Background: an optimization exercise with open tools, aiming at small area, a short achievable clock period and few clock cycles. Do not read the settings as production practice. Where RTL was checked, it was by simulation tests only, not by an equivalence proof against the original. Some runs may be left out. An edit can pass the tests and still lose a function that they never use. No functional check of the RTL was part of runs 1, 2 and 7 to 13.

**Run 1: track usage over the die**

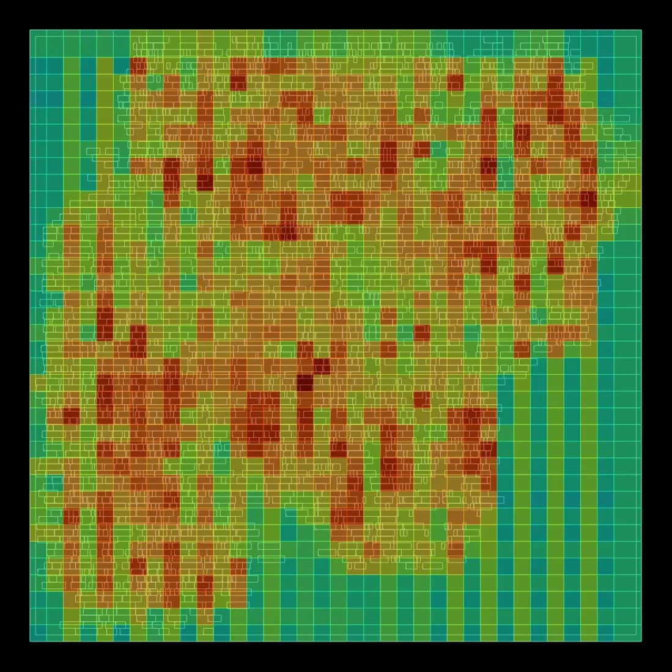
**Run 1: the metal 3 layer**

Scale bar: 100 um.
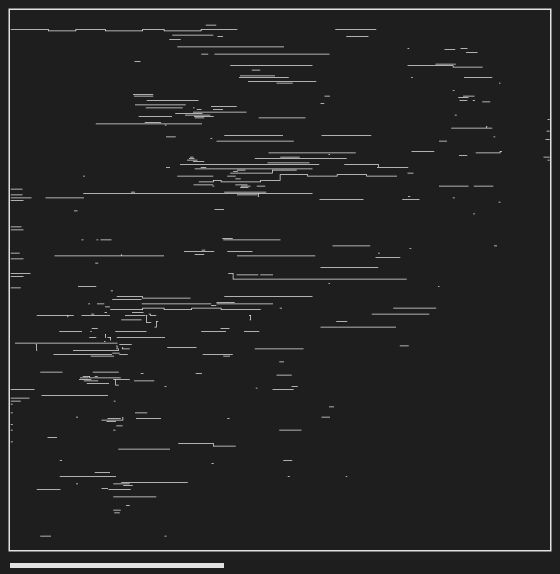
**Run 1: clock distribution**

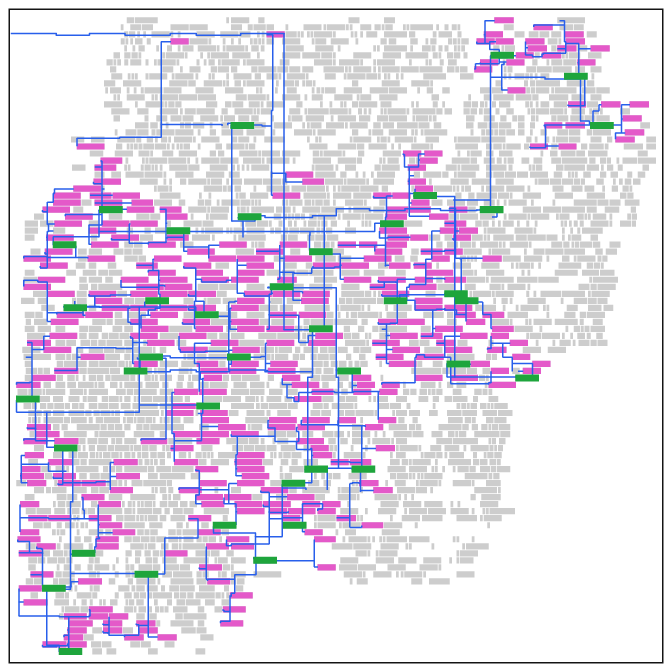
**Run 1: gate families picked out**

Scale bar: 100 um.
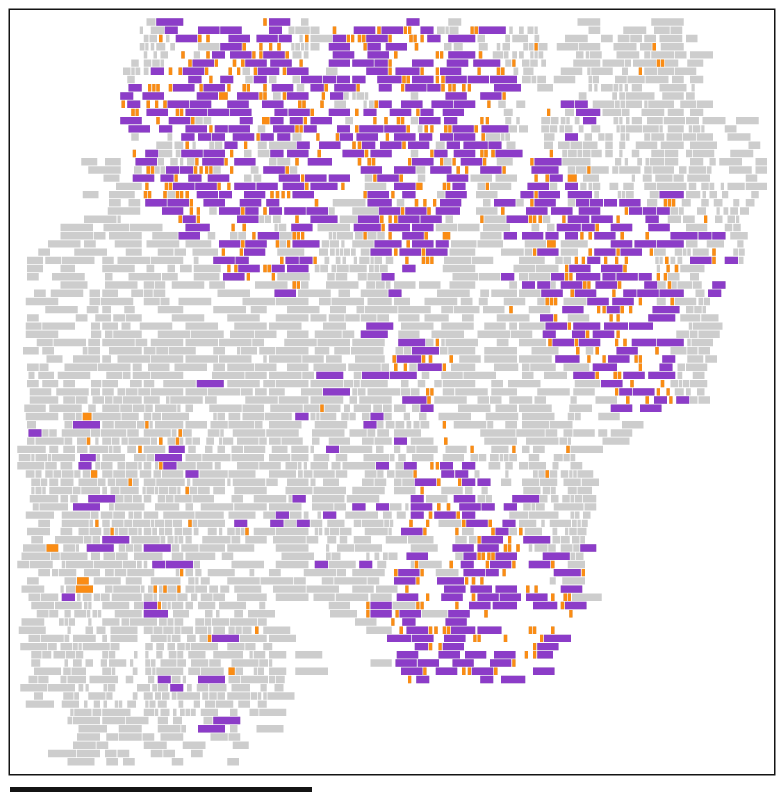
==> design.v <==
`timescale 1ns/100ps
`default_nettype none
module Milestone_1 (
		input logic Clock_50,
		input logic Resetn,
		input logic M1_Start,
		input logic [15:0] SRAM_read_data,
		output logic M1_Finish,
		output logic [15:0] M1_write_data,
		output logic [17:0] M1_address,
		output logic M1_we_n
);
localparam logic [17:0] U_BASE   = 18'd38400;
localparam logic [17:0] V_BASE   = 18'd57600;
localparam logic [17:0] RGB_BASE = 18'd146944;
logic        running;
logic [1:0]  fin_cnt;      
logic        fin_wait;
logic [2:0]  ph;           
logic [7:0]  kk;
logic        lin;          
logic [3:0]  li;           
logic [15:0] ypt;          
logic [17:0] wpt;          
logic ph0, ph1, ph2, ph3, ph4;
assign ph0 = (ph == 3'd0);
assign ph1 = (ph == 3'd1);
assign ph2 = (ph == 3'd2);
assign ph3 = (ph == 3'd3);
assign ph4 = (ph == 3'd4);
logic pair, wait_lead;
assign pair      = (kk >= 8'd2);
assign wait_lead = (kk == 8'd0);
logic l0, l1, l3, l4, l5, l6, l7, l8, l9, l10;
assign l0  = lin & (li == 4'd0);
assign l1  = lin & (li == 4'd1);
assign l3  = lin & (li == 4'd3);
assign l4  = lin & (li == 4'd4);
assign l5  = lin & (li == 4'd5);
assign l6  = lin & (li == 4'd6);
assign l7  = lin & (li == 4'd7);
assign l8  = lin & (li == 4'd8);
assign l9  = lin & (li == 4'd9);
assign l10 = lin & (li == 4'd10);
logic clamp;
assign clamp = (kk >= 8'd158);
logic is_write;
assign is_write = running & pair & (ph0 | ph1 | ph2);
logic uv_rd_slot;
assign uv_rd_slot = ph3 & (kk != 8'd0) & (kk <= 8'd155);
logic rd_u, rd_v, rd_y;
assign rd_u = l0 | l5 | (uv_rd_slot & kk[0]);
assign rd_v = l1 | l6 | ((kk == 8'd1) & ph2) | (uv_rd_slot & ~kk[0]);
assign rd_y = l7 | (ph4 & (kk <= 8'd159));
logic [1:0] uv_off;
assign uv_off = (l0 | l1) ? 2'd0 : (l5 | l6) ? 2'd1 : 2'd2;
logic [17:0] uv_addr;
assign uv_addr = {3'd0, ypt[15:1]} + {2'd0, rd_v ? 8'd225 : 8'd150, 6'd0, uv_off};    
logic row_end, frame_end;
assign row_end   = (kk == 8'd161) & ph2;
assign frame_end = row_end & (ypt == 16'd38400);
always_ff @(posedge Clock_50 or negedge Resetn) begin
	if (!Resetn) begin
		running   <= 1'b0;
		fin_wait  <= 1'b0;
		fin_cnt   <= 2'd0;
		M1_Finish <= 1'b0;
		M1_we_n   <= 1'b1;
		ph        <= 3'd0;
		kk        <= 8'd0;
		lin       <= 1'b0;
		li        <= 4'd0;
		ypt       <= 16'd0;
		wpt       <= RGB_BASE;
	end else begin
		M1_we_n <= ~is_write;
		if (running) begin
			if (frame_end) begin
				running  <= 1'b0;
				fin_wait <= 1'b1;
			end
			if (row_end) begin
				ph <= 3'd0;
				kk <= 8'd0;
			end else if (wait_lead) begin
				if (l9) begin
					ph <= 3'd2;
					kk <= 8'd1;
				end
			end else if (ph4) begin
				ph <= 3'd0;
				kk <= kk + 8'd1;
			end else begin
				ph <= ph + 3'd1;
			end
			if (frame_end) begin
				lin <= 1'b0;
			end else if ((kk == 8'd160) & ph2) begin
				lin <= 1'b1;
				li  <= 4'd0;
			end else if (lin) begin
				li <= li + 4'd1;
				if (li == 4'd10) lin <= 1'b0;
			end
			if (rd_y) ypt <= ypt + 16'd1;
			if (is_write) wpt <= wpt + 18'd1;
		end else if (fin_wait) begin
			fin_cnt <= fin_cnt + 2'd1;
			if (fin_cnt == 2'd1) begin
				M1_Finish <= 1'b1;
				fin_wait  <= 1'b0;
			end
		end else if (M1_Start & ~M1_Finish) begin
			running <= 1'b1;
			lin     <= 1'b1;
			li      <= 4'd0;
		end
	end
end
logic [2:0] ph_n;
always_comb begin
	if (~running | row_end | ph4)
		ph_n = 3'd0;
	else if (wait_lead)
		ph_n = l9 ? 3'd2 : 3'd0;
	else
		ph_n = ph + 3'd1;
end
logic sel_fv, sel_e, sel_f, sel_w0, sel_w1, en_su;
always_ff @(posedge Clock_50) begin
	sel_fv     <= (ph_n == 3'd3);
	en_su      <= (ph_n == 3'd3);
	sel_e      <= (ph_n == 3'd3);
	sel_f      <= (ph_n == 3'd4);
	sel_w0     <= (ph_n == 3'd0);
	sel_w1     <= (ph_n == 3'd1);
end
always_ff @(posedge Clock_50) begin
	if (is_write)
		M1_address <= wpt;
	else if (rd_u | rd_v)
		M1_address <= uv_addr;
	else
		M1_address <= {2'd0, ypt};
end
logic [7:0]  wu0, wu1, wu2, wu3, wu4, wu5;    
logic [7:0]  wv0, wv1, wv2, wv3, wv4, wv5;    
logic [7:0]  pend_h, pend_l;                   
logic [15:0] y_reg;
logic [8:0]  su;                               
logic        nu;                               
logic [7:0]  b0_reg;
wire [7:0] dh = SRAM_read_data[15:8];
wire [7:0] dl = SRAM_read_data[7:0];
logic shift_reg;    
assign shift_reg = pair & ph1;
logic sh_u, sh_v;
assign sh_u = shift_reg | l3 | l4 | l5 | l6 | l8 | l9;
assign sh_v = shift_reg | l4 | l5 | l6 | l7 | l9 | l10;
logic [7:0] u_in, v_in;
always_comb begin
	if (l3 | l8)
		u_in = dh;
	else if (l6 | l9)
		u_in = pend_h;
	else if (clamp | l4 | l5)
		u_in = wu5;
	else if (~kk[0])
		u_in = dh;
	else
		u_in = pend_h;
	if (l4 | l9)
		v_in = dh;
	else if (l7 | l10)
		v_in = pend_l;
	else if (clamp | l5 | l6)
		v_in = wv5;
	else if (~kk[0])
		v_in = pend_h;
	else
		v_in = pend_l;
end
logic ld_pend_h, ld_pend_l, pend_h_dl;
assign pend_h_dl = l3 | l8 | (shift_reg & ~kk[0]);
assign ld_pend_h = pend_h_dl | (shift_reg & kk[0]) | ((kk == 8'd2) & ph0);
assign ld_pend_l = l4 | l9 | (shift_reg & kk[0]) | ((kk == 8'd2) & ph0);
always_ff @(posedge Clock_50) begin
	if (ph2 & ~wait_lead) y_reg <= SRAM_read_data;
	if (sh_u) begin
		wu0 <= wu1; wu1 <= wu2; wu2 <= wu3; wu3 <= wu4; wu4 <= wu5; wu5 <= u_in;
	end
	if (sh_v) begin
		wv0 <= wv1; wv1 <= wv2; wv2 <= wv3; wv3 <= wv4; wv4 <= wv5; wv5 <= v_in;
	end
	if (ld_pend_h) pend_h <= pend_h_dl ? dl : dh;
	if (ld_pend_l) pend_l <= dl;
end
logic [7:0] f0, f1, f2, f3, f4, f5;
assign f0 = sel_fv ? wv0 : wu0;
assign f1 = sel_fv ? wv1 : wu1;
assign f2 = sel_fv ? wv2 : wu2;
assign f3 = sel_fv ? wv3 : wu3;
assign f4 = sel_fv ? wv4 : wu4;
assign f5 = sel_fv ? wv5 : wu5;
logic [8:0] p05, p14, p23;
always_ff @(posedge Clock_50) begin
	p05 <= {1'b0, f0} + {1'b0, f5};
	p14 <= {1'b0, f1} + {1'b0, f4};
	p23 <= {1'b0, f2} + {1'b0, f3};
end
wire [18:0] ftot;
wire ft_w1;
wire ft_w2;
wire ft_w3;
wire ft_w4;
wire ft_w5;
wire ft_w6;
wire ft_w7;
wire ft_w8;
wire ft_w9;
wire ft_w10;
wire ft_w11;
wire ft_w12;
wire ft_w13;
wire ft_w14;
wire ft_w15;
wire ft_w16;
wire ft_w17;
wire ft_w18;
wire ft_w19;
wire ft_w20;
wire ft_w21;
wire ft_w22;
wire ft_w23;
wire ft_w24;
wire ft_w25;
wire ft_w26;
wire ft_w27;
wire ft_w28;
wire ft_w29;
wire ft_w30;
wire ft_w31;
wire ft_w32;
wire ft_w33;
wire ft_w34;
wire ft_w35;
wire ft_w36;
wire ft_w37;
wire ft_w38;
wire ft_w39;
wire ft_w40;
wire ft_w41;
wire ft_w42;
wire ft_w43;
wire ft_w44;
wire ft_w45;
wire ft_w46;
wire ft_w47;
wire ft_w48;
wire ft_w49;
wire ft_w50;
wire ft_w51;
wire ft_w52;
wire ft_w53;
wire ft_w54;
wire ft_w55;
wire ft_w56;
wire ft_w57;
wire ft_w58;
wire ft_w59;
wire ft_w60;
wire ft_w61;
wire ft_w62;
wire ft_w63;
wire ft_w64;
wire ft_w65;
wire ft_w66;
wire ft_w67;
wire ft_w68;
wire ft_w69;
wire ft_w70;
wire ft_w71;
wire ft_w72;
wire ft_w73;
wire ft_w74;
wire ft_w75;
wire ft_w76;
wire ft_w77;
wire ft_w78;
wire ft_w79;
wire ft_w80;
wire ft_w81;
wire ft_w82;
wire ft_w83;
wire ft_w84;
wire ft_w85;
wire ft_w86;
wire ft_w87;
wire ft_w88;
wire ft_w89;
wire ft_w90;
wire ft_w91;
wire ft_w92;
wire ft_w93;
wire ft_w94;
wire ft_w95;
wire ft_w96;
wire ft_w97;
wire ft_w98;
wire ft_w99;
wire ft_w100;
wire ft_w101;
wire ft_w102;
wire ft_w103;
wire ft_w104;
wire ft_w105;
wire ft_w106;
wire ft_w107;
wire ft_w108;
wire ft_w109;
wire ft_w110;
wire ft_w111;
wire ft_w112;
wire ft_w113;
wire ft_w114;
wire ft_w115;
wire ft_w116;
wire ft_w117;
wire ft_w118;
wire ft_w119;
wire ft_w120;
wire ft_w121;
wire ft_w122;
wire ft_w123;
wire ft_w124;
wire ft_w125;
wire ft_w126;
wire ft_w127;
wire ft_w128;
wire ft_w129;
wire ft_w130;
wire ft_w131;
wire ft_w132;
wire ft_w133;
wire ft_w134;
wire ft_w135;
wire ft_w136;
wire ft_w137;
wire ft_w138;
wire ft_w139;
wire ft_w140;
wire ft_w141;
wire ft_w142;
wire ft_w143;
wire ft_w144;
assign {ft_w2, ft_w1} = p05[5] + p05[3];
assign {ft_w4, ft_w3} = p05[8] + p05[6] + p05[4];
assign {ft_w6, ft_w5} = p05[5] + p05[3];
assign {ft_w8, ft_w7} = p05[4] + p05[2] + p14[2];
assign {ft_w10, ft_w9} = p23[1] + {~p14[4]};
assign {ft_w12, ft_w11} = p14[3] + p23[2] + p23[0];
assign {ft_w14, ft_w13} = p05[6] + ft_w1 + {~p14[5]};
assign {ft_w16, ft_w15} = {~p14[1]} + {~p23[7]};
assign {ft_w18, ft_w17} = p14[4] + p23[3] + p23[1];
assign {ft_w20, ft_w19} = p05[7] + ft_w2 + ft_w3;
assign {ft_w22, ft_w21} = p14[6] + p14[2] + p23[8];
assign {ft_w24, ft_w23} = p05[5] + p14[5] + p23[4];
assign {ft_w26, ft_w25} = p23[2] + ft_w4 + {~p14[7]};
assign {ft_w28, ft_w27} = {~p14[3]} + {~p05[7]};
assign {ft_w30, ft_w29} = p05[6] + p14[6] + p23[5];
assign {ft_w32, ft_w31} = p23[3] + p05[7] + {~p14[8]};
assign {ft_w34, ft_w33} = {~p14[4]} + {~p05[8]};
assign {ft_w36, ft_w35} = p05[7] + p14[7] + p23[6];
assign {ft_w38, ft_w37} = p23[4] + p05[8];
assign {ft_w40, ft_w39} = p14[8] + p23[7];
assign {ft_w42, ft_w41} = p05[3] + p05[1];
assign {ft_w44, ft_w43} = p05[4] + p05[2] + p05[0];
assign {ft_w46, ft_w45} = p14[0] + {~p14[2]};
assign {ft_w48, ft_w47} = p05[1] + p14[1] + p23[0];
assign {ft_w50, ft_w49} = ft_w5 + {~p14[3]} + {~p23[5]};
assign {ft_w52, ft_w51} = ft_w6 + ft_w7 + ft_w9;
assign {ft_w54, ft_w53} = p14[0] + p23[6] + p05[6];
assign {ft_w56, ft_w55} = ft_w8 + ft_w10 + ft_w11;
assign {ft_w58, ft_w57} = ft_w13 + ft_w15 + {~p05[7]};
assign {ft_w60, ft_w59} = ft_w12 + ft_w14 + ft_w16;
assign {ft_w62, ft_w61} = ft_w17 + ft_w19 + {~ft_w21};
assign {ft_w64, ft_w63} = ft_w18 + ft_w20 + ft_w23;
assign {ft_w66, ft_w65} = ft_w25 + ft_w27 + {~ft_w22};
assign {ft_w68, ft_w67} = ft_w24 + ft_w26 + ft_w28;
assign {ft_w70, ft_w69} = ft_w29 + ft_w31 + ft_w33;
assign {ft_w72, ft_w71} = ft_w30 + ft_w32 + ft_w34;
assign {ft_w74, ft_w73} = ft_w35 + ft_w37 + {~p14[5]};
assign {ft_w76, ft_w75} = p23[5] + ft_w36 + ft_w38;
assign {ft_w78, ft_w77} = ft_w39 + {~p14[6]} + {~p05[8]};
assign {ft_w80, ft_w79} = p23[8] + p23[6] + p05[8];
assign {ft_w82, ft_w81} = p14[7] + ft_w40;
assign {ft_w84, ft_w83} = p23[7] + p14[8];
assign {ft_w86, ft_w85} = p05[0] + {~p14[0]};
assign {ft_w88, ft_w87} = p05[2] + ft_w41 + {~p14[1]};
assign {ft_w90, ft_w89} = ft_w42 + ft_w43 + ft_w45;
assign {ft_w92, ft_w91} = ft_w44 + ft_w46 + ft_w47;
assign {ft_w94, ft_w93} = ft_w48 + ft_w50 + ft_w51;
assign {ft_w96, ft_w95} = ft_w52 + ft_w55 + ft_w57;
assign {ft_w98, ft_w97} = ft_w56 + ft_w58 + ft_w59;
assign {ft_w100, ft_w99} = ft_w60 + ft_w62 + ft_w63;
assign {ft_w102, ft_w101} = ft_w64 + ft_w66 + ft_w67;
assign {ft_w104, ft_w103} = ft_w68 + ft_w70 + ft_w71;
assign {ft_w106, ft_w105} = ft_w72 + ft_w74 + ft_w75;
assign {ft_w108, ft_w107} = ft_w76 + ft_w78 + ft_w79;
assign {ft_w110, ft_w109} = ft_w80 + ft_w82 + ft_w83;
assign {ft_w112, ft_w111} = p23[8] + ft_w84;
assign {ft_w114, ft_w113} = p05[1] + p05[0];
assign {ft_w116, ft_w115} = ft_w85 + {~p23[2]} + {~p05[2]};
assign {ft_w118, ft_w117} = ft_w86 + ft_w87 + {~p23[3]};
assign {ft_w120, ft_w119} = ft_w88 + ft_w89 + {~p23[4]};
assign {ft_w122, ft_w121} = ft_w49 + ft_w90 + ft_w91;
assign {ft_w124, ft_w123} = ft_w92 + ft_w93 + {~ft_w53};
assign {ft_w126, ft_w125} = ft_w94 + ft_w95 + {~ft_w54};
assign {ft_w128, ft_w127} = ft_w61 + ft_w96 + ft_w97;
assign {ft_w130, ft_w129} = ft_w65 + ft_w98 + ft_w99;
assign {ft_w132, ft_w131} = ft_w69 + ft_w100 + ft_w101;
assign {ft_w134, ft_w133} = ft_w73 + ft_w102 + ft_w103;
assign {ft_w136, ft_w135} = ft_w77 + ft_w104 + ft_w105;
assign {ft_w138, ft_w137} = ft_w81 + ft_w106 + ft_w107;
assign {ft_w140, ft_w139} = ft_w108 + ft_w109 + {~p14[7]};
assign {ft_w142, ft_w141} = ft_w110 + ft_w111 + {~p14[8]};
assign {ft_w144, ft_w143} = 1'b1 + ft_w112;
wire [18:0] ft_ra = {1'b1, 1'b1, ft_w142, ft_w140, ft_w138, ft_w136, ft_w134, ft_w132, ft_w130, ft_w128, ft_w126, ft_w124, ft_w122, ft_w120, ft_w118, ft_w116, ft_w114, {~p23[1]}, {~p23[0]}};
wire [18:0] ft_rb = {1'b0, ft_w144, ft_w143, ft_w141, ft_w139, ft_w137, ft_w135, ft_w133, ft_w131, ft_w129, ft_w127, ft_w125, ft_w123, ft_w121, ft_w119, ft_w117, ft_w115, ft_w113, {~p05[0]}};
assign ftot = ft_ra + ft_rb;
always_ff @(posedge Clock_50) begin
	if (en_su) begin
		su <= ftot[16:8];
		nu <= ftot[18];
	end
end
logic [7:0] ly, hy;
logic [8:0] lu, lv, hu, hv;
logic       lnu, lnv, hnu, hnv;
always_ff @(posedge Clock_50) begin
	if (sel_e) begin
		ly  <= y_reg[15:8];
		lu  <= {1'b0, wu2};
		lv  <= {1'b0, wv2};
		lnu <= 1'b0;
		lnv <= 1'b0;
	end else begin
		ly  <= y_reg[7:0];
		lu  <= su;
		lnu <= nu;
		if (sel_f) begin
			lv  <= ftot[16:8];
			lnv <= ftot[18];
		end
	end
	hy  <= ly;
	hu  <= lu;
	hv  <= lv;
	hnu <= lnu;
	hnv <= lnv;
end
logic pnu, pnv;
assign pnu = hnu;
assign pnv = hnv;
wire [20:0] r_lsum;
wire rlo_w1;
wire rlo_w2;
wire rlo_w3;
wire rlo_w4;
wire rlo_w5;
wire rlo_w6;
wire rlo_w7;
wire rlo_w8;
wire rlo_w9;
wire rlo_w10;
wire rlo_w11;
wire rlo_w12;
wire rlo_w13;
wire rlo_w14;
wire rlo_w15;
wire rlo_w16;
wire rlo_w17;
wire rlo_w18;
wire rlo_w19;
wire rlo_w20;
wire rlo_w21;
wire rlo_w22;
wire rlo_w23;
wire rlo_w24;
wire rlo_w25;
wire rlo_w26;
wire rlo_w27;
wire rlo_w28;
wire rlo_w29;
wire rlo_w30;
wire rlo_w31;
wire rlo_w32;
wire rlo_w33;
wire rlo_w34;
wire rlo_w35;
wire rlo_w36;
wire rlo_w37;
wire rlo_w38;
wire rlo_w39;
wire rlo_w40;
wire rlo_w41;
wire rlo_w42;
wire rlo_w43;
wire rlo_w44;
wire rlo_w45;
wire rlo_w46;
wire rlo_w47;
wire rlo_w48;
wire rlo_w49;
wire rlo_w50;
wire rlo_w51;
wire rlo_w52;
wire rlo_w53;
wire rlo_w54;
wire rlo_w55;
wire rlo_w56;
wire rlo_w57;
wire rlo_w58;
wire rlo_w59;
wire rlo_w60;
wire rlo_w61;
wire rlo_w62;
wire rlo_w63;
wire rlo_w64;
wire rlo_w65;
wire rlo_w66;
wire rlo_w67;
wire rlo_w68;
wire rlo_w69;
wire rlo_w70;
wire rlo_w71;
wire rlo_w72;
wire rlo_w73;
wire rlo_w74;
wire rlo_w75;
wire rlo_w76;
wire rlo_w77;
wire rlo_w78;
wire rlo_w79;
wire rlo_w80;
wire rlo_w81;
wire rlo_w82;
wire rlo_w83;
wire rlo_w84;
wire rlo_w85;
wire rlo_w86;
wire rlo_w87;
wire rlo_w88;
wire rlo_w89;
wire rlo_w90;
wire rlo_w91;
wire rlo_w92;
wire rlo_w93;
wire rlo_w94;
wire rlo_w95;
wire rlo_w96;
wire rlo_w97;
wire rlo_w98;
wire rlo_w99;
wire rlo_w100;
wire rlo_w101;
wire rlo_w102;
wire rlo_w103;
wire rlo_w104;
wire rlo_w105;
wire rlo_w106;
wire rlo_w107;
wire rlo_w108;
wire rlo_w109;
wire rlo_w110;
wire rlo_w111;
wire rlo_w112;
wire rlo_w113;
wire rlo_w114;
wire rlo_w115;
wire rlo_w116;
wire rlo_w117;
wire rlo_w118;
assign {rlo_w2, rlo_w1} = ly[4] + ly[2];
assign {rlo_w4, rlo_w3} = ly[5] + ly[3];
assign {rlo_w6, rlo_w5} = ly[4] + ly[2] + lv[8];
assign {rlo_w8, rlo_w7} = ly[5] + ly[3] + ly[0];
assign {rlo_w10, rlo_w9} = lv[3] + ly[6];
assign {rlo_w12, rlo_w11} = ly[6] + ly[4] + ly[1];
assign {rlo_w14, rlo_w13} = lv[4] + lv[0] + ly[7];
assign {rlo_w16, rlo_w15} = lv[5] + lv[3] + lv[0];
assign {rlo_w18, rlo_w17} = lv[6] + lv[4] + lv[1];
assign {rlo_w20, rlo_w19} = {~ly[6]} + {~lv[8]};
assign {rlo_w22, rlo_w21} = ly[0] + lv[7] + lv[5];
assign {rlo_w24, rlo_w23} = lv[2] + {~ly[7]};
assign {rlo_w26, rlo_w25} = ly[1] + lv[8] + lv[6];
assign {rlo_w28, rlo_w27} = ly[0] + lv[7] + lv[4];
assign {rlo_w30, rlo_w29} = ly[1] + lv[8] + lv[5];
assign {rlo_w32, rlo_w31} = ly[2] + {~lv[1]};
assign {rlo_w34, rlo_w33} = ly[0] + lv[6] + lv[0];
assign {rlo_w36, rlo_w35} = ly[3] + rlo_w1 + {~lv[2]};
assign {rlo_w38, rlo_w37} = ly[1] + lv[7] + lv[1];
assign {rlo_w40, rlo_w39} = rlo_w2 + rlo_w3 + {~lv[3]};
assign {rlo_w42, rlo_w41} = lv[2] + rlo_w4 + rlo_w5;
assign {rlo_w44, rlo_w43} = lv[4] + lv[0] + ly[6];
assign {rlo_w46, rlo_w45} = rlo_w6 + rlo_w7 + rlo_w9;
assign {rlo_w48, rlo_w47} = lv[5] + lv[1] + ly[7];
assign {rlo_w50, rlo_w49} = rlo_w8 + rlo_w10 + rlo_w11;
assign {rlo_w52, rlo_w51} = rlo_w13 + {~lv[6]} + {~lv[2]};
assign {rlo_w54, rlo_w53} = lv[1] + {~ly[1]};
assign {rlo_w56, rlo_w55} = lv[2] + lv[0] + {~ly[2]};
assign {rlo_w58, rlo_w57} = lv[3] + lv[1] + {~ly[3]};
assign {rlo_w60, rlo_w59} = lv[4] + lv[2] + ly[4];
assign {rlo_w62, rlo_w61} = ly[5] + rlo_w15 + {~lv[7]};
assign {rlo_w64, rlo_w63} = rlo_w16 + rlo_w17 + rlo_w19;
assign {rlo_w66, rlo_w65} = rlo_w18 + rlo_w20 + rlo_w21;
assign {rlo_w68, rlo_w67} = lv[3] + rlo_w22 + rlo_w24;
assign {rlo_w70, rlo_w69} = rlo_w26 + rlo_w27 + {~lv[0]};
assign {rlo_w72, rlo_w71} = rlo_w28 + rlo_w29 + rlo_w31;
assign {rlo_w74, rlo_w73} = rlo_w30 + rlo_w32 + rlo_w33;
assign {rlo_w76, rlo_w75} = rlo_w34 + rlo_w36 + rlo_w37;
assign {rlo_w78, rlo_w77} = rlo_w38 + rlo_w40 + rlo_w41;
assign {rlo_w80, rlo_w79} = rlo_w42 + rlo_w45 + {~rlo_w44};
assign {rlo_w82, rlo_w81} = rlo_w46 + rlo_w49 + rlo_w51;
assign {rlo_w84, rlo_w83} = rlo_w12 + rlo_w14 + rlo_w50;
assign {rlo_w86, rlo_w85} = lv[0] + ly[0];
assign {rlo_w88, rlo_w87} = rlo_w53 + {~lv[3]} + {~ly[0]};
assign {rlo_w90, rlo_w89} = rlo_w54 + rlo_w55 + {~lv[4]};
assign {rlo_w92, rlo_w91} = rlo_w56 + rlo_w57 + {~lv[5]};
assign {rlo_w94, rlo_w93} = rlo_w58 + rlo_w59 + {~lv[6]};
assign {rlo_w96, rlo_w95} = rlo_w60 + rlo_w61 + {~ly[4]};
assign {rlo_w98, rlo_w97} = rlo_w62 + rlo_w63 + {~ly[5]};
assign {rlo_w100, rlo_w99} = rlo_w23 + rlo_w64 + rlo_w65;
assign {rlo_w102, rlo_w101} = rlo_w25 + rlo_w66 + rlo_w67;
assign {rlo_w104, rlo_w103} = rlo_w68 + rlo_w69 + {~ly[2]};
assign {rlo_w106, rlo_w105} = rlo_w70 + rlo_w71 + {~ly[3]};
assign {rlo_w108, rlo_w107} = rlo_w35 + rlo_w72 + rlo_w73;
assign {rlo_w110, rlo_w109} = rlo_w39 + rlo_w74 + rlo_w75;
assign {rlo_w112, rlo_w111} = rlo_w76 + rlo_w77 + {~rlo_w43};
assign {rlo_w114, rlo_w113} = rlo_w78 + rlo_w79 + {~rlo_w47};
assign {rlo_w116, rlo_w115} = rlo_w80 + rlo_w81 + {~rlo_w48};
assign {rlo_w118, rlo_w117} = rlo_w52 + rlo_w82 + rlo_w83;
wire [20:0] rlo_ra = {1'b0, rlo_w84, rlo_w116, rlo_w114, rlo_w112, rlo_w110, rlo_w108, rlo_w106, rlo_w104, rlo_w102, rlo_w100, rlo_w98, rlo_w96, rlo_w94, rlo_w92, rlo_w90, rlo_w88, rlo_w86, {~lv[2]}, {~lv[1]}, lv[0]};
wire [20:0] rlo_rb = {1'b0, rlo_w118, rlo_w117, rlo_w115, rlo_w113, rlo_w111, rlo_w109, rlo_w107, rlo_w105, rlo_w103, rlo_w101, rlo_w99, rlo_w97, rlo_w95, rlo_w93, rlo_w91, rlo_w89, rlo_w87, rlo_w85, {~lv[0]}, 1'b0};
assign r_lsum = rlo_ra + rlo_rb;
logic [2:0] r_cy;
always_ff @(posedge Clock_50) r_cy <= r_lsum[20:18];
logic [1:0] r_lb;
always_ff @(posedge Clock_50) r_lb <= r_lsum[17:16];
wire [8:0] r_hsum;
wire rhi_w1;
wire rhi_w2;
wire rhi_w3;
wire rhi_w4;
wire rhi_w5;
wire rhi_w6;
wire rhi_w7;
wire rhi_w8;
wire rhi_w9;
wire rhi_w10;
wire rhi_w11;
wire rhi_w12;
wire rhi_w13;
wire rhi_w14;
wire rhi_w15;
wire rhi_w16;
wire rhi_w17;
wire rhi_w18;
wire rhi_w19;
wire rhi_w20;
wire rhi_w21;
wire rhi_w22;
wire rhi_w23;
wire rhi_w24;
wire rhi_w25;
wire rhi_w26;
wire rhi_w27;
wire rhi_w28;
wire rhi_w29;
wire rhi_w30;
wire rhi_w31;
wire rhi_w32;
wire rhi_w33;
wire rhi_w34;
wire rhi_w35;
wire rhi_w36;
wire rhi_w37;
wire rhi_w38;
wire rhi_w39;
wire rhi_w40;
wire rhi_w41;
wire rhi_w42;
wire rhi_w43;
wire rhi_w44;
wire rhi_w45;
wire rhi_w46;
wire rhi_w47;
wire rhi_w48;
assign {rhi_w2, rhi_w1} = hy[7] + hy[5] + hy[2];
assign {rhi_w4, rhi_w3} = hy[6] + hy[3] + hv[6];
assign {rhi_w6, rhi_w5} = hy[4] + hv[7];
assign {rhi_w8, rhi_w7} = hv[5] + hv[1] + r_cy[0];
assign {rhi_w10, rhi_w9} = hv[2] + r_cy[1] + rhi_w2;
assign {rhi_w12, rhi_w11} = rhi_w3 + {~hv[8]};
assign {rhi_w14, rhi_w13} = hv[3] + r_cy[2] + rhi_w4;
assign {rhi_w16, rhi_w15} = rhi_w5 + {~hv[5]} + {~hy[7]};
assign {rhi_w18, rhi_w17} = hy[5] + hv[8] + hv[4];
assign {rhi_w20, rhi_w19} = hy[7] + rhi_w6 + {~hv[6]};
assign {rhi_w22, rhi_w21} = hy[6] + hv[5];
assign {rhi_w24, rhi_w23} = rhi_w1 + rhi_w7;
assign {rhi_w26, rhi_w25} = rhi_w8 + rhi_w9 + rhi_w11;
assign {rhi_w28, rhi_w27} = rhi_w10 + rhi_w12 + rhi_w13;
assign {rhi_w30, rhi_w29} = rhi_w14 + rhi_w16 + rhi_w17;
assign {rhi_w32, rhi_w31} = rhi_w18 + rhi_w20 + rhi_w21;
assign {rhi_w34, rhi_w33} = hy[7] + hv[6] + rhi_w22;
assign {rhi_w36, rhi_w35} = rhi_w23 + {~hv[7]};
assign {rhi_w38, rhi_w37} = rhi_w24 + rhi_w25 + {~hv[4]};
assign {rhi_w40, rhi_w39} = rhi_w15 + rhi_w26 + rhi_w27;
assign {rhi_w42, rhi_w41} = rhi_w19 + rhi_w28 + rhi_w29;
assign {rhi_w44, rhi_w43} = rhi_w30 + rhi_w31 + {~hv[7]};
assign {rhi_w46, rhi_w45} = rhi_w32 + rhi_w33 + {~hv[8]};
assign {rhi_w48, rhi_w47} = hv[7] + rhi_w34;
wire [8:0] rhi_ra = {{~hv[8]}, {~hv[8]}, rhi_w46, rhi_w44, rhi_w42, rhi_w40, rhi_w38, rhi_w36, {~hv[3]}};
wire [8:0] rhi_rb = {1'b0, rhi_w48, rhi_w47, rhi_w45, rhi_w43, rhi_w41, rhi_w39, rhi_w37, rhi_w35};
assign r_hsum = rhi_ra + rhi_rb;
wire [10:0] r_sum = {r_hsum, r_lb};
wire [21:0] g_lsum;
wire glo_w1;
wire glo_w2;
wire glo_w3;
wire glo_w4;
wire glo_w5;
wire glo_w6;
wire glo_w7;
wire glo_w8;
wire glo_w9;
wire glo_w10;
wire glo_w11;
wire glo_w12;
wire glo_w13;
wire glo_w14;
wire glo_w15;
wire glo_w16;
wire glo_w17;
wire glo_w18;
wire glo_w19;
wire glo_w20;
wire glo_w21;
wire glo_w22;
wire glo_w23;
wire glo_w24;
wire glo_w25;
wire glo_w26;
wire glo_w27;
wire glo_w28;
wire glo_w29;
wire glo_w30;
wire glo_w31;
wire glo_w32;
wire glo_w33;
wire glo_w34;
wire glo_w35;
wire glo_w36;
wire glo_w37;
wire glo_w38;
wire glo_w39;
wire glo_w40;
wire glo_w41;
wire glo_w42;
wire glo_w43;
wire glo_w44;
wire glo_w45;
wire glo_w46;
wire glo_w47;
wire glo_w48;
wire glo_w49;
wire glo_w50;
wire glo_w51;
wire glo_w52;
wire glo_w53;
wire glo_w54;
wire glo_w55;
wire glo_w56;
wire glo_w57;
wire glo_w58;
wire glo_w59;
wire glo_w60;
wire glo_w61;
wire glo_w62;
wire glo_w63;
wire glo_w64;
wire glo_w65;
wire glo_w66;
wire glo_w67;
wire glo_w68;
wire glo_w69;
wire glo_w70;
wire glo_w71;
wire glo_w72;
wire glo_w73;
wire glo_w74;
wire glo_w75;
wire glo_w76;
wire glo_w77;
wire glo_w78;
wire glo_w79;
wire glo_w80;
wire glo_w81;
wire glo_w82;
wire glo_w83;
wire glo_w84;
wire glo_w85;
wire glo_w86;
wire glo_w87;
wire glo_w88;
wire glo_w89;
wire glo_w90;
wire glo_w91;
wire glo_w92;
wire glo_w93;
wire glo_w94;
wire glo_w95;
wire glo_w96;
wire glo_w97;
wire glo_w98;
wire glo_w99;
wire glo_w100;
wire glo_w101;
wire glo_w102;
wire glo_w103;
wire glo_w104;
wire glo_w105;
wire glo_w106;
wire glo_w107;
wire glo_w108;
wire glo_w109;
wire glo_w110;
wire glo_w111;
wire glo_w112;
wire glo_w113;
wire glo_w114;
wire glo_w115;
wire glo_w116;
wire glo_w117;
wire glo_w118;
wire glo_w119;
wire glo_w120;
wire glo_w121;
wire glo_w122;
wire glo_w123;
wire glo_w124;
wire glo_w125;
wire glo_w126;
wire glo_w127;
wire glo_w128;
wire glo_w129;
wire glo_w130;
wire glo_w131;
wire glo_w132;
wire glo_w133;
wire glo_w134;
wire glo_w135;
wire glo_w136;
wire glo_w137;
wire glo_w138;
wire glo_w139;
wire glo_w140;
wire glo_w141;
wire glo_w142;
assign {glo_w2, glo_w1} = ly[7] + ly[5] + ly[3];
assign {glo_w4, glo_w3} = ly[6] + ly[4];
assign {glo_w6, glo_w5} = ly[3] + ly[1];
assign {glo_w8, glo_w7} = ly[4] + ly[2] + ly[0];
assign {glo_w10, glo_w9} = lu[0] + {~lu[8]};
assign {glo_w12, glo_w11} = ly[5] + ly[3] + ly[1];
assign {glo_w14, glo_w13} = lu[1] + lv[0];
assign {glo_w16, glo_w15} = ly[4] + ly[2] + lu[2];
assign {glo_w18, glo_w17} = lv[1] + {~lu[5]} + {~lu[0]};
assign {glo_w20, glo_w19} = ly[0] + lu[3] + lv[2];
assign {glo_w22, glo_w21} = ly[6] + glo_w1 + {~lu[6]};
assign {glo_w24, glo_w23} = {~lu[1]} + {~lv[4]};
assign {glo_w26, glo_w25} = ly[1] + lu[4] + lv[3];
assign {glo_w28, glo_w27} = glo_w2 + glo_w3 + {~lu[7]};
assign {glo_w30, glo_w29} = lu[2] + lv[5] + lv[1];
assign {glo_w32, glo_w31} = lu[2] + {~ly[3]};
assign {glo_w34, glo_w33} = lu[3] + {~ly[4]} + {~lu[1]};
assign {glo_w36, glo_w35} = lu[4] + {~ly[5]} + {~lu[2]};
assign {glo_w38, glo_w37} = lu[5] + ly[6] + {~lu[3]};
assign {glo_w40, glo_w39} = ly[0] + lu[6] + ly[7];
assign {glo_w42, glo_w41} = {~lu[4]} + {~lv[4]};
assign {glo_w44, glo_w43} = ly[1] + lu[7] + {~lu[5]};
assign {glo_w46, glo_w45} = lu[0] + lv[5] + ly[7];
assign {glo_w48, glo_w47} = ly[0] + lu[8] + {~lu[6]};
assign {glo_w50, glo_w49} = lu[1] + lv[6] + ly[2];
assign {glo_w52, glo_w51} = ly[2] + glo_w5 + {~lu[7]};
assign {glo_w54, glo_w53} = lu[2] + lv[7] + lv[0];
assign {glo_w56, glo_w55} = glo_w6 + glo_w7 + glo_w9;
assign {glo_w58, glo_w57} = lu[3] + lv[8] + lv[1];
assign {glo_w60, glo_w59} = glo_w8 + glo_w10 + glo_w11;
assign {glo_w62, glo_w61} = glo_w13 + {~lu[4]} + {~lv[2]};
assign {glo_w64, glo_w63} = glo_w12 + glo_w14 + glo_w15;
assign {glo_w66, glo_w65} = glo_w17 + {~lv[3]} + {~ly[6]};
assign {glo_w68, glo_w67} = glo_w16 + glo_w18 + glo_w19;
assign {glo_w70, glo_w69} = glo_w21 + glo_w23 + {~lv[0]};
assign {glo_w72, glo_w71} = glo_w20 + glo_w22 + glo_w24;
assign {glo_w74, glo_w73} = glo_w25 + glo_w27 + {~glo_w29};
assign {glo_w76, glo_w75} = glo_w4 + glo_w26 + glo_w28;
assign {glo_w78, glo_w77} = lu[0] + {~ly[1]};
assign {glo_w80, glo_w79} = lu[1] + {~ly[2]};
assign {glo_w82, glo_w81} = glo_w31 + {~lu[0]} + {~lv[5]};
assign {glo_w84, glo_w83} = glo_w32 + glo_w33 + {~lv[6]};
assign {glo_w86, glo_w85} = glo_w34 + glo_w35 + {~lv[7]};
assign {glo_w88, glo_w87} = glo_w36 + glo_w37 + {~lv[8]};
assign {glo_w90, glo_w89} = glo_w38 + glo_w39 + glo_w41;
assign {glo_w92, glo_w91} = glo_w40 + glo_w42 + glo_w43;
assign {glo_w94, glo_w93} = glo_w44 + glo_w47 + {~glo_w46};
assign {glo_w96, glo_w95} = glo_w48 + glo_w51 + {~glo_w50};
assign {glo_w98, glo_w97} = glo_w52 + glo_w55 + {~glo_w54};
assign {glo_w100, glo_w99} = glo_w56 + glo_w59 + glo_w61;
assign {glo_w102, glo_w101} = glo_w60 + glo_w62 + glo_w63;
assign {glo_w104, glo_w103} = glo_w64 + glo_w66 + glo_w67;
assign {glo_w106, glo_w105} = glo_w68 + glo_w70 + glo_w71;
assign {glo_w108, glo_w107} = glo_w72 + glo_w74 + glo_w75;
assign {glo_w110, glo_w109} = glo_w77 + {~lv[3]};
assign {glo_w112, glo_w111} = glo_w78 + glo_w79 + {~lv[4]};
assign {glo_w114, glo_w113} = glo_w80 + glo_w81 + {~lv[0]};
assign {glo_w116, glo_w115} = glo_w82 + glo_w83 + {~lv[1]};
assign {glo_w118, glo_w117} = glo_w84 + glo_w85 + {~lv[2]};
assign {glo_w120, glo_w119} = glo_w86 + glo_w87 + {~lv[3]};
assign {glo_w122, glo_w121} = glo_w88 + glo_w89 + {~ly[6]};
assign {glo_w124, glo_w123} = glo_w90 + glo_w91 + {~glo_w45};
assign {glo_w126, glo_w125} = glo_w92 + glo_w93 + {~glo_w49};
assign {glo_w128, glo_w127} = glo_w94 + glo_w95 + {~glo_w53};
assign {glo_w130, glo_w129} = glo_w96 + glo_w97 + {~glo_w57};
assign {glo_w132, glo_w131} = glo_w98 + glo_w99 + {~glo_w58};
assign {glo_w134, glo_w133} = glo_w65 + glo_w100 + glo_w101;
assign {glo_w136, glo_w135} = glo_w69 + glo_w102 + glo_w103;
assign {glo_w138, glo_w137} = glo_w73 + glo_w104 + glo_w105;
assign {glo_w140, glo_w139} = glo_w106 + glo_w107 + {~glo_w30};
assign {glo_w142, glo_w141} = glo_w76 + glo_w108;
wire [21:0] glo_ra = {1'b0, glo_w142, glo_w140, glo_w138, glo_w136, glo_w134, glo_w132, glo_w130, glo_w128, glo_w126, glo_w124, glo_w122, glo_w120, glo_w118, glo_w116, glo_w114, glo_w112, glo_w110, {~ly[0]}, ly[0], {~lv[1]}, lv[0]};
wire [21:0] glo_rb = {1'b0, 1'b0, glo_w141, glo_w139, glo_w137, glo_w135, glo_w133, glo_w131, glo_w129, glo_w127, glo_w125, glo_w123, glo_w121, glo_w119, glo_w117, glo_w115, glo_w113, glo_w111, glo_w109, {~lv[2]}, {~lv[0]}, 1'b0};
assign g_lsum = glo_ra + glo_rb;
logic [3:0] g_cy;
always_ff @(posedge Clock_50) g_cy <= g_lsum[21:18];
logic [1:0] g_lb;
always_ff @(posedge Clock_50) g_lb <= g_lsum[17:16];
wire [8:0] g_hsum;
wire ghi_w1;
wire ghi_w2;
wire ghi_w3;
wire ghi_w4;
wire ghi_w5;
wire ghi_w6;
wire ghi_w7;
wire ghi_w8;
wire ghi_w9;
wire ghi_w10;
wire ghi_w11;
wire ghi_w12;
wire ghi_w13;
wire ghi_w14;
wire ghi_w15;
wire ghi_w16;
wire ghi_w17;
wire ghi_w18;
wire ghi_w19;
wire ghi_w20;
wire ghi_w21;
wire ghi_w22;
wire ghi_w23;
wire ghi_w24;
wire ghi_w25;
wire ghi_w26;
wire ghi_w27;
wire ghi_w28;
wire ghi_w29;
wire ghi_w30;
wire ghi_w31;
wire ghi_w32;
wire ghi_w33;
wire ghi_w34;
wire ghi_w35;
wire ghi_w36;
wire ghi_w37;
wire ghi_w38;
wire ghi_w39;
wire ghi_w40;
wire ghi_w41;
wire ghi_w42;
wire ghi_w43;
wire ghi_w44;
wire ghi_w45;
wire ghi_w46;
wire ghi_w47;
wire ghi_w48;
wire ghi_w49;
wire ghi_w50;
wire ghi_w51;
wire ghi_w52;
wire ghi_w53;
wire ghi_w54;
wire ghi_w55;
wire ghi_w56;
wire ghi_w57;
wire ghi_w58;
wire ghi_w59;
wire ghi_w60;
wire ghi_w61;
wire ghi_w62;
wire ghi_w63;
wire ghi_w64;
wire ghi_w65;
wire ghi_w66;
wire ghi_w67;
wire ghi_w68;
wire ghi_w69;
wire ghi_w70;
wire ghi_w71;
wire ghi_w72;
wire ghi_w73;
wire ghi_w74;
wire ghi_w75;
wire ghi_w76;
assign {ghi_w2, ghi_w1} = hy[7] + hy[5];
assign {ghi_w4, ghi_w3} = hy[2] + hu[5] + hv[4];
assign {ghi_w6, ghi_w5} = g_cy[0] + ghi_w1;
assign {ghi_w8, ghi_w7} = hy[6] + hy[3] + hu[6];
assign {ghi_w10, ghi_w9} = hv[5] + g_cy[1] + ghi_w2;
assign {ghi_w12, ghi_w11} = {~hu[4]} + {~hv[7]};
assign {ghi_w14, ghi_w13} = hy[7] + hy[4] + hu[7];
assign {ghi_w16, ghi_w15} = hv[6] + g_cy[2] + {~hu[5]};
assign {ghi_w18, ghi_w17} = {~hv[8]} + {~hv[4]};
assign {ghi_w20, ghi_w19} = hu[8] + hv[7] + g_cy[3];
assign {ghi_w22, ghi_w21} = {~hu[6]} + {~hv[5]};
assign {ghi_w24, ghi_w23} = hv[8] + hy[5];
assign {ghi_w26, ghi_w25} = ghi_w3 + ghi_w5 + {~hu[8]};
assign {ghi_w28, ghi_w27} = ghi_w4 + ghi_w6 + ghi_w7;
assign {ghi_w30, ghi_w29} = ghi_w9 + ghi_w11;
assign {ghi_w32, ghi_w31} = ghi_w8 + ghi_w10 + ghi_w12;
assign {ghi_w34, ghi_w33} = ghi_w13 + ghi_w15 + ghi_w17;
assign {ghi_w36, ghi_w35} = ghi_w14 + ghi_w16 + ghi_w18;
assign {ghi_w38, ghi_w37} = ghi_w19 + ghi_w21 + {~hy[5]};
assign {ghi_w40, ghi_w39} = ghi_w20 + ghi_w22 + ghi_w23;
assign {ghi_w42, ghi_w41} = hu[7] + hv[6] + hy[6];
assign {ghi_w44, ghi_w43} = hy[7] + hy[6] + ghi_w24;
assign {ghi_w46, ghi_w45} = {~hu[8]} + {~hv[7]};
assign {ghi_w48, ghi_w47} = ghi_w25 + {~hu[3]};
assign {ghi_w50, ghi_w49} = ghi_w26 + ghi_w27 + ghi_w29;
assign {ghi_w52, ghi_w51} = ghi_w28 + ghi_w30 + ghi_w31;
assign {ghi_w54, ghi_w53} = ghi_w32 + ghi_w34 + ghi_w35;
assign {ghi_w56, ghi_w55} = ghi_w36 + ghi_w38 + ghi_w39;
assign {ghi_w58, ghi_w57} = ghi_w40 + ghi_w43 + ghi_w45;
assign {ghi_w60, ghi_w59} = hv[8] + ghi_w44;
assign {ghi_w62, ghi_w61} = ghi_w47 + {~hv[6]};
assign {ghi_w64, ghi_w63} = ghi_w48 + ghi_w49 + {~hv[3]};
assign {ghi_w66, ghi_w65} = ghi_w33 + ghi_w50 + ghi_w51;
assign {ghi_w68, ghi_w67} = ghi_w37 + ghi_w52 + ghi_w53;
assign {ghi_w70, ghi_w69} = ghi_w54 + ghi_w55 + {~ghi_w41};
assign {ghi_w72, ghi_w71} = ghi_w56 + ghi_w57 + {~ghi_w42};
assign {ghi_w74, ghi_w73} = ghi_w46 + ghi_w58 + ghi_w59;
assign {ghi_w76, ghi_w75} = ghi_w60 + {~hv[8]};
wire [8:0] ghi_ra = {1'b1, ghi_w74, ghi_w72, ghi_w70, ghi_w68, ghi_w66, ghi_w64, ghi_w62, {~hv[2]}};
wire [8:0] ghi_rb = {ghi_w76, ghi_w75, ghi_w73, ghi_w71, ghi_w69, ghi_w67, ghi_w65, ghi_w63, ghi_w61};
assign g_hsum = ghi_ra + ghi_rb;
wire [10:0] g_sum = {g_hsum, g_lb};
wire [20:0] b_lsum;
wire blo_w1;
wire blo_w2;
wire blo_w3;
wire blo_w4;
wire blo_w5;
wire blo_w6;
wire blo_w7;
wire blo_w8;
wire blo_w9;
wire blo_w10;
wire blo_w11;
wire blo_w12;
wire blo_w13;
wire blo_w14;
wire blo_w15;
wire blo_w16;
wire blo_w17;
wire blo_w18;
wire blo_w19;
wire blo_w20;
wire blo_w21;
wire blo_w22;
wire blo_w23;
wire blo_w24;
wire blo_w25;
wire blo_w26;
wire blo_w27;
wire blo_w28;
wire blo_w29;
wire blo_w30;
wire blo_w31;
wire blo_w32;
wire blo_w33;
wire blo_w34;
wire blo_w35;
wire blo_w36;
wire blo_w37;
wire blo_w38;
wire blo_w39;
wire blo_w40;
wire blo_w41;
wire blo_w42;
wire blo_w43;
wire blo_w44;
wire blo_w45;
wire blo_w46;
wire blo_w47;
wire blo_w48;
wire blo_w49;
wire blo_w50;
wire blo_w51;
wire blo_w52;
wire blo_w53;
wire blo_w54;
wire blo_w55;
wire blo_w56;
wire blo_w57;
wire blo_w58;
wire blo_w59;
wire blo_w60;
wire blo_w61;
wire blo_w62;
wire blo_w63;
wire blo_w64;
wire blo_w65;
wire blo_w66;
wire blo_w67;
wire blo_w68;
wire blo_w69;
wire blo_w70;
wire blo_w71;
wire blo_w72;
wire blo_w73;
wire blo_w74;
wire blo_w75;
wire blo_w76;
wire blo_w77;
wire blo_w78;
wire blo_w79;
wire blo_w80;
wire blo_w81;
wire blo_w82;
wire blo_w83;
wire blo_w84;
wire blo_w85;
wire blo_w86;
wire blo_w87;
wire blo_w88;
wire blo_w89;
wire blo_w90;
wire blo_w91;
wire blo_w92;
wire blo_w93;
wire blo_w94;
wire blo_w95;
wire blo_w96;
wire blo_w97;
wire blo_w98;
wire blo_w99;
wire blo_w100;
wire blo_w101;
wire blo_w102;
wire blo_w103;
wire blo_w104;
wire blo_w105;
wire blo_w106;
assign {blo_w2, blo_w1} = lu[2] + lu[0] + ly[5];
assign {blo_w4, blo_w3} = lu[3] + lu[1] + {~ly[6]};
assign {blo_w6, blo_w5} = {~lu[8]} + {~lu[6]};
assign {blo_w8, blo_w7} = ly[0] + lu[4] + lu[2];
assign {blo_w10, blo_w9} = {~ly[7]} + {~lu[7]};
assign {blo_w12, blo_w11} = lu[5] + lu[3] + lu[0];
assign {blo_w14, blo_w13} = {~lu[8]} + {~ly[1]};
assign {blo_w16, blo_w15} = ly[2] + ly[0] + lu[6];
assign {blo_w18, blo_w17} = lu[4] + lu[1] + ly[1];
assign {blo_w20, blo_w19} = ly[3] + ly[1] + lu[7];
assign {blo_w22, blo_w21} = lu[5] + lu[2];
assign {blo_w24, blo_w23} = ly[4] + ly[2] + ly[0];
assign {blo_w26, blo_w25} = lu[8] + lu[6] + lu[3];
assign {blo_w28, blo_w27} = ly[5] + ly[3] + ly[1];
assign {blo_w30, blo_w29} = lu[7] + lu[4];
assign {blo_w32, blo_w31} = ly[6] + ly[4] + ly[2];
assign {blo_w34, blo_w33} = lu[8] + lu[5];
assign {blo_w36, blo_w35} = ly[5] + ly[3] + ly[0];
assign {blo_w38, blo_w37} = lu[6] + {~ly[7]};
assign {blo_w40, blo_w39} = ly[4] + ly[1] + lu[7];
assign {blo_w42, blo_w41} = lu[0] + ly[7] + {~ly[6]};
assign {blo_w44, blo_w43} = {~ly[2]} + {~lu[4]};
assign {blo_w46, blo_w45} = lu[0] + {~ly[3]} + {~lu[5]};
assign {blo_w48, blo_w47} = lu[1] + ly[4] + {~lu[6]};
assign {blo_w50, blo_w49} = blo_w1 + {~lu[7]} + {~lu[5]};
assign {blo_w52, blo_w51} = blo_w2 + blo_w3 + blo_w5;
assign {blo_w54, blo_w53} = blo_w4 + blo_w6 + blo_w7;
assign {blo_w56, blo_w55} = blo_w8 + blo_w10 + blo_w11;
assign {blo_w58, blo_w57} = blo_w12 + blo_w14 + blo_w15;
assign {blo_w60, blo_w59} = blo_w16 + blo_w18 + blo_w19;
assign {blo_w62, blo_w61} = blo_w20 + blo_w22 + blo_w23;
assign {blo_w64, blo_w63} = blo_w24 + blo_w26 + blo_w27;
assign {blo_w66, blo_w65} = blo_w28 + blo_w30 + blo_w31;
assign {blo_w68, blo_w67} = blo_w32 + blo_w34 + blo_w35;
assign {blo_w70, blo_w69} = blo_w36 + blo_w38 + blo_w39;
assign {blo_w72, blo_w71} = ly[6] + blo_w40;
assign {blo_w74, blo_w73} = {~ly[0]} + {~lu[2]};
assign {blo_w76, blo_w75} = ly[1] + {~lu[3]} + {~lu[1]};
assign {blo_w78, blo_w77} = blo_w43 + {~lu[2]} + {~ly[1]};
assign {blo_w80, blo_w79} = blo_w44 + blo_w45 + {~lu[3]};
assign {blo_w82, blo_w81} = blo_w46 + blo_w47 + {~lu[4]};
assign {blo_w84, blo_w83} = blo_w48 + blo_w49 + {~ly[4]};
assign {blo_w86, blo_w85} = blo_w50 + blo_w51 + {~ly[5]};
assign {blo_w88, blo_w87} = blo_w9 + blo_w52 + blo_w53;
assign {blo_w90, blo_w89} = blo_w13 + blo_w54 + blo_w55;
assign {blo_w92, blo_w91} = blo_w17 + blo_w56 + blo_w57;
assign {blo_w94, blo_w93} = blo_w21 + blo_w58 + blo_w59;
assign {blo_w96, blo_w95} = blo_w25 + blo_w60 + blo_w61;
assign {blo_w98, blo_w97} = blo_w29 + blo_w62 + blo_w63;
assign {blo_w100, blo_w99} = blo_w33 + blo_w64 + blo_w65;
assign {blo_w102, blo_w101} = blo_w37 + blo_w66 + blo_w67;
assign {blo_w104, blo_w103} = blo_w41 + blo_w68 + blo_w69;
assign {blo_w106, blo_w105} = blo_w42 + blo_w70 + blo_w71;
wire [20:0] blo_ra = {1'b0, blo_w72, blo_w104, blo_w102, blo_w100, blo_w98, blo_w96, blo_w94, blo_w92, blo_w90, blo_w88, blo_w86, blo_w84, blo_w82, blo_w80, blo_w78, blo_w76, blo_w74, {~lu[0]}, {~lu[1]}, lu[0]};
wire [20:0] blo_rb = {1'b0, blo_w106, blo_w105, blo_w103, blo_w101, blo_w99, blo_w97, blo_w95, blo_w93, blo_w91, blo_w89, blo_w87, blo_w85, blo_w83, blo_w81, blo_w79, blo_w77, blo_w75, blo_w73, {~lu[0]}, 1'b0};
assign b_lsum = blo_ra + blo_rb;
logic [2:0] b_cy;
always_ff @(posedge Clock_50) b_cy <= b_lsum[20:18];
logic [1:0] b_lb;
always_ff @(posedge Clock_50) b_lb <= b_lsum[17:16];
wire [8:0] b_hsum;
wire bhi_w1;
wire bhi_w2;
wire bhi_w3;
wire bhi_w4;
wire bhi_w5;
wire bhi_w6;
wire bhi_w7;
wire bhi_w8;
wire bhi_w9;
wire bhi_w10;
wire bhi_w11;
wire bhi_w12;
wire bhi_w13;
wire bhi_w14;
wire bhi_w15;
wire bhi_w16;
wire bhi_w17;
wire bhi_w18;
wire bhi_w19;
wire bhi_w20;
wire bhi_w21;
wire bhi_w22;
wire bhi_w23;
wire bhi_w24;
wire bhi_w25;
wire bhi_w26;
wire bhi_w27;
wire bhi_w28;
wire bhi_w29;
wire bhi_w30;
wire bhi_w31;
wire bhi_w32;
assign {bhi_w2, bhi_w1} = hy[7] + hy[5] + hy[2];
assign {bhi_w4, bhi_w3} = hy[3] + hu[2];
assign {bhi_w6, bhi_w5} = hy[7] + hy[4] + hu[3];
assign {bhi_w8, bhi_w7} = hu[8] + hu[1];
assign {bhi_w10, bhi_w9} = b_cy[1] + bhi_w2 + bhi_w3;
assign {bhi_w12, bhi_w11} = b_cy[2] + hy[6] + bhi_w4;
assign {bhi_w14, bhi_w13} = hu[4] + bhi_w6;
assign {bhi_w16, bhi_w15} = hu[5] + hy[5];
assign {bhi_w18, bhi_w17} = hu[6] + hy[6];
assign {bhi_w20, bhi_w19} = b_cy[0] + bhi_w1;
assign {bhi_w22, bhi_w21} = bhi_w8 + bhi_w9 + {~hy[6]};
assign {bhi_w24, bhi_w23} = bhi_w5 + bhi_w10 + bhi_w11;
assign {bhi_w26, bhi_w25} = bhi_w12 + bhi_w13 + {~hy[5]};
assign {bhi_w28, bhi_w27} = bhi_w14 + bhi_w15 + {~hy[6]};
assign {bhi_w30, bhi_w29} = bhi_w16 + bhi_w17 + {~hy[7]};
assign {bhi_w32, bhi_w31} = hu[7] + hy[7] + bhi_w18;
wire [8:0] bhi_ra = {{~hu[8]}, {~hu[8]}, bhi_w30, bhi_w28, bhi_w26, bhi_w24, bhi_w22, bhi_w20, bhi_w7};
wire [8:0] bhi_rb = {1'b0, bhi_w32, bhi_w31, bhi_w29, bhi_w27, bhi_w25, bhi_w23, bhi_w21, bhi_w19};
assign b_hsum = bhi_ra + bhi_rb;
wire [10:0] b_sum = {b_hsum, b_lb};
function automatic [7:0] clip(input logic [10:0] s, input logic neg);
	if (neg | s[10])
		clip = 8'd0;
	else if (|s[9:8])
		clip = 8'd255;
	else
		clip = s[7:0];
endfunction
logic [7:0] r_px, g_px, b_px;
assign r_px = clip(r_sum, pnv);
assign g_px = clip(g_sum, pnu | pnv);
assign b_px = clip(b_sum, pnu);
always_ff @(posedge Clock_50) begin
	b0_reg <= b_px;
	if (sel_w0)
		M1_write_data <= {r_px, g_px};
	else if (sel_w1)
		M1_write_data <= {b0_reg, r_px};
	else
		M1_write_data <= {g_px, b_px};
end
endmodule
==> flow/run.sh <==
#!/bin/bash
# Standard layout, but with timing repair aiming for extra setup slack
# (the clock period and constraints stay the design's).
set -euo pipefail
MARGIN=${MARGIN:-10}
bash standard.sh SETUP_SLACK_MARGIN=$MARGIN finish > standard_flow.log 2>&1
==> standard.sh <==
#!/bin/bash
# synth_recipe.tcl (not shown) runs the flow's synth.tcl, then flattens the netlist and writes it again
# the make line also repeats each setting of config.mk as NAME=value (left out here)
make -C /OpenROAD-flow-scripts/flow DESIGN_CONFIG=/design/flow/config.mk WORK_HOME=/design/flow/orfs CLKGATE_MAP_FILE= SYNTH_SCRIPT=/design/flow/synth_recipe.tcl "${@:-finish}"
==> config.mk <==
export PLATFORM = sky130hd
export DESIGN_NAME = Milestone_1
export DESIGN_NICKNAME = Milestone_1
export VERILOG_FILES = /design/flow/design.v
export SDC_FILE = /design/flow/constraint.sdc
export NUM_CORES = 4
export LEC_CHECK = 0
export CAP_MARGIN = 20
export CORE_MARGIN = 2
export CORE_UTILIZATION = 40
export PLACE_DENSITY = 0.6
export SLEW_MARGIN = 20
==> constraint.sdc <==
create_clock -name core_clock -period 12.0 [get_ports {Clock_50}]
set_input_delay 2.4000 -clock core_clock [delete_from_list [all_inputs] [get_ports {Clock_50}]]
set_output_delay 2.4000 -clock core_clock [all_outputs]
set_load 0.01 [all_outputs]
==> run_results.csv, run 1 <==
group,metric,value,unit
outcome,outcome,"timing/DRC/antenna clean",
worst_setup_path,crit_path_max_incr_delay,570,ps
worst_setup_path,critPathArrivalTime,4860,ps
global_routing,grt_max_degree,28,
timing,max_freq,220,MHz
cts,cts_tree,"yes",
timing,rsz0062_at_grt,"true",
floorplan,dieWidth,253,um
min_path,hp-class,"flip-flop to flip-flop",
final_layout,bufAreaShareNonClock,0.0991,
worst_setup_path,cp_common_cell,"fa_1",
min_path,hold-path-endpoint,"hnu",
logic_synthesis,async_flop_share,0.167,
cts,cts_made_buffers,39,
logic_synthesis,yosys.area.top_type,"fa_1",
global_routing,grt_pass1_vias,18800,
floorplan,rows,91,
logic_synthesis,synth_xor_area_frac,0.0343,
floorplan,nWellTaps,790,
logic_synthesis,yosysWarnings,1,
logic_synthesis,synth_top_family_by_area,"adder cells",
cts,h-tree-depth,2,
cts,cts_buffer_depth,3,
logic_synthesis,synth_simple_gate_area_frac,0.0904,
cts,post-cts-setup-buffer-count,177,
detailed_routing,wl_met1,30800,um
placed_design,place_ws,7270,ps
placed_design,port_buffers,54,
worst_setup_path,worstSetupStartpoint,"p05[4]",
worst_setup_path,worstReg2RegStart,"p05[4]",
placed_design,dpl.hpwl,47800,um
worst_setup_path,critPathCapture,"lv[6]",
final_layout,fin_nets,3095,
logic_synthesis,synthMuxAreaShare,0.0446,
cts,clk_pin_slew,60,ps
floorplan,core,61500,um^2
cts,cts_resized,610,
final_layout,fill_cells,5049,
timing,finalCritPeriodShare,0.378,
cts,cts_hold_buf,0,
worst_setup_path,worstPathRequired,12320,ps
global_routing,busiest_layer,"met2",
worst_setup_path,cp_num_buf_inv,2,
final_layout,nMultiInputCombCells,1457,
detailed_routing,drc,0,
global_routing,antenna_found_initial,2,
timing,finalSetupViolCount,0,
logic_synthesis,netlist_top_cells_area,"fa_1 21%, edfxtp_1 18%, ha_1 11%",
detailed_routing,dr_wl_met3,3050,um
logic_synthesis,synthesis.nets,2769,
detailed_routing,wl_met2,34100,um
worst_setup_path,cp_cell_sequence,"fa_1 > fa_2 > fa_2 > inv_2 > fa_1 > fa_1 > inv_2 > ha_4 > o21a_1 > a211oi_2 > o211ai_1 > a21oi_4 > xnor2_2 > mux2_2",
final_layout,reg_top3,"M1_address x18, wpt x18",
timing,relSlewSlack,0.0979,
cts,clock_latency,590,ps
final_layout,fin_area,33800,um^2
worst_setup_path,rr_worst_depth,14,
timing,whs,326,ps
logic_synthesis,synthAdderAreaFrac,0.322,
worst_setup_path,path_max_fanout,5,
final_layout,clock_buffers,46,
min_path,worstHoldPathCells,0,
worst_setup_path,crit_type,"flip-flop to flip-flop",
detailed_routing,vias,18000,
detailed_routing,maxUsedRoutingLayer,"met4",
worst_setup_path,cp-end-kind,"flip-flop",
detailed_routing,drt-total-wl,69800,um
min_path,hp-start,"lnu",
logic_synthesis,synth_common_cells,"453 x inv_1, 265 x fa_1, 213 x ha_1, 146 x edfxtp_1, 133 x dfxtp_1",
cts,clock_sinks,335,
worst_setup_path,reg2reg_setup_slack,7460,ps
floorplan,io_pins,55,
detailed_routing,avgViaCountPerCell,5.26,
placed_design,finalWeightedCongestion,0.845,
global_routing,grt.overflow.total,0,
logic_synthesis,synth_edf_count,146,
final_layout,seq_area,8640,um^2
global_routing,grt_pass1_wl,106000,um
final_layout,nonClockBufferCount,309,
timing,finalHoldViolations,0,
detailed_routing,ant_nets,0,
floorplan,die_h,253,um
final_layout,flops_and_latches,335,
timing,fin_crit,4540,ps
logic_synthesis,syn_area_per_cell,10.9,um^2
logic_synthesis,ys_seq_elements,335,
worst_setup_path,cp.depth,14,
final_layout,n_all_inverters,456,
flow_run,maxCapViolCount,0,
logic_synthesis,ys_types,86,
timing,tightest_slew,1350,ps
timing,fin_ws,7460,ps
worst_setup_path,crit_family,"adder cells",
final_layout,final_common_cell,"inv_1",
timing,fin_tns_setup,0,ps
worst_setup_path,reg2reg_to,"lv[6]",
final_layout,seq_area_frac,0.256,
worst_setup_path,cp_slowest_cell,"fa_1",
placed_design,dpl.cell_count,3076,
logic_synthesis,synth_ff_type,"edfxtp_1",
timing,skew,38.5,ps
floorplan,die-area,63900,um^2
cts,root_buffer,"clkbuf_16",
timing,finalMaxSlewViolations,0,
final_layout,final_cell_mix,"415 x inv_1, 236 x fa_1, 159 x ha_1",
final_layout,area_share_clock_buf_inv,0.0405,
logic_synthesis,yosysMostFrequentCell,"inv_1",
final_layout,antenna-diode-count,1,
worst_setup_path,critPathLaunchType,"flip-flop",
logic_synthesis,synth_top_area_frac,0.214,
global_routing,use_met2,0.362,
floorplan,start_util,0.403,
logic_synthesis,netlist_area,24800,um^2
detailed_routing,dr.pass1.iters,5,
final_layout,drive_gt1_frac,0.384,
placed_design,dpl_cell_area,27400,um^2
logic_synthesis,seq_area_frac_synth,0.341,
final_layout,area.growth.synth_to_final,36.4,%
final_layout,largest_cell_class,"multi-input combinational cells",
logic_synthesis,syn_inst,2272,
final_layout,multi_input_area,17700,um^2
logic_synthesis,synth_compound_area_frac,0.0904,
detailed_routing,drt_iter0_drc,1098,
Back to the opening pictures, 'track usage over the die':
routed len/inst: 20.4 um
GR Util met1: 0.294
Finished Core Util: 0.550
gr usage total: 0.215
met3 Usage GRT: 0.0263

Back to the opening pictures, 'the metal 3 layer':
nets with wire on the layer: 185
longest straight run: 107 um
share of all routed wire: 4.4%
main direction: horizontal

Back to the opening pictures, 'clock distribution':
[magenta] flip-flops | count: 335
[blue] clock wires | length: 4580 um
[green] clock-net drivers | count: 39
routed clock nets: 40

Back to the opening pictures, 'gate families picked out':
[purple] fa/ha/maj cells | cells: 478
[orange] inv cells | cells: 456
non-filler instance count after layout: 3420
fraction of area in multi-input gates: 0.523

==> run 2, diff against run 1 <==
--- a/flow/run.sh
+++ b/flow/run.sh
@@ -3,4 +3,4 @@
 # (the clock period and constraints stay the design's).
 set -euo pipefail
-MARGIN=${MARGIN:-10}
+MARGIN=${MARGIN:-6}
 bash standard.sh SETUP_SLACK_MARGIN=$MARGIN finish > standard_flow.log 2>&1
**Run 2: gate families picked out**

Scale bar: 100 um.
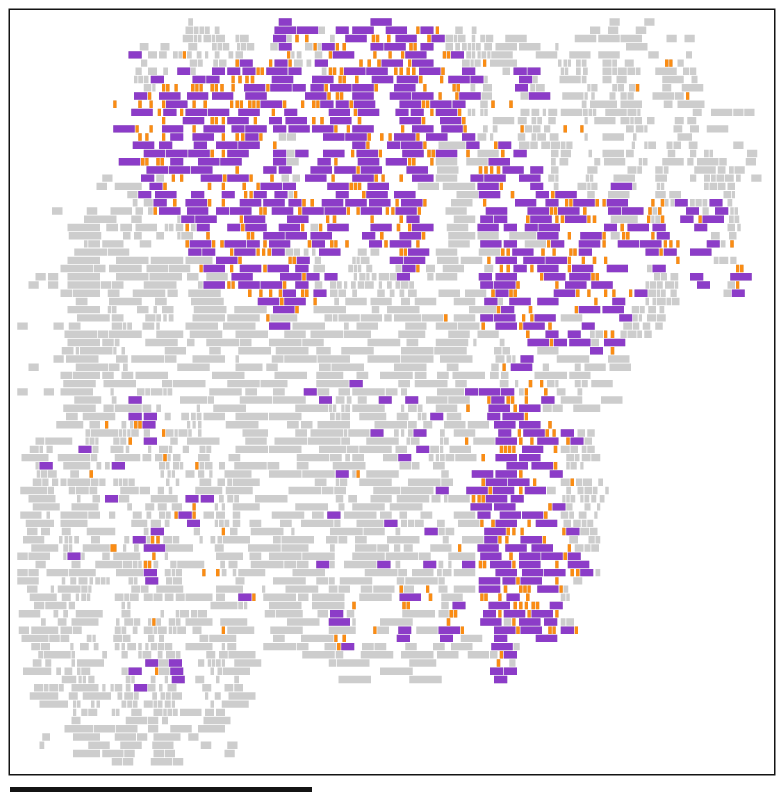
[purple] fa/ha/maj cells | cells: 478
[orange] inv cells | cells: 454

**Run 2: clock distribution**

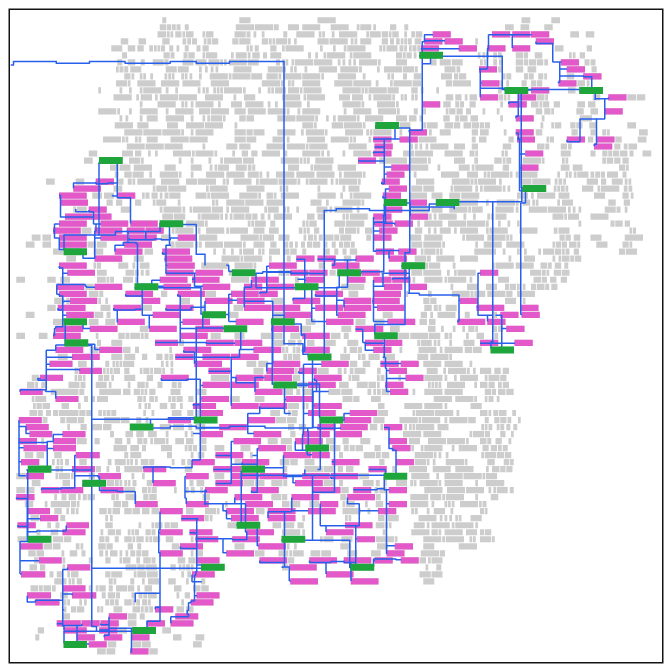
[magenta] flip-flops | count: 335
[green] clock-net drivers | count: 39
[blue] clock wires | length: 4470 um
flops lie: widely spread
routed clock nets: 40
worst skew pair latency: 580 ps
clock skew: 42.8 ps

**Run 2: the metal 3 layer**

Scale bar: 100 um.
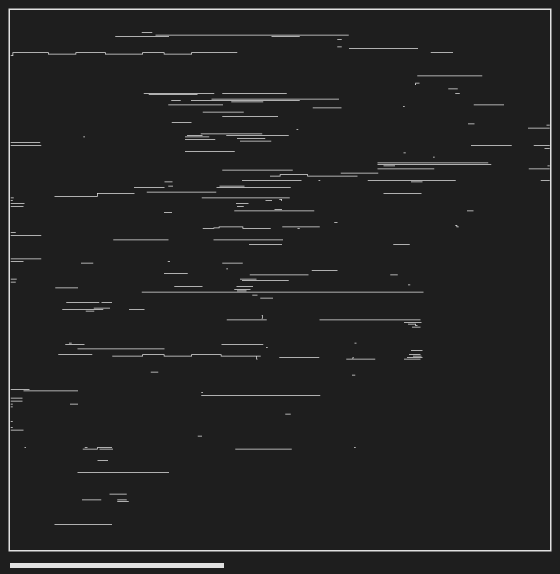
drt total wl: 57400 um
met3 Usage GRT: 0.0277

==> run 2 against run 1 <==
  * Critical path depth rose by 2
  * Setup slack lost 750 ps
  * Via count is 11% lower
  * Synthesized cell count is the same
  * Die area stayed put
  * Sequential cell count is the same
  * Cell area down 19%
==> run_results.csv, run 2 <==
group,metric,value,unit
worst_setup_path,worstPathRequired,12490,ps
global_routing,use_met1,0.253,
detailed_routing,avgViaCountPerCell,5.10,
placed_design,place_ws,6750,ps
cts,cts_made_buffers,39,
worst_setup_path,path_max_fanout,9,
cts,post-cts-setup-buffer-count,0,
logic_synthesis,synth_xor_area_frac,0.0343,
global_routing,grt_pass1_vias,16900,
detailed_routing,dr.pass1.iters,5,
detailed_routing,dr_wl_met3,2520,um
cts,cts_tree,"yes",
logic_synthesis,synth_top_family_by_area,"adder cells",
flow_run,maxCapViolCount,0,
min_path,hp-class,"flip-flop to flip-flop",
worst_setup_path,critPathArrivalTime,5780,ps
min_path,worstHoldPathCells,0,
timing,whs,325,ps
detailed_routing,drc,0,
logic_synthesis,yosysMostFrequentCell,"inv_1",
logic_synthesis,synthesis.nets,2769,
final_layout,final_cells,3158,
final_layout,final_common_cell,"inv_1",
cts,cts_resized,0,
placed_design,port_buffers,54,
final_layout,area.growth.synth_to_final,11.1,%
timing,finalMaxSlewViolations,0,
placed_design,dpl.cell_count,3085,
final_layout,fin_area,27500,um^2
final_layout,bufAreaShareNonClock,0.0235,
global_routing,grt.overflow.total,0,
final_layout,seq_area_frac,0.307,
worst_setup_path,cp_slowest_cell,"mux2i_1",
min_path,hp-start,"lnu",
logic_synthesis,netlist_top_cells_area,"fa_1 21%, edfxtp_1 18%, ha_1 11%",
logic_synthesis,syn_inst,2272,
worst_setup_path,rr_worst_depth,16,
final_layout,multi_input_area,14400,um^2
final_layout,clock_buffers,54,
final_layout,n_all_inverters,454,
floorplan,die_h,253,um
timing,max_freq,189,MHz
worst_setup_path,cp_num_buf_inv,5,
logic_synthesis,seq_area_frac_synth,0.341,
worst_setup_path,critPathLaunchType,"flip-flop",
placed_design,dpl_cell_area,26200,um^2
global_routing,grt_max_degree,70,
global_routing,grt_pass1_wl,92500,um
final_layout,area_share_clock_buf_inv,0.0474,
outcome,outcome,"timing/DRC/antenna clean",
logic_synthesis,synth_edf_count,146,
logic_synthesis,ys_types,86,
logic_synthesis,syn_area_per_cell,10.9,um^2
worst_setup_path,crit_type,"flip-flop to flip-flop",
worst_setup_path,cp-end-kind,"flip-flop",
logic_synthesis,yosysWarnings,1,
floorplan,start_util,0.403,
floorplan,io_pins,55,
placed_design,finalWeightedCongestion,0.885,
floorplan,rows,91,
worst_setup_path,reg2reg_setup_slack,6710,ps
final_layout,antenna-diode-count,0,
logic_synthesis,synth_common_cells,"453 x inv_1, 265 x fa_1, 213 x ha_1, 146 x edfxtp_1, 133 x dfxtp_1",
timing,tightest_slew,1100,ps
worst_setup_path,crit_path_max_incr_delay,610,ps
timing,fin_ws,6710,ps
cts,clk_pin_slew,60,ps
logic_synthesis,synthMuxAreaShare,0.0446,
detailed_routing,avgRoutedWirePerCell,18.2,um
floorplan,nWellTaps,790,
logic_synthesis,netlist_area,24800,um^2
timing,finalCritPeriodShare,0.441,
logic_synthesis,synth_top_area_frac,0.214,
floorplan,dieWidth,253,um
final_layout,nMultiInputCombCells,1440,
timing,fin_crit,5290,ps
worst_setup_path,cp.depth,16,
detailed_routing,vias,16100,
worst_setup_path,worstReg2RegStart,"hy[6]",
global_routing,busiest_layer,"met2",
global_routing,track_usage,0.185,
timing,finalHoldViolations,0,
worst_setup_path,reg2reg_to,"M1_write_data[3]",
detailed_routing,drt_iter0_drc,1030,
final_layout,largest_cell_class,"multi-input combinational cells",
timing,finalSetupViolCount,0,
logic_synthesis,async_flop_share,0.167,
logic_synthesis,ys_seq_elements,335,
logic_synthesis,synth_compound_area_frac,0.0904,
final_layout,seq_area,8460,um^2
global_routing,use_met2,0.312,
worst_setup_path,critPathCapture,"M1_write_data[3]",
timing,rsz0062_at_grt,"false",
logic_synthesis,synthAdderAreaFrac,0.322,
final_layout,drive_gt1_frac,0.0836,
final_layout,fin_nets,2834,
final_layout,utilization,0.448,
cts,cts_hold_buf,0,
final_layout,multi_input_area_share,0.524,
==> run 3, diff against run 2 <==
--- a/design.v
+++ b/design.v
@@ -203,9 +203,14 @@
 assign f4 = sel_fv ? wv4 : wu4;
 assign f5 = sel_fv ? wv5 : wu5;
-logic [8:0] p05, p14, p23;
+wire [8:0] fs1 = {1'b0, f0} + {1'b0, f5};
+wire [8:0] fs2 = {1'b0, f1} + {1'b0, f4};
+wire [8:0] fs3 = {1'b0, f2} + {1'b0, f3};
+logic [9:0] fD13, fD12, fD32;
+logic [8:0] fS3;
 always_ff @(posedge Clock_50) begin
-	p05 <= {1'b0, f0} + {1'b0, f5};
-	p14 <= {1'b0, f1} + {1'b0, f4};
-	p23 <= {1'b0, f2} + {1'b0, f3};
+	fS3  <= fs3;
+	fD13 <= {1'b0, fs1} - {1'b0, fs3};
+	fD12 <= {1'b0, fs1} - {1'b0, fs2};
+	fD32 <= {1'b0, fs3} - {1'b0, fs2};
 end
 wire [18:0] ftot;
@@ -276,156 +281,39 @@
 wire ft_w65;
 wire ft_w66;
-wire ft_w67;
-wire ft_w68;
-wire ft_w69;
-wire ft_w70;
-wire ft_w71;
-wire ft_w72;
-wire ft_w73;
-wire ft_w74;
-wire ft_w75;
-wire ft_w76;
-wire ft_w77;
-wire ft_w78;
-wire ft_w79;
-wire ft_w80;
-wire ft_w81;
-wire ft_w82;
-wire ft_w83;
-wire ft_w84;
-wire ft_w85;
-wire ft_w86;
-wire ft_w87;
-wire ft_w88;
-wire ft_w89;
-wire ft_w90;
-wire ft_w91;
-wire ft_w92;
-wire ft_w93;
-wire ft_w94;
-wire ft_w95;
-wire ft_w96;
-wire ft_w97;
-wire ft_w98;
-wire ft_w99;
-wire ft_w100;
-wire ft_w101;
-wire ft_w102;
-wire ft_w103;
-wire ft_w104;
-wire ft_w105;
-wire ft_w106;
-wire ft_w107;
-wire ft_w108;
-wire ft_w109;
-wire ft_w110;
-wire ft_w111;
-wire ft_w112;
-wire ft_w113;
-wire ft_w114;
-wire ft_w115;
-wire ft_w116;
-wire ft_w117;
-wire ft_w118;
-wire ft_w119;
-wire ft_w120;
-wire ft_w121;
-wire ft_w122;
-wire ft_w123;
-wire ft_w124;
-wire ft_w125;
-wire ft_w126;
-wire ft_w127;
-wire ft_w128;
-wire ft_w129;
-wire ft_w130;
-wire ft_w131;
-wire ft_w132;
-wire ft_w133;
-wire ft_w134;
-wire ft_w135;
-wire ft_w136;
-wire ft_w137;
-wire ft_w138;
-wire ft_w139;
-wire ft_w140;
-wire ft_w141;
-wire ft_w142;
-wire ft_w143;
-wire ft_w144;
-assign {ft_w2, ft_w1} = p05[5] + p05[3];
-assign {ft_w4, ft_w3} = p05[8] + p05[6] + p05[4];
-assign {ft_w6, ft_w5} = p05[5] + p05[3];
-assign {ft_w8, ft_w7} = p05[4] + p05[2] + p14[2];
-assign {ft_w10, ft_w9} = p23[1] + {~p14[4]};
-assign {ft_w12, ft_w11} = p14[3] + p23[2] + p23[0];
-assign {ft_w14, ft_w13} = p05[6] + ft_w1 + {~p14[5]};
-assign {ft_w16, ft_w15} = {~p14[1]} + {~p23[7]};
-assign {ft_w18, ft_w17} = p14[4] + p23[3] + p23[1];
-assign {ft_w20, ft_w19} = p05[7] + ft_w2 + ft_w3;
-assign {ft_w22, ft_w21} = p14[6] + p14[2] + p23[8];
-assign {ft_w24, ft_w23} = p05[5] + p14[5] + p23[4];
-assign {ft_w26, ft_w25} = p23[2] + ft_w4 + {~p14[7]};
-assign {ft_w28, ft_w27} = {~p14[3]} + {~p05[7]};
-assign {ft_w30, ft_w29} = p05[6] + p14[6] + p23[5];
-assign {ft_w32, ft_w31} = p23[3] + p05[7] + {~p14[8]};
-assign {ft_w34, ft_w33} = {~p14[4]} + {~p05[8]};
-assign {ft_w36, ft_w35} = p05[7] + p14[7] + p23[6];
-assign {ft_w38, ft_w37} = p23[4] + p05[8];
-assign {ft_w40, ft_w39} = p14[8] + p23[7];
-assign {ft_w42, ft_w41} = p05[3] + p05[1];
-assign {ft_w44, ft_w43} = p05[4] + p05[2] + p05[0];
-assign {ft_w46, ft_w45} = p14[0] + {~p14[2]};
-assign {ft_w48, ft_w47} = p05[1] + p14[1] + p23[0];
-assign {ft_w50, ft_w49} = ft_w5 + {~p14[3]} + {~p23[5]};
-assign {ft_w52, ft_w51} = ft_w6 + ft_w7 + ft_w9;
-assign {ft_w54, ft_w53} = p14[0] + p23[6] + p05[6];
-assign {ft_w56, ft_w55} = ft_w8 + ft_w10 + ft_w11;
-assign {ft_w58, ft_w57} = ft_w13 + ft_w15 + {~p05[7]};
-assign {ft_w60, ft_w59} = ft_w12 + ft_w14 + ft_w16;
-assign {ft_w62, ft_w61} = ft_w17 + ft_w19 + {~ft_w21};
-assign {ft_w64, ft_w63} = ft_w18 + ft_w20 + ft_w23;
-assign {ft_w66, ft_w65} = ft_w25 + ft_w27 + {~ft_w22};
-assign {ft_w68, ft_w67} = ft_w24 + ft_w26 + ft_w28;
-assign {ft_w70, ft_w69} = ft_w29 + ft_w31 + ft_w33;
-assign {ft_w72, ft_w71} = ft_w30 + ft_w32 + ft_w34;
-assign {ft_w74, ft_w73} = ft_w35 + ft_w37 + {~p14[5]};
-assign {ft_w76, ft_w75} = p23[5] + ft_w36 + ft_w38;
-assign {ft_w78, ft_w77} = ft_w39 + {~p14[6]} + {~p05[8]};
-assign {ft_w80, ft_w79} = p23[8] + p23[6] + p05[8];
-assign {ft_w82, ft_w81} = p14[7] + ft_w40;
-assign {ft_w84, ft_w83} = p23[7] + p14[8];
-assign {ft_w86, ft_w85} = p05[0] + {~p14[0]};
-assign {ft_w88, ft_w87} = p05[2] + ft_w41 + {~p14[1]};
-assign {ft_w90, ft_w89} = ft_w42 + ft_w43 + ft_w45;
-assign {ft_w92, ft_w91} = ft_w44 + ft_w46 + ft_w47;
-assign {ft_w94, ft_w93} = ft_w48 + ft_w50 + ft_w51;
-assign {ft_w96, ft_w95} = ft_w52 + ft_w55 + ft_w57;
-assign {ft_w98, ft_w97} = ft_w56 + ft_w58 + ft_w59;
-assign {ft_w100, ft_w99} = ft_w60 + ft_w62 + ft_w63;
-assign {ft_w102, ft_w101} = ft_w64 + ft_w66 + ft_w67;
-assign {ft_w104, ft_w103} = ft_w68 + ft_w70 + ft_w71;
-assign {ft_w106, ft_w105} = ft_w72 + ft_w74 + ft_w75;
-assign {ft_w108, ft_w107} = ft_w76 + ft_w78 + ft_w79;
-assign {ft_w110, ft_w109} = ft_w80 + ft_w82 + ft_w83;
-assign {ft_w112, ft_w111} = p23[8] + ft_w84;
-assign {ft_w114, ft_w113} = p05[1] + p05[0];
-assign {ft_w116, ft_w115} = ft_w85 + {~p23[2]} + {~p05[2]};
-assign {ft_w118, ft_w117} = ft_w86 + ft_w87 + {~p23[3]};
-assign {ft_w120, ft_w119} = ft_w88 + ft_w89 + {~p23[4]};
-assign {ft_w122, ft_w121} = ft_w49 + ft_w90 + ft_w91;
-assign {ft_w124, ft_w123} = ft_w92 + ft_w93 + {~ft_w53};
-assign {ft_w126, ft_w125} = ft_w94 + ft_w95 + {~ft_w54};
-assign {ft_w128, ft_w127} = ft_w61 + ft_w96 + ft_w97;
-assign {ft_w130, ft_w129} = ft_w65 + ft_w98 + ft_w99;
-assign {ft_w132, ft_w131} = ft_w69 + ft_w100 + ft_w101;
-assign {ft_w134, ft_w133} = ft_w73 + ft_w102 + ft_w103;
-assign {ft_w136, ft_w135} = ft_w77 + ft_w104 + ft_w105;
-assign {ft_w138, ft_w137} = ft_w81 + ft_w106 + ft_w107;
-assign {ft_w140, ft_w139} = ft_w108 + ft_w109 + {~p14[7]};
-assign {ft_w142, ft_w141} = ft_w110 + ft_w111 + {~p14[8]};
-assign {ft_w144, ft_w143} = 1'b1 + ft_w112;
-wire [18:0] ft_ra = {1'b1, 1'b1, ft_w142, ft_w140, ft_w138, ft_w136, ft_w134, ft_w132, ft_w130, ft_w128, ft_w126, ft_w124, ft_w122, ft_w120, ft_w118, ft_w116, ft_w114, {~p23[1]}, {~p23[0]}};
-wire [18:0] ft_rb = {1'b0, ft_w144, ft_w143, ft_w141, ft_w139, ft_w137, ft_w135, ft_w133, ft_w131, ft_w129, ft_w127, ft_w125, ft_w123, ft_w121, ft_w119, ft_w117, ft_w115, ft_w113, {~p05[0]}};
+assign {ft_w2, ft_w1} = fD12[5] + fD12[3];
+assign {ft_w4, ft_w3} = fD13[8] + fD12[6] + fD12[4];
+assign {ft_w6, ft_w5} = fD32[3] + fS3[1];
+assign {ft_w8, ft_w7} = fD12[7] + fD12[5] + fD32[4];
+assign {ft_w10, ft_w9} = fS3[2] + fD13[9];
+assign {ft_w12, ft_w11} = fD12[6] + fD32[5] + fS3[3];
+assign {ft_w14, ft_w13} = {~fD13[9]} + {~fD12[8]};
+assign {ft_w16, ft_w15} = fD12[7] + fD32[6] + fS3[4];
+assign {ft_w18, ft_w17} = fD12[8] + {~fD12[9]};
+assign {ft_w20, ft_w19} = fD32[7] + fS3[5];
+assign {ft_w22, ft_w21} = fD32[8] + fS3[6];
+assign {ft_w24, ft_w23} = fD13[5] + fD12[3];
+assign {ft_w26, ft_w25} = fD13[6] + fD12[4] + fD12[2];
+assign {ft_w28, ft_w27} = fD32[2] + fS3[0] + ft_w1;
+assign {ft_w30, ft_w29} = fD13[7] + ft_w2 + ft_w3;
+assign {ft_w32, ft_w31} = ft_w4 + ft_w6 + ft_w7;
+assign {ft_w34, ft_w33} = ft_w8 + ft_w10 + ft_w11;
+assign {ft_w36, ft_w35} = ft_w12 + ft_w14 + ft_w15;
+assign {ft_w38, ft_w37} = ft_w16 + ft_w18 + ft_w19;
+assign {ft_w40, ft_w39} = fD12[8] + ft_w20 + ft_w21;
+assign {ft_w42, ft_w41} = fS3[7] + ft_w22;
+assign {ft_w44, ft_w43} = fD13[4] + fD12[2];
+assign {ft_w46, ft_w45} = fD12[1] + fD32[0] + ft_w23;
+assign {ft_w48, ft_w47} = fD32[1] + ft_w24 + ft_w25;
+assign {ft_w50, ft_w49} = ft_w26 + ft_w27 + {~fD13[7]};
+assign {ft_w52, ft_w51} = ft_w5 + ft_w28 + ft_w29;
+assign {ft_w54, ft_w53} = ft_w9 + ft_w30 + ft_w31;
+assign {ft_w56, ft_w55} = ft_w13 + ft_w32 + ft_w33;
+assign {ft_w58, ft_w57} = ft_w17 + ft_w34 + ft_w35;
+assign {ft_w60, ft_w59} = ft_w36 + ft_w37 + {~fD12[8]};
+assign {ft_w62, ft_w61} = ft_w38 + ft_w39 + {~fD12[9]};
+assign {ft_w64, ft_w63} = ft_w40 + ft_w41 + {~fD32[9]};
+assign {ft_w66, ft_w65} = ft_w42 + {~fS3[8]};
+wire [18:0] ft_ra = {{~fS3[8]}, {~fS3[8]}, {~fS3[8]}, ft_w64, ft_w62, ft_w60, ft_w58, ft_w56, ft_w54, ft_w52, ft_w50, ft_w48, ft_w46, ft_w44, fD12[0], fD13[3], fD13[2], fD13[1], fD13[0]};
+wire [18:0] ft_rb = {1'b0, 1'b0, ft_w66, ft_w65, ft_w63, ft_w61, ft_w59, ft_w57, ft_w55, ft_w53, ft_w51, ft_w49, ft_w47, ft_w45, ft_w43, fD12[1], fD12[0], 1'b0, 1'b0};
 assign ftot = ft_ra + ft_rb;
 always_ff @(posedge Clock_50) begin
--- a/flow/run.sh
+++ b/flow/run.sh
@@ -3,4 +3,4 @@
 # (the clock period and constraints stay the design's).
 set -euo pipefail
-MARGIN=${MARGIN:-6}
+MARGIN=${MARGIN:-7}
 bash standard.sh SETUP_SLACK_MARGIN=$MARGIN finish > standard_flow.log 2>&1
**Run 3: the metal 3 layer**

Scale bar: 100 um.
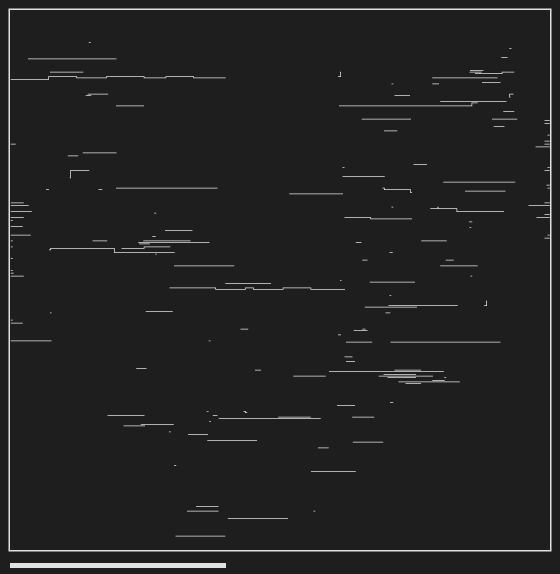
wire length on this layer: 1770 um
longest straight run: 61.4 um
main direction: horizontal
Vias: 15400
drt total wl: 54400 um
met3 Usage GRT: 0.0231

**Run 3: cell classes on the final placement**

Scale bar: 100 um. Fill, decap, tap and diode cells in grey.
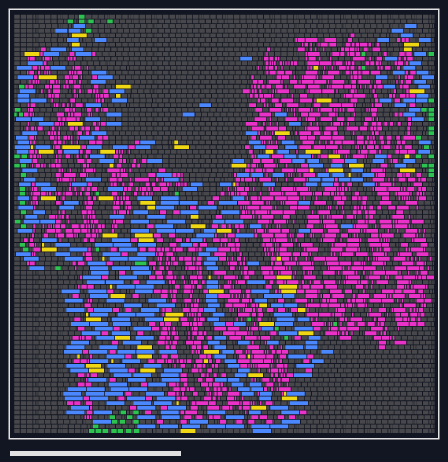
[green] remaining buffers and delay cells | cells: 65 | share of their area: 2.4%
[yellow] clock drivers and dummy loads | cells: 77 | share of their area: 5.6%
[blue] registers | cells: 345 | share of their area: 33%
[magenta] remaining logic cells | cells: 1813 | share of their area: 59%

**Run 3: clock distribution**

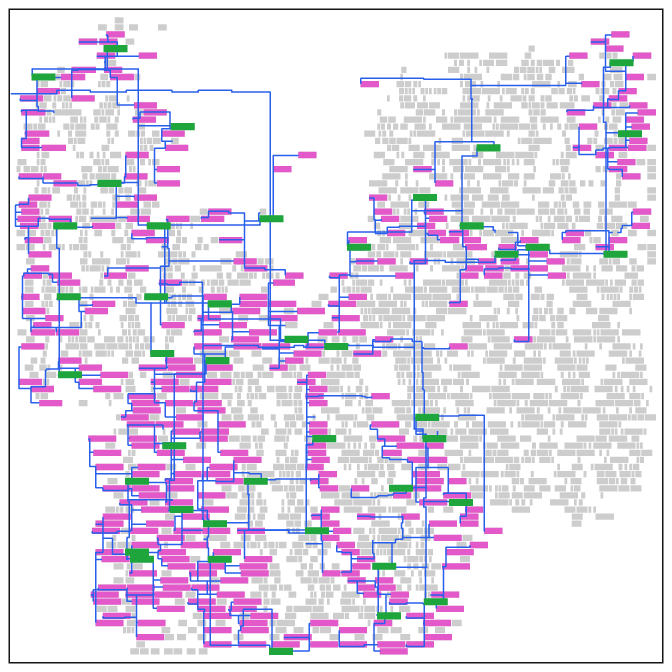
[magenta] flip-flops | count: 345
[green] clock-net drivers | count: 42
[blue] clock wires | length: 4950 um
flops lie: widely spread

==> run 3 against run 2 <==
  * Still clean
  * Cell count decreased by 2.4%
  * Non-clock buffer count decreased by 2
  * Clock-buffer cell count unchanged
  * Via count decreased by 4.2%
  * Wire length decreased by 5.2%
  * Synthesized area decreased by 2.2%
  * Critical path depth decreased by 2
  * Die area decreased by 2.2%
==> run_results.csv, run 3 <==
group,metric,value,unit
outcome,outcome,"timing/DRC/antenna clean",
final_layout,bufAreaShareNonClock,0.0232,
min_path,hp-start,"lnu",
logic_synthesis,netlist_top_cells_area,"fa_1 19%, edfxtp_1 18%, ha_1 12%",
worst_setup_path,cp_cell_sequence,"inv_1 > fa_1 > fa_1 > inv_1 > fa_1 > fa_1 > ha_1 > o21a_1 > o31a_1 > o31a_1 > o22ai_2 > mux2i_2 > nor2_2 > a221o_1",
worst_setup_path,cp_num_buf_inv,2,
worst_setup_path,worstReg2RegStart,"hy[7]",
detailed_routing,avgViaCountPerCell,5.01,
final_layout,final_common_cell,"inv_1",
final_layout,antenna-diode-count,0,
logic_synthesis,ys_seq_elements,345,
logic_synthesis,synth_xor_area_frac,0.0405,
final_layout,nMultiInputCombCells,1375,
timing,finalMaxSlewViolations,0,
global_routing,busiest_layer,"met2",
worst_setup_path,crit_path_max_incr_delay,540,ps
floorplan,nWellTaps,782,
detailed_routing,ant_nets,0,
global_routing,antenna_found_initial,3,
timing,finalCritPeriodShare,0.402,
logic_synthesis,synth_top_area_frac,0.193,
logic_synthesis,syn_area_per_cell,11.1,um^2
flow_run,maxCapViolCount,0,
final_layout,drive_gt1_frac,0.0996,
global_routing,grt_pass1_vias,16500,
worst_setup_path,path_max_fanout,8,
logic_synthesis,synth_top_family_by_area,"adder cells",
detailed_routing,dr.pass1.iters,5,
floorplan,start_util,0.403,
worst_setup_path,critPathArrivalTime,5270,ps
timing,fin_crit,4820,ps
logic_synthesis,synthAdderAreaFrac,0.314,
final_layout,fin_area,27200,um^2
detailed_routing,maxUsedRoutingLayer,"met4",
logic_synthesis,syn_inst,2188,
floorplan,dieWidth,250,um
min_path,hp-class,"flip-flop to flip-flop",
logic_synthesis,async_flop_share,0.162,
worst_setup_path,worstSetupStartpoint,"hy[7]",
detailed_routing,drt_iter0_drc,929,
final_layout,n_all_inverters,438,
final_layout,fill_cells,5534,
cts,clock_sinks,345,
floorplan,core,60100,um^2
worst_setup_path,crit_type,"flip-flop to flip-flop",
final_layout,flops_and_latches,345,
timing,finalHoldViolations,0,
timing,whs,338,ps
logic_synthesis,synth_common_cells,"437 x inv_1, 235 x ha_1, 233 x fa_1, 146 x edfxtp_1, 143 x dfxtp_1",
logic_synthesis,yosysWarnings,1,
global_routing,grt_pass1_wl,88700,um
min_path,hold-path-endpoint,"hnu",
detailed_routing,drc,0,
final_layout,utilization,0.452,
worst_setup_path,critPathLaunchType,"flip-flop",
placed_design,dpl.hpwl,43200,um
cts,h-tree-depth,2,
floorplan,rows,90,
logic_synthesis,seq_area_frac_synth,0.357,
cts,cts_made_buffers,42,
logic_synthesis,yosysMostFrequentCell,"inv_1",
worst_setup_path,rr_worst_depth,14,
final_layout,final_cell_mix,"436 x inv_1, 235 x ha_1, 233 x fa_1",
global_routing,use_met1,0.233,
detailed_routing,wl_met1,24300,um
timing,skew,49.9,ps
timing,finalSetupViolCount,0,
cts,clock_latency,590,ps
timing,max_freq,208,MHz
floorplan,io_pins,55,
logic_synthesis,synthesis.nets,2675,
final_layout,seq_area_frac,0.319,
final_layout,fin_nets,2754,
timing,relSlewSlack,0.300,
cts,cts_resized,3,
timing,rsz0062_at_grt,"true",
worst_setup_path,critPathCapture,"M1_write_data[0]",
logic_synthesis,yosys.area.top_type,"fa_1",
logic_synthesis,synth_edf_count,146,
cts,cts_tree,"yes",
detailed_routing,dr_wl_met3,1770,um
final_layout,multi_input_area,13800,um^2
cts,root_buffer,"clkbuf_16",
Testbench counts for the RTL of run 3, summed over its fixed seeds: cycles 773,792.
==> run 4, diff against run 3 <==
--- a/flow/run.sh
+++ b/flow/run.sh
@@ -3,4 +3,4 @@
 # (the clock period and constraints stay the design's).
 set -euo pipefail
-MARGIN=${MARGIN:-7}
+MARGIN=${MARGIN:-8}
 bash standard.sh SETUP_SLACK_MARGIN=$MARGIN finish > standard_flow.log 2>&1
**Run 4: the metal 3 layer**

Scale bar: 100 um.
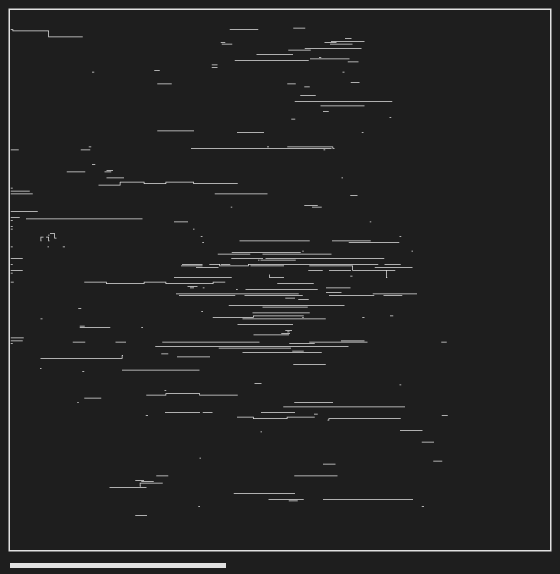
longest straight run: 89.2 um
nets with wire on the layer: 124
wire length on this layer: 2540 um
share of all routed wire: 4.4%
drt total wl: 57200 um
Vias: 15900

**Run 4: gate families picked out**

Scale bar: 100 um.
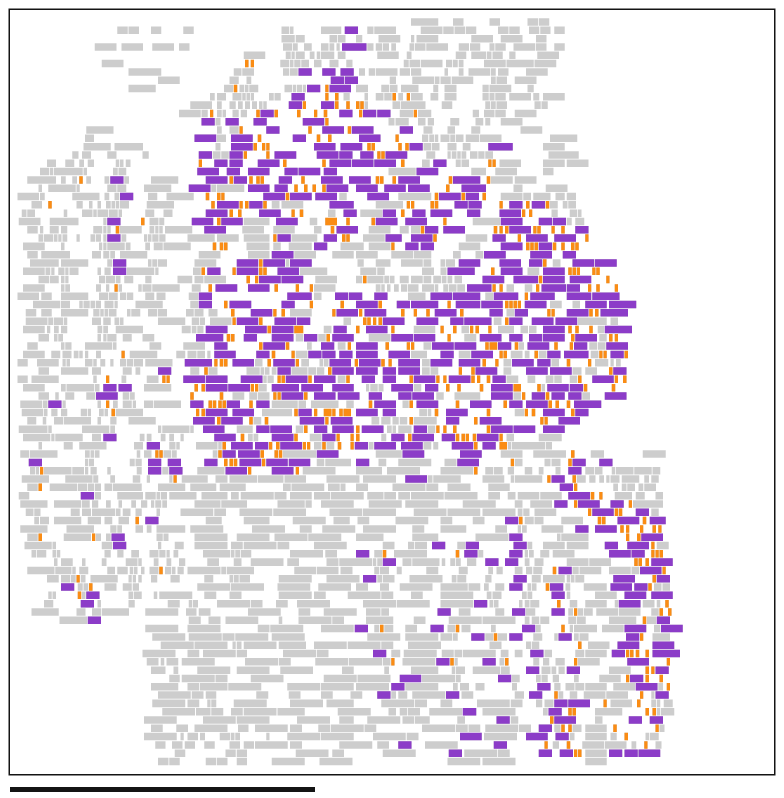
most common cell after layout, fill and taps aside: inv_1
fraction of area in multi-input gates: 0.504

**Run 4: track usage over the die**

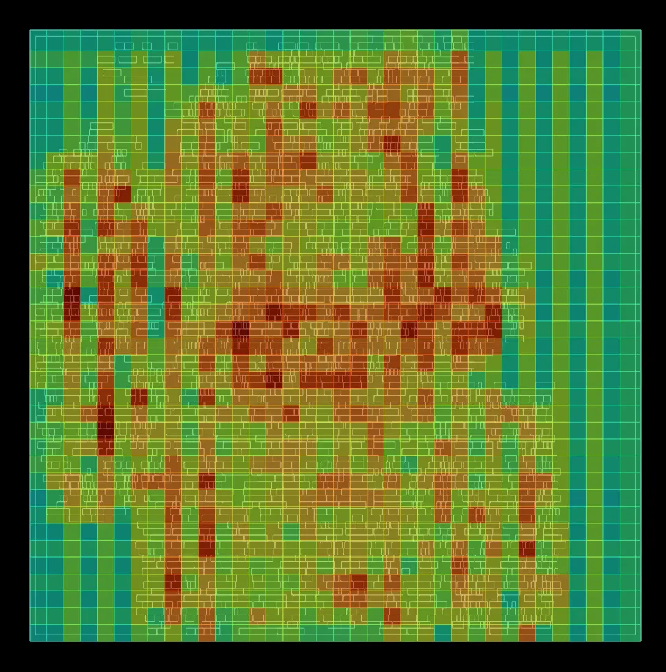
met3 Usage GRT: 0.0326
GR Util met1: 0.247
Finished Core Util: 0.474
routed len/inst: 18.1 um
gr usage total: 0.187

==> run 4 against run 3 <==
  * Wire length rose by 5.1%
  * Fmax rose by 4.5%
  * Still clean
  * Sequential share of layout area fell by 1.2 points
==> run_results.csv, run 4 <==
group,metric,value,unit
global_routing,busiest_layer,"met2",
worst_setup_path,reg2reg_setup_slack,7390,ps
final_layout,reg_top3,"M1_address x18, wpt x18",
outcome,outcome,"timing/DRC/antenna clean",
logic_synthesis,syn_area_per_cell,11.1,um^2
min_path,hp-start,"lnu",
timing,relSlewSlack,0.380,
cts,clock_latency,580,ps
global_routing,grt_max_degree,62,
timing,finalHoldViolations,0,
final_layout,nMultiInputCombCells,1375,
final_layout,bufAreaShareNonClock,0.0523,
floorplan,core,60100,um^2
final_layout,largest_cell_class,"multi-input combinational cells",
logic_synthesis,synth_simple_gate_area_frac,0.0761,
final_layout,area.growth.synth_to_final,17.7,%
final_layout,drive_gt1_frac,0.181,
cts,cts_tree,"yes",
logic_synthesis,synthAdderAreaFrac,0.314,
detailed_routing,dr_wl_met3,2540,um
floorplan,nWellTaps,782,
final_layout,final_cells,3168,
worst_setup_path,cp-end-kind,"flip-flop",
detailed_routing,drt_iter0_drc,922,
worst_setup_path,critPathArrivalTime,5050,ps
worst_setup_path,cp_num_buf_inv,6,
worst_setup_path,worstSetupStartpoint,"hy[6]",
detailed_routing,maxUsedRoutingLayer,"met4",
floorplan,io_pins,55,
logic_synthesis,syn_inst,2188,
worst_setup_path,critPathCapture,"M1_write_data[3]",
placed_design,dpl_cell_area,25800,um^2
timing,skew,28.4,ps
logic_synthesis,seq_area_frac_synth,0.357,
timing,fin_tns_setup,0,ps
flow_run,maxCapViolCount,0,
detailed_routing,wl_met2,27300,um
logic_synthesis,synthMuxAreaShare,0.0478,
detailed_routing,drc,0,
floorplan,die_h,250,um
logic_synthesis,synth_top_area_frac,0.193,
logic_synthesis,synth_ff_type,"edfxtp_1",
worst_setup_path,crit_family,"adder cells",
cts,cts_resized,75,
final_layout,area_share_clock_buf_inv,0.0441,
floorplan,dieWidth,250,um
worst_setup_path,rr_worst_depth,18,
final_layout,fin_nets,2844,
timing,tightest_slew,924,ps
floorplan,die-area,62600,um^2
final_layout,flops_and_latches,345,
min_path,hold-path-endpoint,"hnu",
placed_design,finalWeightedCongestion,0.869,
logic_synthesis,netlist_area,24200,um^2
global_routing,grt_pass1_wl,92100,um
final_layout,n_all_inverters,438,
detailed_routing,dr.pass1.iters,5,
cts,root_buffer,"clkbuf_16",
worst_setup_path,crit_path_max_incr_delay,550,ps
cts,clock_sinks,345,
cts,clk_pin_slew,60,ps
global_routing,grt.overflow.total,0,
timing,fin_crit,4610,ps
placed_design,port_buffers,54,
logic_synthesis,yosys.area.top_type,"fa_1",
placed_design,dpl.cell_count,2999,
final_layout,nonClockBufferCount,159,
global_routing,use_met2,0.316,
logic_synthesis,synth_edf_count,146,
detailed_routing,wl_met1,25800,um
cts,cts_made_buffers,38,
worst_setup_path,worstReg2RegStart,"hy[6]",
floorplan,start_util,0.403,
final_layout,clock_buffers,54,
timing,max_freq,217,MHz
==> run 5, diff against run 4 <==
--- a/config.mk
+++ b/config.mk
@@ -6,4 +6,5 @@
 export NUM_CORES = 4
 export LEC_CHECK = 0
+export ABC_CLOCK_PERIOD_IN_PS = 4000
 export CAP_MARGIN = 20
 export CORE_MARGIN = 2
**Run 5: cell classes on the final placement**

Scale bar: 100 um. Fill, decap, tap and diode cells in grey.
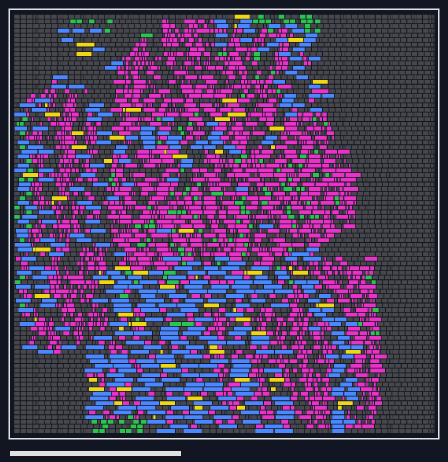
[blue] registers | cells: 345 | share of their area: 32%
[green] remaining buffers and delay cells | cells: 159 | share of their area: 5.4%
[magenta] remaining logic cells | cells: 1813 | share of their area: 58%
[yellow] clock drivers and dummy loads | cells: 69 | share of their area: 4.6%

**Run 5: clock distribution**

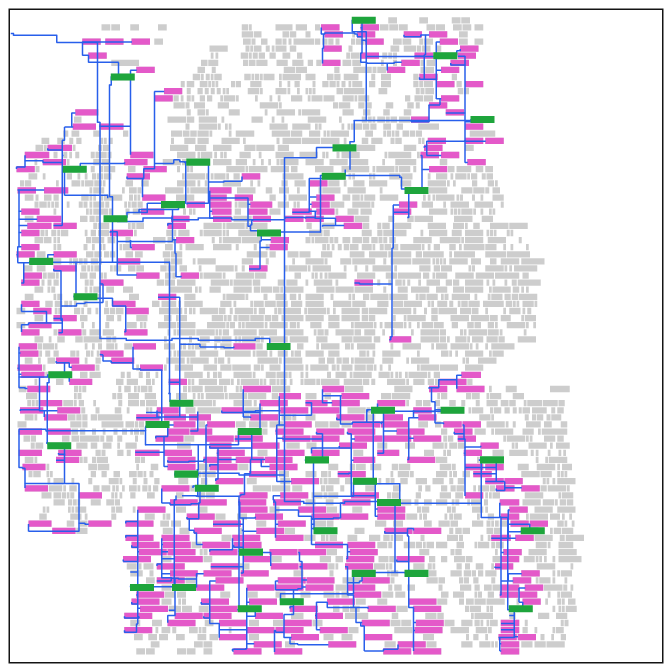
[green] clock-net drivers | count: 38
[magenta] flip-flops | count: 345
[blue] clock wires | length: 4710 um
flops lie: widely spread

==> run 5 against run 4 <==
  * Still clean on timing, DRC and antenna
  * Synthesized cell count unchanged
  * Setup slack is the same
  * Cell area unchanged
  * Largest cell class unchanged
  * Critical path depth is the same
  * First-iteration DRC count unchanged
  * Via count unchanged
==> run_results.csv, run 5 <==
group,metric,value,unit
final_layout,reg_top3,"M1_address x18, wpt x18",
placed_design,dpl.hpwl,42900,um
final_layout,utilization,0.474,
worst_setup_path,worstReg2RegStart,"hy[6]",
cts,clk_pin_slew,60,ps
logic_synthesis,yosys.area.top_type,"fa_1",
worst_setup_path,cp.depth,18,
timing,fin_crit,4610,ps
logic_synthesis,netlist_area,24200,um^2
timing,tightest_slew,924,ps
logic_synthesis,ys_types,88,
timing,whs,347,ps
floorplan,io_pins,55,
cts,cts_tree,"yes",
logic_synthesis,seq_area_frac_synth,0.357,
final_layout,nonClockBufferCount,159,
worst_setup_path,rr_worst_depth,18,
detailed_routing,maxUsedRoutingLayer,"met4",
final_layout,fin_area,28500,um^2
cts,clock_sinks,345,
cts,post-cts-setup-buffer-count,62,
detailed_routing,dr.pass1.iters,5,
final_layout,drive_gt1_frac,0.181,
flow_run,maxCapViolCount,0,
worst_setup_path,cp_num_buf_inv,6,
final_layout,n_all_inverters,438,
detailed_routing,wl_met1,25800,um
cts,cts_made_buffers,38,
detailed_routing,ant_nets,0,
final_layout,fill_cells,5467,
outcome,outcome,"timing/DRC/antenna clean",
final_layout,area_share_clock_buf_inv,0.0441,
detailed_routing,drt-total-wl,57200,um
final_layout,fin_nets,2844,
worst_setup_path,crit_path_max_incr_delay,550,ps
worst_setup_path,critPathLaunchType,"flip-flop",
logic_synthesis,synthMuxAreaShare,0.0478,
final_layout,area.growth.synth_to_final,17.7,%
floorplan,core,60100,um^2
global_routing,grt.overflow.total,0,
placed_design,place_ws,7160,ps
cts,h-tree-depth,2,
logic_synthesis,synth_edf_count,146,
detailed_routing,drc,0,
final_layout,multi_input_area_share,0.504,
worst_setup_path,reg2reg_to,"M1_write_data[3]",
cts,cts_buffer_depth,3,
timing,finalSetupViolCount,0,
logic_synthesis,synth_top_area_frac,0.193,
floorplan,rows,90,
placed_design,finalWeightedCongestion,0.869,
global_routing,grt_max_degree,62,
logic_synthesis,synth_top_family_by_area,"adder cells",
logic_synthesis,yosysWarnings,1,
placed_design,dpl.cell_count,2999,
final_layout,final_common_cell,"inv_1",
worst_setup_path,critPathArrivalTime,5050,ps
floorplan,dieWidth,250,um
global_routing,antenna_found_initial,1,
final_layout,flops_and_latches,345,
final_layout,seq_area,8730,um^2
final_layout,final_cell_mix,"408 x inv_1, 219 x fa_1, 219 x ha_1",
logic_synthesis,synth_common_cells,"437 x inv_1, 235 x ha_1, 233 x fa_1, 146 x edfxtp_1, 143 x dfxtp_1",
timing,finalMaxSlewViolations,0,
logic_synthesis,synth_simple_gate_area_frac,0.0761,
cts,root_buffer,"clkbuf_16",
floorplan,nWellTaps,782,
detailed_routing,wl_met2,27300,um
timing,fin_tns_setup,0,ps
timing,skew,28.4,ps
logic_synthesis,async_flop_share,0.162,
worst_setup_path,path_max_fanout,6,
final_layout,final_cells,3168,
==> run 6, diff against run 5 <==
--- a/config.mk
+++ b/config.mk
@@ -6,8 +6,7 @@
 export NUM_CORES = 4
 export LEC_CHECK = 0
-export ABC_CLOCK_PERIOD_IN_PS = 4000
 export CAP_MARGIN = 20
 export CORE_MARGIN = 2
-export CORE_UTILIZATION = 40
-export PLACE_DENSITY = 0.6
+export CORE_UTILIZATION = 60
+export PLACE_DENSITY = 0.75
 export SLEW_MARGIN = 20
**Run 6: track usage over the die**

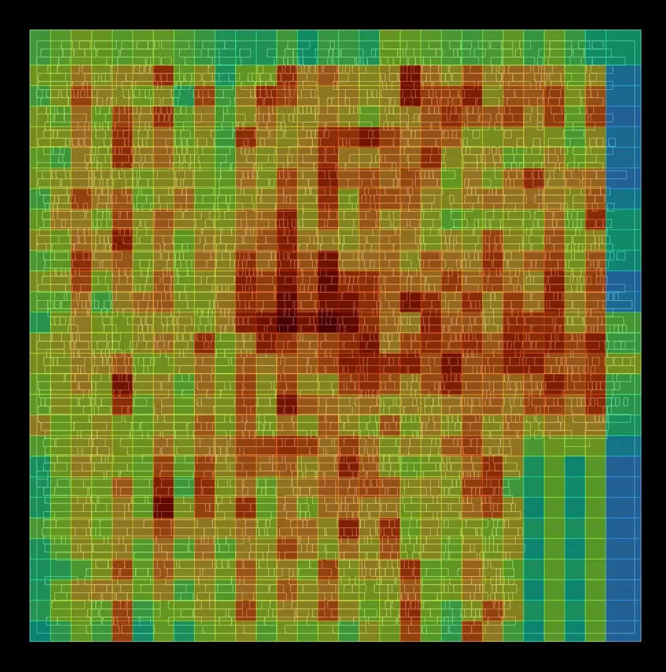
GR Util met1: 0.402
met2 Use GR: 0.457
Finished Core Util: 0.707
Most Used Layer, Global Route: met2

**Run 6: gate families picked out**

Scale bar: 50 um.
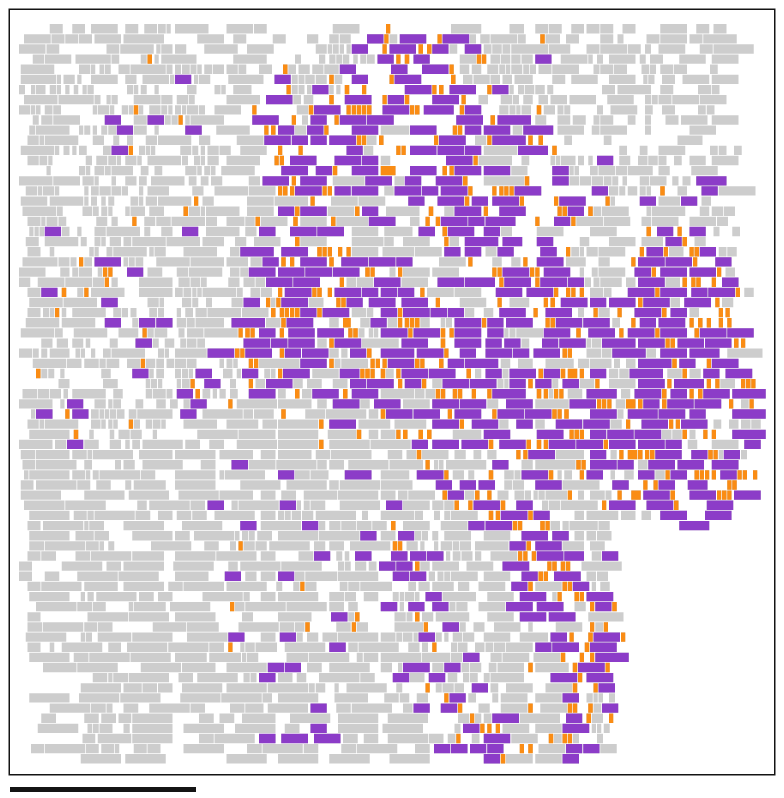
non-filler instance count after layout: 2891
fraction of area in multi-input gates: 0.514

**Run 6: clock distribution**

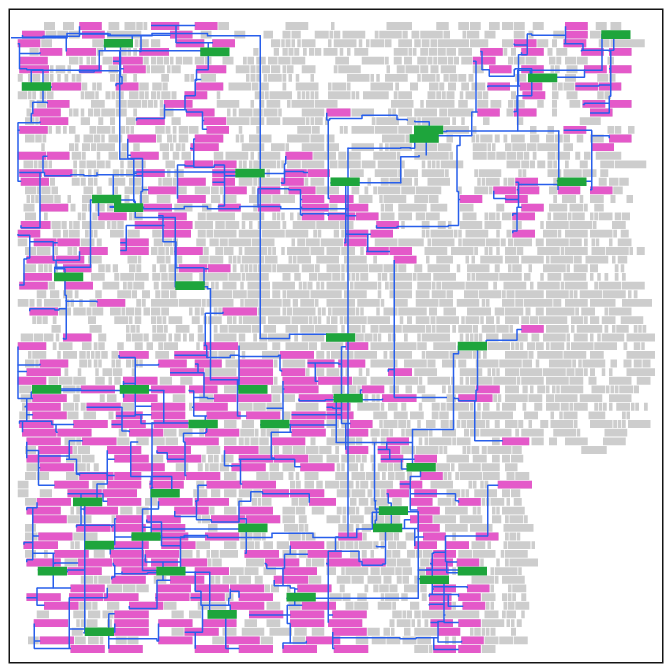
clock skew: 27.6 ps
worst skew pair latency: 570 ps

==> run 6 against run 5 <==
  * Fmax up 1.2%
  * Worst hold slack better by 13 ps
  * Cell count down 8.7%
  * Sequential cell count did not move
  * Wire length grew 1.4%
  * Still clean
==> run_results.csv, run 6 <==
group,metric,value,unit
worst_setup_path,cp-end-kind,"flip-flop",
detailed_routing,drt_iter0_drc,1098,
timing,finalMaxSlewViolations,0,
worst_setup_path,crit_type,"flip-flop to flip-flop",
timing,relSlewSlack,0.306,
final_layout,area.growth.synth_to_final,16.2,%
min_path,hp-class,"flip-flop to flip-flop",
floorplan,die_h,205,um
cts,cts_made_buffers,37,
worst_setup_path,worstPathRequired,12440,ps
final_layout,flops_and_latches,345,
cts,cts_tree,"yes",
timing,max_freq,219,MHz
cts,cts_resized,72,
worst_setup_path,cp_num_buf_inv,7,
logic_synthesis,synth_compound_area_frac,0.0912,
logic_synthesis,synth_top_family_by_area,"adder cells",
min_path,hp-start,"lnu",
logic_synthesis,async_flop_share,0.162,
timing,finalHoldViolations,0,
timing,finalCritPeriodShare,0.380,
logic_synthesis,yosysWarnings,1,
worst_setup_path,crit_path_max_incr_delay,550,ps
logic_synthesis,ys_seq_elements,345,
worst_setup_path,critPathCapture,"M1_write_data[3]",
worst_setup_path,reg2reg_to,"M1_write_data[3]",
final_layout,seq_area_frac,0.310,
logic_synthesis,seq_area_frac_synth,0.357,
detailed_routing,avgRoutedWirePerCell,20.1,um
detailed_routing,vias,16400,
worst_setup_path,cp_slowest_cell,"fa_2",
worst_setup_path,worstSetupStartpoint,"hy[3]",
floorplan,rows,73,
placed_design,dpl_cell_area,25500,um^2
floorplan,core,39800,um^2
worst_setup_path,crit_family,"adder cells",
placed_design,dpl.hpwl,41700,um
final_layout,fill_cells,2850,
worst_setup_path,cp.depth,19,
final_layout,antenna-diode-count,1,
final_layout,n_all_inverters,438,
global_routing,track_usage,0.286,
logic_synthesis,netlist_area,24200,um^2
logic_synthesis,synth_ff_type,"edfxtp_1",
floorplan,start_util,0.608,
global_routing,grt_max_degree,60,
logic_synthesis,synth_simple_gate_area_frac,0.0761,
detailed_routing,avgViaCountPerCell,5.66,
logic_synthesis,yosysMostFrequentCell,"inv_1",
cts,post-cts-setup-buffer-count,52,
global_routing,use_met3,0.0563,
detailed_routing,ant_nets,0,
worst_setup_path,cp_cell_sequence,"inv_2 > fa_1 > inv_1 > fa_1 > inv_1 > fa_1 > inv_2 > fa_2 > inv_2 > fa_2 > nor2b_4 > o31a_1 > o31a_1 > buf_4 > nor2_2 > a211oi_4 > buf_6 > nand2_1 > a221o_1",
detailed_routing,dr.pass1.iters,5,
detailed_routing,dr_wl_met3,4190,um
outcome,outcome,"timing/DRC/antenna clean",
cts,cts_buffer_depth,3,
logic_synthesis,yosys.area.top_type,"fa_1",
final_layout,area_share_clock_buf_inv,0.0452,
floorplan,nWellTaps,525,
detailed_routing,drt-total-wl,58000,um
placed_design,port_buffers,54,
detailed_routing,maxUsedRoutingLayer,"met5",
final_layout,bufAreaShareNonClock,0.0474,
worst_setup_path,reg2reg_setup_slack,7440,ps
final_layout,nonClockBufferCount,139,
final_layout,multi_input_area,14500,um^2
worst_setup_path,critPathArrivalTime,5000,ps
final_layout,final_common_cell,"inv_1",
flow_run,maxCapViolCount,0,
cts,cts_hold_buf,0,
logic_synthesis,synthesis.nets,2675,
floorplan,die-area,42000,um^2
cts,clk_pin_slew,70,ps
logic_synthesis,synth_common_cells,"437 x inv_1, 235 x ha_1, 233 x fa_1, 146 x edfxtp_1, 143 x dfxtp_1",
detailed_routing,wl_met2,27100,um
final_layout,final_cell_mix,"415 x inv_1, 222 x fa_1, 215 x ha_1",
min_path,worstHoldPathCells,0,
final_layout,seq_area,8730,um^2
cts,clock_sinks,345,
==> run 7, diff against run 6 <==
--- a/design.v
+++ b/design.v
@@ -323,6 +323,6 @@
 	end
 end
-logic [7:0] ly, hy;
-logic [8:0] lu, lv, hu, hv;
+logic [7:0] ly;
+logic [8:0] lu, lv;
 logic       lnu, lnv, hnu, hnv;
 always_ff @(posedge Clock_50) begin
@@ -342,7 +342,4 @@
 		end
 	end
-	hy  <= ly;
-	hu  <= lu;
-	hv  <= lv;
 	hnu <= lnu;
 	hnv <= lnv;
@@ -536,5 +533,5 @@
 logic [1:0] r_lb;
 always_ff @(posedge Clock_50) r_lb <= r_lsum[17:16];
-wire [8:0] r_hsum;
+wire [8:0] r_hpre;
 wire rhi_w1;
 wire rhi_w2;
@@ -583,33 +580,33 @@
 wire rhi_w45;
 wire rhi_w46;
-wire rhi_w47;
-wire rhi_w48;
-assign {rhi_w2, rhi_w1} = hy[7] + hy[5] + hy[2];
-assign {rhi_w4, rhi_w3} = hy[6] + hy[3] + hv[6];
-assign {rhi_w6, rhi_w5} = hy[4] + hv[7];
-assign {rhi_w8, rhi_w7} = hv[5] + hv[1] + r_cy[0];
-assign {rhi_w10, rhi_w9} = hv[2] + r_cy[1] + rhi_w2;
-assign {rhi_w12, rhi_w11} = rhi_w3 + {~hv[8]};
-assign {rhi_w14, rhi_w13} = hv[3] + r_cy[2] + rhi_w4;
-assign {rhi_w16, rhi_w15} = rhi_w5 + {~hv[5]} + {~hy[7]};
-assign {rhi_w18, rhi_w17} = hy[5] + hv[8] + hv[4];
-assign {rhi_w20, rhi_w19} = hy[7] + rhi_w6 + {~hv[6]};
-assign {rhi_w22, rhi_w21} = hy[6] + hv[5];
-assign {rhi_w24, rhi_w23} = rhi_w1 + rhi_w7;
-assign {rhi_w26, rhi_w25} = rhi_w8 + rhi_w9 + rhi_w11;
-assign {rhi_w28, rhi_w27} = rhi_w10 + rhi_w12 + rhi_w13;
-assign {rhi_w30, rhi_w29} = rhi_w14 + rhi_w16 + rhi_w17;
-assign {rhi_w32, rhi_w31} = rhi_w18 + rhi_w20 + rhi_w21;
-assign {rhi_w34, rhi_w33} = hy[7] + hv[6] + rhi_w22;
-assign {rhi_w36, rhi_w35} = rhi_w23 + {~hv[7]};
-assign {rhi_w38, rhi_w37} = rhi_w24 + rhi_w25 + {~hv[4]};
-assign {rhi_w40, rhi_w39} = rhi_w15 + rhi_w26 + rhi_w27;
-assign {rhi_w42, rhi_w41} = rhi_w19 + rhi_w28 + rhi_w29;
-assign {rhi_w44, rhi_w43} = rhi_w30 + rhi_w31 + {~hv[7]};
-assign {rhi_w46, rhi_w45} = rhi_w32 + rhi_w33 + {~hv[8]};
-assign {rhi_w48, rhi_w47} = hv[7] + rhi_w34;
-wire [8:0] rhi_ra = {{~hv[8]}, {~hv[8]}, rhi_w46, rhi_w44, rhi_w42, rhi_w40, rhi_w38, rhi_w36, {~hv[3]}};
-wire [8:0] rhi_rb = {1'b0, rhi_w48, rhi_w47, rhi_w45, rhi_w43, rhi_w41, rhi_w39, rhi_w37, rhi_w35};
-assign r_hsum = rhi_ra + rhi_rb;
+assign {rhi_w2, rhi_w1} = ly[7] + ly[5];
+assign {rhi_w4, rhi_w3} = ly[6] + ly[3];
+assign {rhi_w6, rhi_w5} = ly[2] + lv[5] + lv[1];
+assign {rhi_w8, rhi_w7} = lv[6] + lv[2] + rhi_w2;
+assign {rhi_w10, rhi_w9} = rhi_w3 + {~lv[8]};
+assign {rhi_w12, rhi_w11} = ly[4] + lv[7] + lv[3];
+assign {rhi_w14, rhi_w13} = rhi_w4 + {~lv[5]} + {~ly[7]};
+assign {rhi_w16, rhi_w15} = ly[5] + lv[8] + lv[4];
+assign {rhi_w18, rhi_w17} = ly[7] + {~lv[6]};
+assign {rhi_w20, rhi_w19} = ly[6] + lv[5];
+assign {rhi_w22, rhi_w21} = rhi_w1 + rhi_w5;
+assign {rhi_w24, rhi_w23} = rhi_w6 + rhi_w7 + rhi_w9;
+assign {rhi_w26, rhi_w25} = rhi_w8 + rhi_w10 + rhi_w11;
+assign {rhi_w28, rhi_w27} = rhi_w12 + rhi_w14 + rhi_w15;
+assign {rhi_w30, rhi_w29} = rhi_w16 + rhi_w18 + rhi_w19;
+assign {rhi_w32, rhi_w31} = ly[7] + lv[6] + rhi_w20;
+assign {rhi_w34, rhi_w33} = rhi_w21 + {~lv[7]};
+assign {rhi_w36, rhi_w35} = rhi_w22 + rhi_w23 + {~lv[4]};
+assign {rhi_w38, rhi_w37} = rhi_w13 + rhi_w24 + rhi_w25;
+assign {rhi_w40, rhi_w39} = rhi_w17 + rhi_w26 + rhi_w27;
+assign {rhi_w42, rhi_w41} = rhi_w28 + rhi_w29 + {~lv[7]};
+assign {rhi_w44, rhi_w43} = rhi_w30 + rhi_w31 + {~lv[8]};
+assign {rhi_w46, rhi_w45} = lv[7] + rhi_w32;
+wire [8:0] rhi_ra = {{~lv[8]}, {~lv[8]}, rhi_w44, rhi_w42, rhi_w40, rhi_w38, rhi_w36, rhi_w34, {~lv[3]}};
+wire [8:0] rhi_rb = {1'b0, rhi_w46, rhi_w45, rhi_w43, rhi_w41, rhi_w39, rhi_w37, rhi_w35, rhi_w33};
+assign r_hpre = rhi_ra + rhi_rb;
+logic [8:0] r_hreg;
+always_ff @(posedge Clock_50) r_hreg <= r_hpre;
+wire [8:0] r_hsum = r_hreg + {6'd0, r_cy};
 wire [10:0] r_sum = {r_hsum, r_lb};
 wire [21:0] g_lsum;
@@ -834,5 +831,5 @@
 logic [1:0] g_lb;
 always_ff @(posedge Clock_50) g_lb <= g_lsum[17:16];
-wire [8:0] g_hsum;
+wire [8:0] g_hpre;
 wire ghi_w1;
 wire ghi_w2;
@@ -895,61 +892,40 @@
 wire ghi_w59;
 wire ghi_w60;
-wire ghi_w61;
-wire ghi_w62;
-wire ghi_w63;
-wire ghi_w64;
-wire ghi_w65;
-wire ghi_w66;
-wire ghi_w67;
-wire ghi_w68;
-wire ghi_w69;
-wire ghi_w70;
-wire ghi_w71;
-wire ghi_w72;
-wire ghi_w73;
-wire ghi_w74;
-wire ghi_w75;
-wire ghi_w76;
-assign {ghi_w2, ghi_w1} = hy[7] + hy[5];
-assign {ghi_w4, ghi_w3} = hy[2] + hu[5] + hv[4];
-assign {ghi_w6, ghi_w5} = g_cy[0] + ghi_w1;
-assign {ghi_w8, ghi_w7} = hy[6] + hy[3] + hu[6];
-assign {ghi_w10, ghi_w9} = hv[5] + g_cy[1] + ghi_w2;
-assign {ghi_w12, ghi_w11} = {~hu[4]} + {~hv[7]};
-assign {ghi_w14, ghi_w13} = hy[7] + hy[4] + hu[7];
-assign {ghi_w16, ghi_w15} = hv[6] + g_cy[2] + {~hu[5]};
-assign {ghi_w18, ghi_w17} = {~hv[8]} + {~hv[4]};
-assign {ghi_w20, ghi_w19} = hu[8] + hv[7] + g_cy[3];
-assign {ghi_w22, ghi_w21} = {~hu[6]} + {~hv[5]};
-assign {ghi_w24, ghi_w23} = hv[8] + hy[5];
-assign {ghi_w26, ghi_w25} = ghi_w3 + ghi_w5 + {~hu[8]};
-assign {ghi_w28, ghi_w27} = ghi_w4 + ghi_w6 + ghi_w7;
-assign {ghi_w30, ghi_w29} = ghi_w9 + ghi_w11;
-assign {ghi_w32, ghi_w31} = ghi_w8 + ghi_w10 + ghi_w12;
-assign {ghi_w34, ghi_w33} = ghi_w13 + ghi_w15 + ghi_w17;
-assign {ghi_w36, ghi_w35} = ghi_w14 + ghi_w16 + ghi_w18;
-assign {ghi_w38, ghi_w37} = ghi_w19 + ghi_w21 + {~hy[5]};
-assign {ghi_w40, ghi_w39} = ghi_w20 + ghi_w22 + ghi_w23;
-assign {ghi_w42, ghi_w41} = hu[7] + hv[6] + hy[6];
-assign {ghi_w44, ghi_w43} = hy[7] + hy[6] + ghi_w24;
-assign {ghi_w46, ghi_w45} = {~hu[8]} + {~hv[7]};
-assign {ghi_w48, ghi_w47} = ghi_w25 + {~hu[3]};
-assign {ghi_w50, ghi_w49} = ghi_w26 + ghi_w27 + ghi_w29;
-assign {ghi_w52, ghi_w51} = ghi_w28 + ghi_w30 + ghi_w31;
-assign {ghi_w54, ghi_w53} = ghi_w32 + ghi_w34 + ghi_w35;
-assign {ghi_w56, ghi_w55} = ghi_w36 + ghi_w38 + ghi_w39;
-assign {ghi_w58, ghi_w57} = ghi_w40 + ghi_w43 + ghi_w45;
-assign {ghi_w60, ghi_w59} = hv[8] + ghi_w44;
-assign {ghi_w62, ghi_w61} = ghi_w47 + {~hv[6]};
-assign {ghi_w64, ghi_w63} = ghi_w48 + ghi_w49 + {~hv[3]};
-assign {ghi_w66, ghi_w65} = ghi_w33 + ghi_w50 + ghi_w51;
-assign {ghi_w68, ghi_w67} = ghi_w37 + ghi_w52 + ghi_w53;
-assign {ghi_w70, ghi_w69} = ghi_w54 + ghi_w55 + {~ghi_w41};
-assign {ghi_w72, ghi_w71} = ghi_w56 + ghi_w57 + {~ghi_w42};
-assign {ghi_w74, ghi_w73} = ghi_w46 + ghi_w58 + ghi_w59;
-assign {ghi_w76, ghi_w75} = ghi_w60 + {~hv[8]};
-wire [8:0] ghi_ra = {1'b1, ghi_w74, ghi_w72, ghi_w70, ghi_w68, ghi_w66, ghi_w64, ghi_w62, {~hv[2]}};
-wire [8:0] ghi_rb = {ghi_w76, ghi_w75, ghi_w73, ghi_w71, ghi_w69, ghi_w67, ghi_w65, ghi_w63, ghi_w61};
-assign g_hsum = ghi_ra + ghi_rb;
+assign {ghi_w2, ghi_w1} = ly[7] + ly[5] + ly[2];
+assign {ghi_w4, ghi_w3} = lu[5] + lv[4];
+assign {ghi_w6, ghi_w5} = ly[6] + ly[3] + lu[6];
+assign {ghi_w8, ghi_w7} = lv[5] + {~lu[4]};
+assign {ghi_w10, ghi_w9} = ly[7] + ly[4] + lu[7];
+assign {ghi_w12, ghi_w11} = lv[6] + {~lu[5]};
+assign {ghi_w14, ghi_w13} = lu[8] + lv[7];
+assign {ghi_w16, ghi_w15} = ghi_w1 + ghi_w3 + {~lu[8]};
+assign {ghi_w18, ghi_w17} = ghi_w2 + ghi_w4 + ghi_w5;
+assign {ghi_w20, ghi_w19} = ghi_w7 + {~lv[7]};
+assign {ghi_w22, ghi_w21} = ghi_w6 + ghi_w8 + ghi_w9;
+assign {ghi_w24, ghi_w23} = ghi_w11 + {~lv[8]} + {~lv[4]};
+assign {ghi_w26, ghi_w25} = ghi_w10 + ghi_w12 + ghi_w13;
+assign {ghi_w28, ghi_w27} = lu[6] + lv[5] + ly[5];
+assign {ghi_w30, ghi_w29} = lv[8] + ly[5] + ghi_w14;
+assign {ghi_w32, ghi_w31} = lu[7] + lv[6] + ly[6];
+assign {ghi_w34, ghi_w33} = ly[7] + ly[6] + {~lu[8]};
+assign {ghi_w36, ghi_w35} = ghi_w15 + {~lu[3]};
+assign {ghi_w38, ghi_w37} = ghi_w16 + ghi_w17 + ghi_w19;
+assign {ghi_w40, ghi_w39} = ghi_w18 + ghi_w20 + ghi_w21;
+assign {ghi_w42, ghi_w41} = ghi_w22 + ghi_w24 + ghi_w25;
+assign {ghi_w44, ghi_w43} = ghi_w26 + ghi_w29 + {~ghi_w28};
+assign {ghi_w46, ghi_w45} = ghi_w30 + ghi_w33 + {~lv[7]};
+assign {ghi_w48, ghi_w47} = ghi_w35 + {~lv[6]};
+assign {ghi_w50, ghi_w49} = ghi_w36 + ghi_w37 + {~lv[3]};
+assign {ghi_w52, ghi_w51} = ghi_w23 + ghi_w38 + ghi_w39;
+assign {ghi_w54, ghi_w53} = ghi_w40 + ghi_w41 + {~ghi_w27};
+assign {ghi_w56, ghi_w55} = ghi_w42 + ghi_w43 + {~ghi_w31};
+assign {ghi_w58, ghi_w57} = ghi_w44 + ghi_w45 + {~ghi_w32};
+assign {ghi_w60, ghi_w59} = lv[8] + ghi_w34 + ghi_w46;
+wire [8:0] ghi_ra = {1'b1, {~lv[8]}, ghi_w58, ghi_w56, ghi_w54, ghi_w52, ghi_w50, ghi_w48, {~lv[2]}};
+wire [8:0] ghi_rb = {1'b0, ghi_w60, ghi_w59, ghi_w57, ghi_w55, ghi_w53, ghi_w51, ghi_w49, ghi_w47};
+assign g_hpre = ghi_ra + ghi_rb;
+logic [8:0] g_hreg;
+always_ff @(posedge Clock_50) g_hreg <= g_hpre;
+wire [8:0] g_hsum = g_hreg + {5'd0, g_cy};
 wire [10:0] g_sum = {g_hsum, g_lb};
 wire [20:0] b_lsum;
@@ -1120,5 +1096,5 @@
 logic [1:0] b_lb;
 always_ff @(posedge Clock_50) b_lb <= b_lsum[17:16];
-wire [8:0] b_hsum;
+wire [8:0] b_hpre;
 wire bhi_w1;
 wire bhi_w2;
@@ -1143,33 +1119,21 @@
 wire bhi_w21;
 wire bhi_w22;
-wire bhi_w23;
-wire bhi_w24;
-wire bhi_w25;
-wire bhi_w26;
-wire bhi_w27;
-wire bhi_w28;
-wire bhi_w29;
-wire bhi_w30;
-wire bhi_w31;
-wire bhi_w32;
-assign {bhi_w2, bhi_w1} = hy[7] + hy[5] + hy[2];
-assign {bhi_w4, bhi_w3} = hy[3] + hu[2];
-assign {bhi_w6, bhi_w5} = hy[7] + hy[4] + hu[3];
-assign {bhi_w8, bhi_w7} = hu[8] + hu[1];
-assign {bhi_w10, bhi_w9} = b_cy[1] + bhi_w2 + bhi_w3;
-assign {bhi_w12, bhi_w11} = b_cy[2] + hy[6] + bhi_w4;
-assign {bhi_w14, bhi_w13} = hu[4] + bhi_w6;
-assign {bhi_w16, bhi_w15} = hu[5] + hy[5];
-assign {bhi_w18, bhi_w17} = hu[6] + hy[6];
-assign {bhi_w20, bhi_w19} = b_cy[0] + bhi_w1;
-assign {bhi_w22, bhi_w21} = bhi_w8 + bhi_w9 + {~hy[6]};
-assign {bhi_w24, bhi_w23} = bhi_w5 + bhi_w10 + bhi_w11;
-assign {bhi_w26, bhi_w25} = bhi_w12 + bhi_w13 + {~hy[5]};
-assign {bhi_w28, bhi_w27} = bhi_w14 + bhi_w15 + {~hy[6]};
-assign {bhi_w30, bhi_w29} = bhi_w16 + bhi_w17 + {~hy[7]};
-assign {bhi_w32, bhi_w31} = hu[7] + hy[7] + bhi_w18;
-wire [8:0] bhi_ra = {{~hu[8]}, {~hu[8]}, bhi_w30, bhi_w28, bhi_w26, bhi_w24, bhi_w22, bhi_w20, bhi_w7};
-wire [8:0] bhi_rb = {1'b0, bhi_w32, bhi_w31, bhi_w29, bhi_w27, bhi_w25, bhi_w23, bhi_w21, bhi_w19};
-assign b_hsum = bhi_ra + bhi_rb;
+assign {bhi_w2, bhi_w1} = ly[7] + ly[5];
+assign {bhi_w4, bhi_w3} = ly[2] + lu[8];
+assign {bhi_w6, bhi_w5} = ly[3] + lu[2] + bhi_w2;
+assign {bhi_w8, bhi_w7} = ly[7] + ly[4] + lu[3];
+assign {bhi_w10, bhi_w9} = lu[1] + bhi_w1;
+assign {bhi_w12, bhi_w11} = bhi_w4 + bhi_w5 + {~ly[6]};
+assign {bhi_w14, bhi_w13} = ly[6] + bhi_w6 + bhi_w7;
+assign {bhi_w16, bhi_w15} = lu[4] + bhi_w8 + {~ly[5]};
+assign {bhi_w18, bhi_w17} = lu[5] + ly[5] + {~ly[6]};
+assign {bhi_w20, bhi_w19} = lu[6] + ly[6] + {~ly[7]};
+assign {bhi_w22, bhi_w21} = lu[7] + ly[7];
+wire [8:0] bhi_ra = {{~lu[8]}, {~lu[8]}, bhi_w20, bhi_w18, bhi_w16, bhi_w14, bhi_w12, bhi_w10, bhi_w3};
+wire [8:0] bhi_rb = {1'b0, bhi_w22, bhi_w21, bhi_w19, bhi_w17, bhi_w15, bhi_w13, bhi_w11, bhi_w9};
+assign b_hpre = bhi_ra + bhi_rb;
+logic [8:0] b_hreg;
+always_ff @(posedge Clock_50) b_hreg <= b_hpre;
+wire [8:0] b_hsum = b_hreg + {6'd0, b_cy};
 wire [10:0] b_sum = {b_hsum, b_lb};
 function automatic [7:0] clip(input logic [10:0] s, input logic neg);
--- a/config.mk
+++ b/config.mk
@@ -8,5 +8,5 @@
 export CAP_MARGIN = 20
 export CORE_MARGIN = 2
-export CORE_UTILIZATION = 60
-export PLACE_DENSITY = 0.75
+export CORE_UTILIZATION = 40
+export PLACE_DENSITY = 0.6
 export SLEW_MARGIN = 20
**Run 7: gate families picked out**

Scale bar: 100 um.
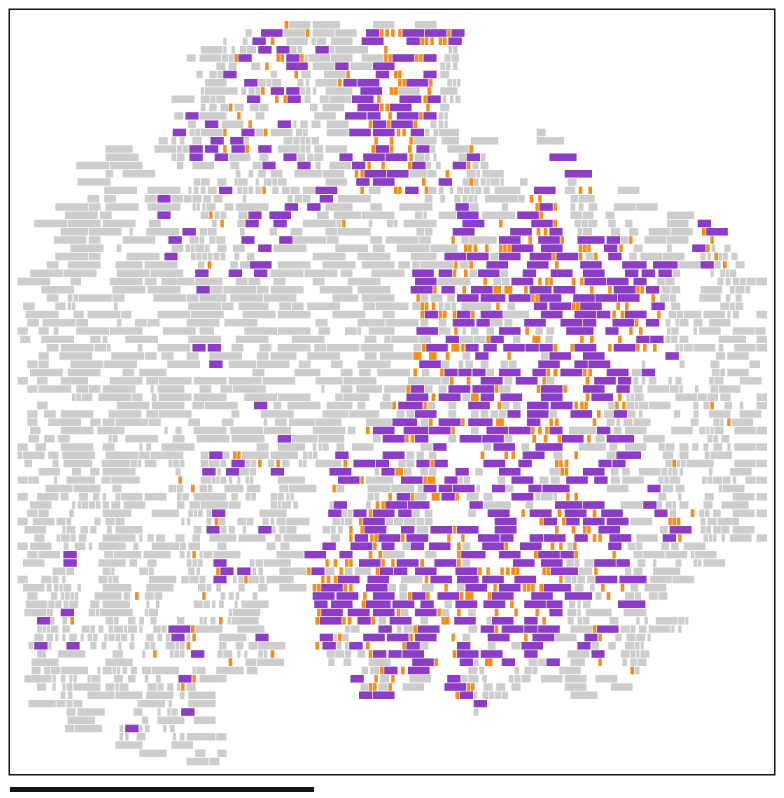
[purple] fa/ha/maj cells | cells: 466
[orange] inv cells | cells: 397
non-filler instance count after layout: 3227
fraction of area in multi-input gates: 0.501

**Run 7: clock distribution**

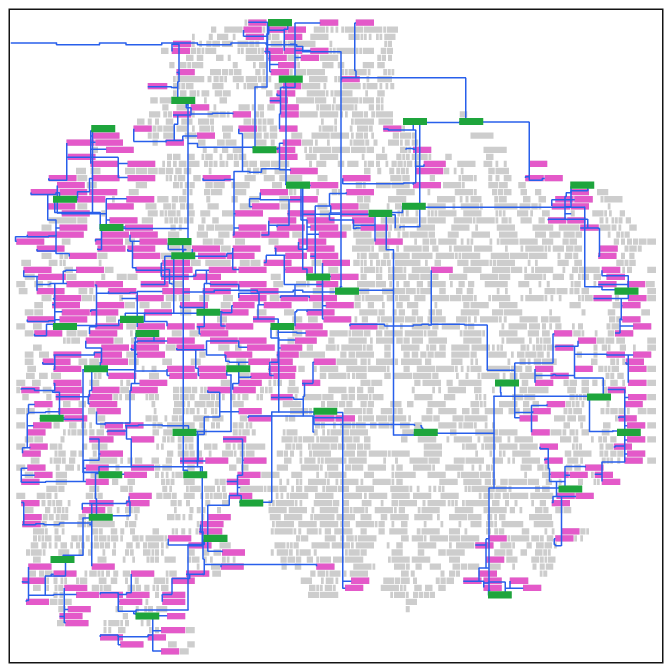

**Run 7: cell classes on the final placement**

Scale bar: 100 um. Fill, decap, tap and diode cells in grey.
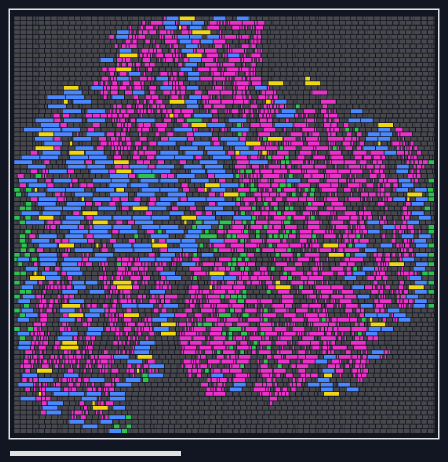
[yellow] clock drivers and dummy loads | cells: 74 | share of their area: 5.1%
[magenta] remaining logic cells | cells: 1840 | share of their area: 57%
[green] remaining buffers and delay cells | cells: 181 | share of their area: 5.9%
[blue] registers | cells: 350 | share of their area: 32%
Core ar.: 60400 um^2
sequential share of cell area: 0.306
Final Cell Area: 28800 um^2

==> run 7 against run 6 <==
  * First-iteration DRC count decreased by 21%
  * Cell area increased by 2.3%
  * Clock skew decreased by 5.7 ps
  * Critical path type unchanged
  * Highest routed layer is now met4
==> run_results.csv, run 7 <==
group,metric,value,unit
detailed_routing,wl_met2,29000,um
final_layout,utilization,0.477,
min_path,hold-path-endpoint,"hnu",
final_layout,drive_gt1_frac,0.171,
global_routing,track_usage,0.195,
worst_setup_path,cp.depth,16,
timing,fin_tns_setup,0,ps
final_layout,final_cell_mix,"371 x inv_1, 225 x ha_1, 217 x fa_1",
cts,post-cts-setup-buffer-count,83,
logic_synthesis,yosys.area.top_type,"fa_1",
cts,cts_buffer_depth,3,
global_routing,antenna_found_initial,0,
logic_synthesis,synth_top_area_frac,0.186,
logic_synthesis,netlist_area,24400,um^2
logic_synthesis,seq_area_frac_synth,0.359,
logic_synthesis,netlist_top_cells_area,"fa_1 19%, edfxtp_1 18%, ha_1 12%",
final_layout,bufAreaShareNonClock,0.0566,
global_routing,grt_pass1_wl,95700,um
worst_setup_path,reg2reg_setup_slack,7970,ps
logic_synthesis,synth_compound_area_frac,0.0890,
outcome,outcome,"timing/DRC/antenna clean",
timing,finalSetupViolCount,0,
global_routing,grt_pass1_vias,17200,
cts,clock_sinks,350,
final_layout,fill_cells,5499,
worst_setup_path,cp_num_buf_inv,5,
final_layout,nMultiInputCombCells,1443,
logic_synthesis,synth_common_cells,"396 x inv_1, 239 x ha_1, 227 x fa_1, 148 x dfxtp_1, 146 x edfxtp_1",
global_routing,busiest_layer,"met2",
timing,whs,327,ps
logic_synthesis,yosysMostFrequentCell,"inv_1",
detailed_routing,ant_nets,0,
final_layout,seq_area,8820,um^2
logic_synthesis,synthMuxAreaShare,0.0429,
worst_setup_path,worstPathRequired,12460,ps
cts,cts_made_buffers,41,
floorplan,io_pins,55,
logic_synthesis,synthAdderAreaFrac,0.309,
placed_design,port_buffers,54,
timing,finalCritPeriodShare,0.336,
final_layout,largest_cell_class,"multi-input combinational cells",
timing,fin_crit,4030,ps
final_layout,antenna-diode-count,0,
floorplan,nWellTaps,782,
final_layout,area_share_clock_buf_inv,0.0490,
detailed_routing,dr.pass1.iters,7,
detailed_routing,dr_wl_met3,2390,um
logic_synthesis,syn_area_per_cell,11.0,um^2
timing,rsz0062_at_grt,"true",
detailed_routing,avgRoutedWirePerCell,18.8,um
global_routing,use_met3,0.0236,
detailed_routing,drc,0,
floorplan,die_h,251,um
cts,clk_pin_slew,60,ps
worst_setup_path,path_max_fanout,7,
cts,h-tree-depth,2,
timing,relSlewSlack,0.301,
==> run 8, diff against run 7 <==
==> flow/run.sh (replaced) <==
#!/bin/bash
# Standard layout with two changes to how it is made (the clock period and
# constraints stay the design's): timing repair aims for extra setup slack,
# and the port buffers are plain buffers (buf_2) rather than the resizer's
# default pick.
set -euo pipefail
MARGIN=${MARGIN:-8}
bash standard.sh SETUP_SLACK_MARGIN=$MARGIN "BUFFER_PORTS_ARGS=-buffer_cell sky130_fd_sc_hd__buf_2" finish > standard_flow.log 2>&1
**Run 8: gate families picked out**

Scale bar: 100 um.
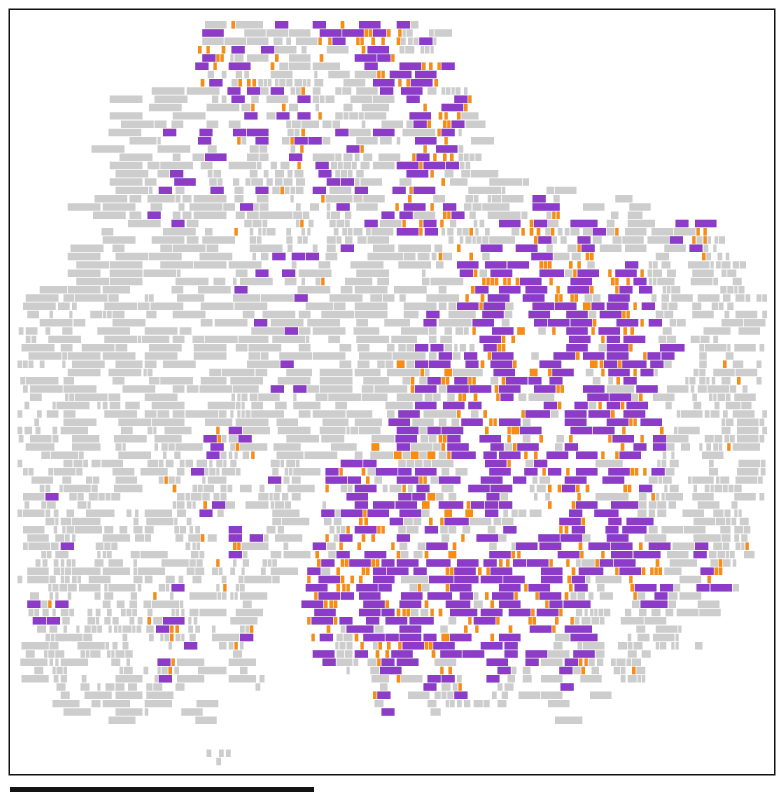
[orange] inv cells | cells: 397
[purple] fa/ha/maj cells | cells: 466

**Run 8: track usage over the die**

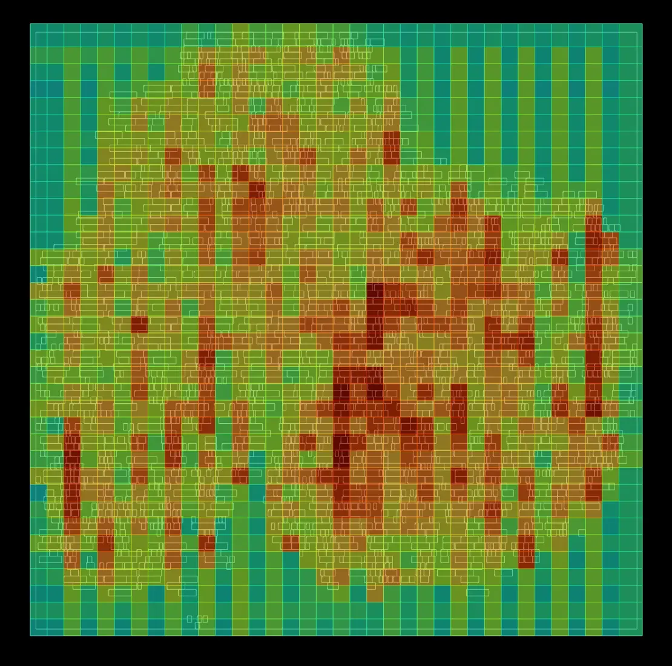
Finished Core Util: 0.469
GR Util met1: 0.255
routed len/inst: 18.8 um
met3 Usage GRT: 0.0271

**Run 8: cell classes on the final placement**

Scale bar: 100 um. Fill, decap, tap and diode cells in grey.
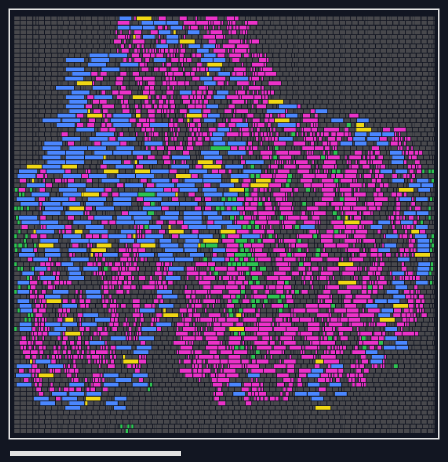
Final Cell Area: 28300 um^2
sequential share of cell area: 0.312

==> run 8 against run 7 <==
  * Highest routed layer unchanged
  * Setup slack worse by 65 ps
  * Die area stayed put
  * Clock-buffer cell count is 11 higher
  * Via count about the same
  * Synthesized cell count unchanged
  * Wire length decreased by 0.38%
  * Cell area is 1.8% lower
  * First-iteration DRC count up 14%
  * Largest cell class unchanged
  * Utilization fell by 0.86 points
==> run_results.csv, run 8 <==
group,metric,value,unit
outcome,outcome,"timing/DRC/antenna clean",
cts,clock_sinks,350,
worst_setup_path,cp_cell_sequence,"buf_4 > fa_2 > inv_2 > fa_2 > fa_1 > fa_1 > inv_1 > ha_4 > o21ai_1 > o21a_1 > nor4b_4 > o31ai_4 > a21o_1 > xor2_1",
logic_synthesis,synth_simple_gate_area_frac,0.0836,
logic_synthesis,seq_area_frac_synth,0.359,
cts,cts_made_buffers,40,
worst_setup_path,cp.depth,14,
cts,cts_buffer_depth,3,
final_layout,largest_cell_class,"multi-input combinational cells",
worst_setup_path,crit_type,"flip-flop to flip-flop",
global_routing,grt_pass1_wl,96000,um
timing,finalSetupViolCount,0,
timing,tightest_slew,1050,ps
global_routing,grt.overflow.total,0,
global_routing,grt_max_degree,57,
logic_synthesis,synthesis.nets,2714,
worst_setup_path,path_max_fanout,3,
worst_setup_path,cp-end-kind,"flip-flop",
final_layout,fill_cells,5511,
detailed_routing,avgViaCountPerCell,5.11,
placed_design,dpl.cell_count,3030,
worst_setup_path,crit_family,"adder cells",
logic_synthesis,yosysWarnings,1,
final_layout,final_cells,3209,
detailed_routing,dr_wl_met3,2360,um
worst_setup_path,reg2reg_to,"g_cy[2]",
logic_synthesis,synth_edf_count,146,
logic_synthesis,synth_common_cells,"396 x inv_1, 239 x ha_1, 227 x fa_1, 148 x dfxtp_1, 146 x edfxtp_1",
final_layout,bufAreaShareNonClock,0.0433,
global_routing,busiest_layer,"met2",
cts,cts_tree,"yes",
detailed_routing,maxUsedRoutingLayer,"met4",
worst_setup_path,reg2reg_setup_slack,7900,ps
logic_synthesis,ys_seq_elements,350,
final_layout,multi_input_area,14400,um^2
logic_synthesis,synth_top_family_by_area,"adder cells",
floorplan,core,60400,um^2
worst_setup_path,critPathLaunchType,"flip-flop",
min_path,hp-start,"lnu",
floorplan,dieWidth,251,um
final_layout,area_share_clock_buf_inv,0.0458,
global_routing,grt_pass1_vias,17300,
flow_run,maxCapViolCount,0,
detailed_routing,drc,0,
floorplan,die_h,251,um
final_layout,drive_gt1_frac,0.184,
timing,fin_tns_setup,0,ps
cts,cts_resized,77,
logic_synthesis,async_flop_share,0.160,
timing,fin_crit,4100,ps
timing,fin_ws,7900,ps
floorplan,die-area,63000,um^2
worst_setup_path,critPathCapture,"g_cy[2]",
timing,finalHoldViolations,0,
logic_synthesis,ys_types,78,
final_layout,nMultiInputCombCells,1443,
final_layout,antenna-diode-count,0,
floorplan,nWellTaps,782,
detailed_routing,drt-total-wl,60300,um
detailed_routing,vias,16400,
cts,post-cts-setup-buffer-count,84,
detailed_routing,wl_met2,29700,um
global_routing,track_usage,0.195,
min_path,hold-path-endpoint,"hnu",
cts,root_buffer,"clkbuf_16",
final_layout,clock_buffers,60,
logic_synthesis,syn_area_per_cell,11.0,um^2
worst_setup_path,worstSetupStartpoint,"ly[3]",
placed_design,dpl_cell_area,25600,um^2
logic_synthesis,synth_compound_area_frac,0.0890,
worst_setup_path,critPathArrivalTime,4550,ps
cts,h-tree-depth,2,
floorplan,io_pins,55,
final_layout,nonClockBufferCount,165,
timing,finalCritPeriodShare,0.341,
final_layout,final_common_cell,"inv_1",
final_layout,n_all_inverters,397,
final_layout,final_cell_mix,"367 x inv_1, 228 x ha_1, 211 x fa_1",
logic_synthesis,netlist_area,24400,um^2
logic_synthesis,yosysMostFrequentCell,"inv_1",
logic_synthesis,synthAdderAreaFrac,0.309,
timing,rsz0062_at_grt,"true",
worst_setup_path,crit_path_max_incr_delay,550,ps
timing,whs,332,ps
final_layout,fin_nets,2882,
final_layout,seq_area,8820,um^2
global_routing,antenna_found_initial,1,
detailed_routing,ant_nets,0,
timing,max_freq,244,MHz
timing,relSlewSlack,0.295,
placed_design,place_ws,7140,ps
logic_synthesis,yosys.area.top_type,"fa_1",
logic_synthesis,syn_inst,2229,
cts,clk_pin_slew,60,ps
min_path,hp-class,"flip-flop to flip-flop",
min_path,worstHoldPathCells,0,
## Run 9: files that changed since run 8, shown whole
==> design.v <==
`timescale 1ns/100ps
`default_nettype none
module Milestone_1 (
		input logic Clock_50,
		input logic Resetn,
		input logic M1_Start,
		input logic [15:0] SRAM_read_data,
		output logic M1_Finish,
		output logic [15:0] M1_write_data,
		output logic [17:0] M1_address,
		output logic M1_we_n
);
localparam logic [17:0] U_BASE   = 18'd38400;
localparam logic [17:0] V_BASE   = 18'd57600;
localparam logic [17:0] RGB_BASE = 18'd146944;
logic        running;
logic [1:0]  fin_cnt;      
logic        fin_wait;
logic [2:0]  ph;           
logic [7:0]  kk;
logic        lin;          
logic [3:0]  li;           
logic [15:0] ypt;          
logic [17:0] wpt;          
logic ph0, ph1, ph2, ph3, ph4;
assign ph0 = (ph == 3'd0);
assign ph1 = (ph == 3'd1);
assign ph2 = (ph == 3'd2);
assign ph3 = (ph == 3'd3);
assign ph4 = (ph == 3'd4);
logic pair, wait_lead;
assign pair      = (kk >= 8'd2);
assign wait_lead = (kk == 8'd0);
logic l0, l1, l3, l4, l5, l6, l7, l8, l9, l10;
assign l0  = lin & (li == 4'd0);
assign l1  = lin & (li == 4'd1);
assign l3  = lin & (li == 4'd3);
assign l4  = lin & (li == 4'd4);
assign l5  = lin & (li == 4'd5);
assign l6  = lin & (li == 4'd6);
assign l7  = lin & (li == 4'd7);
assign l8  = lin & (li == 4'd8);
assign l9  = lin & (li == 4'd9);
assign l10 = lin & (li == 4'd10);
logic clamp;
assign clamp = (kk >= 8'd158);
logic is_write;
assign is_write = running & pair & (ph0 | ph1 | ph2);
logic uv_rd_slot;
assign uv_rd_slot = ph3 & (kk != 8'd0) & (kk <= 8'd155);
logic rd_u, rd_v, rd_y;
assign rd_u = l0 | l5 | (uv_rd_slot & kk[0]);
assign rd_v = l1 | l6 | ((kk == 8'd1) & ph2) | (uv_rd_slot & ~kk[0]);
assign rd_y = l7 | (ph4 & (kk <= 8'd159));
logic [1:0] uv_off;
assign uv_off = (l0 | l1) ? 2'd0 : (l5 | l6) ? 2'd1 : 2'd2;
logic [17:0] uv_addr;
assign uv_addr = {3'd0, ypt[15:1]} + {2'd0, rd_v ? 8'd225 : 8'd150, 6'd0, uv_off};    
logic row_end, frame_end;
assign row_end   = (kk == 8'd161) & ph2;
assign frame_end = row_end & (ypt == 16'd38400);
always_ff @(posedge Clock_50 or negedge Resetn) begin
	if (!Resetn) begin
		running   <= 1'b0;
		fin_wait  <= 1'b0;
		fin_cnt   <= 2'd0;
		M1_Finish <= 1'b0;
		M1_we_n   <= 1'b1;
		ph        <= 3'd0;
		kk        <= 8'd0;
		lin       <= 1'b0;
		li        <= 4'd0;
		ypt       <= 16'd0;
		wpt       <= RGB_BASE;
	end else begin
		M1_we_n <= ~is_write;
		if (running) begin
			if (frame_end) begin
				running  <= 1'b0;
				fin_wait <= 1'b1;
			end
			if (row_end) begin
				ph <= 3'd0;
				kk <= 8'd0;
			end else if (wait_lead) begin
				if (l9) begin
					ph <= 3'd2;
					kk <= 8'd1;
				end
			end else if (ph4) begin
				ph <= 3'd0;
				kk <= kk + 8'd1;
			end else begin
				ph <= ph + 3'd1;
			end
			if (frame_end) begin
				lin <= 1'b0;
			end else if ((kk == 8'd160) & ph2) begin
				lin <= 1'b1;
				li  <= 4'd0;
			end else if (lin) begin
				li <= li + 4'd1;
				if (li == 4'd10) lin <= 1'b0;
			end
			if (rd_y) ypt <= ypt + 16'd1;
			if (is_write) wpt <= wpt + 18'd1;
		end else if (fin_wait) begin
			fin_cnt <= fin_cnt + 2'd1;
			if (fin_cnt == 2'd1) begin
				M1_Finish <= 1'b1;
				fin_wait  <= 1'b0;
			end
		end else if (M1_Start & ~M1_Finish) begin
			running <= 1'b1;
			lin     <= 1'b1;
			li      <= 4'd0;
		end
	end
end
logic [2:0] ph_n;
always_comb begin
	if (~running | row_end | ph4)
		ph_n = 3'd0;
	else if (wait_lead)
		ph_n = l9 ? 3'd2 : 3'd0;
	else
		ph_n = ph + 3'd1;
end
logic sel_fv, sel_e, sel_f, sel_w0, sel_w1, en_su;
always_ff @(posedge Clock_50) begin
	sel_fv     <= (ph_n == 3'd3);
	en_su      <= (ph_n == 3'd3);
	sel_e      <= (ph_n == 3'd3);
	sel_f      <= (ph_n == 3'd4);
	sel_w0     <= (ph_n == 3'd0);
	sel_w1     <= (ph_n == 3'd1);
end
always_ff @(posedge Clock_50) begin
	if (is_write)
		M1_address <= wpt;
	else if (rd_u | rd_v)
		M1_address <= uv_addr;
	else
		M1_address <= {2'd0, ypt};
end
logic [7:0]  wu0, wu1, wu2, wu3, wu4, wu5;    
logic [7:0]  wv0, wv1, wv2, wv3, wv4, wv5;    
logic [7:0]  pend_h, pend_l;                   
logic [15:0] y_reg;
logic [8:0]  su;                               
logic        nu;                               
logic [7:0]  b0_reg;
wire [7:0] dh = SRAM_read_data[15:8];
wire [7:0] dl = SRAM_read_data[7:0];
logic shift_reg;    
assign shift_reg = pair & ph1;
logic sh_u, sh_v;
assign sh_u = shift_reg | l3 | l4 | l5 | l6 | l8 | l9;
assign sh_v = shift_reg | l4 | l5 | l6 | l7 | l9 | l10;
logic [7:0] u_in, v_in;
always_comb begin
	if (l3 | l8)
		u_in = dh;
	else if (l6 | l9)
		u_in = pend_h;
	else if (clamp | l4 | l5)
		u_in = wu5;
	else if (~kk[0])
		u_in = dh;
	else
		u_in = pend_h;
	if (l4 | l9)
		v_in = dh;
	else if (l7 | l10)
		v_in = pend_l;
	else if (clamp | l5 | l6)
		v_in = wv5;
	else if (~kk[0])
		v_in = pend_h;
	else
		v_in = pend_l;
end
logic ld_pend_h, ld_pend_l, pend_h_dl;
assign pend_h_dl = l3 | l8 | (shift_reg & ~kk[0]);
assign ld_pend_h = pend_h_dl | (shift_reg & kk[0]) | ((kk == 8'd2) & ph0);
assign ld_pend_l = l4 | l9 | (shift_reg & kk[0]) | ((kk == 8'd2) & ph0);
always_ff @(posedge Clock_50) begin
	if (ph2 & ~wait_lead) y_reg <= SRAM_read_data;
	if (sh_u) begin
		wu0 <= wu1; wu1 <= wu2; wu2 <= wu3; wu3 <= wu4; wu4 <= wu5; wu5 <= u_in;
	end
	if (sh_v) begin
		wv0 <= wv1; wv1 <= wv2; wv2 <= wv3; wv3 <= wv4; wv4 <= wv5; wv5 <= v_in;
	end
	if (ld_pend_h) pend_h <= pend_h_dl ? dl : dh;
	if (ld_pend_l) pend_l <= dl;
end
logic [7:0] f0, f1, f2, f3, f4, f5;
assign f0 = sel_fv ? wv0 : wu0;
assign f1 = sel_fv ? wv1 : wu1;
assign f2 = sel_fv ? wv2 : wu2;
assign f3 = sel_fv ? wv3 : wu3;
assign f4 = sel_fv ? wv4 : wu4;
assign f5 = sel_fv ? wv5 : wu5;
wire [8:0] fs1 = {1'b0, f0} + {1'b0, f5};
wire [8:0] fs2 = {1'b0, f1} + {1'b0, f4};
wire [8:0] fs3 = {1'b0, f2} + {1'b0, f3};
logic [9:0] fD13, fD12, fD32;
logic [8:0] fS3;
always_ff @(posedge Clock_50) begin
	fS3  <= fs3;
	fD13 <= {1'b0, fs1} - {1'b0, fs3};
	fD12 <= {1'b0, fs1} - {1'b0, fs2};
	fD32 <= {1'b0, fs3} - {1'b0, fs2};
end
wire [18:0] ftot;
wire ft_w1;
wire ft_w2;
wire ft_w3;
wire ft_w4;
wire ft_w5;
wire ft_w6;
wire ft_w7;
wire ft_w8;
wire ft_w9;
wire ft_w10;
wire ft_w11;
wire ft_w12;
wire ft_w13;
wire ft_w14;
wire ft_w15;
wire ft_w16;
wire ft_w17;
wire ft_w18;
wire ft_w19;
wire ft_w20;
wire ft_w21;
wire ft_w22;
wire ft_w23;
wire ft_w24;
wire ft_w25;
wire ft_w26;
wire ft_w27;
wire ft_w28;
wire ft_w29;
wire ft_w30;
wire ft_w31;
wire ft_w32;
wire ft_w33;
wire ft_w34;
wire ft_w35;
wire ft_w36;
wire ft_w37;
wire ft_w38;
wire ft_w39;
wire ft_w40;
wire ft_w41;
wire ft_w42;
wire ft_w43;
wire ft_w44;
wire ft_w45;
wire ft_w46;
wire ft_w47;
wire ft_w48;
wire ft_w49;
wire ft_w50;
wire ft_w51;
wire ft_w52;
wire ft_w53;
wire ft_w54;
wire ft_w55;
wire ft_w56;
wire ft_w57;
wire ft_w58;
wire ft_w59;
wire ft_w60;
wire ft_w61;
wire ft_w62;
wire ft_w63;
wire ft_w64;
wire ft_w65;
wire ft_w66;
assign {ft_w2, ft_w1} = fD12[5] + fD12[3];
assign {ft_w4, ft_w3} = fD13[8] + fD12[6] + fD12[4];
assign {ft_w6, ft_w5} = fD32[3] + fS3[1];
assign {ft_w8, ft_w7} = fD12[7] + fD12[5] + fD32[4];
assign {ft_w10, ft_w9} = fS3[2] + fD13[9];
assign {ft_w12, ft_w11} = fD12[6] + fD32[5] + fS3[3];
assign {ft_w14, ft_w13} = {~fD13[9]} + {~fD12[8]};
assign {ft_w16, ft_w15} = fD12[7] + fD32[6] + fS3[4];
assign {ft_w18, ft_w17} = fD12[8] + {~fD12[9]};
assign {ft_w20, ft_w19} = fD32[7] + fS3[5];
assign {ft_w22, ft_w21} = fD32[8] + fS3[6];
assign {ft_w24, ft_w23} = fD13[5] + fD12[3];
assign {ft_w26, ft_w25} = fD13[6] + fD12[4] + fD12[2];
assign {ft_w28, ft_w27} = fD32[2] + fS3[0] + ft_w1;
assign {ft_w30, ft_w29} = fD13[7] + ft_w2 + ft_w3;
assign {ft_w32, ft_w31} = ft_w4 + ft_w6 + ft_w7;
assign {ft_w34, ft_w33} = ft_w8 + ft_w10 + ft_w11;
assign {ft_w36, ft_w35} = ft_w12 + ft_w14 + ft_w15;
assign {ft_w38, ft_w37} = ft_w16 + ft_w18 + ft_w19;
assign {ft_w40, ft_w39} = fD12[8] + ft_w20 + ft_w21;
assign {ft_w42, ft_w41} = fS3[7] + ft_w22;
assign {ft_w44, ft_w43} = fD13[4] + fD12[2];
assign {ft_w46, ft_w45} = fD12[1] + fD32[0] + ft_w23;
assign {ft_w48, ft_w47} = fD32[1] + ft_w24 + ft_w25;
assign {ft_w50, ft_w49} = ft_w26 + ft_w27 + {~fD13[7]};
assign {ft_w52, ft_w51} = ft_w5 + ft_w28 + ft_w29;
assign {ft_w54, ft_w53} = ft_w9 + ft_w30 + ft_w31;
assign {ft_w56, ft_w55} = ft_w13 + ft_w32 + ft_w33;
assign {ft_w58, ft_w57} = ft_w17 + ft_w34 + ft_w35;
assign {ft_w60, ft_w59} = ft_w36 + ft_w37 + {~fD12[8]};
assign {ft_w62, ft_w61} = ft_w38 + ft_w39 + {~fD12[9]};
assign {ft_w64, ft_w63} = ft_w40 + ft_w41 + {~fD32[9]};
assign {ft_w66, ft_w65} = ft_w42 + {~fS3[8]};
wire [18:0] ft_ra = {{~fS3[8]}, {~fS3[8]}, {~fS3[8]}, ft_w64, ft_w62, ft_w60, ft_w58, ft_w56, ft_w54, ft_w52, ft_w50, ft_w48, ft_w46, ft_w44, fD12[0], fD13[3], fD13[2], fD13[1], fD13[0]};
wire [18:0] ft_rb = {1'b0, 1'b0, ft_w66, ft_w65, ft_w63, ft_w61, ft_w59, ft_w57, ft_w55, ft_w53, ft_w51, ft_w49, ft_w47, ft_w45, ft_w43, fD12[1], fD12[0], 1'b0, 1'b0};
assign ftot = ft_ra + ft_rb;
always_ff @(posedge Clock_50) begin
	if (en_su) begin
		su <= ftot[16:8];
		nu <= ftot[18];
	end
end
logic [7:0] ly;
logic [8:0] lu, lv;
logic [10:0] ly5, lu3;    
wire [7:0] ly_n = sel_e ? y_reg[15:8] : y_reg[7:0];
wire [8:0] lu_n = sel_e ? {1'b0, wu2} : su;
always_ff @(posedge Clock_50) begin
	ly5 <= {1'b0, ly_n, 2'b00} + {3'b000, ly_n};
	lu3 <= {1'b0, lu_n, 1'b0} + {2'b00, lu_n};
end
logic       lnu, lnv, hnu, hnv;
always_ff @(posedge Clock_50) begin
	ly  <= ly_n;
	lu  <= lu_n;
	if (sel_e) begin
		lv  <= {1'b0, wv2};
		lnu <= 1'b0;
		lnv <= 1'b0;
	end else begin
		lnu <= nu;
		if (sel_f) begin
			lv  <= ftot[16:8];
			lnv <= ftot[18];
		end
	end
	hnu <= lnu;
	hnv <= lnv;
end
logic pnu, pnv;
assign pnu = hnu;
assign pnv = hnv;
wire [20:0] r_lsum;
wire rlo_w1;
wire rlo_w2;
wire rlo_w3;
wire rlo_w4;
wire rlo_w5;
wire rlo_w6;
wire rlo_w7;
wire rlo_w8;
wire rlo_w9;
wire rlo_w10;
wire rlo_w11;
wire rlo_w12;
wire rlo_w13;
wire rlo_w14;
wire rlo_w15;
wire rlo_w16;
wire rlo_w17;
wire rlo_w18;
wire rlo_w19;
wire rlo_w20;
wire rlo_w21;
wire rlo_w22;
wire rlo_w23;
wire rlo_w24;
wire rlo_w25;
wire rlo_w26;
wire rlo_w27;
wire rlo_w28;
wire rlo_w29;
wire rlo_w30;
wire rlo_w31;
wire rlo_w32;
wire rlo_w33;
wire rlo_w34;
wire rlo_w35;
wire rlo_w36;
wire rlo_w37;
wire rlo_w38;
wire rlo_w39;
wire rlo_w40;
wire rlo_w41;
wire rlo_w42;
wire rlo_w43;
wire rlo_w44;
wire rlo_w45;
wire rlo_w46;
wire rlo_w47;
wire rlo_w48;
wire rlo_w49;
wire rlo_w50;
wire rlo_w51;
wire rlo_w52;
wire rlo_w53;
wire rlo_w54;
wire rlo_w55;
wire rlo_w56;
wire rlo_w57;
wire rlo_w58;
wire rlo_w59;
wire rlo_w60;
wire rlo_w61;
wire rlo_w62;
wire rlo_w63;
wire rlo_w64;
wire rlo_w65;
wire rlo_w66;
wire rlo_w67;
wire rlo_w68;
wire rlo_w69;
wire rlo_w70;
wire rlo_w71;
wire rlo_w72;
wire rlo_w73;
wire rlo_w74;
wire rlo_w75;
wire rlo_w76;
wire rlo_w77;
wire rlo_w78;
wire rlo_w79;
wire rlo_w80;
wire rlo_w81;
wire rlo_w82;
wire rlo_w83;
wire rlo_w84;
wire rlo_w85;
wire rlo_w86;
wire rlo_w87;
wire rlo_w88;
wire rlo_w89;
wire rlo_w90;
wire rlo_w91;
wire rlo_w92;
wire rlo_w93;
wire rlo_w94;
wire rlo_w95;
wire rlo_w96;
wire rlo_w97;
wire rlo_w98;
wire rlo_w99;
wire rlo_w100;
wire rlo_w101;
wire rlo_w102;
wire rlo_w103;
wire rlo_w104;
wire rlo_w105;
wire rlo_w106;
wire rlo_w107;
wire rlo_w108;
assign {rlo_w2, rlo_w1} = ly[7] + ly5[5];
assign {rlo_w4, rlo_w3} = ly[1] + ly5[6] + lv[4];
assign {rlo_w6, rlo_w5} = lv[5] + lv[3] + lv[0];
assign {rlo_w8, rlo_w7} = lv[6] + lv[4] + lv[1];
assign {rlo_w10, rlo_w9} = {~ly[6]} + {~lv[8]};
assign {rlo_w12, rlo_w11} = ly[0] + lv[7] + lv[5];
assign {rlo_w14, rlo_w13} = lv[2] + {~ly[7]};
assign {rlo_w16, rlo_w15} = ly[1] + lv[8] + lv[6];
assign {rlo_w18, rlo_w17} = ly5[0] + lv[7] + lv[4];
assign {rlo_w20, rlo_w19} = ly5[1] + lv[8] + lv[5];
assign {rlo_w22, rlo_w21} = ly[2] + {~lv[1]};
assign {rlo_w24, rlo_w23} = ly[4] + ly5[2] + lv[6];
assign {rlo_w26, rlo_w25} = lv[0] + ly[3] + {~lv[2]};
assign {rlo_w28, rlo_w27} = ly[5] + ly5[3] + lv[7];
assign {rlo_w30, rlo_w29} = lv[1] + {~lv[3]};
assign {rlo_w32, rlo_w31} = ly5[4] + lv[8] + lv[2];
assign {rlo_w34, rlo_w33} = lv[4] + lv[0] + ly[6];
assign {rlo_w36, rlo_w35} = lv[3] + ly[6] + rlo_w1;
assign {rlo_w38, rlo_w37} = lv[5] + lv[1] + ly[0];
assign {rlo_w40, rlo_w39} = lv[0] + ly[0] + rlo_w2;
assign {rlo_w42, rlo_w41} = rlo_w3 + {~lv[6]} + {~lv[2]};
assign {rlo_w44, rlo_w43} = lv[1] + {~ly[1]};
assign {rlo_w46, rlo_w45} = lv[2] + lv[0] + {~ly[2]};
assign {rlo_w48, rlo_w47} = lv[3] + lv[1] + {~ly[3]};
assign {rlo_w50, rlo_w49} = lv[4] + lv[2] + ly[4];
assign {rlo_w52, rlo_w51} = ly[5] + rlo_w5 + {~lv[7]};
assign {rlo_w54, rlo_w53} = rlo_w6 + rlo_w7 + rlo_w9;
assign {rlo_w56, rlo_w55} = rlo_w8 + rlo_w10 + rlo_w11;
assign {rlo_w58, rlo_w57} = lv[3] + rlo_w12 + rlo_w14;
assign {rlo_w60, rlo_w59} = rlo_w16 + rlo_w17 + {~lv[0]};
assign {rlo_w62, rlo_w61} = rlo_w18 + rlo_w19 + rlo_w21;
assign {rlo_w64, rlo_w63} = rlo_w20 + rlo_w22 + rlo_w23;
assign {rlo_w66, rlo_w65} = rlo_w24 + rlo_w26 + rlo_w27;
assign {rlo_w68, rlo_w67} = rlo_w28 + rlo_w30 + rlo_w31;
assign {rlo_w70, rlo_w69} = rlo_w32 + rlo_w35 + {~rlo_w34};
assign {rlo_w72, rlo_w71} = rlo_w36 + rlo_w39 + rlo_w41;
assign {rlo_w74, rlo_w73} = rlo_w4 + rlo_w40;
assign {rlo_w76, rlo_w75} = lv[0] + ly[0];
assign {rlo_w78, rlo_w77} = rlo_w43 + {~lv[3]} + {~ly[0]};
assign {rlo_w80, rlo_w79} = rlo_w44 + rlo_w45 + {~lv[4]};
assign {rlo_w82, rlo_w81} = rlo_w46 + rlo_w47 + {~lv[5]};
assign {rlo_w84, rlo_w83} = rlo_w48 + rlo_w49 + {~lv[6]};
assign {rlo_w86, rlo_w85} = rlo_w50 + rlo_w51 + {~ly[4]};
assign {rlo_w88, rlo_w87} = rlo_w52 + rlo_w53 + {~ly[5]};
assign {rlo_w90, rlo_w89} = rlo_w13 + rlo_w54 + rlo_w55;
assign {rlo_w92, rlo_w91} = rlo_w15 + rlo_w56 + rlo_w57;
assign {rlo_w94, rlo_w93} = rlo_w58 + rlo_w59 + {~ly[2]};
assign {rlo_w96, rlo_w95} = rlo_w60 + rlo_w61 + {~ly[3]};
assign {rlo_w98, rlo_w97} = rlo_w25 + rlo_w62 + rlo_w63;
assign {rlo_w100, rlo_w99} = rlo_w29 + rlo_w64 + rlo_w65;
assign {rlo_w102, rlo_w101} = rlo_w66 + rlo_w67 + {~rlo_w33};
assign {rlo_w104, rlo_w103} = rlo_w68 + rlo_w69 + {~rlo_w37};
assign {rlo_w106, rlo_w105} = rlo_w70 + rlo_w71 + {~rlo_w38};
assign {rlo_w108, rlo_w107} = rlo_w42 + rlo_w72 + rlo_w73;
wire [20:0] rlo_ra = {1'b0, rlo_w74, rlo_w106, rlo_w104, rlo_w102, rlo_w100, rlo_w98, rlo_w96, rlo_w94, rlo_w92, rlo_w90, rlo_w88, rlo_w86, rlo_w84, rlo_w82, rlo_w80, rlo_w78, rlo_w76, {~lv[2]}, {~lv[1]}, lv[0]};
wire [20:0] rlo_rb = {1'b0, rlo_w108, rlo_w107, rlo_w105, rlo_w103, rlo_w101, rlo_w99, rlo_w97, rlo_w95, rlo_w93, rlo_w91, rlo_w89, rlo_w87, rlo_w85, rlo_w83, rlo_w81, rlo_w79, rlo_w77, rlo_w75, {~lv[0]}, 1'b0};
assign r_lsum = rlo_ra + rlo_rb;
logic [2:0] r_cy;
always_ff @(posedge Clock_50) r_cy <= r_lsum[20:18];
logic [1:0] r_lb;
always_ff @(posedge Clock_50) r_lb <= r_lsum[17:16];
wire [8:0] r_hpre;
wire rhi_w1;
wire rhi_w2;
wire rhi_w3;
wire rhi_w4;
wire rhi_w5;
wire rhi_w6;
wire rhi_w7;
wire rhi_w8;
wire rhi_w9;
wire rhi_w10;
wire rhi_w11;
wire rhi_w12;
wire rhi_w13;
wire rhi_w14;
wire rhi_w15;
wire rhi_w16;
wire rhi_w17;
wire rhi_w18;
wire rhi_w19;
wire rhi_w20;
wire rhi_w21;
wire rhi_w22;
wire rhi_w23;
wire rhi_w24;
wire rhi_w25;
wire rhi_w26;
wire rhi_w27;
wire rhi_w28;
wire rhi_w29;
wire rhi_w30;
wire rhi_w31;
wire rhi_w32;
wire rhi_w33;
wire rhi_w34;
wire rhi_w35;
wire rhi_w36;
wire rhi_w37;
wire rhi_w38;
wire rhi_w39;
wire rhi_w40;
wire rhi_w41;
wire rhi_w42;
assign {rhi_w2, rhi_w1} = ly[2] + ly5[7] + lv[5];
assign {rhi_w4, rhi_w3} = ly[3] + ly5[8] + lv[6];
assign {rhi_w6, rhi_w5} = lv[2] + {~lv[8]};
assign {rhi_w8, rhi_w7} = ly5[9] + lv[7] + lv[3];
assign {rhi_w10, rhi_w9} = {~lv[5]} + {~ly[4]};
assign {rhi_w12, rhi_w11} = ly[5] + ly5[10] + lv[8];
assign {rhi_w14, rhi_w13} = lv[4] + ly[4] + {~lv[6]};
assign {rhi_w16, rhi_w15} = ly[6] + lv[5];
assign {rhi_w18, rhi_w17} = lv[1] + rhi_w1;
assign {rhi_w20, rhi_w19} = rhi_w2 + rhi_w3 + rhi_w5;
assign {rhi_w22, rhi_w21} = rhi_w4 + rhi_w6 + rhi_w7;
assign {rhi_w24, rhi_w23} = rhi_w8 + rhi_w10 + rhi_w11;
assign {rhi_w26, rhi_w25} = rhi_w12 + rhi_w14 + rhi_w15;
assign {rhi_w28, rhi_w27} = ly[7] + lv[6] + rhi_w16;
assign {rhi_w30, rhi_w29} = rhi_w17 + {~lv[7]};
assign {rhi_w32, rhi_w31} = rhi_w18 + rhi_w19 + {~lv[4]};
assign {rhi_w34, rhi_w33} = rhi_w9 + rhi_w20 + rhi_w21;
assign {rhi_w36, rhi_w35} = rhi_w13 + rhi_w22 + rhi_w23;
assign {rhi_w38, rhi_w37} = rhi_w24 + rhi_w25 + {~lv[7]};
assign {rhi_w40, rhi_w39} = rhi_w26 + rhi_w27 + {~lv[8]};
assign {rhi_w42, rhi_w41} = lv[7] + rhi_w28;
wire [8:0] rhi_ra = {{~lv[8]}, {~lv[8]}, rhi_w40, rhi_w38, rhi_w36, rhi_w34, rhi_w32, rhi_w30, {~lv[3]}};
wire [8:0] rhi_rb = {1'b0, rhi_w42, rhi_w41, rhi_w39, rhi_w37, rhi_w35, rhi_w33, rhi_w31, rhi_w29};
assign r_hpre = rhi_ra + rhi_rb;
logic [8:0] r_hreg;
always_ff @(posedge Clock_50) r_hreg <= r_hpre;
wire [8:0] r_hsum = r_hreg + {6'd0, r_cy};
wire [10:0] r_sum = {r_hsum, r_lb};
wire [19:0] g_lsum;
wire glo_w1;
wire glo_w2;
wire glo_w3;
wire glo_w4;
wire glo_w5;
wire glo_w6;
wire glo_w7;
wire glo_w8;
wire glo_w9;
wire glo_w10;
wire glo_w11;
wire glo_w12;
wire glo_w13;
wire glo_w14;
wire glo_w15;
wire glo_w16;
wire glo_w17;
wire glo_w18;
wire glo_w19;
wire glo_w20;
wire glo_w21;
wire glo_w22;
wire glo_w23;
wire glo_w24;
wire glo_w25;
wire glo_w26;
wire glo_w27;
wire glo_w28;
wire glo_w29;
wire glo_w30;
wire glo_w31;
wire glo_w32;
wire glo_w33;
wire glo_w34;
wire glo_w35;
wire glo_w36;
wire glo_w37;
wire glo_w38;
wire glo_w39;
wire glo_w40;
wire glo_w41;
wire glo_w42;
wire glo_w43;
wire glo_w44;
wire glo_w45;
wire glo_w46;
wire glo_w47;
wire glo_w48;
wire glo_w49;
wire glo_w50;
wire glo_w51;
wire glo_w52;
wire glo_w53;
wire glo_w54;
wire glo_w55;
wire glo_w56;
wire glo_w57;
wire glo_w58;
wire glo_w59;
wire glo_w60;
wire glo_w61;
wire glo_w62;
wire glo_w63;
wire glo_w64;
wire glo_w65;
wire glo_w66;
wire glo_w67;
wire glo_w68;
wire glo_w69;
wire glo_w70;
wire glo_w71;
wire glo_w72;
wire glo_w73;
wire glo_w74;
wire glo_w75;
wire glo_w76;
wire glo_w77;
wire glo_w78;
wire glo_w79;
wire glo_w80;
wire glo_w81;
wire glo_w82;
wire glo_w83;
wire glo_w84;
wire glo_w85;
wire glo_w86;
wire glo_w87;
wire glo_w88;
wire glo_w89;
wire glo_w90;
wire glo_w91;
wire glo_w92;
wire glo_w93;
wire glo_w94;
wire glo_w95;
wire glo_w96;
wire glo_w97;
wire glo_w98;
wire glo_w99;
wire glo_w100;
wire glo_w101;
wire glo_w102;
wire glo_w103;
wire glo_w104;
assign {glo_w2, glo_w1} = ly[3] + ly5[1];
assign {glo_w4, glo_w3} = ly5[2] + {~lu[3]} + {~lu3[0]};
assign {glo_w6, glo_w5} = ly[5] + ly5[3] + lv[0];
assign {glo_w8, glo_w7} = ly[6] + ly5[4];
assign {glo_w10, glo_w9} = ly[0] + ly[7] + ly5[5];
assign {glo_w12, glo_w11} = lv[2] + {~lu[6]};
assign {glo_w14, glo_w13} = ly[4] + {~lu3[3]};
assign {glo_w16, glo_w15} = ly[5] + {~lu3[4]} + {~lv[7]};
assign {glo_w18, glo_w17} = ly[6] + lu3[5] + lv[8];
assign {glo_w20, glo_w19} = {~ly[7]} + {~lu3[6]};
assign {glo_w22, glo_w21} = ly[1] + ly[0] + {~lu[0]};
assign {glo_w24, glo_w23} = ly5[0] + {~lu[1]} + {~lu3[8]};
assign {glo_w26, glo_w25} = ly[2] + glo_w1 + {~lu[2]};
assign {glo_w28, glo_w27} = {~lu3[9]} + {~lv[7]};
assign {glo_w30, glo_w29} = glo_w2 + glo_w3 + {~lu3[10]};
assign {glo_w32, glo_w31} = lv[8] + lv[1] + ly[4];
assign {glo_w34, glo_w33} = ly[4] + glo_w4 + glo_w5;
assign {glo_w36, glo_w35} = lu[4] + lu3[1] + lv[2];
assign {glo_w38, glo_w37} = lv[1] + glo_w6 + glo_w7;
assign {glo_w40, glo_w39} = lu[5] + lu3[2] + lv[3];
assign {glo_w42, glo_w41} = glo_w8 + glo_w9 + glo_w11;
assign {glo_w44, glo_w43} = lu3[3] + lv[4] + lv[0];
assign {glo_w46, glo_w45} = ly[1] + {~lu3[0]};
assign {glo_w48, glo_w47} = ly[2] + lu3[1] + lv[4];
assign {glo_w50, glo_w49} = ly[3] + {~lu3[2]} + {~lv[5]};
assign {glo_w52, glo_w51} = glo_w13 + {~lv[6]} + {~lv[1]};
assign {glo_w54, glo_w53} = glo_w14 + glo_w15 + {~lv[2]};
assign {glo_w56, glo_w55} = glo_w16 + {~lv[3]} + {~ly[5]};
assign {glo_w58, glo_w57} = glo_w19 + {~lv[4]} + {~ly[0]};
assign {glo_w60, glo_w59} = glo_w20 + glo_w21 + {~lu3[7]};
assign {glo_w62, glo_w61} = glo_w22 + glo_w23 + {~lv[6]};
assign {glo_w64, glo_w63} = glo_w24 + glo_w25 + glo_w27;
assign {glo_w66, glo_w65} = glo_w26 + glo_w28 + glo_w29;
assign {glo_w68, glo_w67} = glo_w30 + glo_w33 + {~glo_w32};
assign {glo_w70, glo_w69} = glo_w34 + glo_w37 + {~glo_w36};
assign {glo_w72, glo_w71} = glo_w38 + glo_w41 + {~glo_w40};
assign {glo_w74, glo_w73} = glo_w10 + glo_w12 + glo_w42;
assign {glo_w76, glo_w75} = glo_w45 + {~lv[3]};
assign {glo_w78, glo_w77} = glo_w46 + {~ly[1]} + {~glo_w47};
assign {glo_w80, glo_w79} = glo_w49 + {~lv[0]} + {~glo_w48};
assign {glo_w82, glo_w81} = glo_w50 + glo_w51 + {~ly[3]};
assign {glo_w84, glo_w83} = glo_w52 + glo_w53 + {~ly[4]};
assign {glo_w86, glo_w85} = glo_w54 + glo_w55 + {~glo_w17};
assign {glo_w88, glo_w87} = glo_w56 + glo_w57 + {~glo_w18};
assign {glo_w90, glo_w89} = glo_w58 + glo_w59 + {~lv[5]};
assign {glo_w92, glo_w91} = glo_w60 + glo_w61 + {~ly[2]};
assign {glo_w94, glo_w93} = glo_w62 + glo_w63 + {~lv[0]};
assign {glo_w96, glo_w95} = glo_w64 + glo_w65 + {~glo_w31};
assign {glo_w98, glo_w97} = glo_w66 + glo_w67 + {~glo_w35};
assign {glo_w100, glo_w99} = glo_w68 + glo_w69 + {~glo_w39};
assign {glo_w102, glo_w101} = glo_w70 + glo_w71 + {~glo_w43};
assign {glo_w104, glo_w103} = glo_w72 + glo_w73 + {~glo_w44};
wire [19:0] glo_ra = {1'b0, glo_w74, glo_w102, glo_w100, glo_w98, glo_w96, glo_w94, glo_w92, glo_w90, glo_w88, glo_w86, glo_w84, glo_w82, glo_w80, glo_w78, glo_w76, {~ly[0]}, ly[0], {~lv[1]}, lv[0]};
wire [19:0] glo_rb = {1'b0, glo_w104, glo_w103, glo_w101, glo_w99, glo_w97, glo_w95, glo_w93, glo_w91, glo_w89, glo_w87, glo_w85, glo_w83, glo_w81, glo_w79, glo_w77, glo_w75, {~lv[2]}, {~lv[0]}, 1'b0};
assign g_lsum = glo_ra + glo_rb;
logic [2:0] g_cy;
always_ff @(posedge Clock_50) g_cy <= g_lsum[19:17];
logic [0:0] g_lb;
always_ff @(posedge Clock_50) g_lb <= g_lsum[16:16];
wire [9:0] g_hpre;
wire ghi_w1;
wire ghi_w2;
wire ghi_w3;
wire ghi_w4;
wire ghi_w5;
wire ghi_w6;
wire ghi_w7;
wire ghi_w8;
wire ghi_w9;
wire ghi_w10;
wire ghi_w11;
wire ghi_w12;
wire ghi_w13;
wire ghi_w14;
wire ghi_w15;
wire ghi_w16;
wire ghi_w17;
wire ghi_w18;
wire ghi_w19;
wire ghi_w20;
wire ghi_w21;
wire ghi_w22;
wire ghi_w23;
wire ghi_w24;
wire ghi_w25;
wire ghi_w26;
wire ghi_w27;
wire ghi_w28;
wire ghi_w29;
wire ghi_w30;
wire ghi_w31;
wire ghi_w32;
wire ghi_w33;
wire ghi_w34;
wire ghi_w35;
wire ghi_w36;
wire ghi_w37;
wire ghi_w38;
wire ghi_w39;
wire ghi_w40;
wire ghi_w41;
wire ghi_w42;
wire ghi_w43;
wire ghi_w44;
wire ghi_w45;
wire ghi_w46;
wire ghi_w47;
wire ghi_w48;
wire ghi_w49;
wire ghi_w50;
wire ghi_w51;
wire ghi_w52;
wire ghi_w53;
wire ghi_w54;
wire ghi_w55;
wire ghi_w56;
wire ghi_w57;
wire ghi_w58;
wire ghi_w59;
wire ghi_w60;
wire ghi_w61;
wire ghi_w62;
assign {ghi_w2, ghi_w1} = ly[1] + ly5[6];
assign {ghi_w4, ghi_w3} = ly[2] + ly5[7] + lv[4];
assign {ghi_w6, ghi_w5} = ly[3] + ly5[8];
assign {ghi_w8, ghi_w7} = ly[4] + ly5[9];
assign {ghi_w10, ghi_w9} = lv[3] + ghi_w1 + {~lu[7]};
assign {ghi_w12, ghi_w11} = ghi_w2 + ghi_w3 + {~lu[8]};
assign {ghi_w14, ghi_w13} = {~lu3[5]} + {~lv[6]};
assign {ghi_w16, ghi_w15} = lv[5] + ghi_w4 + ghi_w5;
assign {ghi_w18, ghi_w17} = lu3[6] + lv[7] + lv[3];
assign {ghi_w20, ghi_w19} = lv[6] + ghi_w6 + ghi_w7;
assign {ghi_w22, ghi_w21} = lu3[7] + lv[8] + lv[4];
assign {ghi_w24, ghi_w23} = ly5[10] + lv[7] + ghi_w8;
assign {ghi_w26, ghi_w25} = lu3[8] + lv[5] + ly[5];
assign {ghi_w28, ghi_w27} = lv[8] + ly[5] + {~lu3[9]};
assign {ghi_w30, ghi_w29} = {~lv[6]} + {~ly[6]};
assign {ghi_w32, ghi_w31} = ly[7] + ly[6] + {~lu3[10]};
assign {ghi_w34, ghi_w33} = ghi_w9 + {~lu3[4]};
assign {ghi_w36, ghi_w35} = ghi_w10 + ghi_w11 + ghi_w13;
assign {ghi_w38, ghi_w37} = ghi_w12 + ghi_w14 + ghi_w15;
assign {ghi_w40, ghi_w39} = ghi_w16 + ghi_w19 + {~ghi_w18};
assign {ghi_w42, ghi_w41} = ghi_w20 + ghi_w23 + {~ghi_w22};
assign {ghi_w44, ghi_w43} = ghi_w24 + ghi_w27 + ghi_w29;
assign {ghi_w46, ghi_w45} = ghi_w28 + ghi_w30 + ghi_w31;
assign {ghi_w48, ghi_w47} = ghi_w33 + {~lv[5]};
assign {ghi_w50, ghi_w49} = ghi_w34 + ghi_w35 + {~lv[2]};
assign {ghi_w52, ghi_w51} = ghi_w36 + ghi_w37 + {~ghi_w17};
assign {ghi_w54, ghi_w53} = ghi_w38 + ghi_w39 + {~ghi_w21};
assign {ghi_w56, ghi_w55} = ghi_w40 + ghi_w41 + {~ghi_w25};
assign {ghi_w58, ghi_w57} = ghi_w42 + ghi_w43 + {~ghi_w26};
assign {ghi_w60, ghi_w59} = ghi_w44 + ghi_w45 + {~lv[7]};
assign {ghi_w62, ghi_w61} = lv[8] + ghi_w32 + ghi_w46;
wire [9:0] ghi_ra = {1'b1, {~lv[8]}, ghi_w60, ghi_w58, ghi_w56, ghi_w54, ghi_w52, ghi_w50, ghi_w48, {~lv[1]}};
wire [9:0] ghi_rb = {1'b0, ghi_w62, ghi_w61, ghi_w59, ghi_w57, ghi_w55, ghi_w53, ghi_w51, ghi_w49, ghi_w47};
assign g_hpre = ghi_ra + ghi_rb;
logic [9:0] g_hreg;
always_ff @(posedge Clock_50) g_hreg <= g_hpre;
wire [9:0] g_hsum = g_hreg + {7'd0, g_cy};
wire [10:0] g_sum = {g_hsum, g_lb};
wire [20:0] b_lsum;
wire blo_w1;
wire blo_w2;
wire blo_w3;
wire blo_w4;
wire blo_w5;
wire blo_w6;
wire blo_w7;
wire blo_w8;
wire blo_w9;
wire blo_w10;
wire blo_w11;
wire blo_w12;
wire blo_w13;
wire blo_w14;
wire blo_w15;
wire blo_w16;
wire blo_w17;
wire blo_w18;
wire blo_w19;
wire blo_w20;
wire blo_w21;
wire blo_w22;
wire blo_w23;
wire blo_w24;
wire blo_w25;
wire blo_w26;
wire blo_w27;
wire blo_w28;
wire blo_w29;
wire blo_w30;
wire blo_w31;
wire blo_w32;
wire blo_w33;
wire blo_w34;
wire blo_w35;
wire blo_w36;
wire blo_w37;
wire blo_w38;
wire blo_w39;
wire blo_w40;
wire blo_w41;
wire blo_w42;
wire blo_w43;
wire blo_w44;
wire blo_w45;
wire blo_w46;
wire blo_w47;
wire blo_w48;
wire blo_w49;
wire blo_w50;
wire blo_w51;
wire blo_w52;
wire blo_w53;
wire blo_w54;
wire blo_w55;
wire blo_w56;
wire blo_w57;
wire blo_w58;
wire blo_w59;
wire blo_w60;
wire blo_w61;
wire blo_w62;
wire blo_w63;
wire blo_w64;
wire blo_w65;
wire blo_w66;
wire blo_w67;
wire blo_w68;
wire blo_w69;
wire blo_w70;
wire blo_w71;
wire blo_w72;
wire blo_w73;
wire blo_w74;
wire blo_w75;
wire blo_w76;
wire blo_w77;
wire blo_w78;
wire blo_w79;
wire blo_w80;
wire blo_w81;
wire blo_w82;
wire blo_w83;
wire blo_w84;
wire blo_w85;
wire blo_w86;
wire blo_w87;
wire blo_w88;
wire blo_w89;
wire blo_w90;
wire blo_w91;
wire blo_w92;
assign {blo_w2, blo_w1} = lu[0] + lu3[4];
assign {blo_w4, blo_w3} = lu[1] + lu3[5] + lu3[8];
assign {blo_w6, blo_w5} = lu[2] + lu3[6] + lu3[9];
assign {blo_w8, blo_w7} = lu[0] + lu[3] + lu3[7];
assign {blo_w10, blo_w9} = lu3[10] + ly[0];
assign {blo_w12, blo_w11} = ly5[0] + lu[1] + lu[4];
assign {blo_w14, blo_w13} = lu3[8] + ly[1] + {~ly[2]};
assign {blo_w16, blo_w15} = ly[3] + ly5[1] + lu[2];
assign {blo_w18, blo_w17} = lu[5] + lu3[9] + ly[2];
assign {blo_w20, blo_w19} = ly[4] + ly5[2] + lu[3];
assign {blo_w22, blo_w21} = lu[6] + lu3[10];
assign {blo_w24, blo_w23} = ly[5] + ly5[3] + lu[4];
assign {blo_w26, blo_w25} = ly[6] + ly5[4];
assign {blo_w28, blo_w27} = ly[7] + ly5[5];
assign {blo_w30, blo_w29} = ly5[6] + lu[0] + lu[7];
assign {blo_w32, blo_w31} = lu3[0] + lu3[3];
assign {blo_w34, blo_w33} = lu3[1] + lu3[4];
assign {blo_w36, blo_w35} = lu3[2] + lu3[5];
assign {blo_w38, blo_w37} = lu3[3] + lu3[6];
assign {blo_w40, blo_w39} = lu3[7] + ly[5] + blo_w1;
assign {blo_w42, blo_w41} = blo_w2 + blo_w3 + {~ly[6]};
assign {blo_w44, blo_w43} = blo_w4 + blo_w5 + {~ly[7]};
assign {blo_w46, blo_w45} = blo_w6 + blo_w7 + blo_w9;
assign {blo_w48, blo_w47} = blo_w8 + blo_w10 + blo_w11;
assign {blo_w50, blo_w49} = blo_w12 + blo_w14 + blo_w15;
assign {blo_w52, blo_w51} = blo_w16 + blo_w18 + blo_w19;
assign {blo_w54, blo_w53} = lu[7] + blo_w20 + blo_w22;
assign {blo_w56, blo_w55} = lu[5] + lu[8] + blo_w24;
assign {blo_w58, blo_w57} = lu[6] + blo_w26 + blo_w27;
assign {blo_w60, blo_w59} = ly[0] + blo_w28 + blo_w29;
assign {blo_w62, blo_w61} = blo_w31 + {~ly[1]};
assign {blo_w64, blo_w63} = blo_w32 + blo_w33 + {~ly[2]};
assign {blo_w66, blo_w65} = blo_w34 + blo_w35 + {~ly[3]};
assign {blo_w68, blo_w67} = ly[4] + blo_w36 + blo_w37;
assign {blo_w70, blo_w69} = blo_w38 + blo_w39 + {~ly[4]};
assign {blo_w72, blo_w71} = blo_w40 + blo_w41 + {~ly[5]};
assign {blo_w74, blo_w73} = blo_w42 + blo_w43 + {~ly[0]};
assign {blo_w76, blo_w75} = blo_w44 + blo_w45 + {~ly[1]};
assign {blo_w78, blo_w77} = blo_w13 + blo_w46 + blo_w47;
assign {blo_w80, blo_w79} = blo_w17 + blo_w48 + blo_w49;
assign {blo_w82, blo_w81} = blo_w21 + blo_w50 + blo_w51;
assign {blo_w84, blo_w83} = blo_w23 + blo_w52 + blo_w53;
assign {blo_w86, blo_w85} = blo_w25 + blo_w54 + blo_w55;
assign {blo_w88, blo_w87} = blo_w56 + blo_w57 + {~ly[0]};
assign {blo_w90, blo_w89} = blo_w58 + blo_w59 + {~ly[1]};
assign {blo_w92, blo_w91} = ly[1] + blo_w30 + blo_w60;
wire [20:0] blo_ra = {1'b0, blo_w92, blo_w90, blo_w88, blo_w86, blo_w84, blo_w82, blo_w80, blo_w78, blo_w76, blo_w74, blo_w72, blo_w70, blo_w68, blo_w66, blo_w64, blo_w62, {~ly[0]}, lu3[2], lu3[1], lu3[0]};
wire [20:0] blo_rb = {1'b0, 1'b0, blo_w91, blo_w89, blo_w87, blo_w85, blo_w83, blo_w81, blo_w79, blo_w77, blo_w75, blo_w73, blo_w71, blo_w69, blo_w67, blo_w65, blo_w63, blo_w61, ly[0], 1'b0, 1'b0};
assign b_lsum = blo_ra + blo_rb;
logic [2:0] b_cy;
always_ff @(posedge Clock_50) b_cy <= b_lsum[20:18];
logic [1:0] b_lb;
always_ff @(posedge Clock_50) b_lb <= b_lsum[17:16];
wire [8:0] b_hpre;
wire bhi_w1;
wire bhi_w2;
wire bhi_w3;
wire bhi_w4;
wire bhi_w5;
wire bhi_w6;
wire bhi_w7;
wire bhi_w8;
wire bhi_w9;
wire bhi_w10;
wire bhi_w11;
wire bhi_w12;
wire bhi_w13;
wire bhi_w14;
wire bhi_w15;
wire bhi_w16;
wire bhi_w17;
wire bhi_w18;
wire bhi_w19;
wire bhi_w20;
wire bhi_w21;
wire bhi_w22;
wire bhi_w23;
wire bhi_w24;
wire bhi_w25;
wire bhi_w26;
assign {bhi_w2, bhi_w1} = ly[2] + ly5[7];
assign {bhi_w4, bhi_w3} = ly5[8] + lu[2];
assign {bhi_w6, bhi_w5} = ly[4] + ly5[9] + lu[3];
assign {bhi_w8, bhi_w7} = ly5[10] + lu[4];
assign {bhi_w10, bhi_w9} = lu[5] + ly[5];
assign {bhi_w12, bhi_w11} = lu[6] + ly[6];
assign {bhi_w14, bhi_w13} = lu[1] + lu[8];
assign {bhi_w16, bhi_w15} = bhi_w2 + bhi_w3 + {~ly[3]};
assign {bhi_w18, bhi_w17} = ly[3] + bhi_w4 + bhi_w5;
assign {bhi_w20, bhi_w19} = bhi_w6 + bhi_w7 + {~ly[5]};
assign {bhi_w22, bhi_w21} = bhi_w8 + bhi_w9 + {~ly[6]};
assign {bhi_w24, bhi_w23} = bhi_w10 + bhi_w11 + {~ly[7]};
assign {bhi_w26, bhi_w25} = lu[7] + ly[7] + bhi_w12;
wire [8:0] bhi_ra = {{~lu[8]}, {~lu[8]}, bhi_w24, bhi_w22, bhi_w20, bhi_w18, bhi_w16, bhi_w14, bhi_w1};
wire [8:0] bhi_rb = {1'b0, bhi_w26, bhi_w25, bhi_w23, bhi_w21, bhi_w19, bhi_w17, bhi_w15, bhi_w13};
assign b_hpre = bhi_ra + bhi_rb;
logic [8:0] b_hreg;
always_ff @(posedge Clock_50) b_hreg <= b_hpre;
wire [8:0] b_hsum = b_hreg + {6'd0, b_cy};
wire [10:0] b_sum = {b_hsum, b_lb};
function automatic [7:0] clip(input logic [10:0] s, input logic neg);
	if (neg | s[10])
		clip = 8'd0;
	else if (|s[9:8])
		clip = 8'd255;
	else
		clip = s[7:0];
endfunction
logic [7:0] r_px, g_px, b_px;
assign r_px = clip(r_sum, pnv);
assign g_px = clip(g_sum, pnu | pnv);
assign b_px = clip(b_sum, pnu);
always_ff @(posedge Clock_50) begin
	b0_reg <= b_px;
	if (sel_w0)
		M1_write_data <= {r_px, g_px};
	else if (sel_w1)
		M1_write_data <= {b0_reg, r_px};
	else
		M1_write_data <= {g_px, b_px};
end
endmodule
**Run 9: gate families picked out**

Scale bar: 100 um.
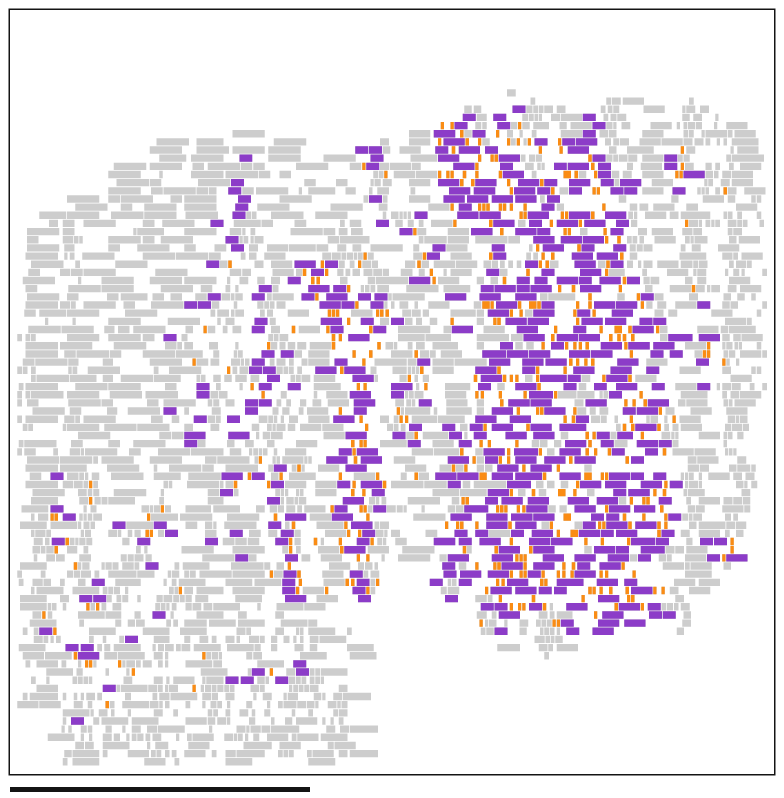
[orange] inv cells | cells: 411
[purple] fa/ha/maj cells | cells: 454

**Run 9: the metal 3 layer**

Scale bar: 100 um.
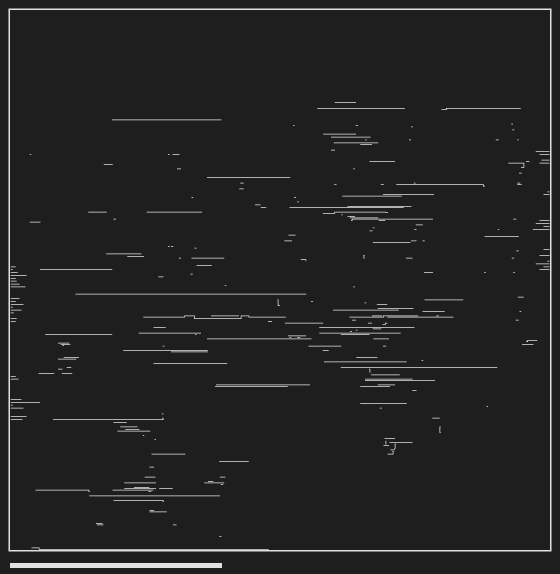
drt total wl: 61300 um
Vias: 16800
met3 Usage GRT: 0.0254

**Run 9: cell classes on the final placement**

Scale bar: 100 um. Fill, decap, tap and diode cells in grey.
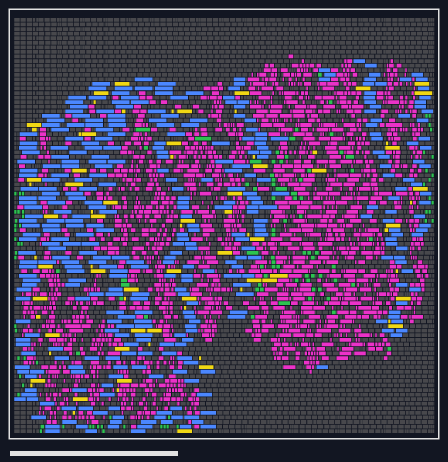
[blue] registers | cells: 368 | share of their area: 33%
[green] remaining buffers and delay cells | cells: 124 | share of their area: 3.3%
[magenta] remaining logic cells | cells: 1919 | share of their area: 59%
[yellow] clock drivers and dummy loads | cells: 76 | share of their area: 4.7%

==> run 9 against run 8 <==
  * Still clean on timing, DRC and antenna
  * Utilization decreased by 0.84 points
  * Cell count increased by 3.6%
  * Die area increased by 3.0%
  * Fmax increased by 4.4%
  * Via count increased by 2.8%
  * Cell area increased by 0.78%
  * Worst hold slack improved by 7.4 ps
==> run_results.csv, run 9 <==
group,metric,value,unit
outcome,outcome,"timing/DRC/antenna clean",
worst_setup_path,crit_path_max_incr_delay,540,ps
min_path,worstHoldPathCells,0,
cts,cts_hold_buf,0,
detailed_routing,maxUsedRoutingLayer,"met4",
final_layout,bufAreaShareNonClock,0.0319,
final_layout,reg_top3,"M1_address x18, wpt x18",
logic_synthesis,synthesis.nets,2795,
global_routing,use_met1,0.238,
placed_design,dpl.cell_count,3184,
detailed_routing,wl_met2,30300,um
floorplan,io_pins,55,
logic_synthesis,ys_seq_elements,368,
detailed_routing,dr_wl_met3,2460,um
worst_setup_path,cp_cell_sequence,"buf_12 > fa_1 > inv_1 > fa_2 > fa_2 > fa_1 > inv_1 > ha_4 > o21ai_2 > a21oi_2 > o31a_1 > o31a_1 > or2_1",
min_path,hp-start,"lnu",
cts,cts_buffer_depth,3,
worst_setup_path,path_max_fanout,4,
timing,max_freq,255,MHz
cts,h-tree-depth,2,
logic_synthesis,yosysMostFrequentCell,"inv_1",
logic_synthesis,synth_top_family_by_area,"adder cells",
global_routing,busiest_layer,"met2",
global_routing,grt_pass1_vias,17900,
final_layout,final_common_cell,"inv_1",
detailed_routing,ant_nets,0,
final_layout,utilization,0.460,
global_routing,antenna_found_initial,0,
detailed_routing,avgViaCountPerCell,5.07,
timing,fin_tns_setup,0,ps
global_routing,track_usage,0.193,
floorplan,core,61900,um^2
cts,cts_tree,"yes",
worst_setup_path,worstSetupStartpoint,"ly[5]",
worst_setup_path,cp_num_buf_inv,3,
timing,whs,339,ps
placed_design,finalWeightedCongestion,0.944,
logic_synthesis,syn_area_per_cell,10.8,um^2
final_layout,fin_area,28500,um^2
global_routing,grt_pass1_wl,96900,um
logic_synthesis,ys_types,95,
final_layout,drive_gt1_frac,0.145,
floorplan,die-area,64900,um^2
cts,clock_sinks,368,
cts,cts_made_buffers,41,
timing,skew,35.0,ps
logic_synthesis,synth_simple_gate_area_frac,0.0880,
timing,relSlewSlack,0.324,
cts,post-cts-setup-buffer-count,39,
placed_design,port_buffers,54,
timing,rsz0062_at_grt,"true",
floorplan,dieWidth,255,um
timing,tightest_slew,1010,ps
min_path,hp-class,"flip-flop to flip-flop",
logic_synthesis,seq_area_frac_synth,0.362,
cts,root_buffer,"clkbuf_16",
final_layout,fill_cells,5844,
worst_setup_path,crit_type,"flip-flop to flip-flop",
final_layout,multi_input_area_share,0.509,
final_layout,flops_and_latches,368,
final_layout,nMultiInputCombCells,1508,
final_layout,largest_cell_class,"multi-input combinational cells",
detailed_routing,drt_iter0_drc,1104,
timing,fin_ws,8070,ps
logic_synthesis,synth_compound_area_frac,0.0989,
timing,finalMaxSlewViolations,0,
min_path,hold-path-endpoint,"hnu",
logic_synthesis,synth_common_cells,"410 x inv_1, 247 x ha_1, 207 x fa_1, 166 x dfxtp_1, 146 x edfxtp_1",
logic_synthesis,yosys.area.top_type,"edfxtp_1",
global_routing,grt.overflow.total,0,
final_layout,seq_area_frac,0.321,
final_layout,multi_input_area,14500,um^2
worst_setup_path,crit_family,"adder cells",
flow_run,maxCapViolCount,0,
logic_synthesis,synthMuxAreaShare,0.0429,
floorplan,rows,91,
logic_synthesis,syn_inst,2322,
worst_setup_path,reg2reg_to,"g_cy[2]",
worst_setup_path,critPathArrivalTime,4390,ps
worst_setup_path,rr_worst_depth,13,
detailed_routing,drc,0,
detailed_routing,avgRoutedWirePerCell,18.4,um
floorplan,nWellTaps,837,
final_layout,final_cell_mix,"399 x inv_1, 242 x ha_1, 199 x fa_1",
final_layout,clock_buffers,53,
worst_setup_path,critPathLaunchType,"flip-flop",
cts,cts_resized,43,
logic_synthesis,netlist_area,25200,um^2
logic_synthesis,netlist_top_cells_area,"edfxtp_1 17%, fa_1 16%, dfxtp_1 13%",
logic_synthesis,synth_xor_area_frac,0.0522,
final_layout,antenna-diode-count,1,
worst_setup_path,critPathCapture,"g_cy[2]",
final_layout,nonClockBufferCount,124,
final_layout,fin_nets,2927,
worst_setup_path,reg2reg_setup_slack,8070,ps
worst_setup_path,cp_slowest_cell,"fa_2",
worst_setup_path,cp.depth,13,
final_layout,seq_area,9160,um^2
logic_synthesis,synthAdderAreaFrac,0.288,
timing,finalHoldViolations,0,
logic_synthesis,synth_edf_count,146,
detailed_routing,wl_met1,26100,um
final_layout,n_all_inverters,411,
global_routing,grt_max_degree,57,
timing,finalCritPeriodShare,0.327,
logic_synthesis,synth_ff_type,"dfxtp_1",
global_routing,use_met2,0.342,
timing,finalSetupViolCount,0,
placed_design,dpl_cell_area,26400,um^2
detailed_routing,dr.pass1.iters,6,
logic_synthesis,async_flop_share,0.152,
final_layout,area_share_clock_buf_inv,0.0457,
worst_setup_path,worstReg2RegStart,"ly[5]",
cts,clock_latency,580,ps
logic_synthesis,yosysWarnings,1,
final_layout,area.growth.synth_to_final,13.4,%
floorplan,start_util,0.406,
logic_synthesis,synth_top_area_frac,0.174,
worst_setup_path,worstPathRequired,12460,ps
cts,clk_pin_slew,70,ps
placed_design,dpl.hpwl,48200,um
timing,fin_crit,3930,ps
final_layout,final_cells,3325,
worst_setup_path,cp-end-kind,"flip-flop",
floorplan,die_h,255,um
placed_design,place_ws,7410,ps
==> run 10, diff against run 9 <==
--- a/design.v
+++ b/design.v
@@ -594,5 +594,5 @@
 wire [8:0] r_hsum = r_hreg + {6'd0, r_cy};
 wire [10:0] r_sum = {r_hsum, r_lb};
-wire [19:0] g_lsum;
+wire [20:0] g_lsum;
 wire glo_w1;
 wire glo_w2;
@@ -699,4 +699,16 @@
 wire glo_w103;
 wire glo_w104;
+wire glo_w105;
+wire glo_w106;
+wire glo_w107;
+wire glo_w108;
+wire glo_w109;
+wire glo_w110;
+wire glo_w111;
+wire glo_w112;
+wire glo_w113;
+wire glo_w114;
+wire glo_w115;
+wire glo_w116;
 assign {glo_w2, glo_w1} = ly[3] + ly5[1];
 assign {glo_w4, glo_w3} = ly5[2] + {~lu[3]} + {~lu3[0]};
@@ -705,58 +717,64 @@
 assign {glo_w10, glo_w9} = ly[0] + ly[7] + ly5[5];
 assign {glo_w12, glo_w11} = lv[2] + {~lu[6]};
-assign {glo_w14, glo_w13} = ly[4] + {~lu3[3]};
-assign {glo_w16, glo_w15} = ly[5] + {~lu3[4]} + {~lv[7]};
-assign {glo_w18, glo_w17} = ly[6] + lu3[5] + lv[8];
-assign {glo_w20, glo_w19} = {~ly[7]} + {~lu3[6]};
-assign {glo_w22, glo_w21} = ly[1] + ly[0] + {~lu[0]};
-assign {glo_w24, glo_w23} = ly5[0] + {~lu[1]} + {~lu3[8]};
-assign {glo_w26, glo_w25} = ly[2] + glo_w1 + {~lu[2]};
-assign {glo_w28, glo_w27} = {~lu3[9]} + {~lv[7]};
-assign {glo_w30, glo_w29} = glo_w2 + glo_w3 + {~lu3[10]};
-assign {glo_w32, glo_w31} = lv[8] + lv[1] + ly[4];
-assign {glo_w34, glo_w33} = ly[4] + glo_w4 + glo_w5;
-assign {glo_w36, glo_w35} = lu[4] + lu3[1] + lv[2];
-assign {glo_w38, glo_w37} = lv[1] + glo_w6 + glo_w7;
-assign {glo_w40, glo_w39} = lu[5] + lu3[2] + lv[3];
-assign {glo_w42, glo_w41} = glo_w8 + glo_w9 + glo_w11;
-assign {glo_w44, glo_w43} = lu3[3] + lv[4] + lv[0];
-assign {glo_w46, glo_w45} = ly[1] + {~lu3[0]};
-assign {glo_w48, glo_w47} = ly[2] + lu3[1] + lv[4];
-assign {glo_w50, glo_w49} = ly[3] + {~lu3[2]} + {~lv[5]};
-assign {glo_w52, glo_w51} = glo_w13 + {~lv[6]} + {~lv[1]};
-assign {glo_w54, glo_w53} = glo_w14 + glo_w15 + {~lv[2]};
-assign {glo_w56, glo_w55} = glo_w16 + {~lv[3]} + {~ly[5]};
-assign {glo_w58, glo_w57} = glo_w19 + {~lv[4]} + {~ly[0]};
-assign {glo_w60, glo_w59} = glo_w20 + glo_w21 + {~lu3[7]};
-assign {glo_w62, glo_w61} = glo_w22 + glo_w23 + {~lv[6]};
-assign {glo_w64, glo_w63} = glo_w24 + glo_w25 + glo_w27;
-assign {glo_w66, glo_w65} = glo_w26 + glo_w28 + glo_w29;
-assign {glo_w68, glo_w67} = glo_w30 + glo_w33 + {~glo_w32};
-assign {glo_w70, glo_w69} = glo_w34 + glo_w37 + {~glo_w36};
-assign {glo_w72, glo_w71} = glo_w38 + glo_w41 + {~glo_w40};
-assign {glo_w74, glo_w73} = glo_w10 + glo_w12 + glo_w42;
-assign {glo_w76, glo_w75} = glo_w45 + {~lv[3]};
-assign {glo_w78, glo_w77} = glo_w46 + {~ly[1]} + {~glo_w47};
-assign {glo_w80, glo_w79} = glo_w49 + {~lv[0]} + {~glo_w48};
-assign {glo_w82, glo_w81} = glo_w50 + glo_w51 + {~ly[3]};
-assign {glo_w84, glo_w83} = glo_w52 + glo_w53 + {~ly[4]};
-assign {glo_w86, glo_w85} = glo_w54 + glo_w55 + {~glo_w17};
-assign {glo_w88, glo_w87} = glo_w56 + glo_w57 + {~glo_w18};
-assign {glo_w90, glo_w89} = glo_w58 + glo_w59 + {~lv[5]};
-assign {glo_w92, glo_w91} = glo_w60 + glo_w61 + {~ly[2]};
-assign {glo_w94, glo_w93} = glo_w62 + glo_w63 + {~lv[0]};
-assign {glo_w96, glo_w95} = glo_w64 + glo_w65 + {~glo_w31};
-assign {glo_w98, glo_w97} = glo_w66 + glo_w67 + {~glo_w35};
-assign {glo_w100, glo_w99} = glo_w68 + glo_w69 + {~glo_w39};
-assign {glo_w102, glo_w101} = glo_w70 + glo_w71 + {~glo_w43};
-assign {glo_w104, glo_w103} = glo_w72 + glo_w73 + {~glo_w44};
-wire [19:0] glo_ra = {1'b0, glo_w74, glo_w102, glo_w100, glo_w98, glo_w96, glo_w94, glo_w92, glo_w90, glo_w88, glo_w86, glo_w84, glo_w82, glo_w80, glo_w78, glo_w76, {~ly[0]}, ly[0], {~lv[1]}, lv[0]};
-wire [19:0] glo_rb = {1'b0, glo_w104, glo_w103, glo_w101, glo_w99, glo_w97, glo_w95, glo_w93, glo_w91, glo_w89, glo_w87, glo_w85, glo_w83, glo_w81, glo_w79, glo_w77, glo_w75, {~lv[2]}, {~lv[0]}, 1'b0};
+assign {glo_w14, glo_w13} = ly[1] + ly5[6] + lv[3];
+assign {glo_w16, glo_w15} = {~lu[7]} + {~lu3[4]};
+assign {glo_w18, glo_w17} = ly[4] + {~lu3[3]};
+assign {glo_w20, glo_w19} = ly[5] + {~lu3[4]} + {~lv[7]};
+assign {glo_w22, glo_w21} = ly[6] + lu3[5] + lv[8];
+assign {glo_w24, glo_w23} = {~ly[7]} + {~lu3[6]};
+assign {glo_w26, glo_w25} = ly[1] + ly[0] + {~lu[0]};
+assign {glo_w28, glo_w27} = ly5[0] + {~lu[1]} + {~lu3[8]};
+assign {glo_w30, glo_w29} = ly[2] + glo_w1 + {~lu[2]};
+assign {glo_w32, glo_w31} = {~lu3[9]} + {~lv[7]};
+assign {glo_w34, glo_w33} = glo_w2 + glo_w3 + {~lu3[10]};
+assign {glo_w36, glo_w35} = lv[8] + lv[1] + ly[4];
+assign {glo_w38, glo_w37} = ly[4] + glo_w4 + glo_w5;
+assign {glo_w40, glo_w39} = lu[4] + lu3[1] + lv[2];
+assign {glo_w42, glo_w41} = lv[1] + glo_w6 + glo_w7;
+assign {glo_w44, glo_w43} = lu[5] + lu3[2] + lv[3];
+assign {glo_w46, glo_w45} = glo_w8 + glo_w9 + glo_w11;
+assign {glo_w48, glo_w47} = lu3[3] + lv[4] + lv[0];
+assign {glo_w50, glo_w49} = glo_w10 + glo_w12 + glo_w13;
+assign {glo_w52, glo_w51} = glo_w15 + {~lv[5]} + {~lv[1]};
+assign {glo_w54, glo_w53} = ly[1] + {~lu3[0]};
+assign {glo_w56, glo_w55} = ly[2] + lu3[1] + lv[4];
+assign {glo_w58, glo_w57} = ly[3] + {~lu3[2]} + {~lv[5]};
+assign {glo_w60, glo_w59} = glo_w17 + {~lv[6]} + {~lv[1]};
+assign {glo_w62, glo_w61} = glo_w18 + glo_w19 + {~lv[2]};
+assign {glo_w64, glo_w63} = glo_w20 + {~lv[3]} + {~ly[5]};
+assign {glo_w66, glo_w65} = glo_w23 + {~lv[4]} + {~ly[0]};
+assign {glo_w68, glo_w67} = glo_w24 + glo_w25 + {~lu3[7]};
+assign {glo_w70, glo_w69} = glo_w26 + glo_w27 + {~lv[6]};
+assign {glo_w72, glo_w71} = glo_w28 + glo_w29 + glo_w31;
+assign {glo_w74, glo_w73} = glo_w30 + glo_w32 + glo_w33;
+assign {glo_w76, glo_w75} = glo_w34 + glo_w37 + {~glo_w36};
+assign {glo_w78, glo_w77} = glo_w38 + glo_w41 + {~glo_w40};
+assign {glo_w80, glo_w79} = glo_w42 + glo_w45 + {~glo_w44};
+assign {glo_w82, glo_w81} = glo_w46 + glo_w49 + glo_w51;
+assign {glo_w84, glo_w83} = glo_w14 + glo_w16 + glo_w50;
+assign {glo_w86, glo_w85} = glo_w53 + {~lv[3]};
+assign {glo_w88, glo_w87} = glo_w54 + {~ly[1]} + {~glo_w55};
+assign {glo_w90, glo_w89} = glo_w57 + {~lv[0]} + {~glo_w56};
+assign {glo_w92, glo_w91} = glo_w58 + glo_w59 + {~ly[3]};
+assign {glo_w94, glo_w93} = glo_w60 + glo_w61 + {~ly[4]};
+assign {glo_w96, glo_w95} = glo_w62 + glo_w63 + {~glo_w21};
+assign {glo_w98, glo_w97} = glo_w64 + glo_w65 + {~glo_w22};
+assign {glo_w100, glo_w99} = glo_w66 + glo_w67 + {~lv[5]};
+assign {glo_w102, glo_w101} = glo_w68 + glo_w69 + {~ly[2]};
+assign {glo_w104, glo_w103} = glo_w70 + glo_w71 + {~lv[0]};
+assign {glo_w106, glo_w105} = glo_w72 + glo_w73 + {~glo_w35};
+assign {glo_w108, glo_w107} = glo_w74 + glo_w75 + {~glo_w39};
+assign {glo_w110, glo_w109} = glo_w76 + glo_w77 + {~glo_w43};
+assign {glo_w112, glo_w111} = glo_w78 + glo_w79 + {~glo_w47};
+assign {glo_w114, glo_w113} = glo_w80 + glo_w81 + {~glo_w48};
+assign {glo_w116, glo_w115} = glo_w52 + glo_w82 + glo_w83;
+wire [20:0] glo_ra = {1'b0, glo_w84, glo_w114, glo_w112, glo_w110, glo_w108, glo_w106, glo_w104, glo_w102, glo_w100, glo_w98, glo_w96, glo_w94, glo_w92, glo_w90, glo_w88, glo_w86, {~ly[0]}, ly[0], {~lv[1]}, lv[0]};
+wire [20:0] glo_rb = {1'b0, glo_w116, glo_w115, glo_w113, glo_w111, glo_w109, glo_w107, glo_w105, glo_w103, glo_w101, glo_w99, glo_w97, glo_w95, glo_w93, glo_w91, glo_w89, glo_w87, glo_w85, {~lv[2]}, {~lv[0]}, 1'b0};
 assign g_lsum = glo_ra + glo_rb;
 logic [2:0] g_cy;
-always_ff @(posedge Clock_50) g_cy <= g_lsum[19:17];
-logic [0:0] g_lb;
-always_ff @(posedge Clock_50) g_lb <= g_lsum[16:16];
-wire [9:0] g_hpre;
+always_ff @(posedge Clock_50) g_cy <= g_lsum[20:18];
+logic [1:0] g_lb;
+always_ff @(posedge Clock_50) g_lb <= g_lsum[17:16];
+wire [8:0] g_hpre;
 wire ghi_w1;
 wire ghi_w2;
@@ -811,51 +829,36 @@
 wire ghi_w51;
 wire ghi_w52;
-wire ghi_w53;
-wire ghi_w54;
-wire ghi_w55;
-wire ghi_w56;
-wire ghi_w57;
-wire ghi_w58;
-wire ghi_w59;
-wire ghi_w60;
-wire ghi_w61;
-wire ghi_w62;
-assign {ghi_w2, ghi_w1} = ly[1] + ly5[6];
-assign {ghi_w4, ghi_w3} = ly[2] + ly5[7] + lv[4];
-assign {ghi_w6, ghi_w5} = ly[3] + ly5[8];
-assign {ghi_w8, ghi_w7} = ly[4] + ly5[9];
-assign {ghi_w10, ghi_w9} = lv[3] + ghi_w1 + {~lu[7]};
-assign {ghi_w12, ghi_w11} = ghi_w2 + ghi_w3 + {~lu[8]};
-assign {ghi_w14, ghi_w13} = {~lu3[5]} + {~lv[6]};
-assign {ghi_w16, ghi_w15} = lv[5] + ghi_w4 + ghi_w5;
-assign {ghi_w18, ghi_w17} = lu3[6] + lv[7] + lv[3];
-assign {ghi_w20, ghi_w19} = lv[6] + ghi_w6 + ghi_w7;
-assign {ghi_w22, ghi_w21} = lu3[7] + lv[8] + lv[4];
-assign {ghi_w24, ghi_w23} = ly5[10] + lv[7] + ghi_w8;
-assign {ghi_w26, ghi_w25} = lu3[8] + lv[5] + ly[5];
-assign {ghi_w28, ghi_w27} = lv[8] + ly[5] + {~lu3[9]};
-assign {ghi_w30, ghi_w29} = {~lv[6]} + {~ly[6]};
-assign {ghi_w32, ghi_w31} = ly[7] + ly[6] + {~lu3[10]};
-assign {ghi_w34, ghi_w33} = ghi_w9 + {~lu3[4]};
-assign {ghi_w36, ghi_w35} = ghi_w10 + ghi_w11 + ghi_w13;
-assign {ghi_w38, ghi_w37} = ghi_w12 + ghi_w14 + ghi_w15;
-assign {ghi_w40, ghi_w39} = ghi_w16 + ghi_w19 + {~ghi_w18};
-assign {ghi_w42, ghi_w41} = ghi_w20 + ghi_w23 + {~ghi_w22};
-assign {ghi_w44, ghi_w43} = ghi_w24 + ghi_w27 + ghi_w29;
-assign {ghi_w46, ghi_w45} = ghi_w28 + ghi_w30 + ghi_w31;
-assign {ghi_w48, ghi_w47} = ghi_w33 + {~lv[5]};
-assign {ghi_w50, ghi_w49} = ghi_w34 + ghi_w35 + {~lv[2]};
-assign {ghi_w52, ghi_w51} = ghi_w36 + ghi_w37 + {~ghi_w17};
-assign {ghi_w54, ghi_w53} = ghi_w38 + ghi_w39 + {~ghi_w21};
-assign {ghi_w56, ghi_w55} = ghi_w40 + ghi_w41 + {~ghi_w25};
-assign {ghi_w58, ghi_w57} = ghi_w42 + ghi_w43 + {~ghi_w26};
-assign {ghi_w60, ghi_w59} = ghi_w44 + ghi_w45 + {~lv[7]};
-assign {ghi_w62, ghi_w61} = lv[8] + ghi_w32 + ghi_w46;
-wire [9:0] ghi_ra = {1'b1, {~lv[8]}, ghi_w60, ghi_w58, ghi_w56, ghi_w54, ghi_w52, ghi_w50, ghi_w48, {~lv[1]}};
-wire [9:0] ghi_rb = {1'b0, ghi_w62, ghi_w61, ghi_w59, ghi_w57, ghi_w55, ghi_w53, ghi_w51, ghi_w49, ghi_w47};
+assign {ghi_w2, ghi_w1} = ly[2] + ly5[7];
+assign {ghi_w4, ghi_w3} = ly[3] + ly5[8];
+assign {ghi_w6, ghi_w5} = ly[4] + ly5[9];
+assign {ghi_w8, ghi_w7} = lv[4] + ghi_w1 + {~lu[8]};
+assign {ghi_w10, ghi_w9} = lv[5] + ghi_w2 + ghi_w3;
+assign {ghi_w12, ghi_w11} = {~lu3[6]} + {~lv[7]};
+assign {ghi_w14, ghi_w13} = lv[6] + ghi_w4 + ghi_w5;
+assign {ghi_w16, ghi_w15} = lu3[7] + lv[8] + lv[4];
+assign {ghi_w18, ghi_w17} = ly5[10] + lv[7] + ghi_w6;
+assign {ghi_w20, ghi_w19} = lu3[8] + lv[5] + ly[5];
+assign {ghi_w22, ghi_w21} = lv[8] + ly[5] + {~lu3[9]};
+assign {ghi_w24, ghi_w23} = {~lv[6]} + {~ly[6]};
+assign {ghi_w26, ghi_w25} = ly[7] + ly[6] + {~lu3[10]};
+assign {ghi_w28, ghi_w27} = ghi_w7 + {~lu3[5]};
+assign {ghi_w30, ghi_w29} = ghi_w8 + ghi_w9 + ghi_w11;
+assign {ghi_w32, ghi_w31} = ghi_w10 + ghi_w12 + ghi_w13;
+assign {ghi_w34, ghi_w33} = ghi_w14 + ghi_w17 + {~ghi_w16};
+assign {ghi_w36, ghi_w35} = ghi_w18 + ghi_w21 + ghi_w23;
+assign {ghi_w38, ghi_w37} = ghi_w22 + ghi_w24 + ghi_w25;
+assign {ghi_w40, ghi_w39} = ghi_w27 + {~lv[6]};
+assign {ghi_w42, ghi_w41} = ghi_w28 + ghi_w29 + {~lv[3]};
+assign {ghi_w44, ghi_w43} = ghi_w30 + ghi_w31 + {~ghi_w15};
+assign {ghi_w46, ghi_w45} = ghi_w32 + ghi_w33 + {~ghi_w19};
+assign {ghi_w48, ghi_w47} = ghi_w34 + ghi_w35 + {~ghi_w20};
+assign {ghi_w50, ghi_w49} = ghi_w36 + ghi_w37 + {~lv[7]};
+assign {ghi_w52, ghi_w51} = lv[8] + ghi_w26 + ghi_w38;
+wire [8:0] ghi_ra = {1'b1, {~lv[8]}, ghi_w50, ghi_w48, ghi_w46, ghi_w44, ghi_w42, ghi_w40, {~lv[2]}};
+wire [8:0] ghi_rb = {1'b0, ghi_w52, ghi_w51, ghi_w49, ghi_w47, ghi_w45, ghi_w43, ghi_w41, ghi_w39};
 assign g_hpre = ghi_ra + ghi_rb;
-logic [9:0] g_hreg;
+logic [8:0] g_hreg;
 always_ff @(posedge Clock_50) g_hreg <= g_hpre;
-wire [9:0] g_hsum = g_hreg + {7'd0, g_cy};
+wire [8:0] g_hsum = g_hreg + {6'd0, g_cy};
 wire [10:0] g_sum = {g_hsum, g_lb};
 wire [20:0] b_lsum;
**Run 10: clock distribution**

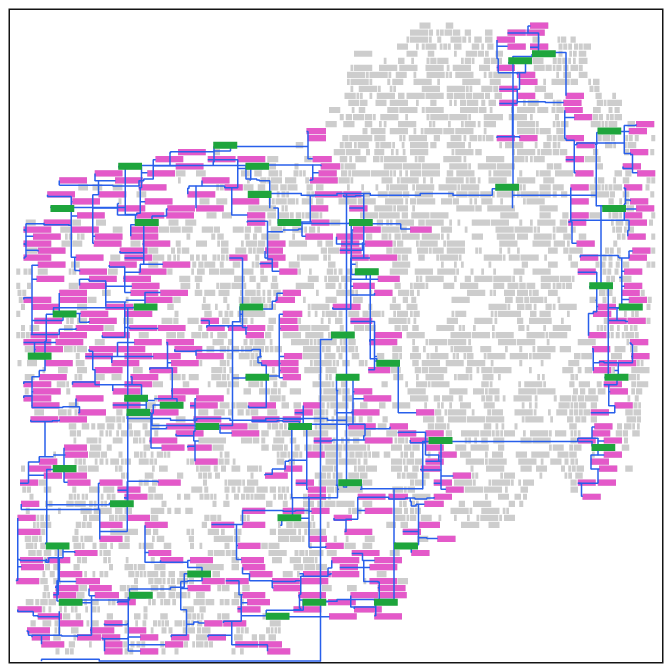
clock skew: 33.8 ps
worst skew pair latency: 590 ps

**Run 10: cell classes on the final placement**

Scale bar: 100 um. Fill, decap, tap and diode cells in grey.
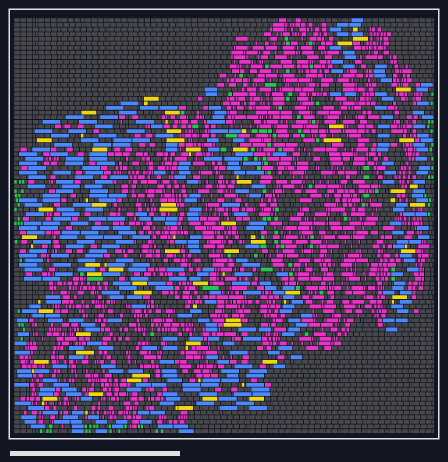
[magenta] remaining logic cells | cells: 1854 | share of their area: 58%
[green] remaining buffers and delay cells | cells: 123 | share of their area: 3.3%
[yellow] clock drivers and dummy loads | cells: 78 | share of their area: 5.3%
[blue] registers | cells: 368 | share of their area: 34%
Finished Core Util: 0.464
Final Cell Area: 28100 um^2

**Run 10: the metal 3 layer**

Scale bar: 100 um.
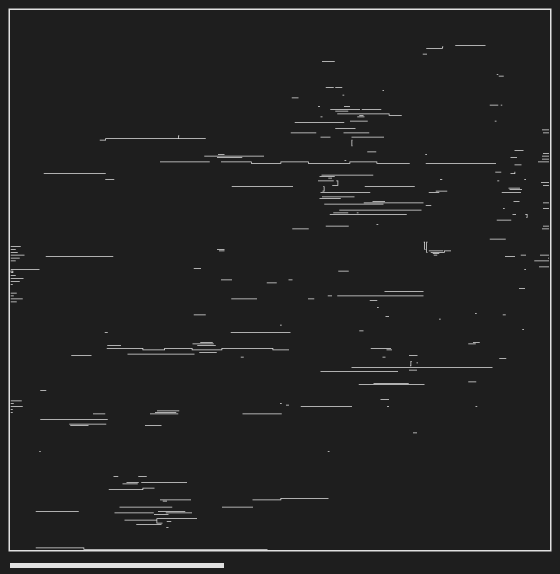
longest straight run: 85.6 um
wire length on this layer: 2070 um
main direction: horizontal
share of all routed wire: 3.4%
nets with wire on the layer: 148

==> run 10 against run 9 <==
  * Critical path depth increased by 6
  * Non-clock buffer count decreased by 1
  * Utilization increased by 0.40 points
  * Synthesized cell count decreased by 2.7%
  * Die area decreased by 2.0%
  * Wire length decreased by 0.37%
  * Register-to-register slack got worse by 110 ps
  * Cell area decreased by 1.3%
  * Via count decreased by 3.0%
  * Setup slack got worse by 110 ps
  * Highest routed layer unchanged
==> run_results.csv, run 10 <==
group,metric,value,unit
final_layout,clock_buffers,57,
detailed_routing,dr.pass1.iters,5,
detailed_routing,avgViaCountPerCell,5.10,
final_layout,final_common_cell,"inv_1",
logic_synthesis,synth_top_area_frac,0.178,
floorplan,die_h,252,um
detailed_routing,maxUsedRoutingLayer,"met4",
logic_synthesis,yosysWarnings,1,
floorplan,start_util,0.407,
logic_synthesis,yosys.area.top_type,"edfxtp_1",
timing,finalHoldViolations,0,
timing,whs,325,ps
final_layout,seq_area_frac,0.326,
logic_synthesis,synthMuxAreaShare,0.0439,
worst_setup_path,critPathArrivalTime,4530,ps
worst_setup_path,crit_family,"adder cells",
final_layout,final_cell_mix,"394 x inv_1, 240 x ha_1, 205 x fa_1",
min_path,hp-class,"flip-flop to flip-flop",
cts,clock_sinks,368,
worst_setup_path,cp_num_buf_inv,7,
timing,rsz0062_at_grt,"true",
logic_synthesis,synth_edf_count,146,
timing,finalCritPeriodShare,0.336,
cts,post-cts-setup-buffer-count,34,
flow_run,maxCapViolCount,0,
detailed_routing,wl_met1,26500,um
logic_synthesis,syn_area_per_cell,10.9,um^2
floorplan,io_pins,55,
worst_setup_path,critPathCapture,"g_lb[0]",
worst_setup_path,worstSetupStartpoint,"lv[0]",
final_layout,nonClockBufferCount,123,
cts,cts_buffer_depth,3,
worst_setup_path,worstPathRequired,12490,ps
final_layout,area.growth.synth_to_final,14.2,%
final_layout,area_share_clock_buf_inv,0.0516,
outcome,outcome,"timing/DRC/antenna clean",
cts,cts_tree,"yes",
logic_synthesis,synth_xor_area_frac,0.0505,
logic_synthesis,netlist_area,24600,um^2
min_path,worstHoldPathCells,0,
floorplan,nWellTaps,782,
final_layout,drive_gt1_frac,0.152,
worst_setup_path,critPathLaunchType,"flip-flop",
final_layout,fill_cells,5592,
detailed_routing,drt_iter0_drc,880,
final_layout,bufAreaShareNonClock,0.0320,
worst_setup_path,rr_worst_depth,19,
logic_synthesis,synthAdderAreaFrac,0.293,
final_layout,largest_cell_class,"multi-input combinational cells",
logic_synthesis,syn_inst,2260,
logic_synthesis,ys_types,86,
global_routing,busiest_layer,"met2",
placed_design,dpl.hpwl,47600,um
global_routing,track_usage,0.195,
detailed_routing,avgRoutedWirePerCell,19.1,um
final_layout,seq_area,9160,um^2
worst_setup_path,crit_type,"flip-flop to flip-flop",
placed_design,finalWeightedCongestion,0.936,
timing,max_freq,248,MHz
final_layout,final_cells,3206,
detailed_routing,dr_wl_met3,2070,um
placed_design,dpl.cell_count,3066,
logic_synthesis,synth_common_cells,"410 x inv_1, 246 x ha_1, 207 x fa_1, 166 x dfxtp_1, 146 x edfxtp_1",
logic_synthesis,synth_top_family_by_area,"adder cells",
timing,finalSetupViolCount,0,
detailed_routing,ant_nets,0,
worst_setup_path,cp_slowest_cell,"fa_1",
cts,clk_pin_slew,60,ps
logic_synthesis,synth_compound_area_frac,0.102,
final_layout,antenna-diode-count,1,
logic_synthesis,seq_area_frac_synth,0.370,
worst_setup_path,cp_cell_sequence,"buf_12 > fa_1 > inv_1 > fa_1 > fa_1 > fa_1 > inv_2 > ha_4 > nand3_2 > o21bai_1 > a21o_1 > a2bb2oi_2 > buf_4 > buf_6 > buf_6 > buf_6 > nand2_1 > nor2_2 > nor2_1",
worst_setup_path,crit_path_max_incr_delay,500,ps
final_layout,nMultiInputCombCells,1444,
global_routing,use_met2,0.346,
final_layout,multi_input_area,14100,um^2
floorplan,dieWidth,252,um
logic_synthesis,ys_seq_elements,368,
global_routing,grt_pass1_vias,17100,
timing,tightest_slew,892,ps
final_layout,fin_nets,2863,
global_routing,use_met1,0.245,
detailed_routing,drc,0,
floorplan,core,60600,um^2
logic_synthesis,async_flop_share,0.152,
timing,relSlewSlack,0.405,
floorplan,rows,90,
logic_synthesis,synthesis.nets,2732,
timing,finalMaxSlewViolations,0,
cts,cts_resized,44,
detailed_routing,drt-total-wl,61100,um
placed_design,port_buffers,54,
min_path,hp-start,"lnu",
min_path,hold-path-endpoint,"hnu",
global_routing,grt_pass1_wl,95300,um
==> run 11, diff against run 10 <==
==> flow/run.sh (replaced) <==
#!/bin/bash
# Standard layout, but with timing repair aiming for extra setup slack
# (the clock period and constraints stay the design's).
set -euo pipefail
MARGIN=${MARGIN:-8}
bash standard.sh SETUP_SLACK_MARGIN=$MARGIN finish > standard_flow.log 2>&1
**Run 11: gate families picked out**

Scale bar: 100 um.
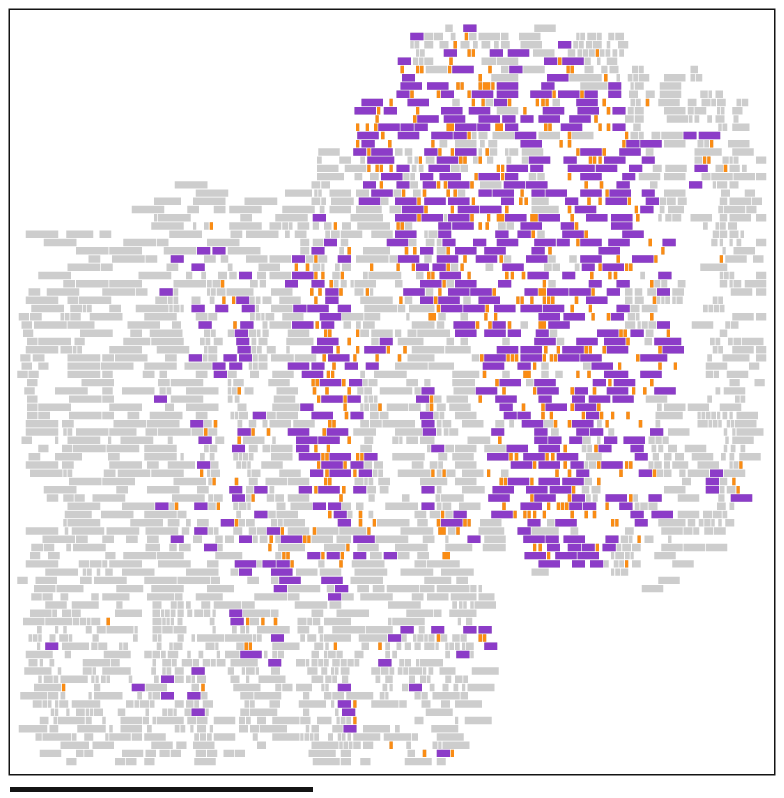
[orange] inv cells | cells: 410
[purple] fa/ha/maj cells | cells: 453
fraction of area in multi-input gates: 0.497
non-filler instance count after layout: 3200

**Run 11: the metal 3 layer**

Scale bar: 100 um.
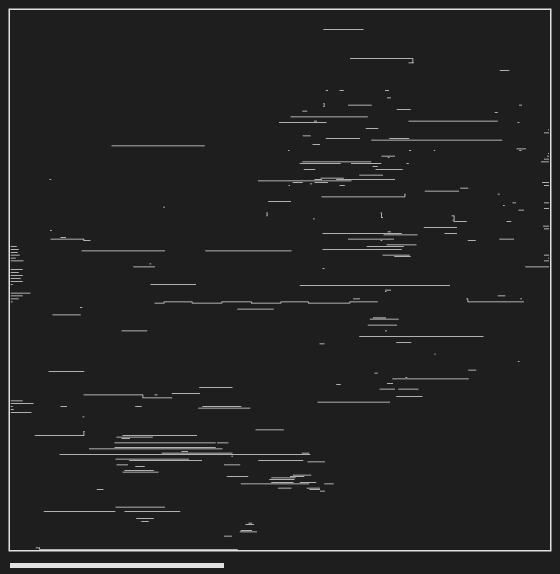
Vias: 16300
drt total wl: 60700 um
met3 Usage GRT: 0.0277

**Run 11: track usage over the die**

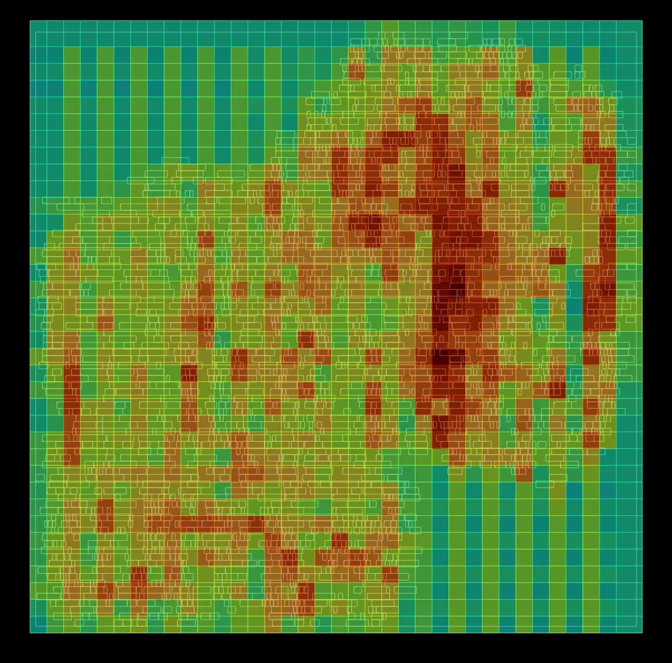
Finished Core Util: 0.464
gr usage total: 0.194
met2 Use GR: 0.332
GR Util met1: 0.252
routed len/inst: 19.0 um

==> run 11 against run 10 <==
  * Still clean on timing, DRC and antenna
  * Clock-buffer cell count is 2 higher
  * Cell count is 0.19% lower
  * Setup slack better by 17 ps
  * Utilization hardly changed
  * Fmax is 0.41% higher
  * Via count is 0.42% lower
  * Non-clock buffer count is 4 lower
  * Die area stayed put
  * Critical path depth is 5 lower
  * Largest cell class unchanged
==> run_results.csv, run 11 <==
group,metric,value,unit
outcome,outcome,"timing/DRC/antenna clean",
timing,skew,25.8,ps
min_path,hold-path-endpoint,"hnu",
final_layout,final_common_cell,"inv_1",
final_layout,nonClockBufferCount,119,
logic_synthesis,synthAdderAreaFrac,0.293,
logic_synthesis,yosysMostFrequentCell,"inv_1",
timing,fin_tns_setup,0,ps
timing,tightest_slew,1100,ps
flow_run,maxCapViolCount,0,
cts,cts_buffer_depth,3,
placed_design,finalWeightedCongestion,0.920,
detailed_routing,ant_nets,0,
floorplan,die_h,252,um
floorplan,dieWidth,252,um
timing,whs,328,ps
final_layout,fill_cells,5597,
global_routing,busiest_layer,"met2",
worst_setup_path,cp_cell_sequence,"fa_1 > inv_2 > fa_1 > fa_1 > fa_1 > inv_2 > ha_4 > nand3_2 > o21bai_1 > a21o_1 > a2bb2oi_2 > a21boi_2 > a211o_1 > a21o_1",
final_layout,fin_area,28100,um^2
logic_synthesis,ys_seq_elements,368,
worst_setup_path,critPathLaunchType,"flip-flop",
final_layout,largest_cell_class,"multi-input combinational cells",
logic_synthesis,ys_types,86,
floorplan,die-area,63600,um^2
cts,post-cts-setup-buffer-count,42,
logic_synthesis,yosysWarnings,1,
logic_synthesis,synth_simple_gate_area_frac,0.0710,
logic_synthesis,synth_xor_area_frac,0.0505,
worst_setup_path,path_max_fanout,3,
cts,clk_pin_slew,60,ps
worst_setup_path,reg2reg_to,"g_cy[2]",
worst_setup_path,reg2reg_setup_slack,7980,ps
logic_synthesis,synth_compound_area_frac,0.102,
timing,relSlewSlack,0.265,
logic_synthesis,synthMuxAreaShare,0.0439,
worst_setup_path,worstReg2RegStart,"lv[0]",
detailed_routing,drc,0,
timing,fin_ws,7980,ps
worst_setup_path,cp_common_cell,"fa_1",
cts,cts_tree,"yes",
final_layout,area_share_clock_buf_inv,0.0488,
final_layout,drive_gt1_frac,0.123,
final_layout,nMultiInputCombCells,1444,
final_layout,bufAreaShareNonClock,0.0377,
final_layout,seq_area,9160,um^2
cts,root_buffer,"clkbuf_16",
logic_synthesis,synthesis.nets,2732,
cts,clock_latency,580,ps
floorplan,start_util,0.407,
final_layout,seq_area_frac,0.326,
timing,finalCritPeriodShare,0.335,
placed_design,dpl_cell_area,26100,um^2
logic_synthesis,syn_inst,2260,
logic_synthesis,netlist_top_cells_area,"edfxtp_1 18%, fa_1 17%, dfxtp_1 13%",
placed_design,dpl.cell_count,3065,
global_routing,antenna_found_initial,2,
final_layout,flops_and_latches,368,
logic_synthesis,synth_common_cells,"410 x inv_1, 246 x ha_1, 207 x fa_1, 166 x dfxtp_1, 146 x edfxtp_1",
logic_synthesis,synth_top_family_by_area,"adder cells",
timing,finalHoldViolations,0,
final_layout,n_all_inverters,410,
logic_synthesis,seq_area_frac_synth,0.370,
global_routing,grt.overflow.total,0,
worst_setup_path,cp-end-kind,"flip-flop",
final_layout,area.growth.synth_to_final,14.1,%
detailed_routing,wl_met2,29100,um
logic_synthesis,async_flop_share,0.152,
detailed_routing,dr_wl_met3,2560,um
timing,max_freq,249,MHz
worst_setup_path,critPathCapture,"g_cy[2]",
final_layout,reg_top3,"M1_address x18, wpt x18",
worst_setup_path,worstSetupStartpoint,"lv[0]",
final_layout,final_cell_mix,"397 x inv_1, 242 x ha_1, 206 x fa_1",
floorplan,io_pins,55,
floorplan,nWellTaps,782,
worst_setup_path,crit_path_max_incr_delay,570,ps
logic_synthesis,synth_edf_count,146,
detailed_routing,wl_met1,26900,um
worst_setup_path,crit_type,"flip-flop to flip-flop",
worst_setup_path,rr_worst_depth,14,
logic_synthesis,netlist_area,24600,um^2
logic_synthesis,synth_ff_type,"dfxtp_1",
min_path,hp-class,"flip-flop to flip-flop",
worst_setup_path,crit_family,"adder cells",
min_path,hp-start,"lnu",
detailed_routing,drt_iter0_drc,966,
cts,h-tree-depth,2,
cts,cts_made_buffers,43,
detailed_routing,dr.pass1.iters,5,
global_routing,grt_pass1_wl,95100,um
logic_synthesis,yosys.area.top_type,"edfxtp_1",
detailed_routing,maxUsedRoutingLayer,"met5",
floorplan,rows,90,
final_layout,fin_nets,2858,
worst_setup_path,worstPathRequired,12470,ps
min_path,worstHoldPathCells,0,
final_layout,multi_input_area,14000,um^2
placed_design,port_buffers,54,
worst_setup_path,cp.depth,14,
worst_setup_path,cp_slowest_cell,"fa_1",
cts,cts_hold_buf,0,
floorplan,core,60600,um^2
logic_synthesis,synth_top_area_frac,0.178,
global_routing,grt_max_degree,57,
final_layout,antenna-diode-count,0,
worst_setup_path,critPathArrivalTime,4490,ps
global_routing,grt_pass1_vias,17000,
detailed_routing,avgViaCountPerCell,5.09,
worst_setup_path,cp_num_buf_inv,2,
timing,finalMaxSlewViolations,0,
logic_synthesis,syn_area_per_cell,10.9,um^2
timing,fin_crit,4020,ps
timing,rsz0062_at_grt,"true",
placed_design,dpl.hpwl,47700,um
final_layout,clock_buffers,59,
placed_design,place_ws,7520,ps
cts,cts_resized,30,
cts,clock_sinks,368,
timing,finalSetupViolCount,0,
## Run 12: large edit since run 11, in outline
design.v: 1078 -> 1070 lines; modules unchanged: 0
  Milestone_1: edited, 1076 -> 1068 lines
==> flow/run.sh (replaced) <==
#!/bin/bash
# Standard layout with two changes to how it is made (the clock period and
# constraints stay the design's): timing repair aims for extra setup slack,
# and the port buffers are plain buffers (buf_2) rather than the resizer's
# default pick.
set -euo pipefail
MARGIN=${MARGIN:-8}
bash standard.sh SETUP_SLACK_MARGIN=$MARGIN "BUFFER_PORTS_ARGS=-buffer_cell sky130_fd_sc_hd__buf_2" finish > standard_flow.log 2>&1
**Run 12: clock distribution**

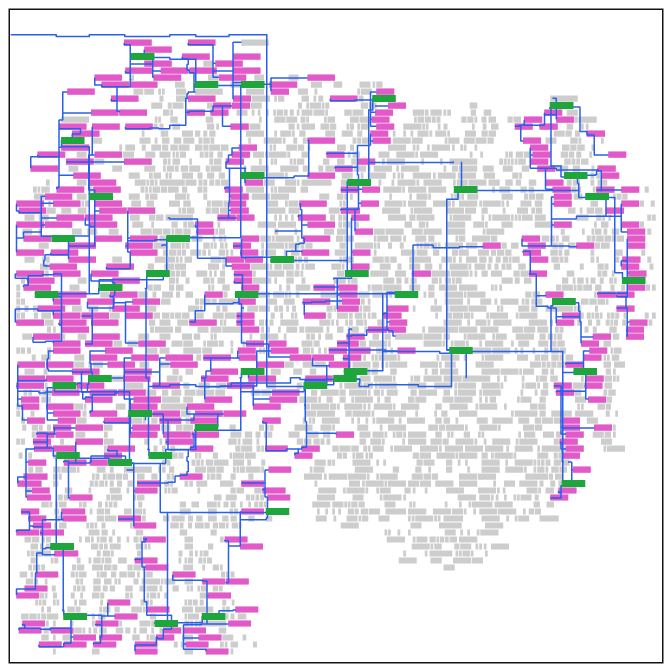
clock skew: 40.4 ps

**Run 12: gate families picked out**

Scale bar: 100 um.
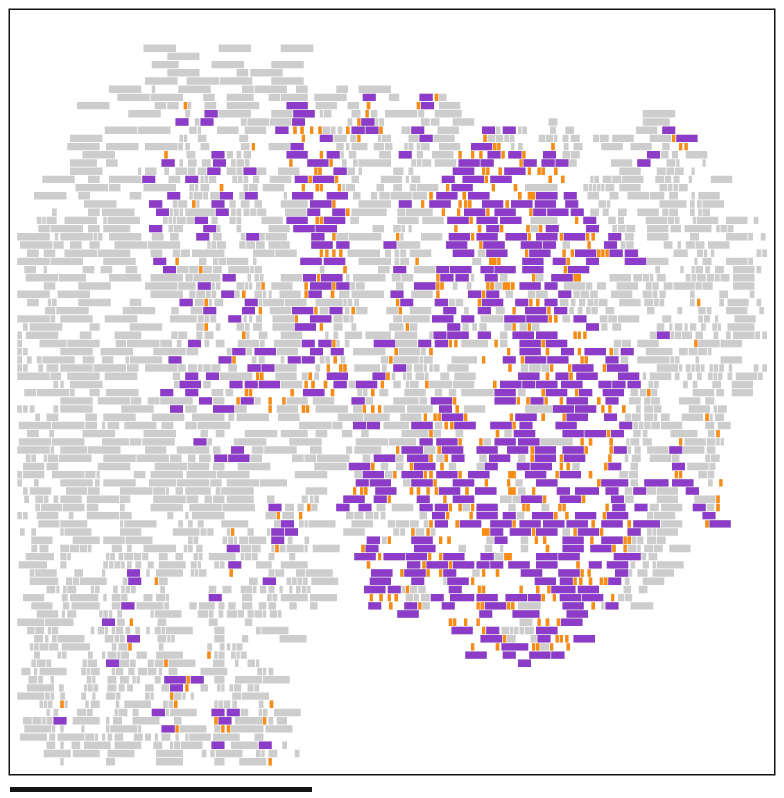
[purple] fa/ha/maj cells | cells: 453
[orange] inv cells | cells: 399

**Run 12: track usage over the die**

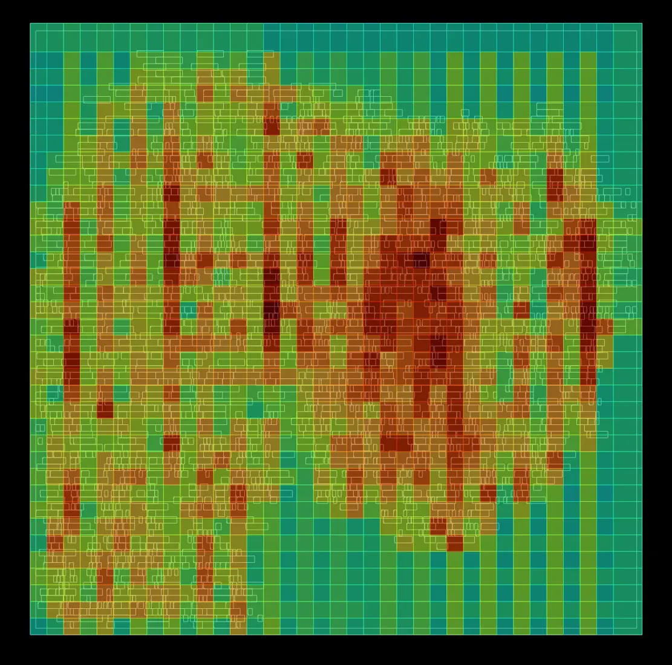
gr usage total: 0.194
Finished Core Util: 0.464
met3 Usage GRT: 0.0284
routed len/inst: 18.4 um

==> run 12 against run 11 <==
  * Still clean
  * Synthesized area increased by 0.95%
  * Cell count is 3.5% higher
  * Wire length grew 0.37%
  * First-iteration DRC count shrank 17%
  * Critical path depth decreased by 3
  * Register-to-register slack worse by 80 ps
  * Setup slack got worse by 82 ps
  * Sequential share of layout area shrank 0.50 points
  * Die area grew 0.94%
  * Utilization hardly changed
  * Largest cell class unchanged
==> run_results.csv, run 12 <==
group,metric,value,unit
outcome,outcome,"timing/DRC/antenna clean",
final_layout,fin_area,28600,um^2
worst_setup_path,crit_type,"flip-flop to flip-flop",
timing,whs,404,ps
detailed_routing,dr.pass1.iters,5,
placed_design,place_ws,7340,ps
logic_synthesis,yosysMostFrequentCell,"inv_1",
final_layout,bufAreaShareNonClock,0.0338,
final_layout,largest_cell_class,"multi-input combinational cells",
logic_synthesis,synthAdderAreaFrac,0.290,
cts,h-tree-depth,2,
logic_synthesis,syn_inst,2302,
logic_synthesis,synth_ff_type,"dfxtp_1",
global_routing,busiest_layer,"met2",
cts,root_buffer,"clkbuf_16",
logic_synthesis,synth_compound_area_frac,0.0946,
final_layout,drive_gt1_frac,0.146,
detailed_routing,drc,0,
final_layout,final_cell_mix,"390 x inv_1, 241 x ha_1, 203 x fa_1",
floorplan,dieWidth,253,um
placed_design,dpl.hpwl,46200,um
cts,clk_pin_slew,60,ps
worst_setup_path,reg2reg_to,"g_hreg[9]",
timing,rsz0062_at_grt,"true",
timing,tightest_slew,1020,ps
detailed_routing,drt-total-wl,60900,um
placed_design,dpl.cell_count,3161,
logic_synthesis,async_flop_share,0.152,
worst_setup_path,cp.depth,11,
logic_synthesis,ys_seq_elements,368,
detailed_routing,wl_met2,30400,um
floorplan,nWellTaps,837,
timing,finalMaxSlewViolations,0,
logic_synthesis,synth_edf_count,146,
logic_synthesis,synth_top_area_frac,0.176,
logic_synthesis,syn_area_per_cell,10.8,um^2
worst_setup_path,reg2reg_setup_slack,7900,ps
worst_setup_path,crit_path_max_incr_delay,540,ps
floorplan,rows,91,
min_path,hold-path-endpoint,"hnu",
logic_synthesis,synthesis.nets,2774,
floorplan,core,61600,um^2
final_layout,fill_cells,5684,
cts,clock_sinks,368,
global_routing,grt_max_degree,57,
worst_setup_path,critPathLaunchType,"flip-flop",
logic_synthesis,synth_top_family_by_area,"adder cells",
final_layout,seq_area_frac,0.321,
logic_synthesis,ys_types,73,
cts,cts_buffer_depth,3,
floorplan,io_pins,55,
timing,relSlewSlack,0.314,
floorplan,die_h,253,um
detailed_routing,vias,16700,
global_routing,antenna_found_initial,2,
global_routing,grt.overflow.total,0,
cts,post-cts-setup-buffer-count,44,
detailed_routing,dr_wl_met3,2310,um
final_layout,seq_area,9160,um^2
final_layout,nonClockBufferCount,131,
placed_design,dpl_cell_area,26100,um^2
min_path,hp-start,"lnu",
final_layout,n_all_inverters,399,
logic_synthesis,seq_area_frac_synth,0.366,
logic_synthesis,synthMuxAreaShare,0.0442,
final_layout,final_common_cell,"inv_1",
final_layout,reg_top3,"M1_address x18, wpt x18",
worst_setup_path,critPathArrivalTime,4580,ps
final_layout,fin_nets,2912,
final_layout,antenna-diode-count,0,
timing,fin_crit,4100,ps
worst_setup_path,cp_common_cell,"fa_1",
--- run 13: outline of the changes from run 12 ---
design.v: 1070 -> 948 lines; modules unchanged: 0
  Milestone_1: edited, 1068 -> 946 lines
**Run 13: gate families picked out**

Scale bar: 100 um.
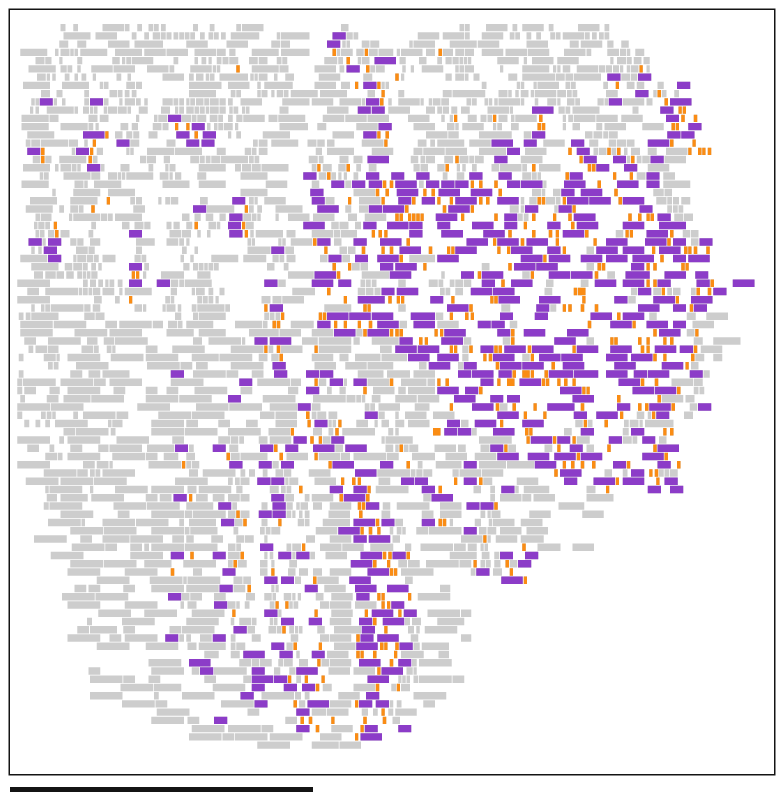
[purple] fa/ha/maj cells | cells: 433
[orange] inv cells | cells: 418
fraction of area in multi-input gates: 0.485
non-filler instance count after layout: 3204

**Run 13: track usage over the die**

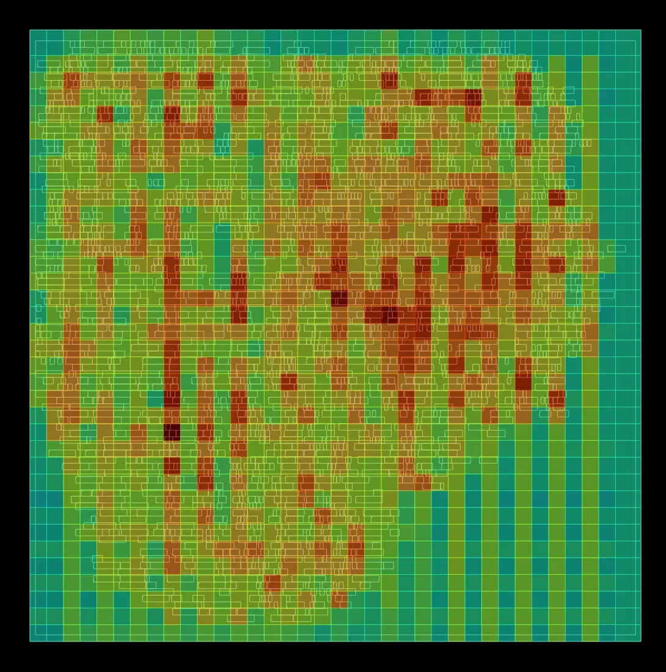
gr usage total: 0.183
met3 Usage GRT: 0.0284
Finished Core Util: 0.460

**Run 13: cell classes on the final placement**

Scale bar: 100 um. Fill, decap, tap and diode cells in grey.
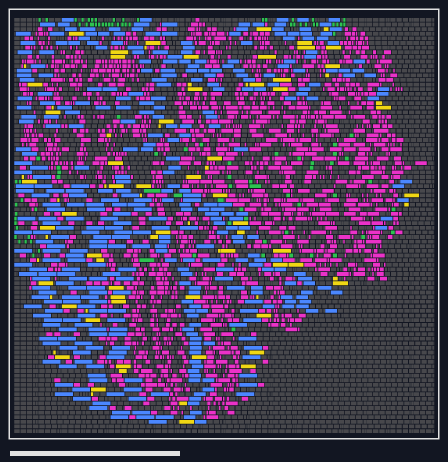
[yellow] clock drivers and dummy loads | cells: 83 | share of their area: 5.7%
[green] remaining buffers and delay cells | cells: 99 | share of their area: 2.5%
[magenta] remaining logic cells | cells: 1852 | share of their area: 56%
[blue] registers | cells: 388 | share of their area: 36%
Rows: 90
Core ar.: 60600 um^2

==> run 13 against run 12 <==
  * Still clean
  * Via count decreased by 4.4%
  * Utilization is 0.39 points lower
  * Global-route usage shrank 1.2 points
  * Clock-buffer cell count increased by 12
  * Setup slack better by 78 ps
  * Cell area decreased by 2.5%
  * Non-clock buffer count decreased by 32
  * Critical path depth up 4
  * Clock skew fell by 16 ps
  * Register-to-register slack gained 80 ps
==> run_results.csv, run 13 <==
group,metric,value,unit
timing,finalCritPeriodShare,0.335,
logic_synthesis,synth_common_cells,"418 x inv_1, 256 x ha_1, 184 x dfxtp_1, 177 x fa_1, 148 x edfxtp_1",
detailed_routing,drt_iter0_drc,720,
floorplan,start_util,0.406,
timing,max_freq,249,MHz
cts,clock_latency,600,ps
logic_synthesis,seq_area_frac_synth,0.388,
logic_synthesis,synth_top_area_frac,0.181,
placed_design,finalWeightedCongestion,0.874,
worst_setup_path,worstReg2RegStart,"lu3[0]",
global_routing,grt_pass1_wl,90100,um
worst_setup_path,crit_family,"adder cells",
detailed_routing,drc,0,
worst_setup_path,cp_num_buf_inv,3,
worst_setup_path,cp.depth,15,
global_routing,grt_pass1_vias,16700,
min_path,hp-class,"flip-flop to flip-flop",
cts,cts_tree,"yes",
floorplan,nWellTaps,782,
timing,finalMaxSlewViolations,0,
placed_design,dpl.cell_count,3085,
final_layout,seq_area_frac,0.344,
flow_run,maxCapViolCount,0,
worst_setup_path,worstSetupStartpoint,"lu3[0]",
timing,whs,336,ps
worst_setup_path,critPathCapture,"g_cy[1]",
logic_synthesis,netlist_top_cells_area,"edfxtp_1 18%, dfxtp_1 15%, fa_1 14%",
worst_setup_path,cp-end-kind,"flip-flop",
floorplan,die-area,63500,um^2
final_layout,final_common_cell,"inv_1",
global_routing,use_met2,0.302,
detailed_routing,vias,15900,
placed_design,dpl_cell_area,25800,um^2
detailed_routing,wl_met1,26300,um
placed_design,dpl.hpwl,44200,um
cts,h-tree-depth,2,
worst_setup_path,cp_slowest_cell,"fa_1",
final_layout,antenna-diode-count,0,
final_layout,fill_cells,5587,
logic_synthesis,yosys.area.top_type,"edfxtp_1",
detailed_routing,ant_nets,0,
final_layout,clock_buffers,66,
min_path,hold-path-endpoint,"hnv",
floorplan,io_pins,55,
final_layout,multi_input_area,13500,um^2
logic_synthesis,yosysWarnings,1,
worst_setup_path,cp_cell_sequence,"fa_1 > inv_1 > fa_1 > inv_1 > fa_1 > fa_1 > inv_2 > ha_4 > o21a_1 > o211ai_1 > a31o_2 > o311ai_4 > o31a_1 > a21oi_2 > xnor2_1",
placed_design,place_ws,7490,ps
timing,finalSetupViolCount,0,
timing,tightest_slew,884,ps
cts,root_buffer,"clkbuf_16",
final_layout,area.growth.synth_to_final,13.3,%
global_routing,use_met1,0.247,
detailed_routing,dr_wl_met3,2200,um
final_layout,seq_area,9590,um^2
worst_setup_path,cp_common_cell,"fa_1",
logic_synthesis,synth_simple_gate_area_frac,0.0766,
logic_synthesis,async_flop_share,0.144,
cts,cts_hold_buf,0,
cts,cts_buffer_depth,3,
worst_setup_path,critPathLaunchType,"flip-flop",
global_routing,grt.overflow.total,0,
worst_setup_path,path_max_fanout,3,
logic_synthesis,ys_seq_elements,388,
cts,cts_resized,42,
timing,relSlewSlack,0.406,
timing,finalHoldViolations,0,
detailed_routing,drt-total-wl,56600,um
logic_synthesis,synthesis.nets,2726,
global_routing,antenna_found_initial,1,
timing,skew,24.4,ps
logic_synthesis,netlist_area,24600,um^2
placed_design,port_buffers,54,
floorplan,dieWidth,252,um
final_layout,reg_top3,"M1_address x18, wpt x18",
outcome,outcome,"timing/DRC/antenna clean",
detailed_routing,wl_met2,26700,um
worst_setup_path,reg2reg_to,"g_cy[1]",
final_layout,bufAreaShareNonClock,0.0240,
logic_synthesis,synth_top_family_by_area,"adder cells",
final_layout,nonClockBufferCount,99,
detailed_routing,avgViaCountPerCell,4.97,
min_path,worstHoldPathCells,0,
timing,fin_crit,4020,ps
worst_setup_path,rr_worst_depth,15,
worst_setup_path,worstPathRequired,12460,ps
logic_synthesis,ys_types,71,
cts,clock_sinks,388,
cts,clk_pin_slew,60,ps
final_layout,area_share_clock_buf_inv,0.0554,
final_layout,fin_area,27900,um^2
timing,rsz0062_at_grt,"true",
final_layout,fin_nets,2838,
detailed_routing,dr.pass1.iters,5,
worst_setup_path,crit_path_max_incr_delay,530,ps
detailed_routing,maxUsedRoutingLayer,"met4",
logic_synthesis,yosysMostFrequentCell,"inv_1",
timing,fin_tns_setup,0,ps
cts,post-cts-setup-buffer-count,16,

==> notes/layouts.md <==
Pictures saved along the way, in no particular order.

Clock distribution.
Plate I
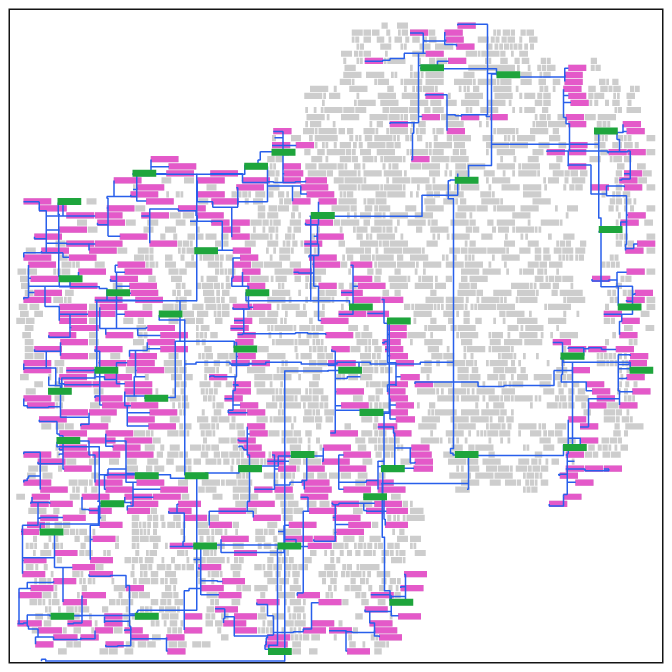
Plate II
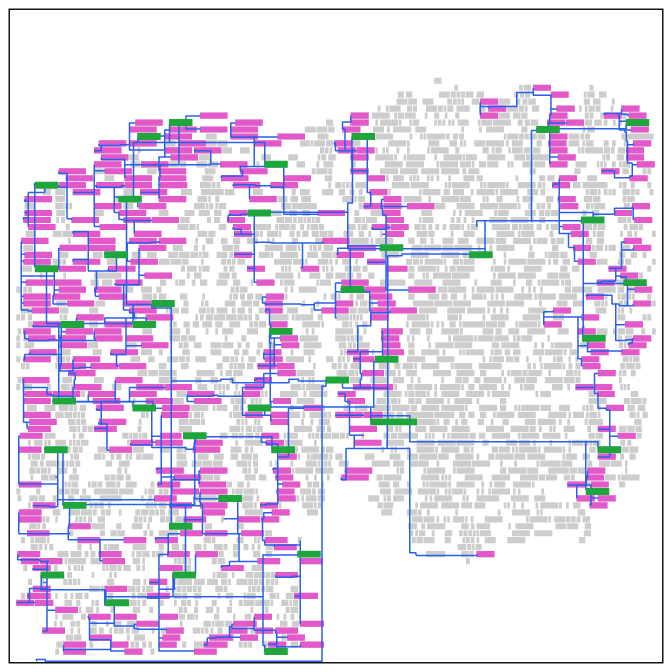
Plate III
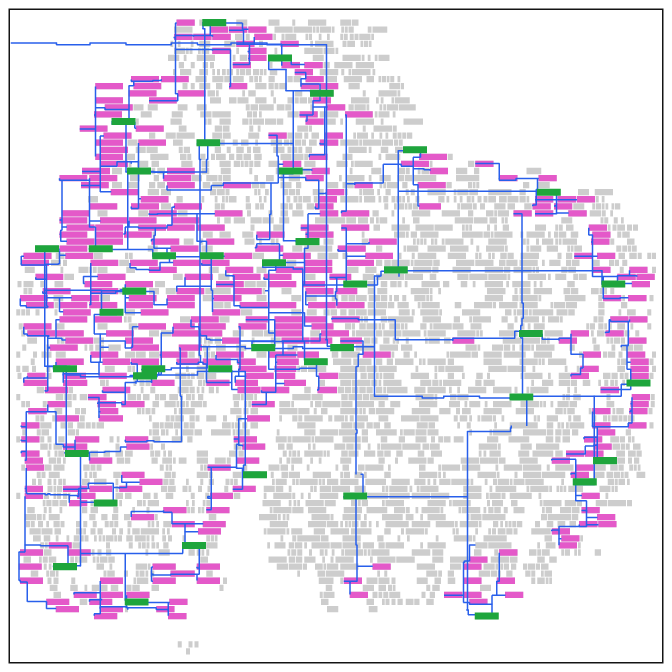
Plate IV
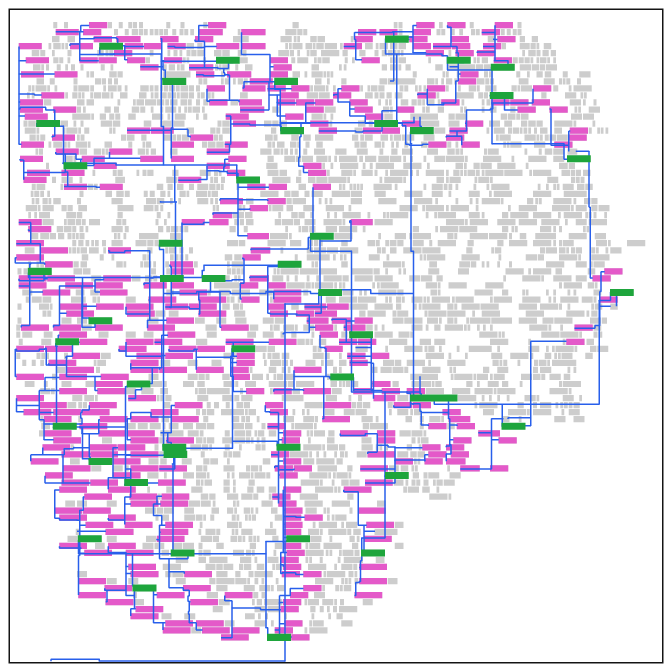
Plate II is run 9.
Plate IV is run 13.
Plate III is run 8.
Plate I is run 11.

Key to Plate IV:
[green] clock-net drivers | count: 45
[blue] clock wires | length: 5320 um
[magenta] flip-flops | count: 388
routed clock nets: 46


==> gallery <==
Cell classes on the final placement.
picture 1
Scale bar: 100 um. Fill, decap, tap and diode cells in grey.
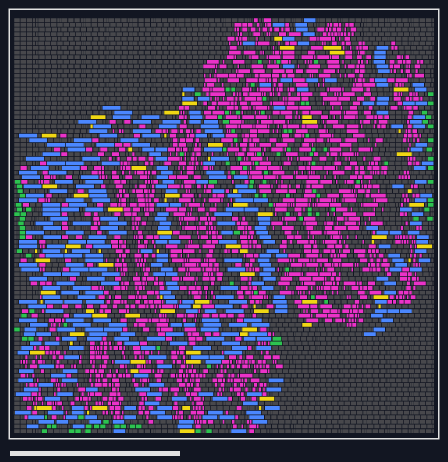
picture 2
Scale bar: 100 um. Fill, decap, tap and diode cells in grey.
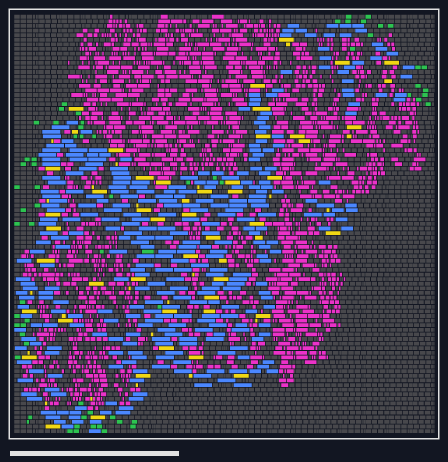
picture 3
Scale bar: 100 um. Fill, decap, tap and diode cells in grey.
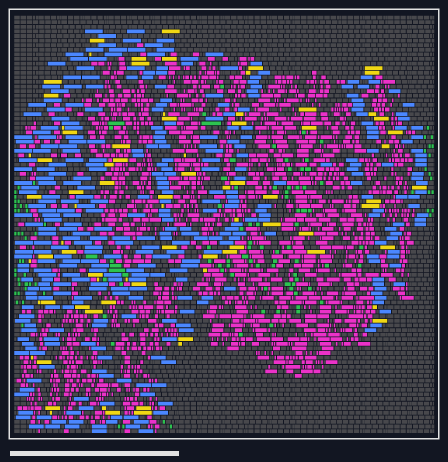
picture 4
Scale bar: 50 um. Fill, decap, tap and diode cells in grey.
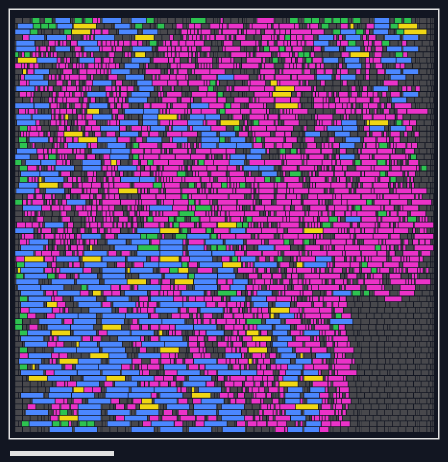
Of these, highest utilization: picture 4
Of these, smallest die: picture 4
| picture | from |
|---|---|
| picture 4 | run 6 |
| picture 1 | run 11 |
| picture 2 | run 2 |
| picture 3 | run 12 |

Key to picture 3:
[yellow] clock drivers and dummy loads | cells: 78 | share of their area: 5.7%
[magenta] remaining logic cells | cells: 1897 | share of their area: 58%
[blue] registers | cells: 368 | share of their area: 33%
[green] remaining buffers and delay cells | cells: 131 | share of their area: 3.5%

-- port drivers added, routing unchanged --
How much do the figures lean on ideal ports? The routed layouts below were timed once more, with nothing changed but the port constraints. Step 1: set_driving_cell puts a clkbuf_16 on Clock_50 and a buf_2 on each other input, an assumption about the parent block. Step 2 also shifts input and output timing later by t, the mid clock arrival at the registers, as if the neighbouring blocks saw the same clock. Slacks: no drivers / after step 1 / after step 2; pairs: no drivers / after step 1.
run	t, ns	slack for setup (ns)	worst hold slack (ns)	cell pins on the clock port's net
run 1	0.629	7.460 / 7.460 / 7.460	0.326 / 0.326 / 0.326	1
run 2	0.621	6.708 / 6.708 / 6.708	0.325 / 0.325 / 0.325	1
run 3	0.619	7.182 / 7.182 / 7.182	0.338 / 0.338 / 0.338	1
run 4	0.628	7.387 / 7.387 / 7.387	0.347 / 0.347 / 0.347	1
run 5	0.628	7.387 / 7.387 / 7.387	0.347 / 0.347 / 0.347	1
run 6	0.617	7.441 / 7.441 / 7.441	0.360 / 0.360 / 0.360	1
run 7	0.619	7.968 / 7.968 / 7.968	0.327 / 0.327 / 0.327	1
run 8	0.631	7.903 / 7.903 / 7.903	0.332 / 0.332 / 0.332	1
run 9	0.613	8.075 / 8.075 / 8.075	0.339 / 0.339 / 0.339	1
run 10	0.640	7.964 / 7.964 / 7.964	0.325 / 0.325 / 0.325	1
run 11	0.619	7.980 / 7.980 / 7.767	0.328 / 0.328 / 0.328	1
run 12	0.637	7.898 / 7.898 / 7.898	0.404 / 0.404 / 0.404	1
run 13	0.641	7.976 / 7.976 / 7.976	0.336 / 0.336 / 0.336	1
After both steps setup and hold are still met in every run listed. The setup slack of run 11, which loses most, moves by 0.000 ns with the drivers and by -0.213 ns with both steps.
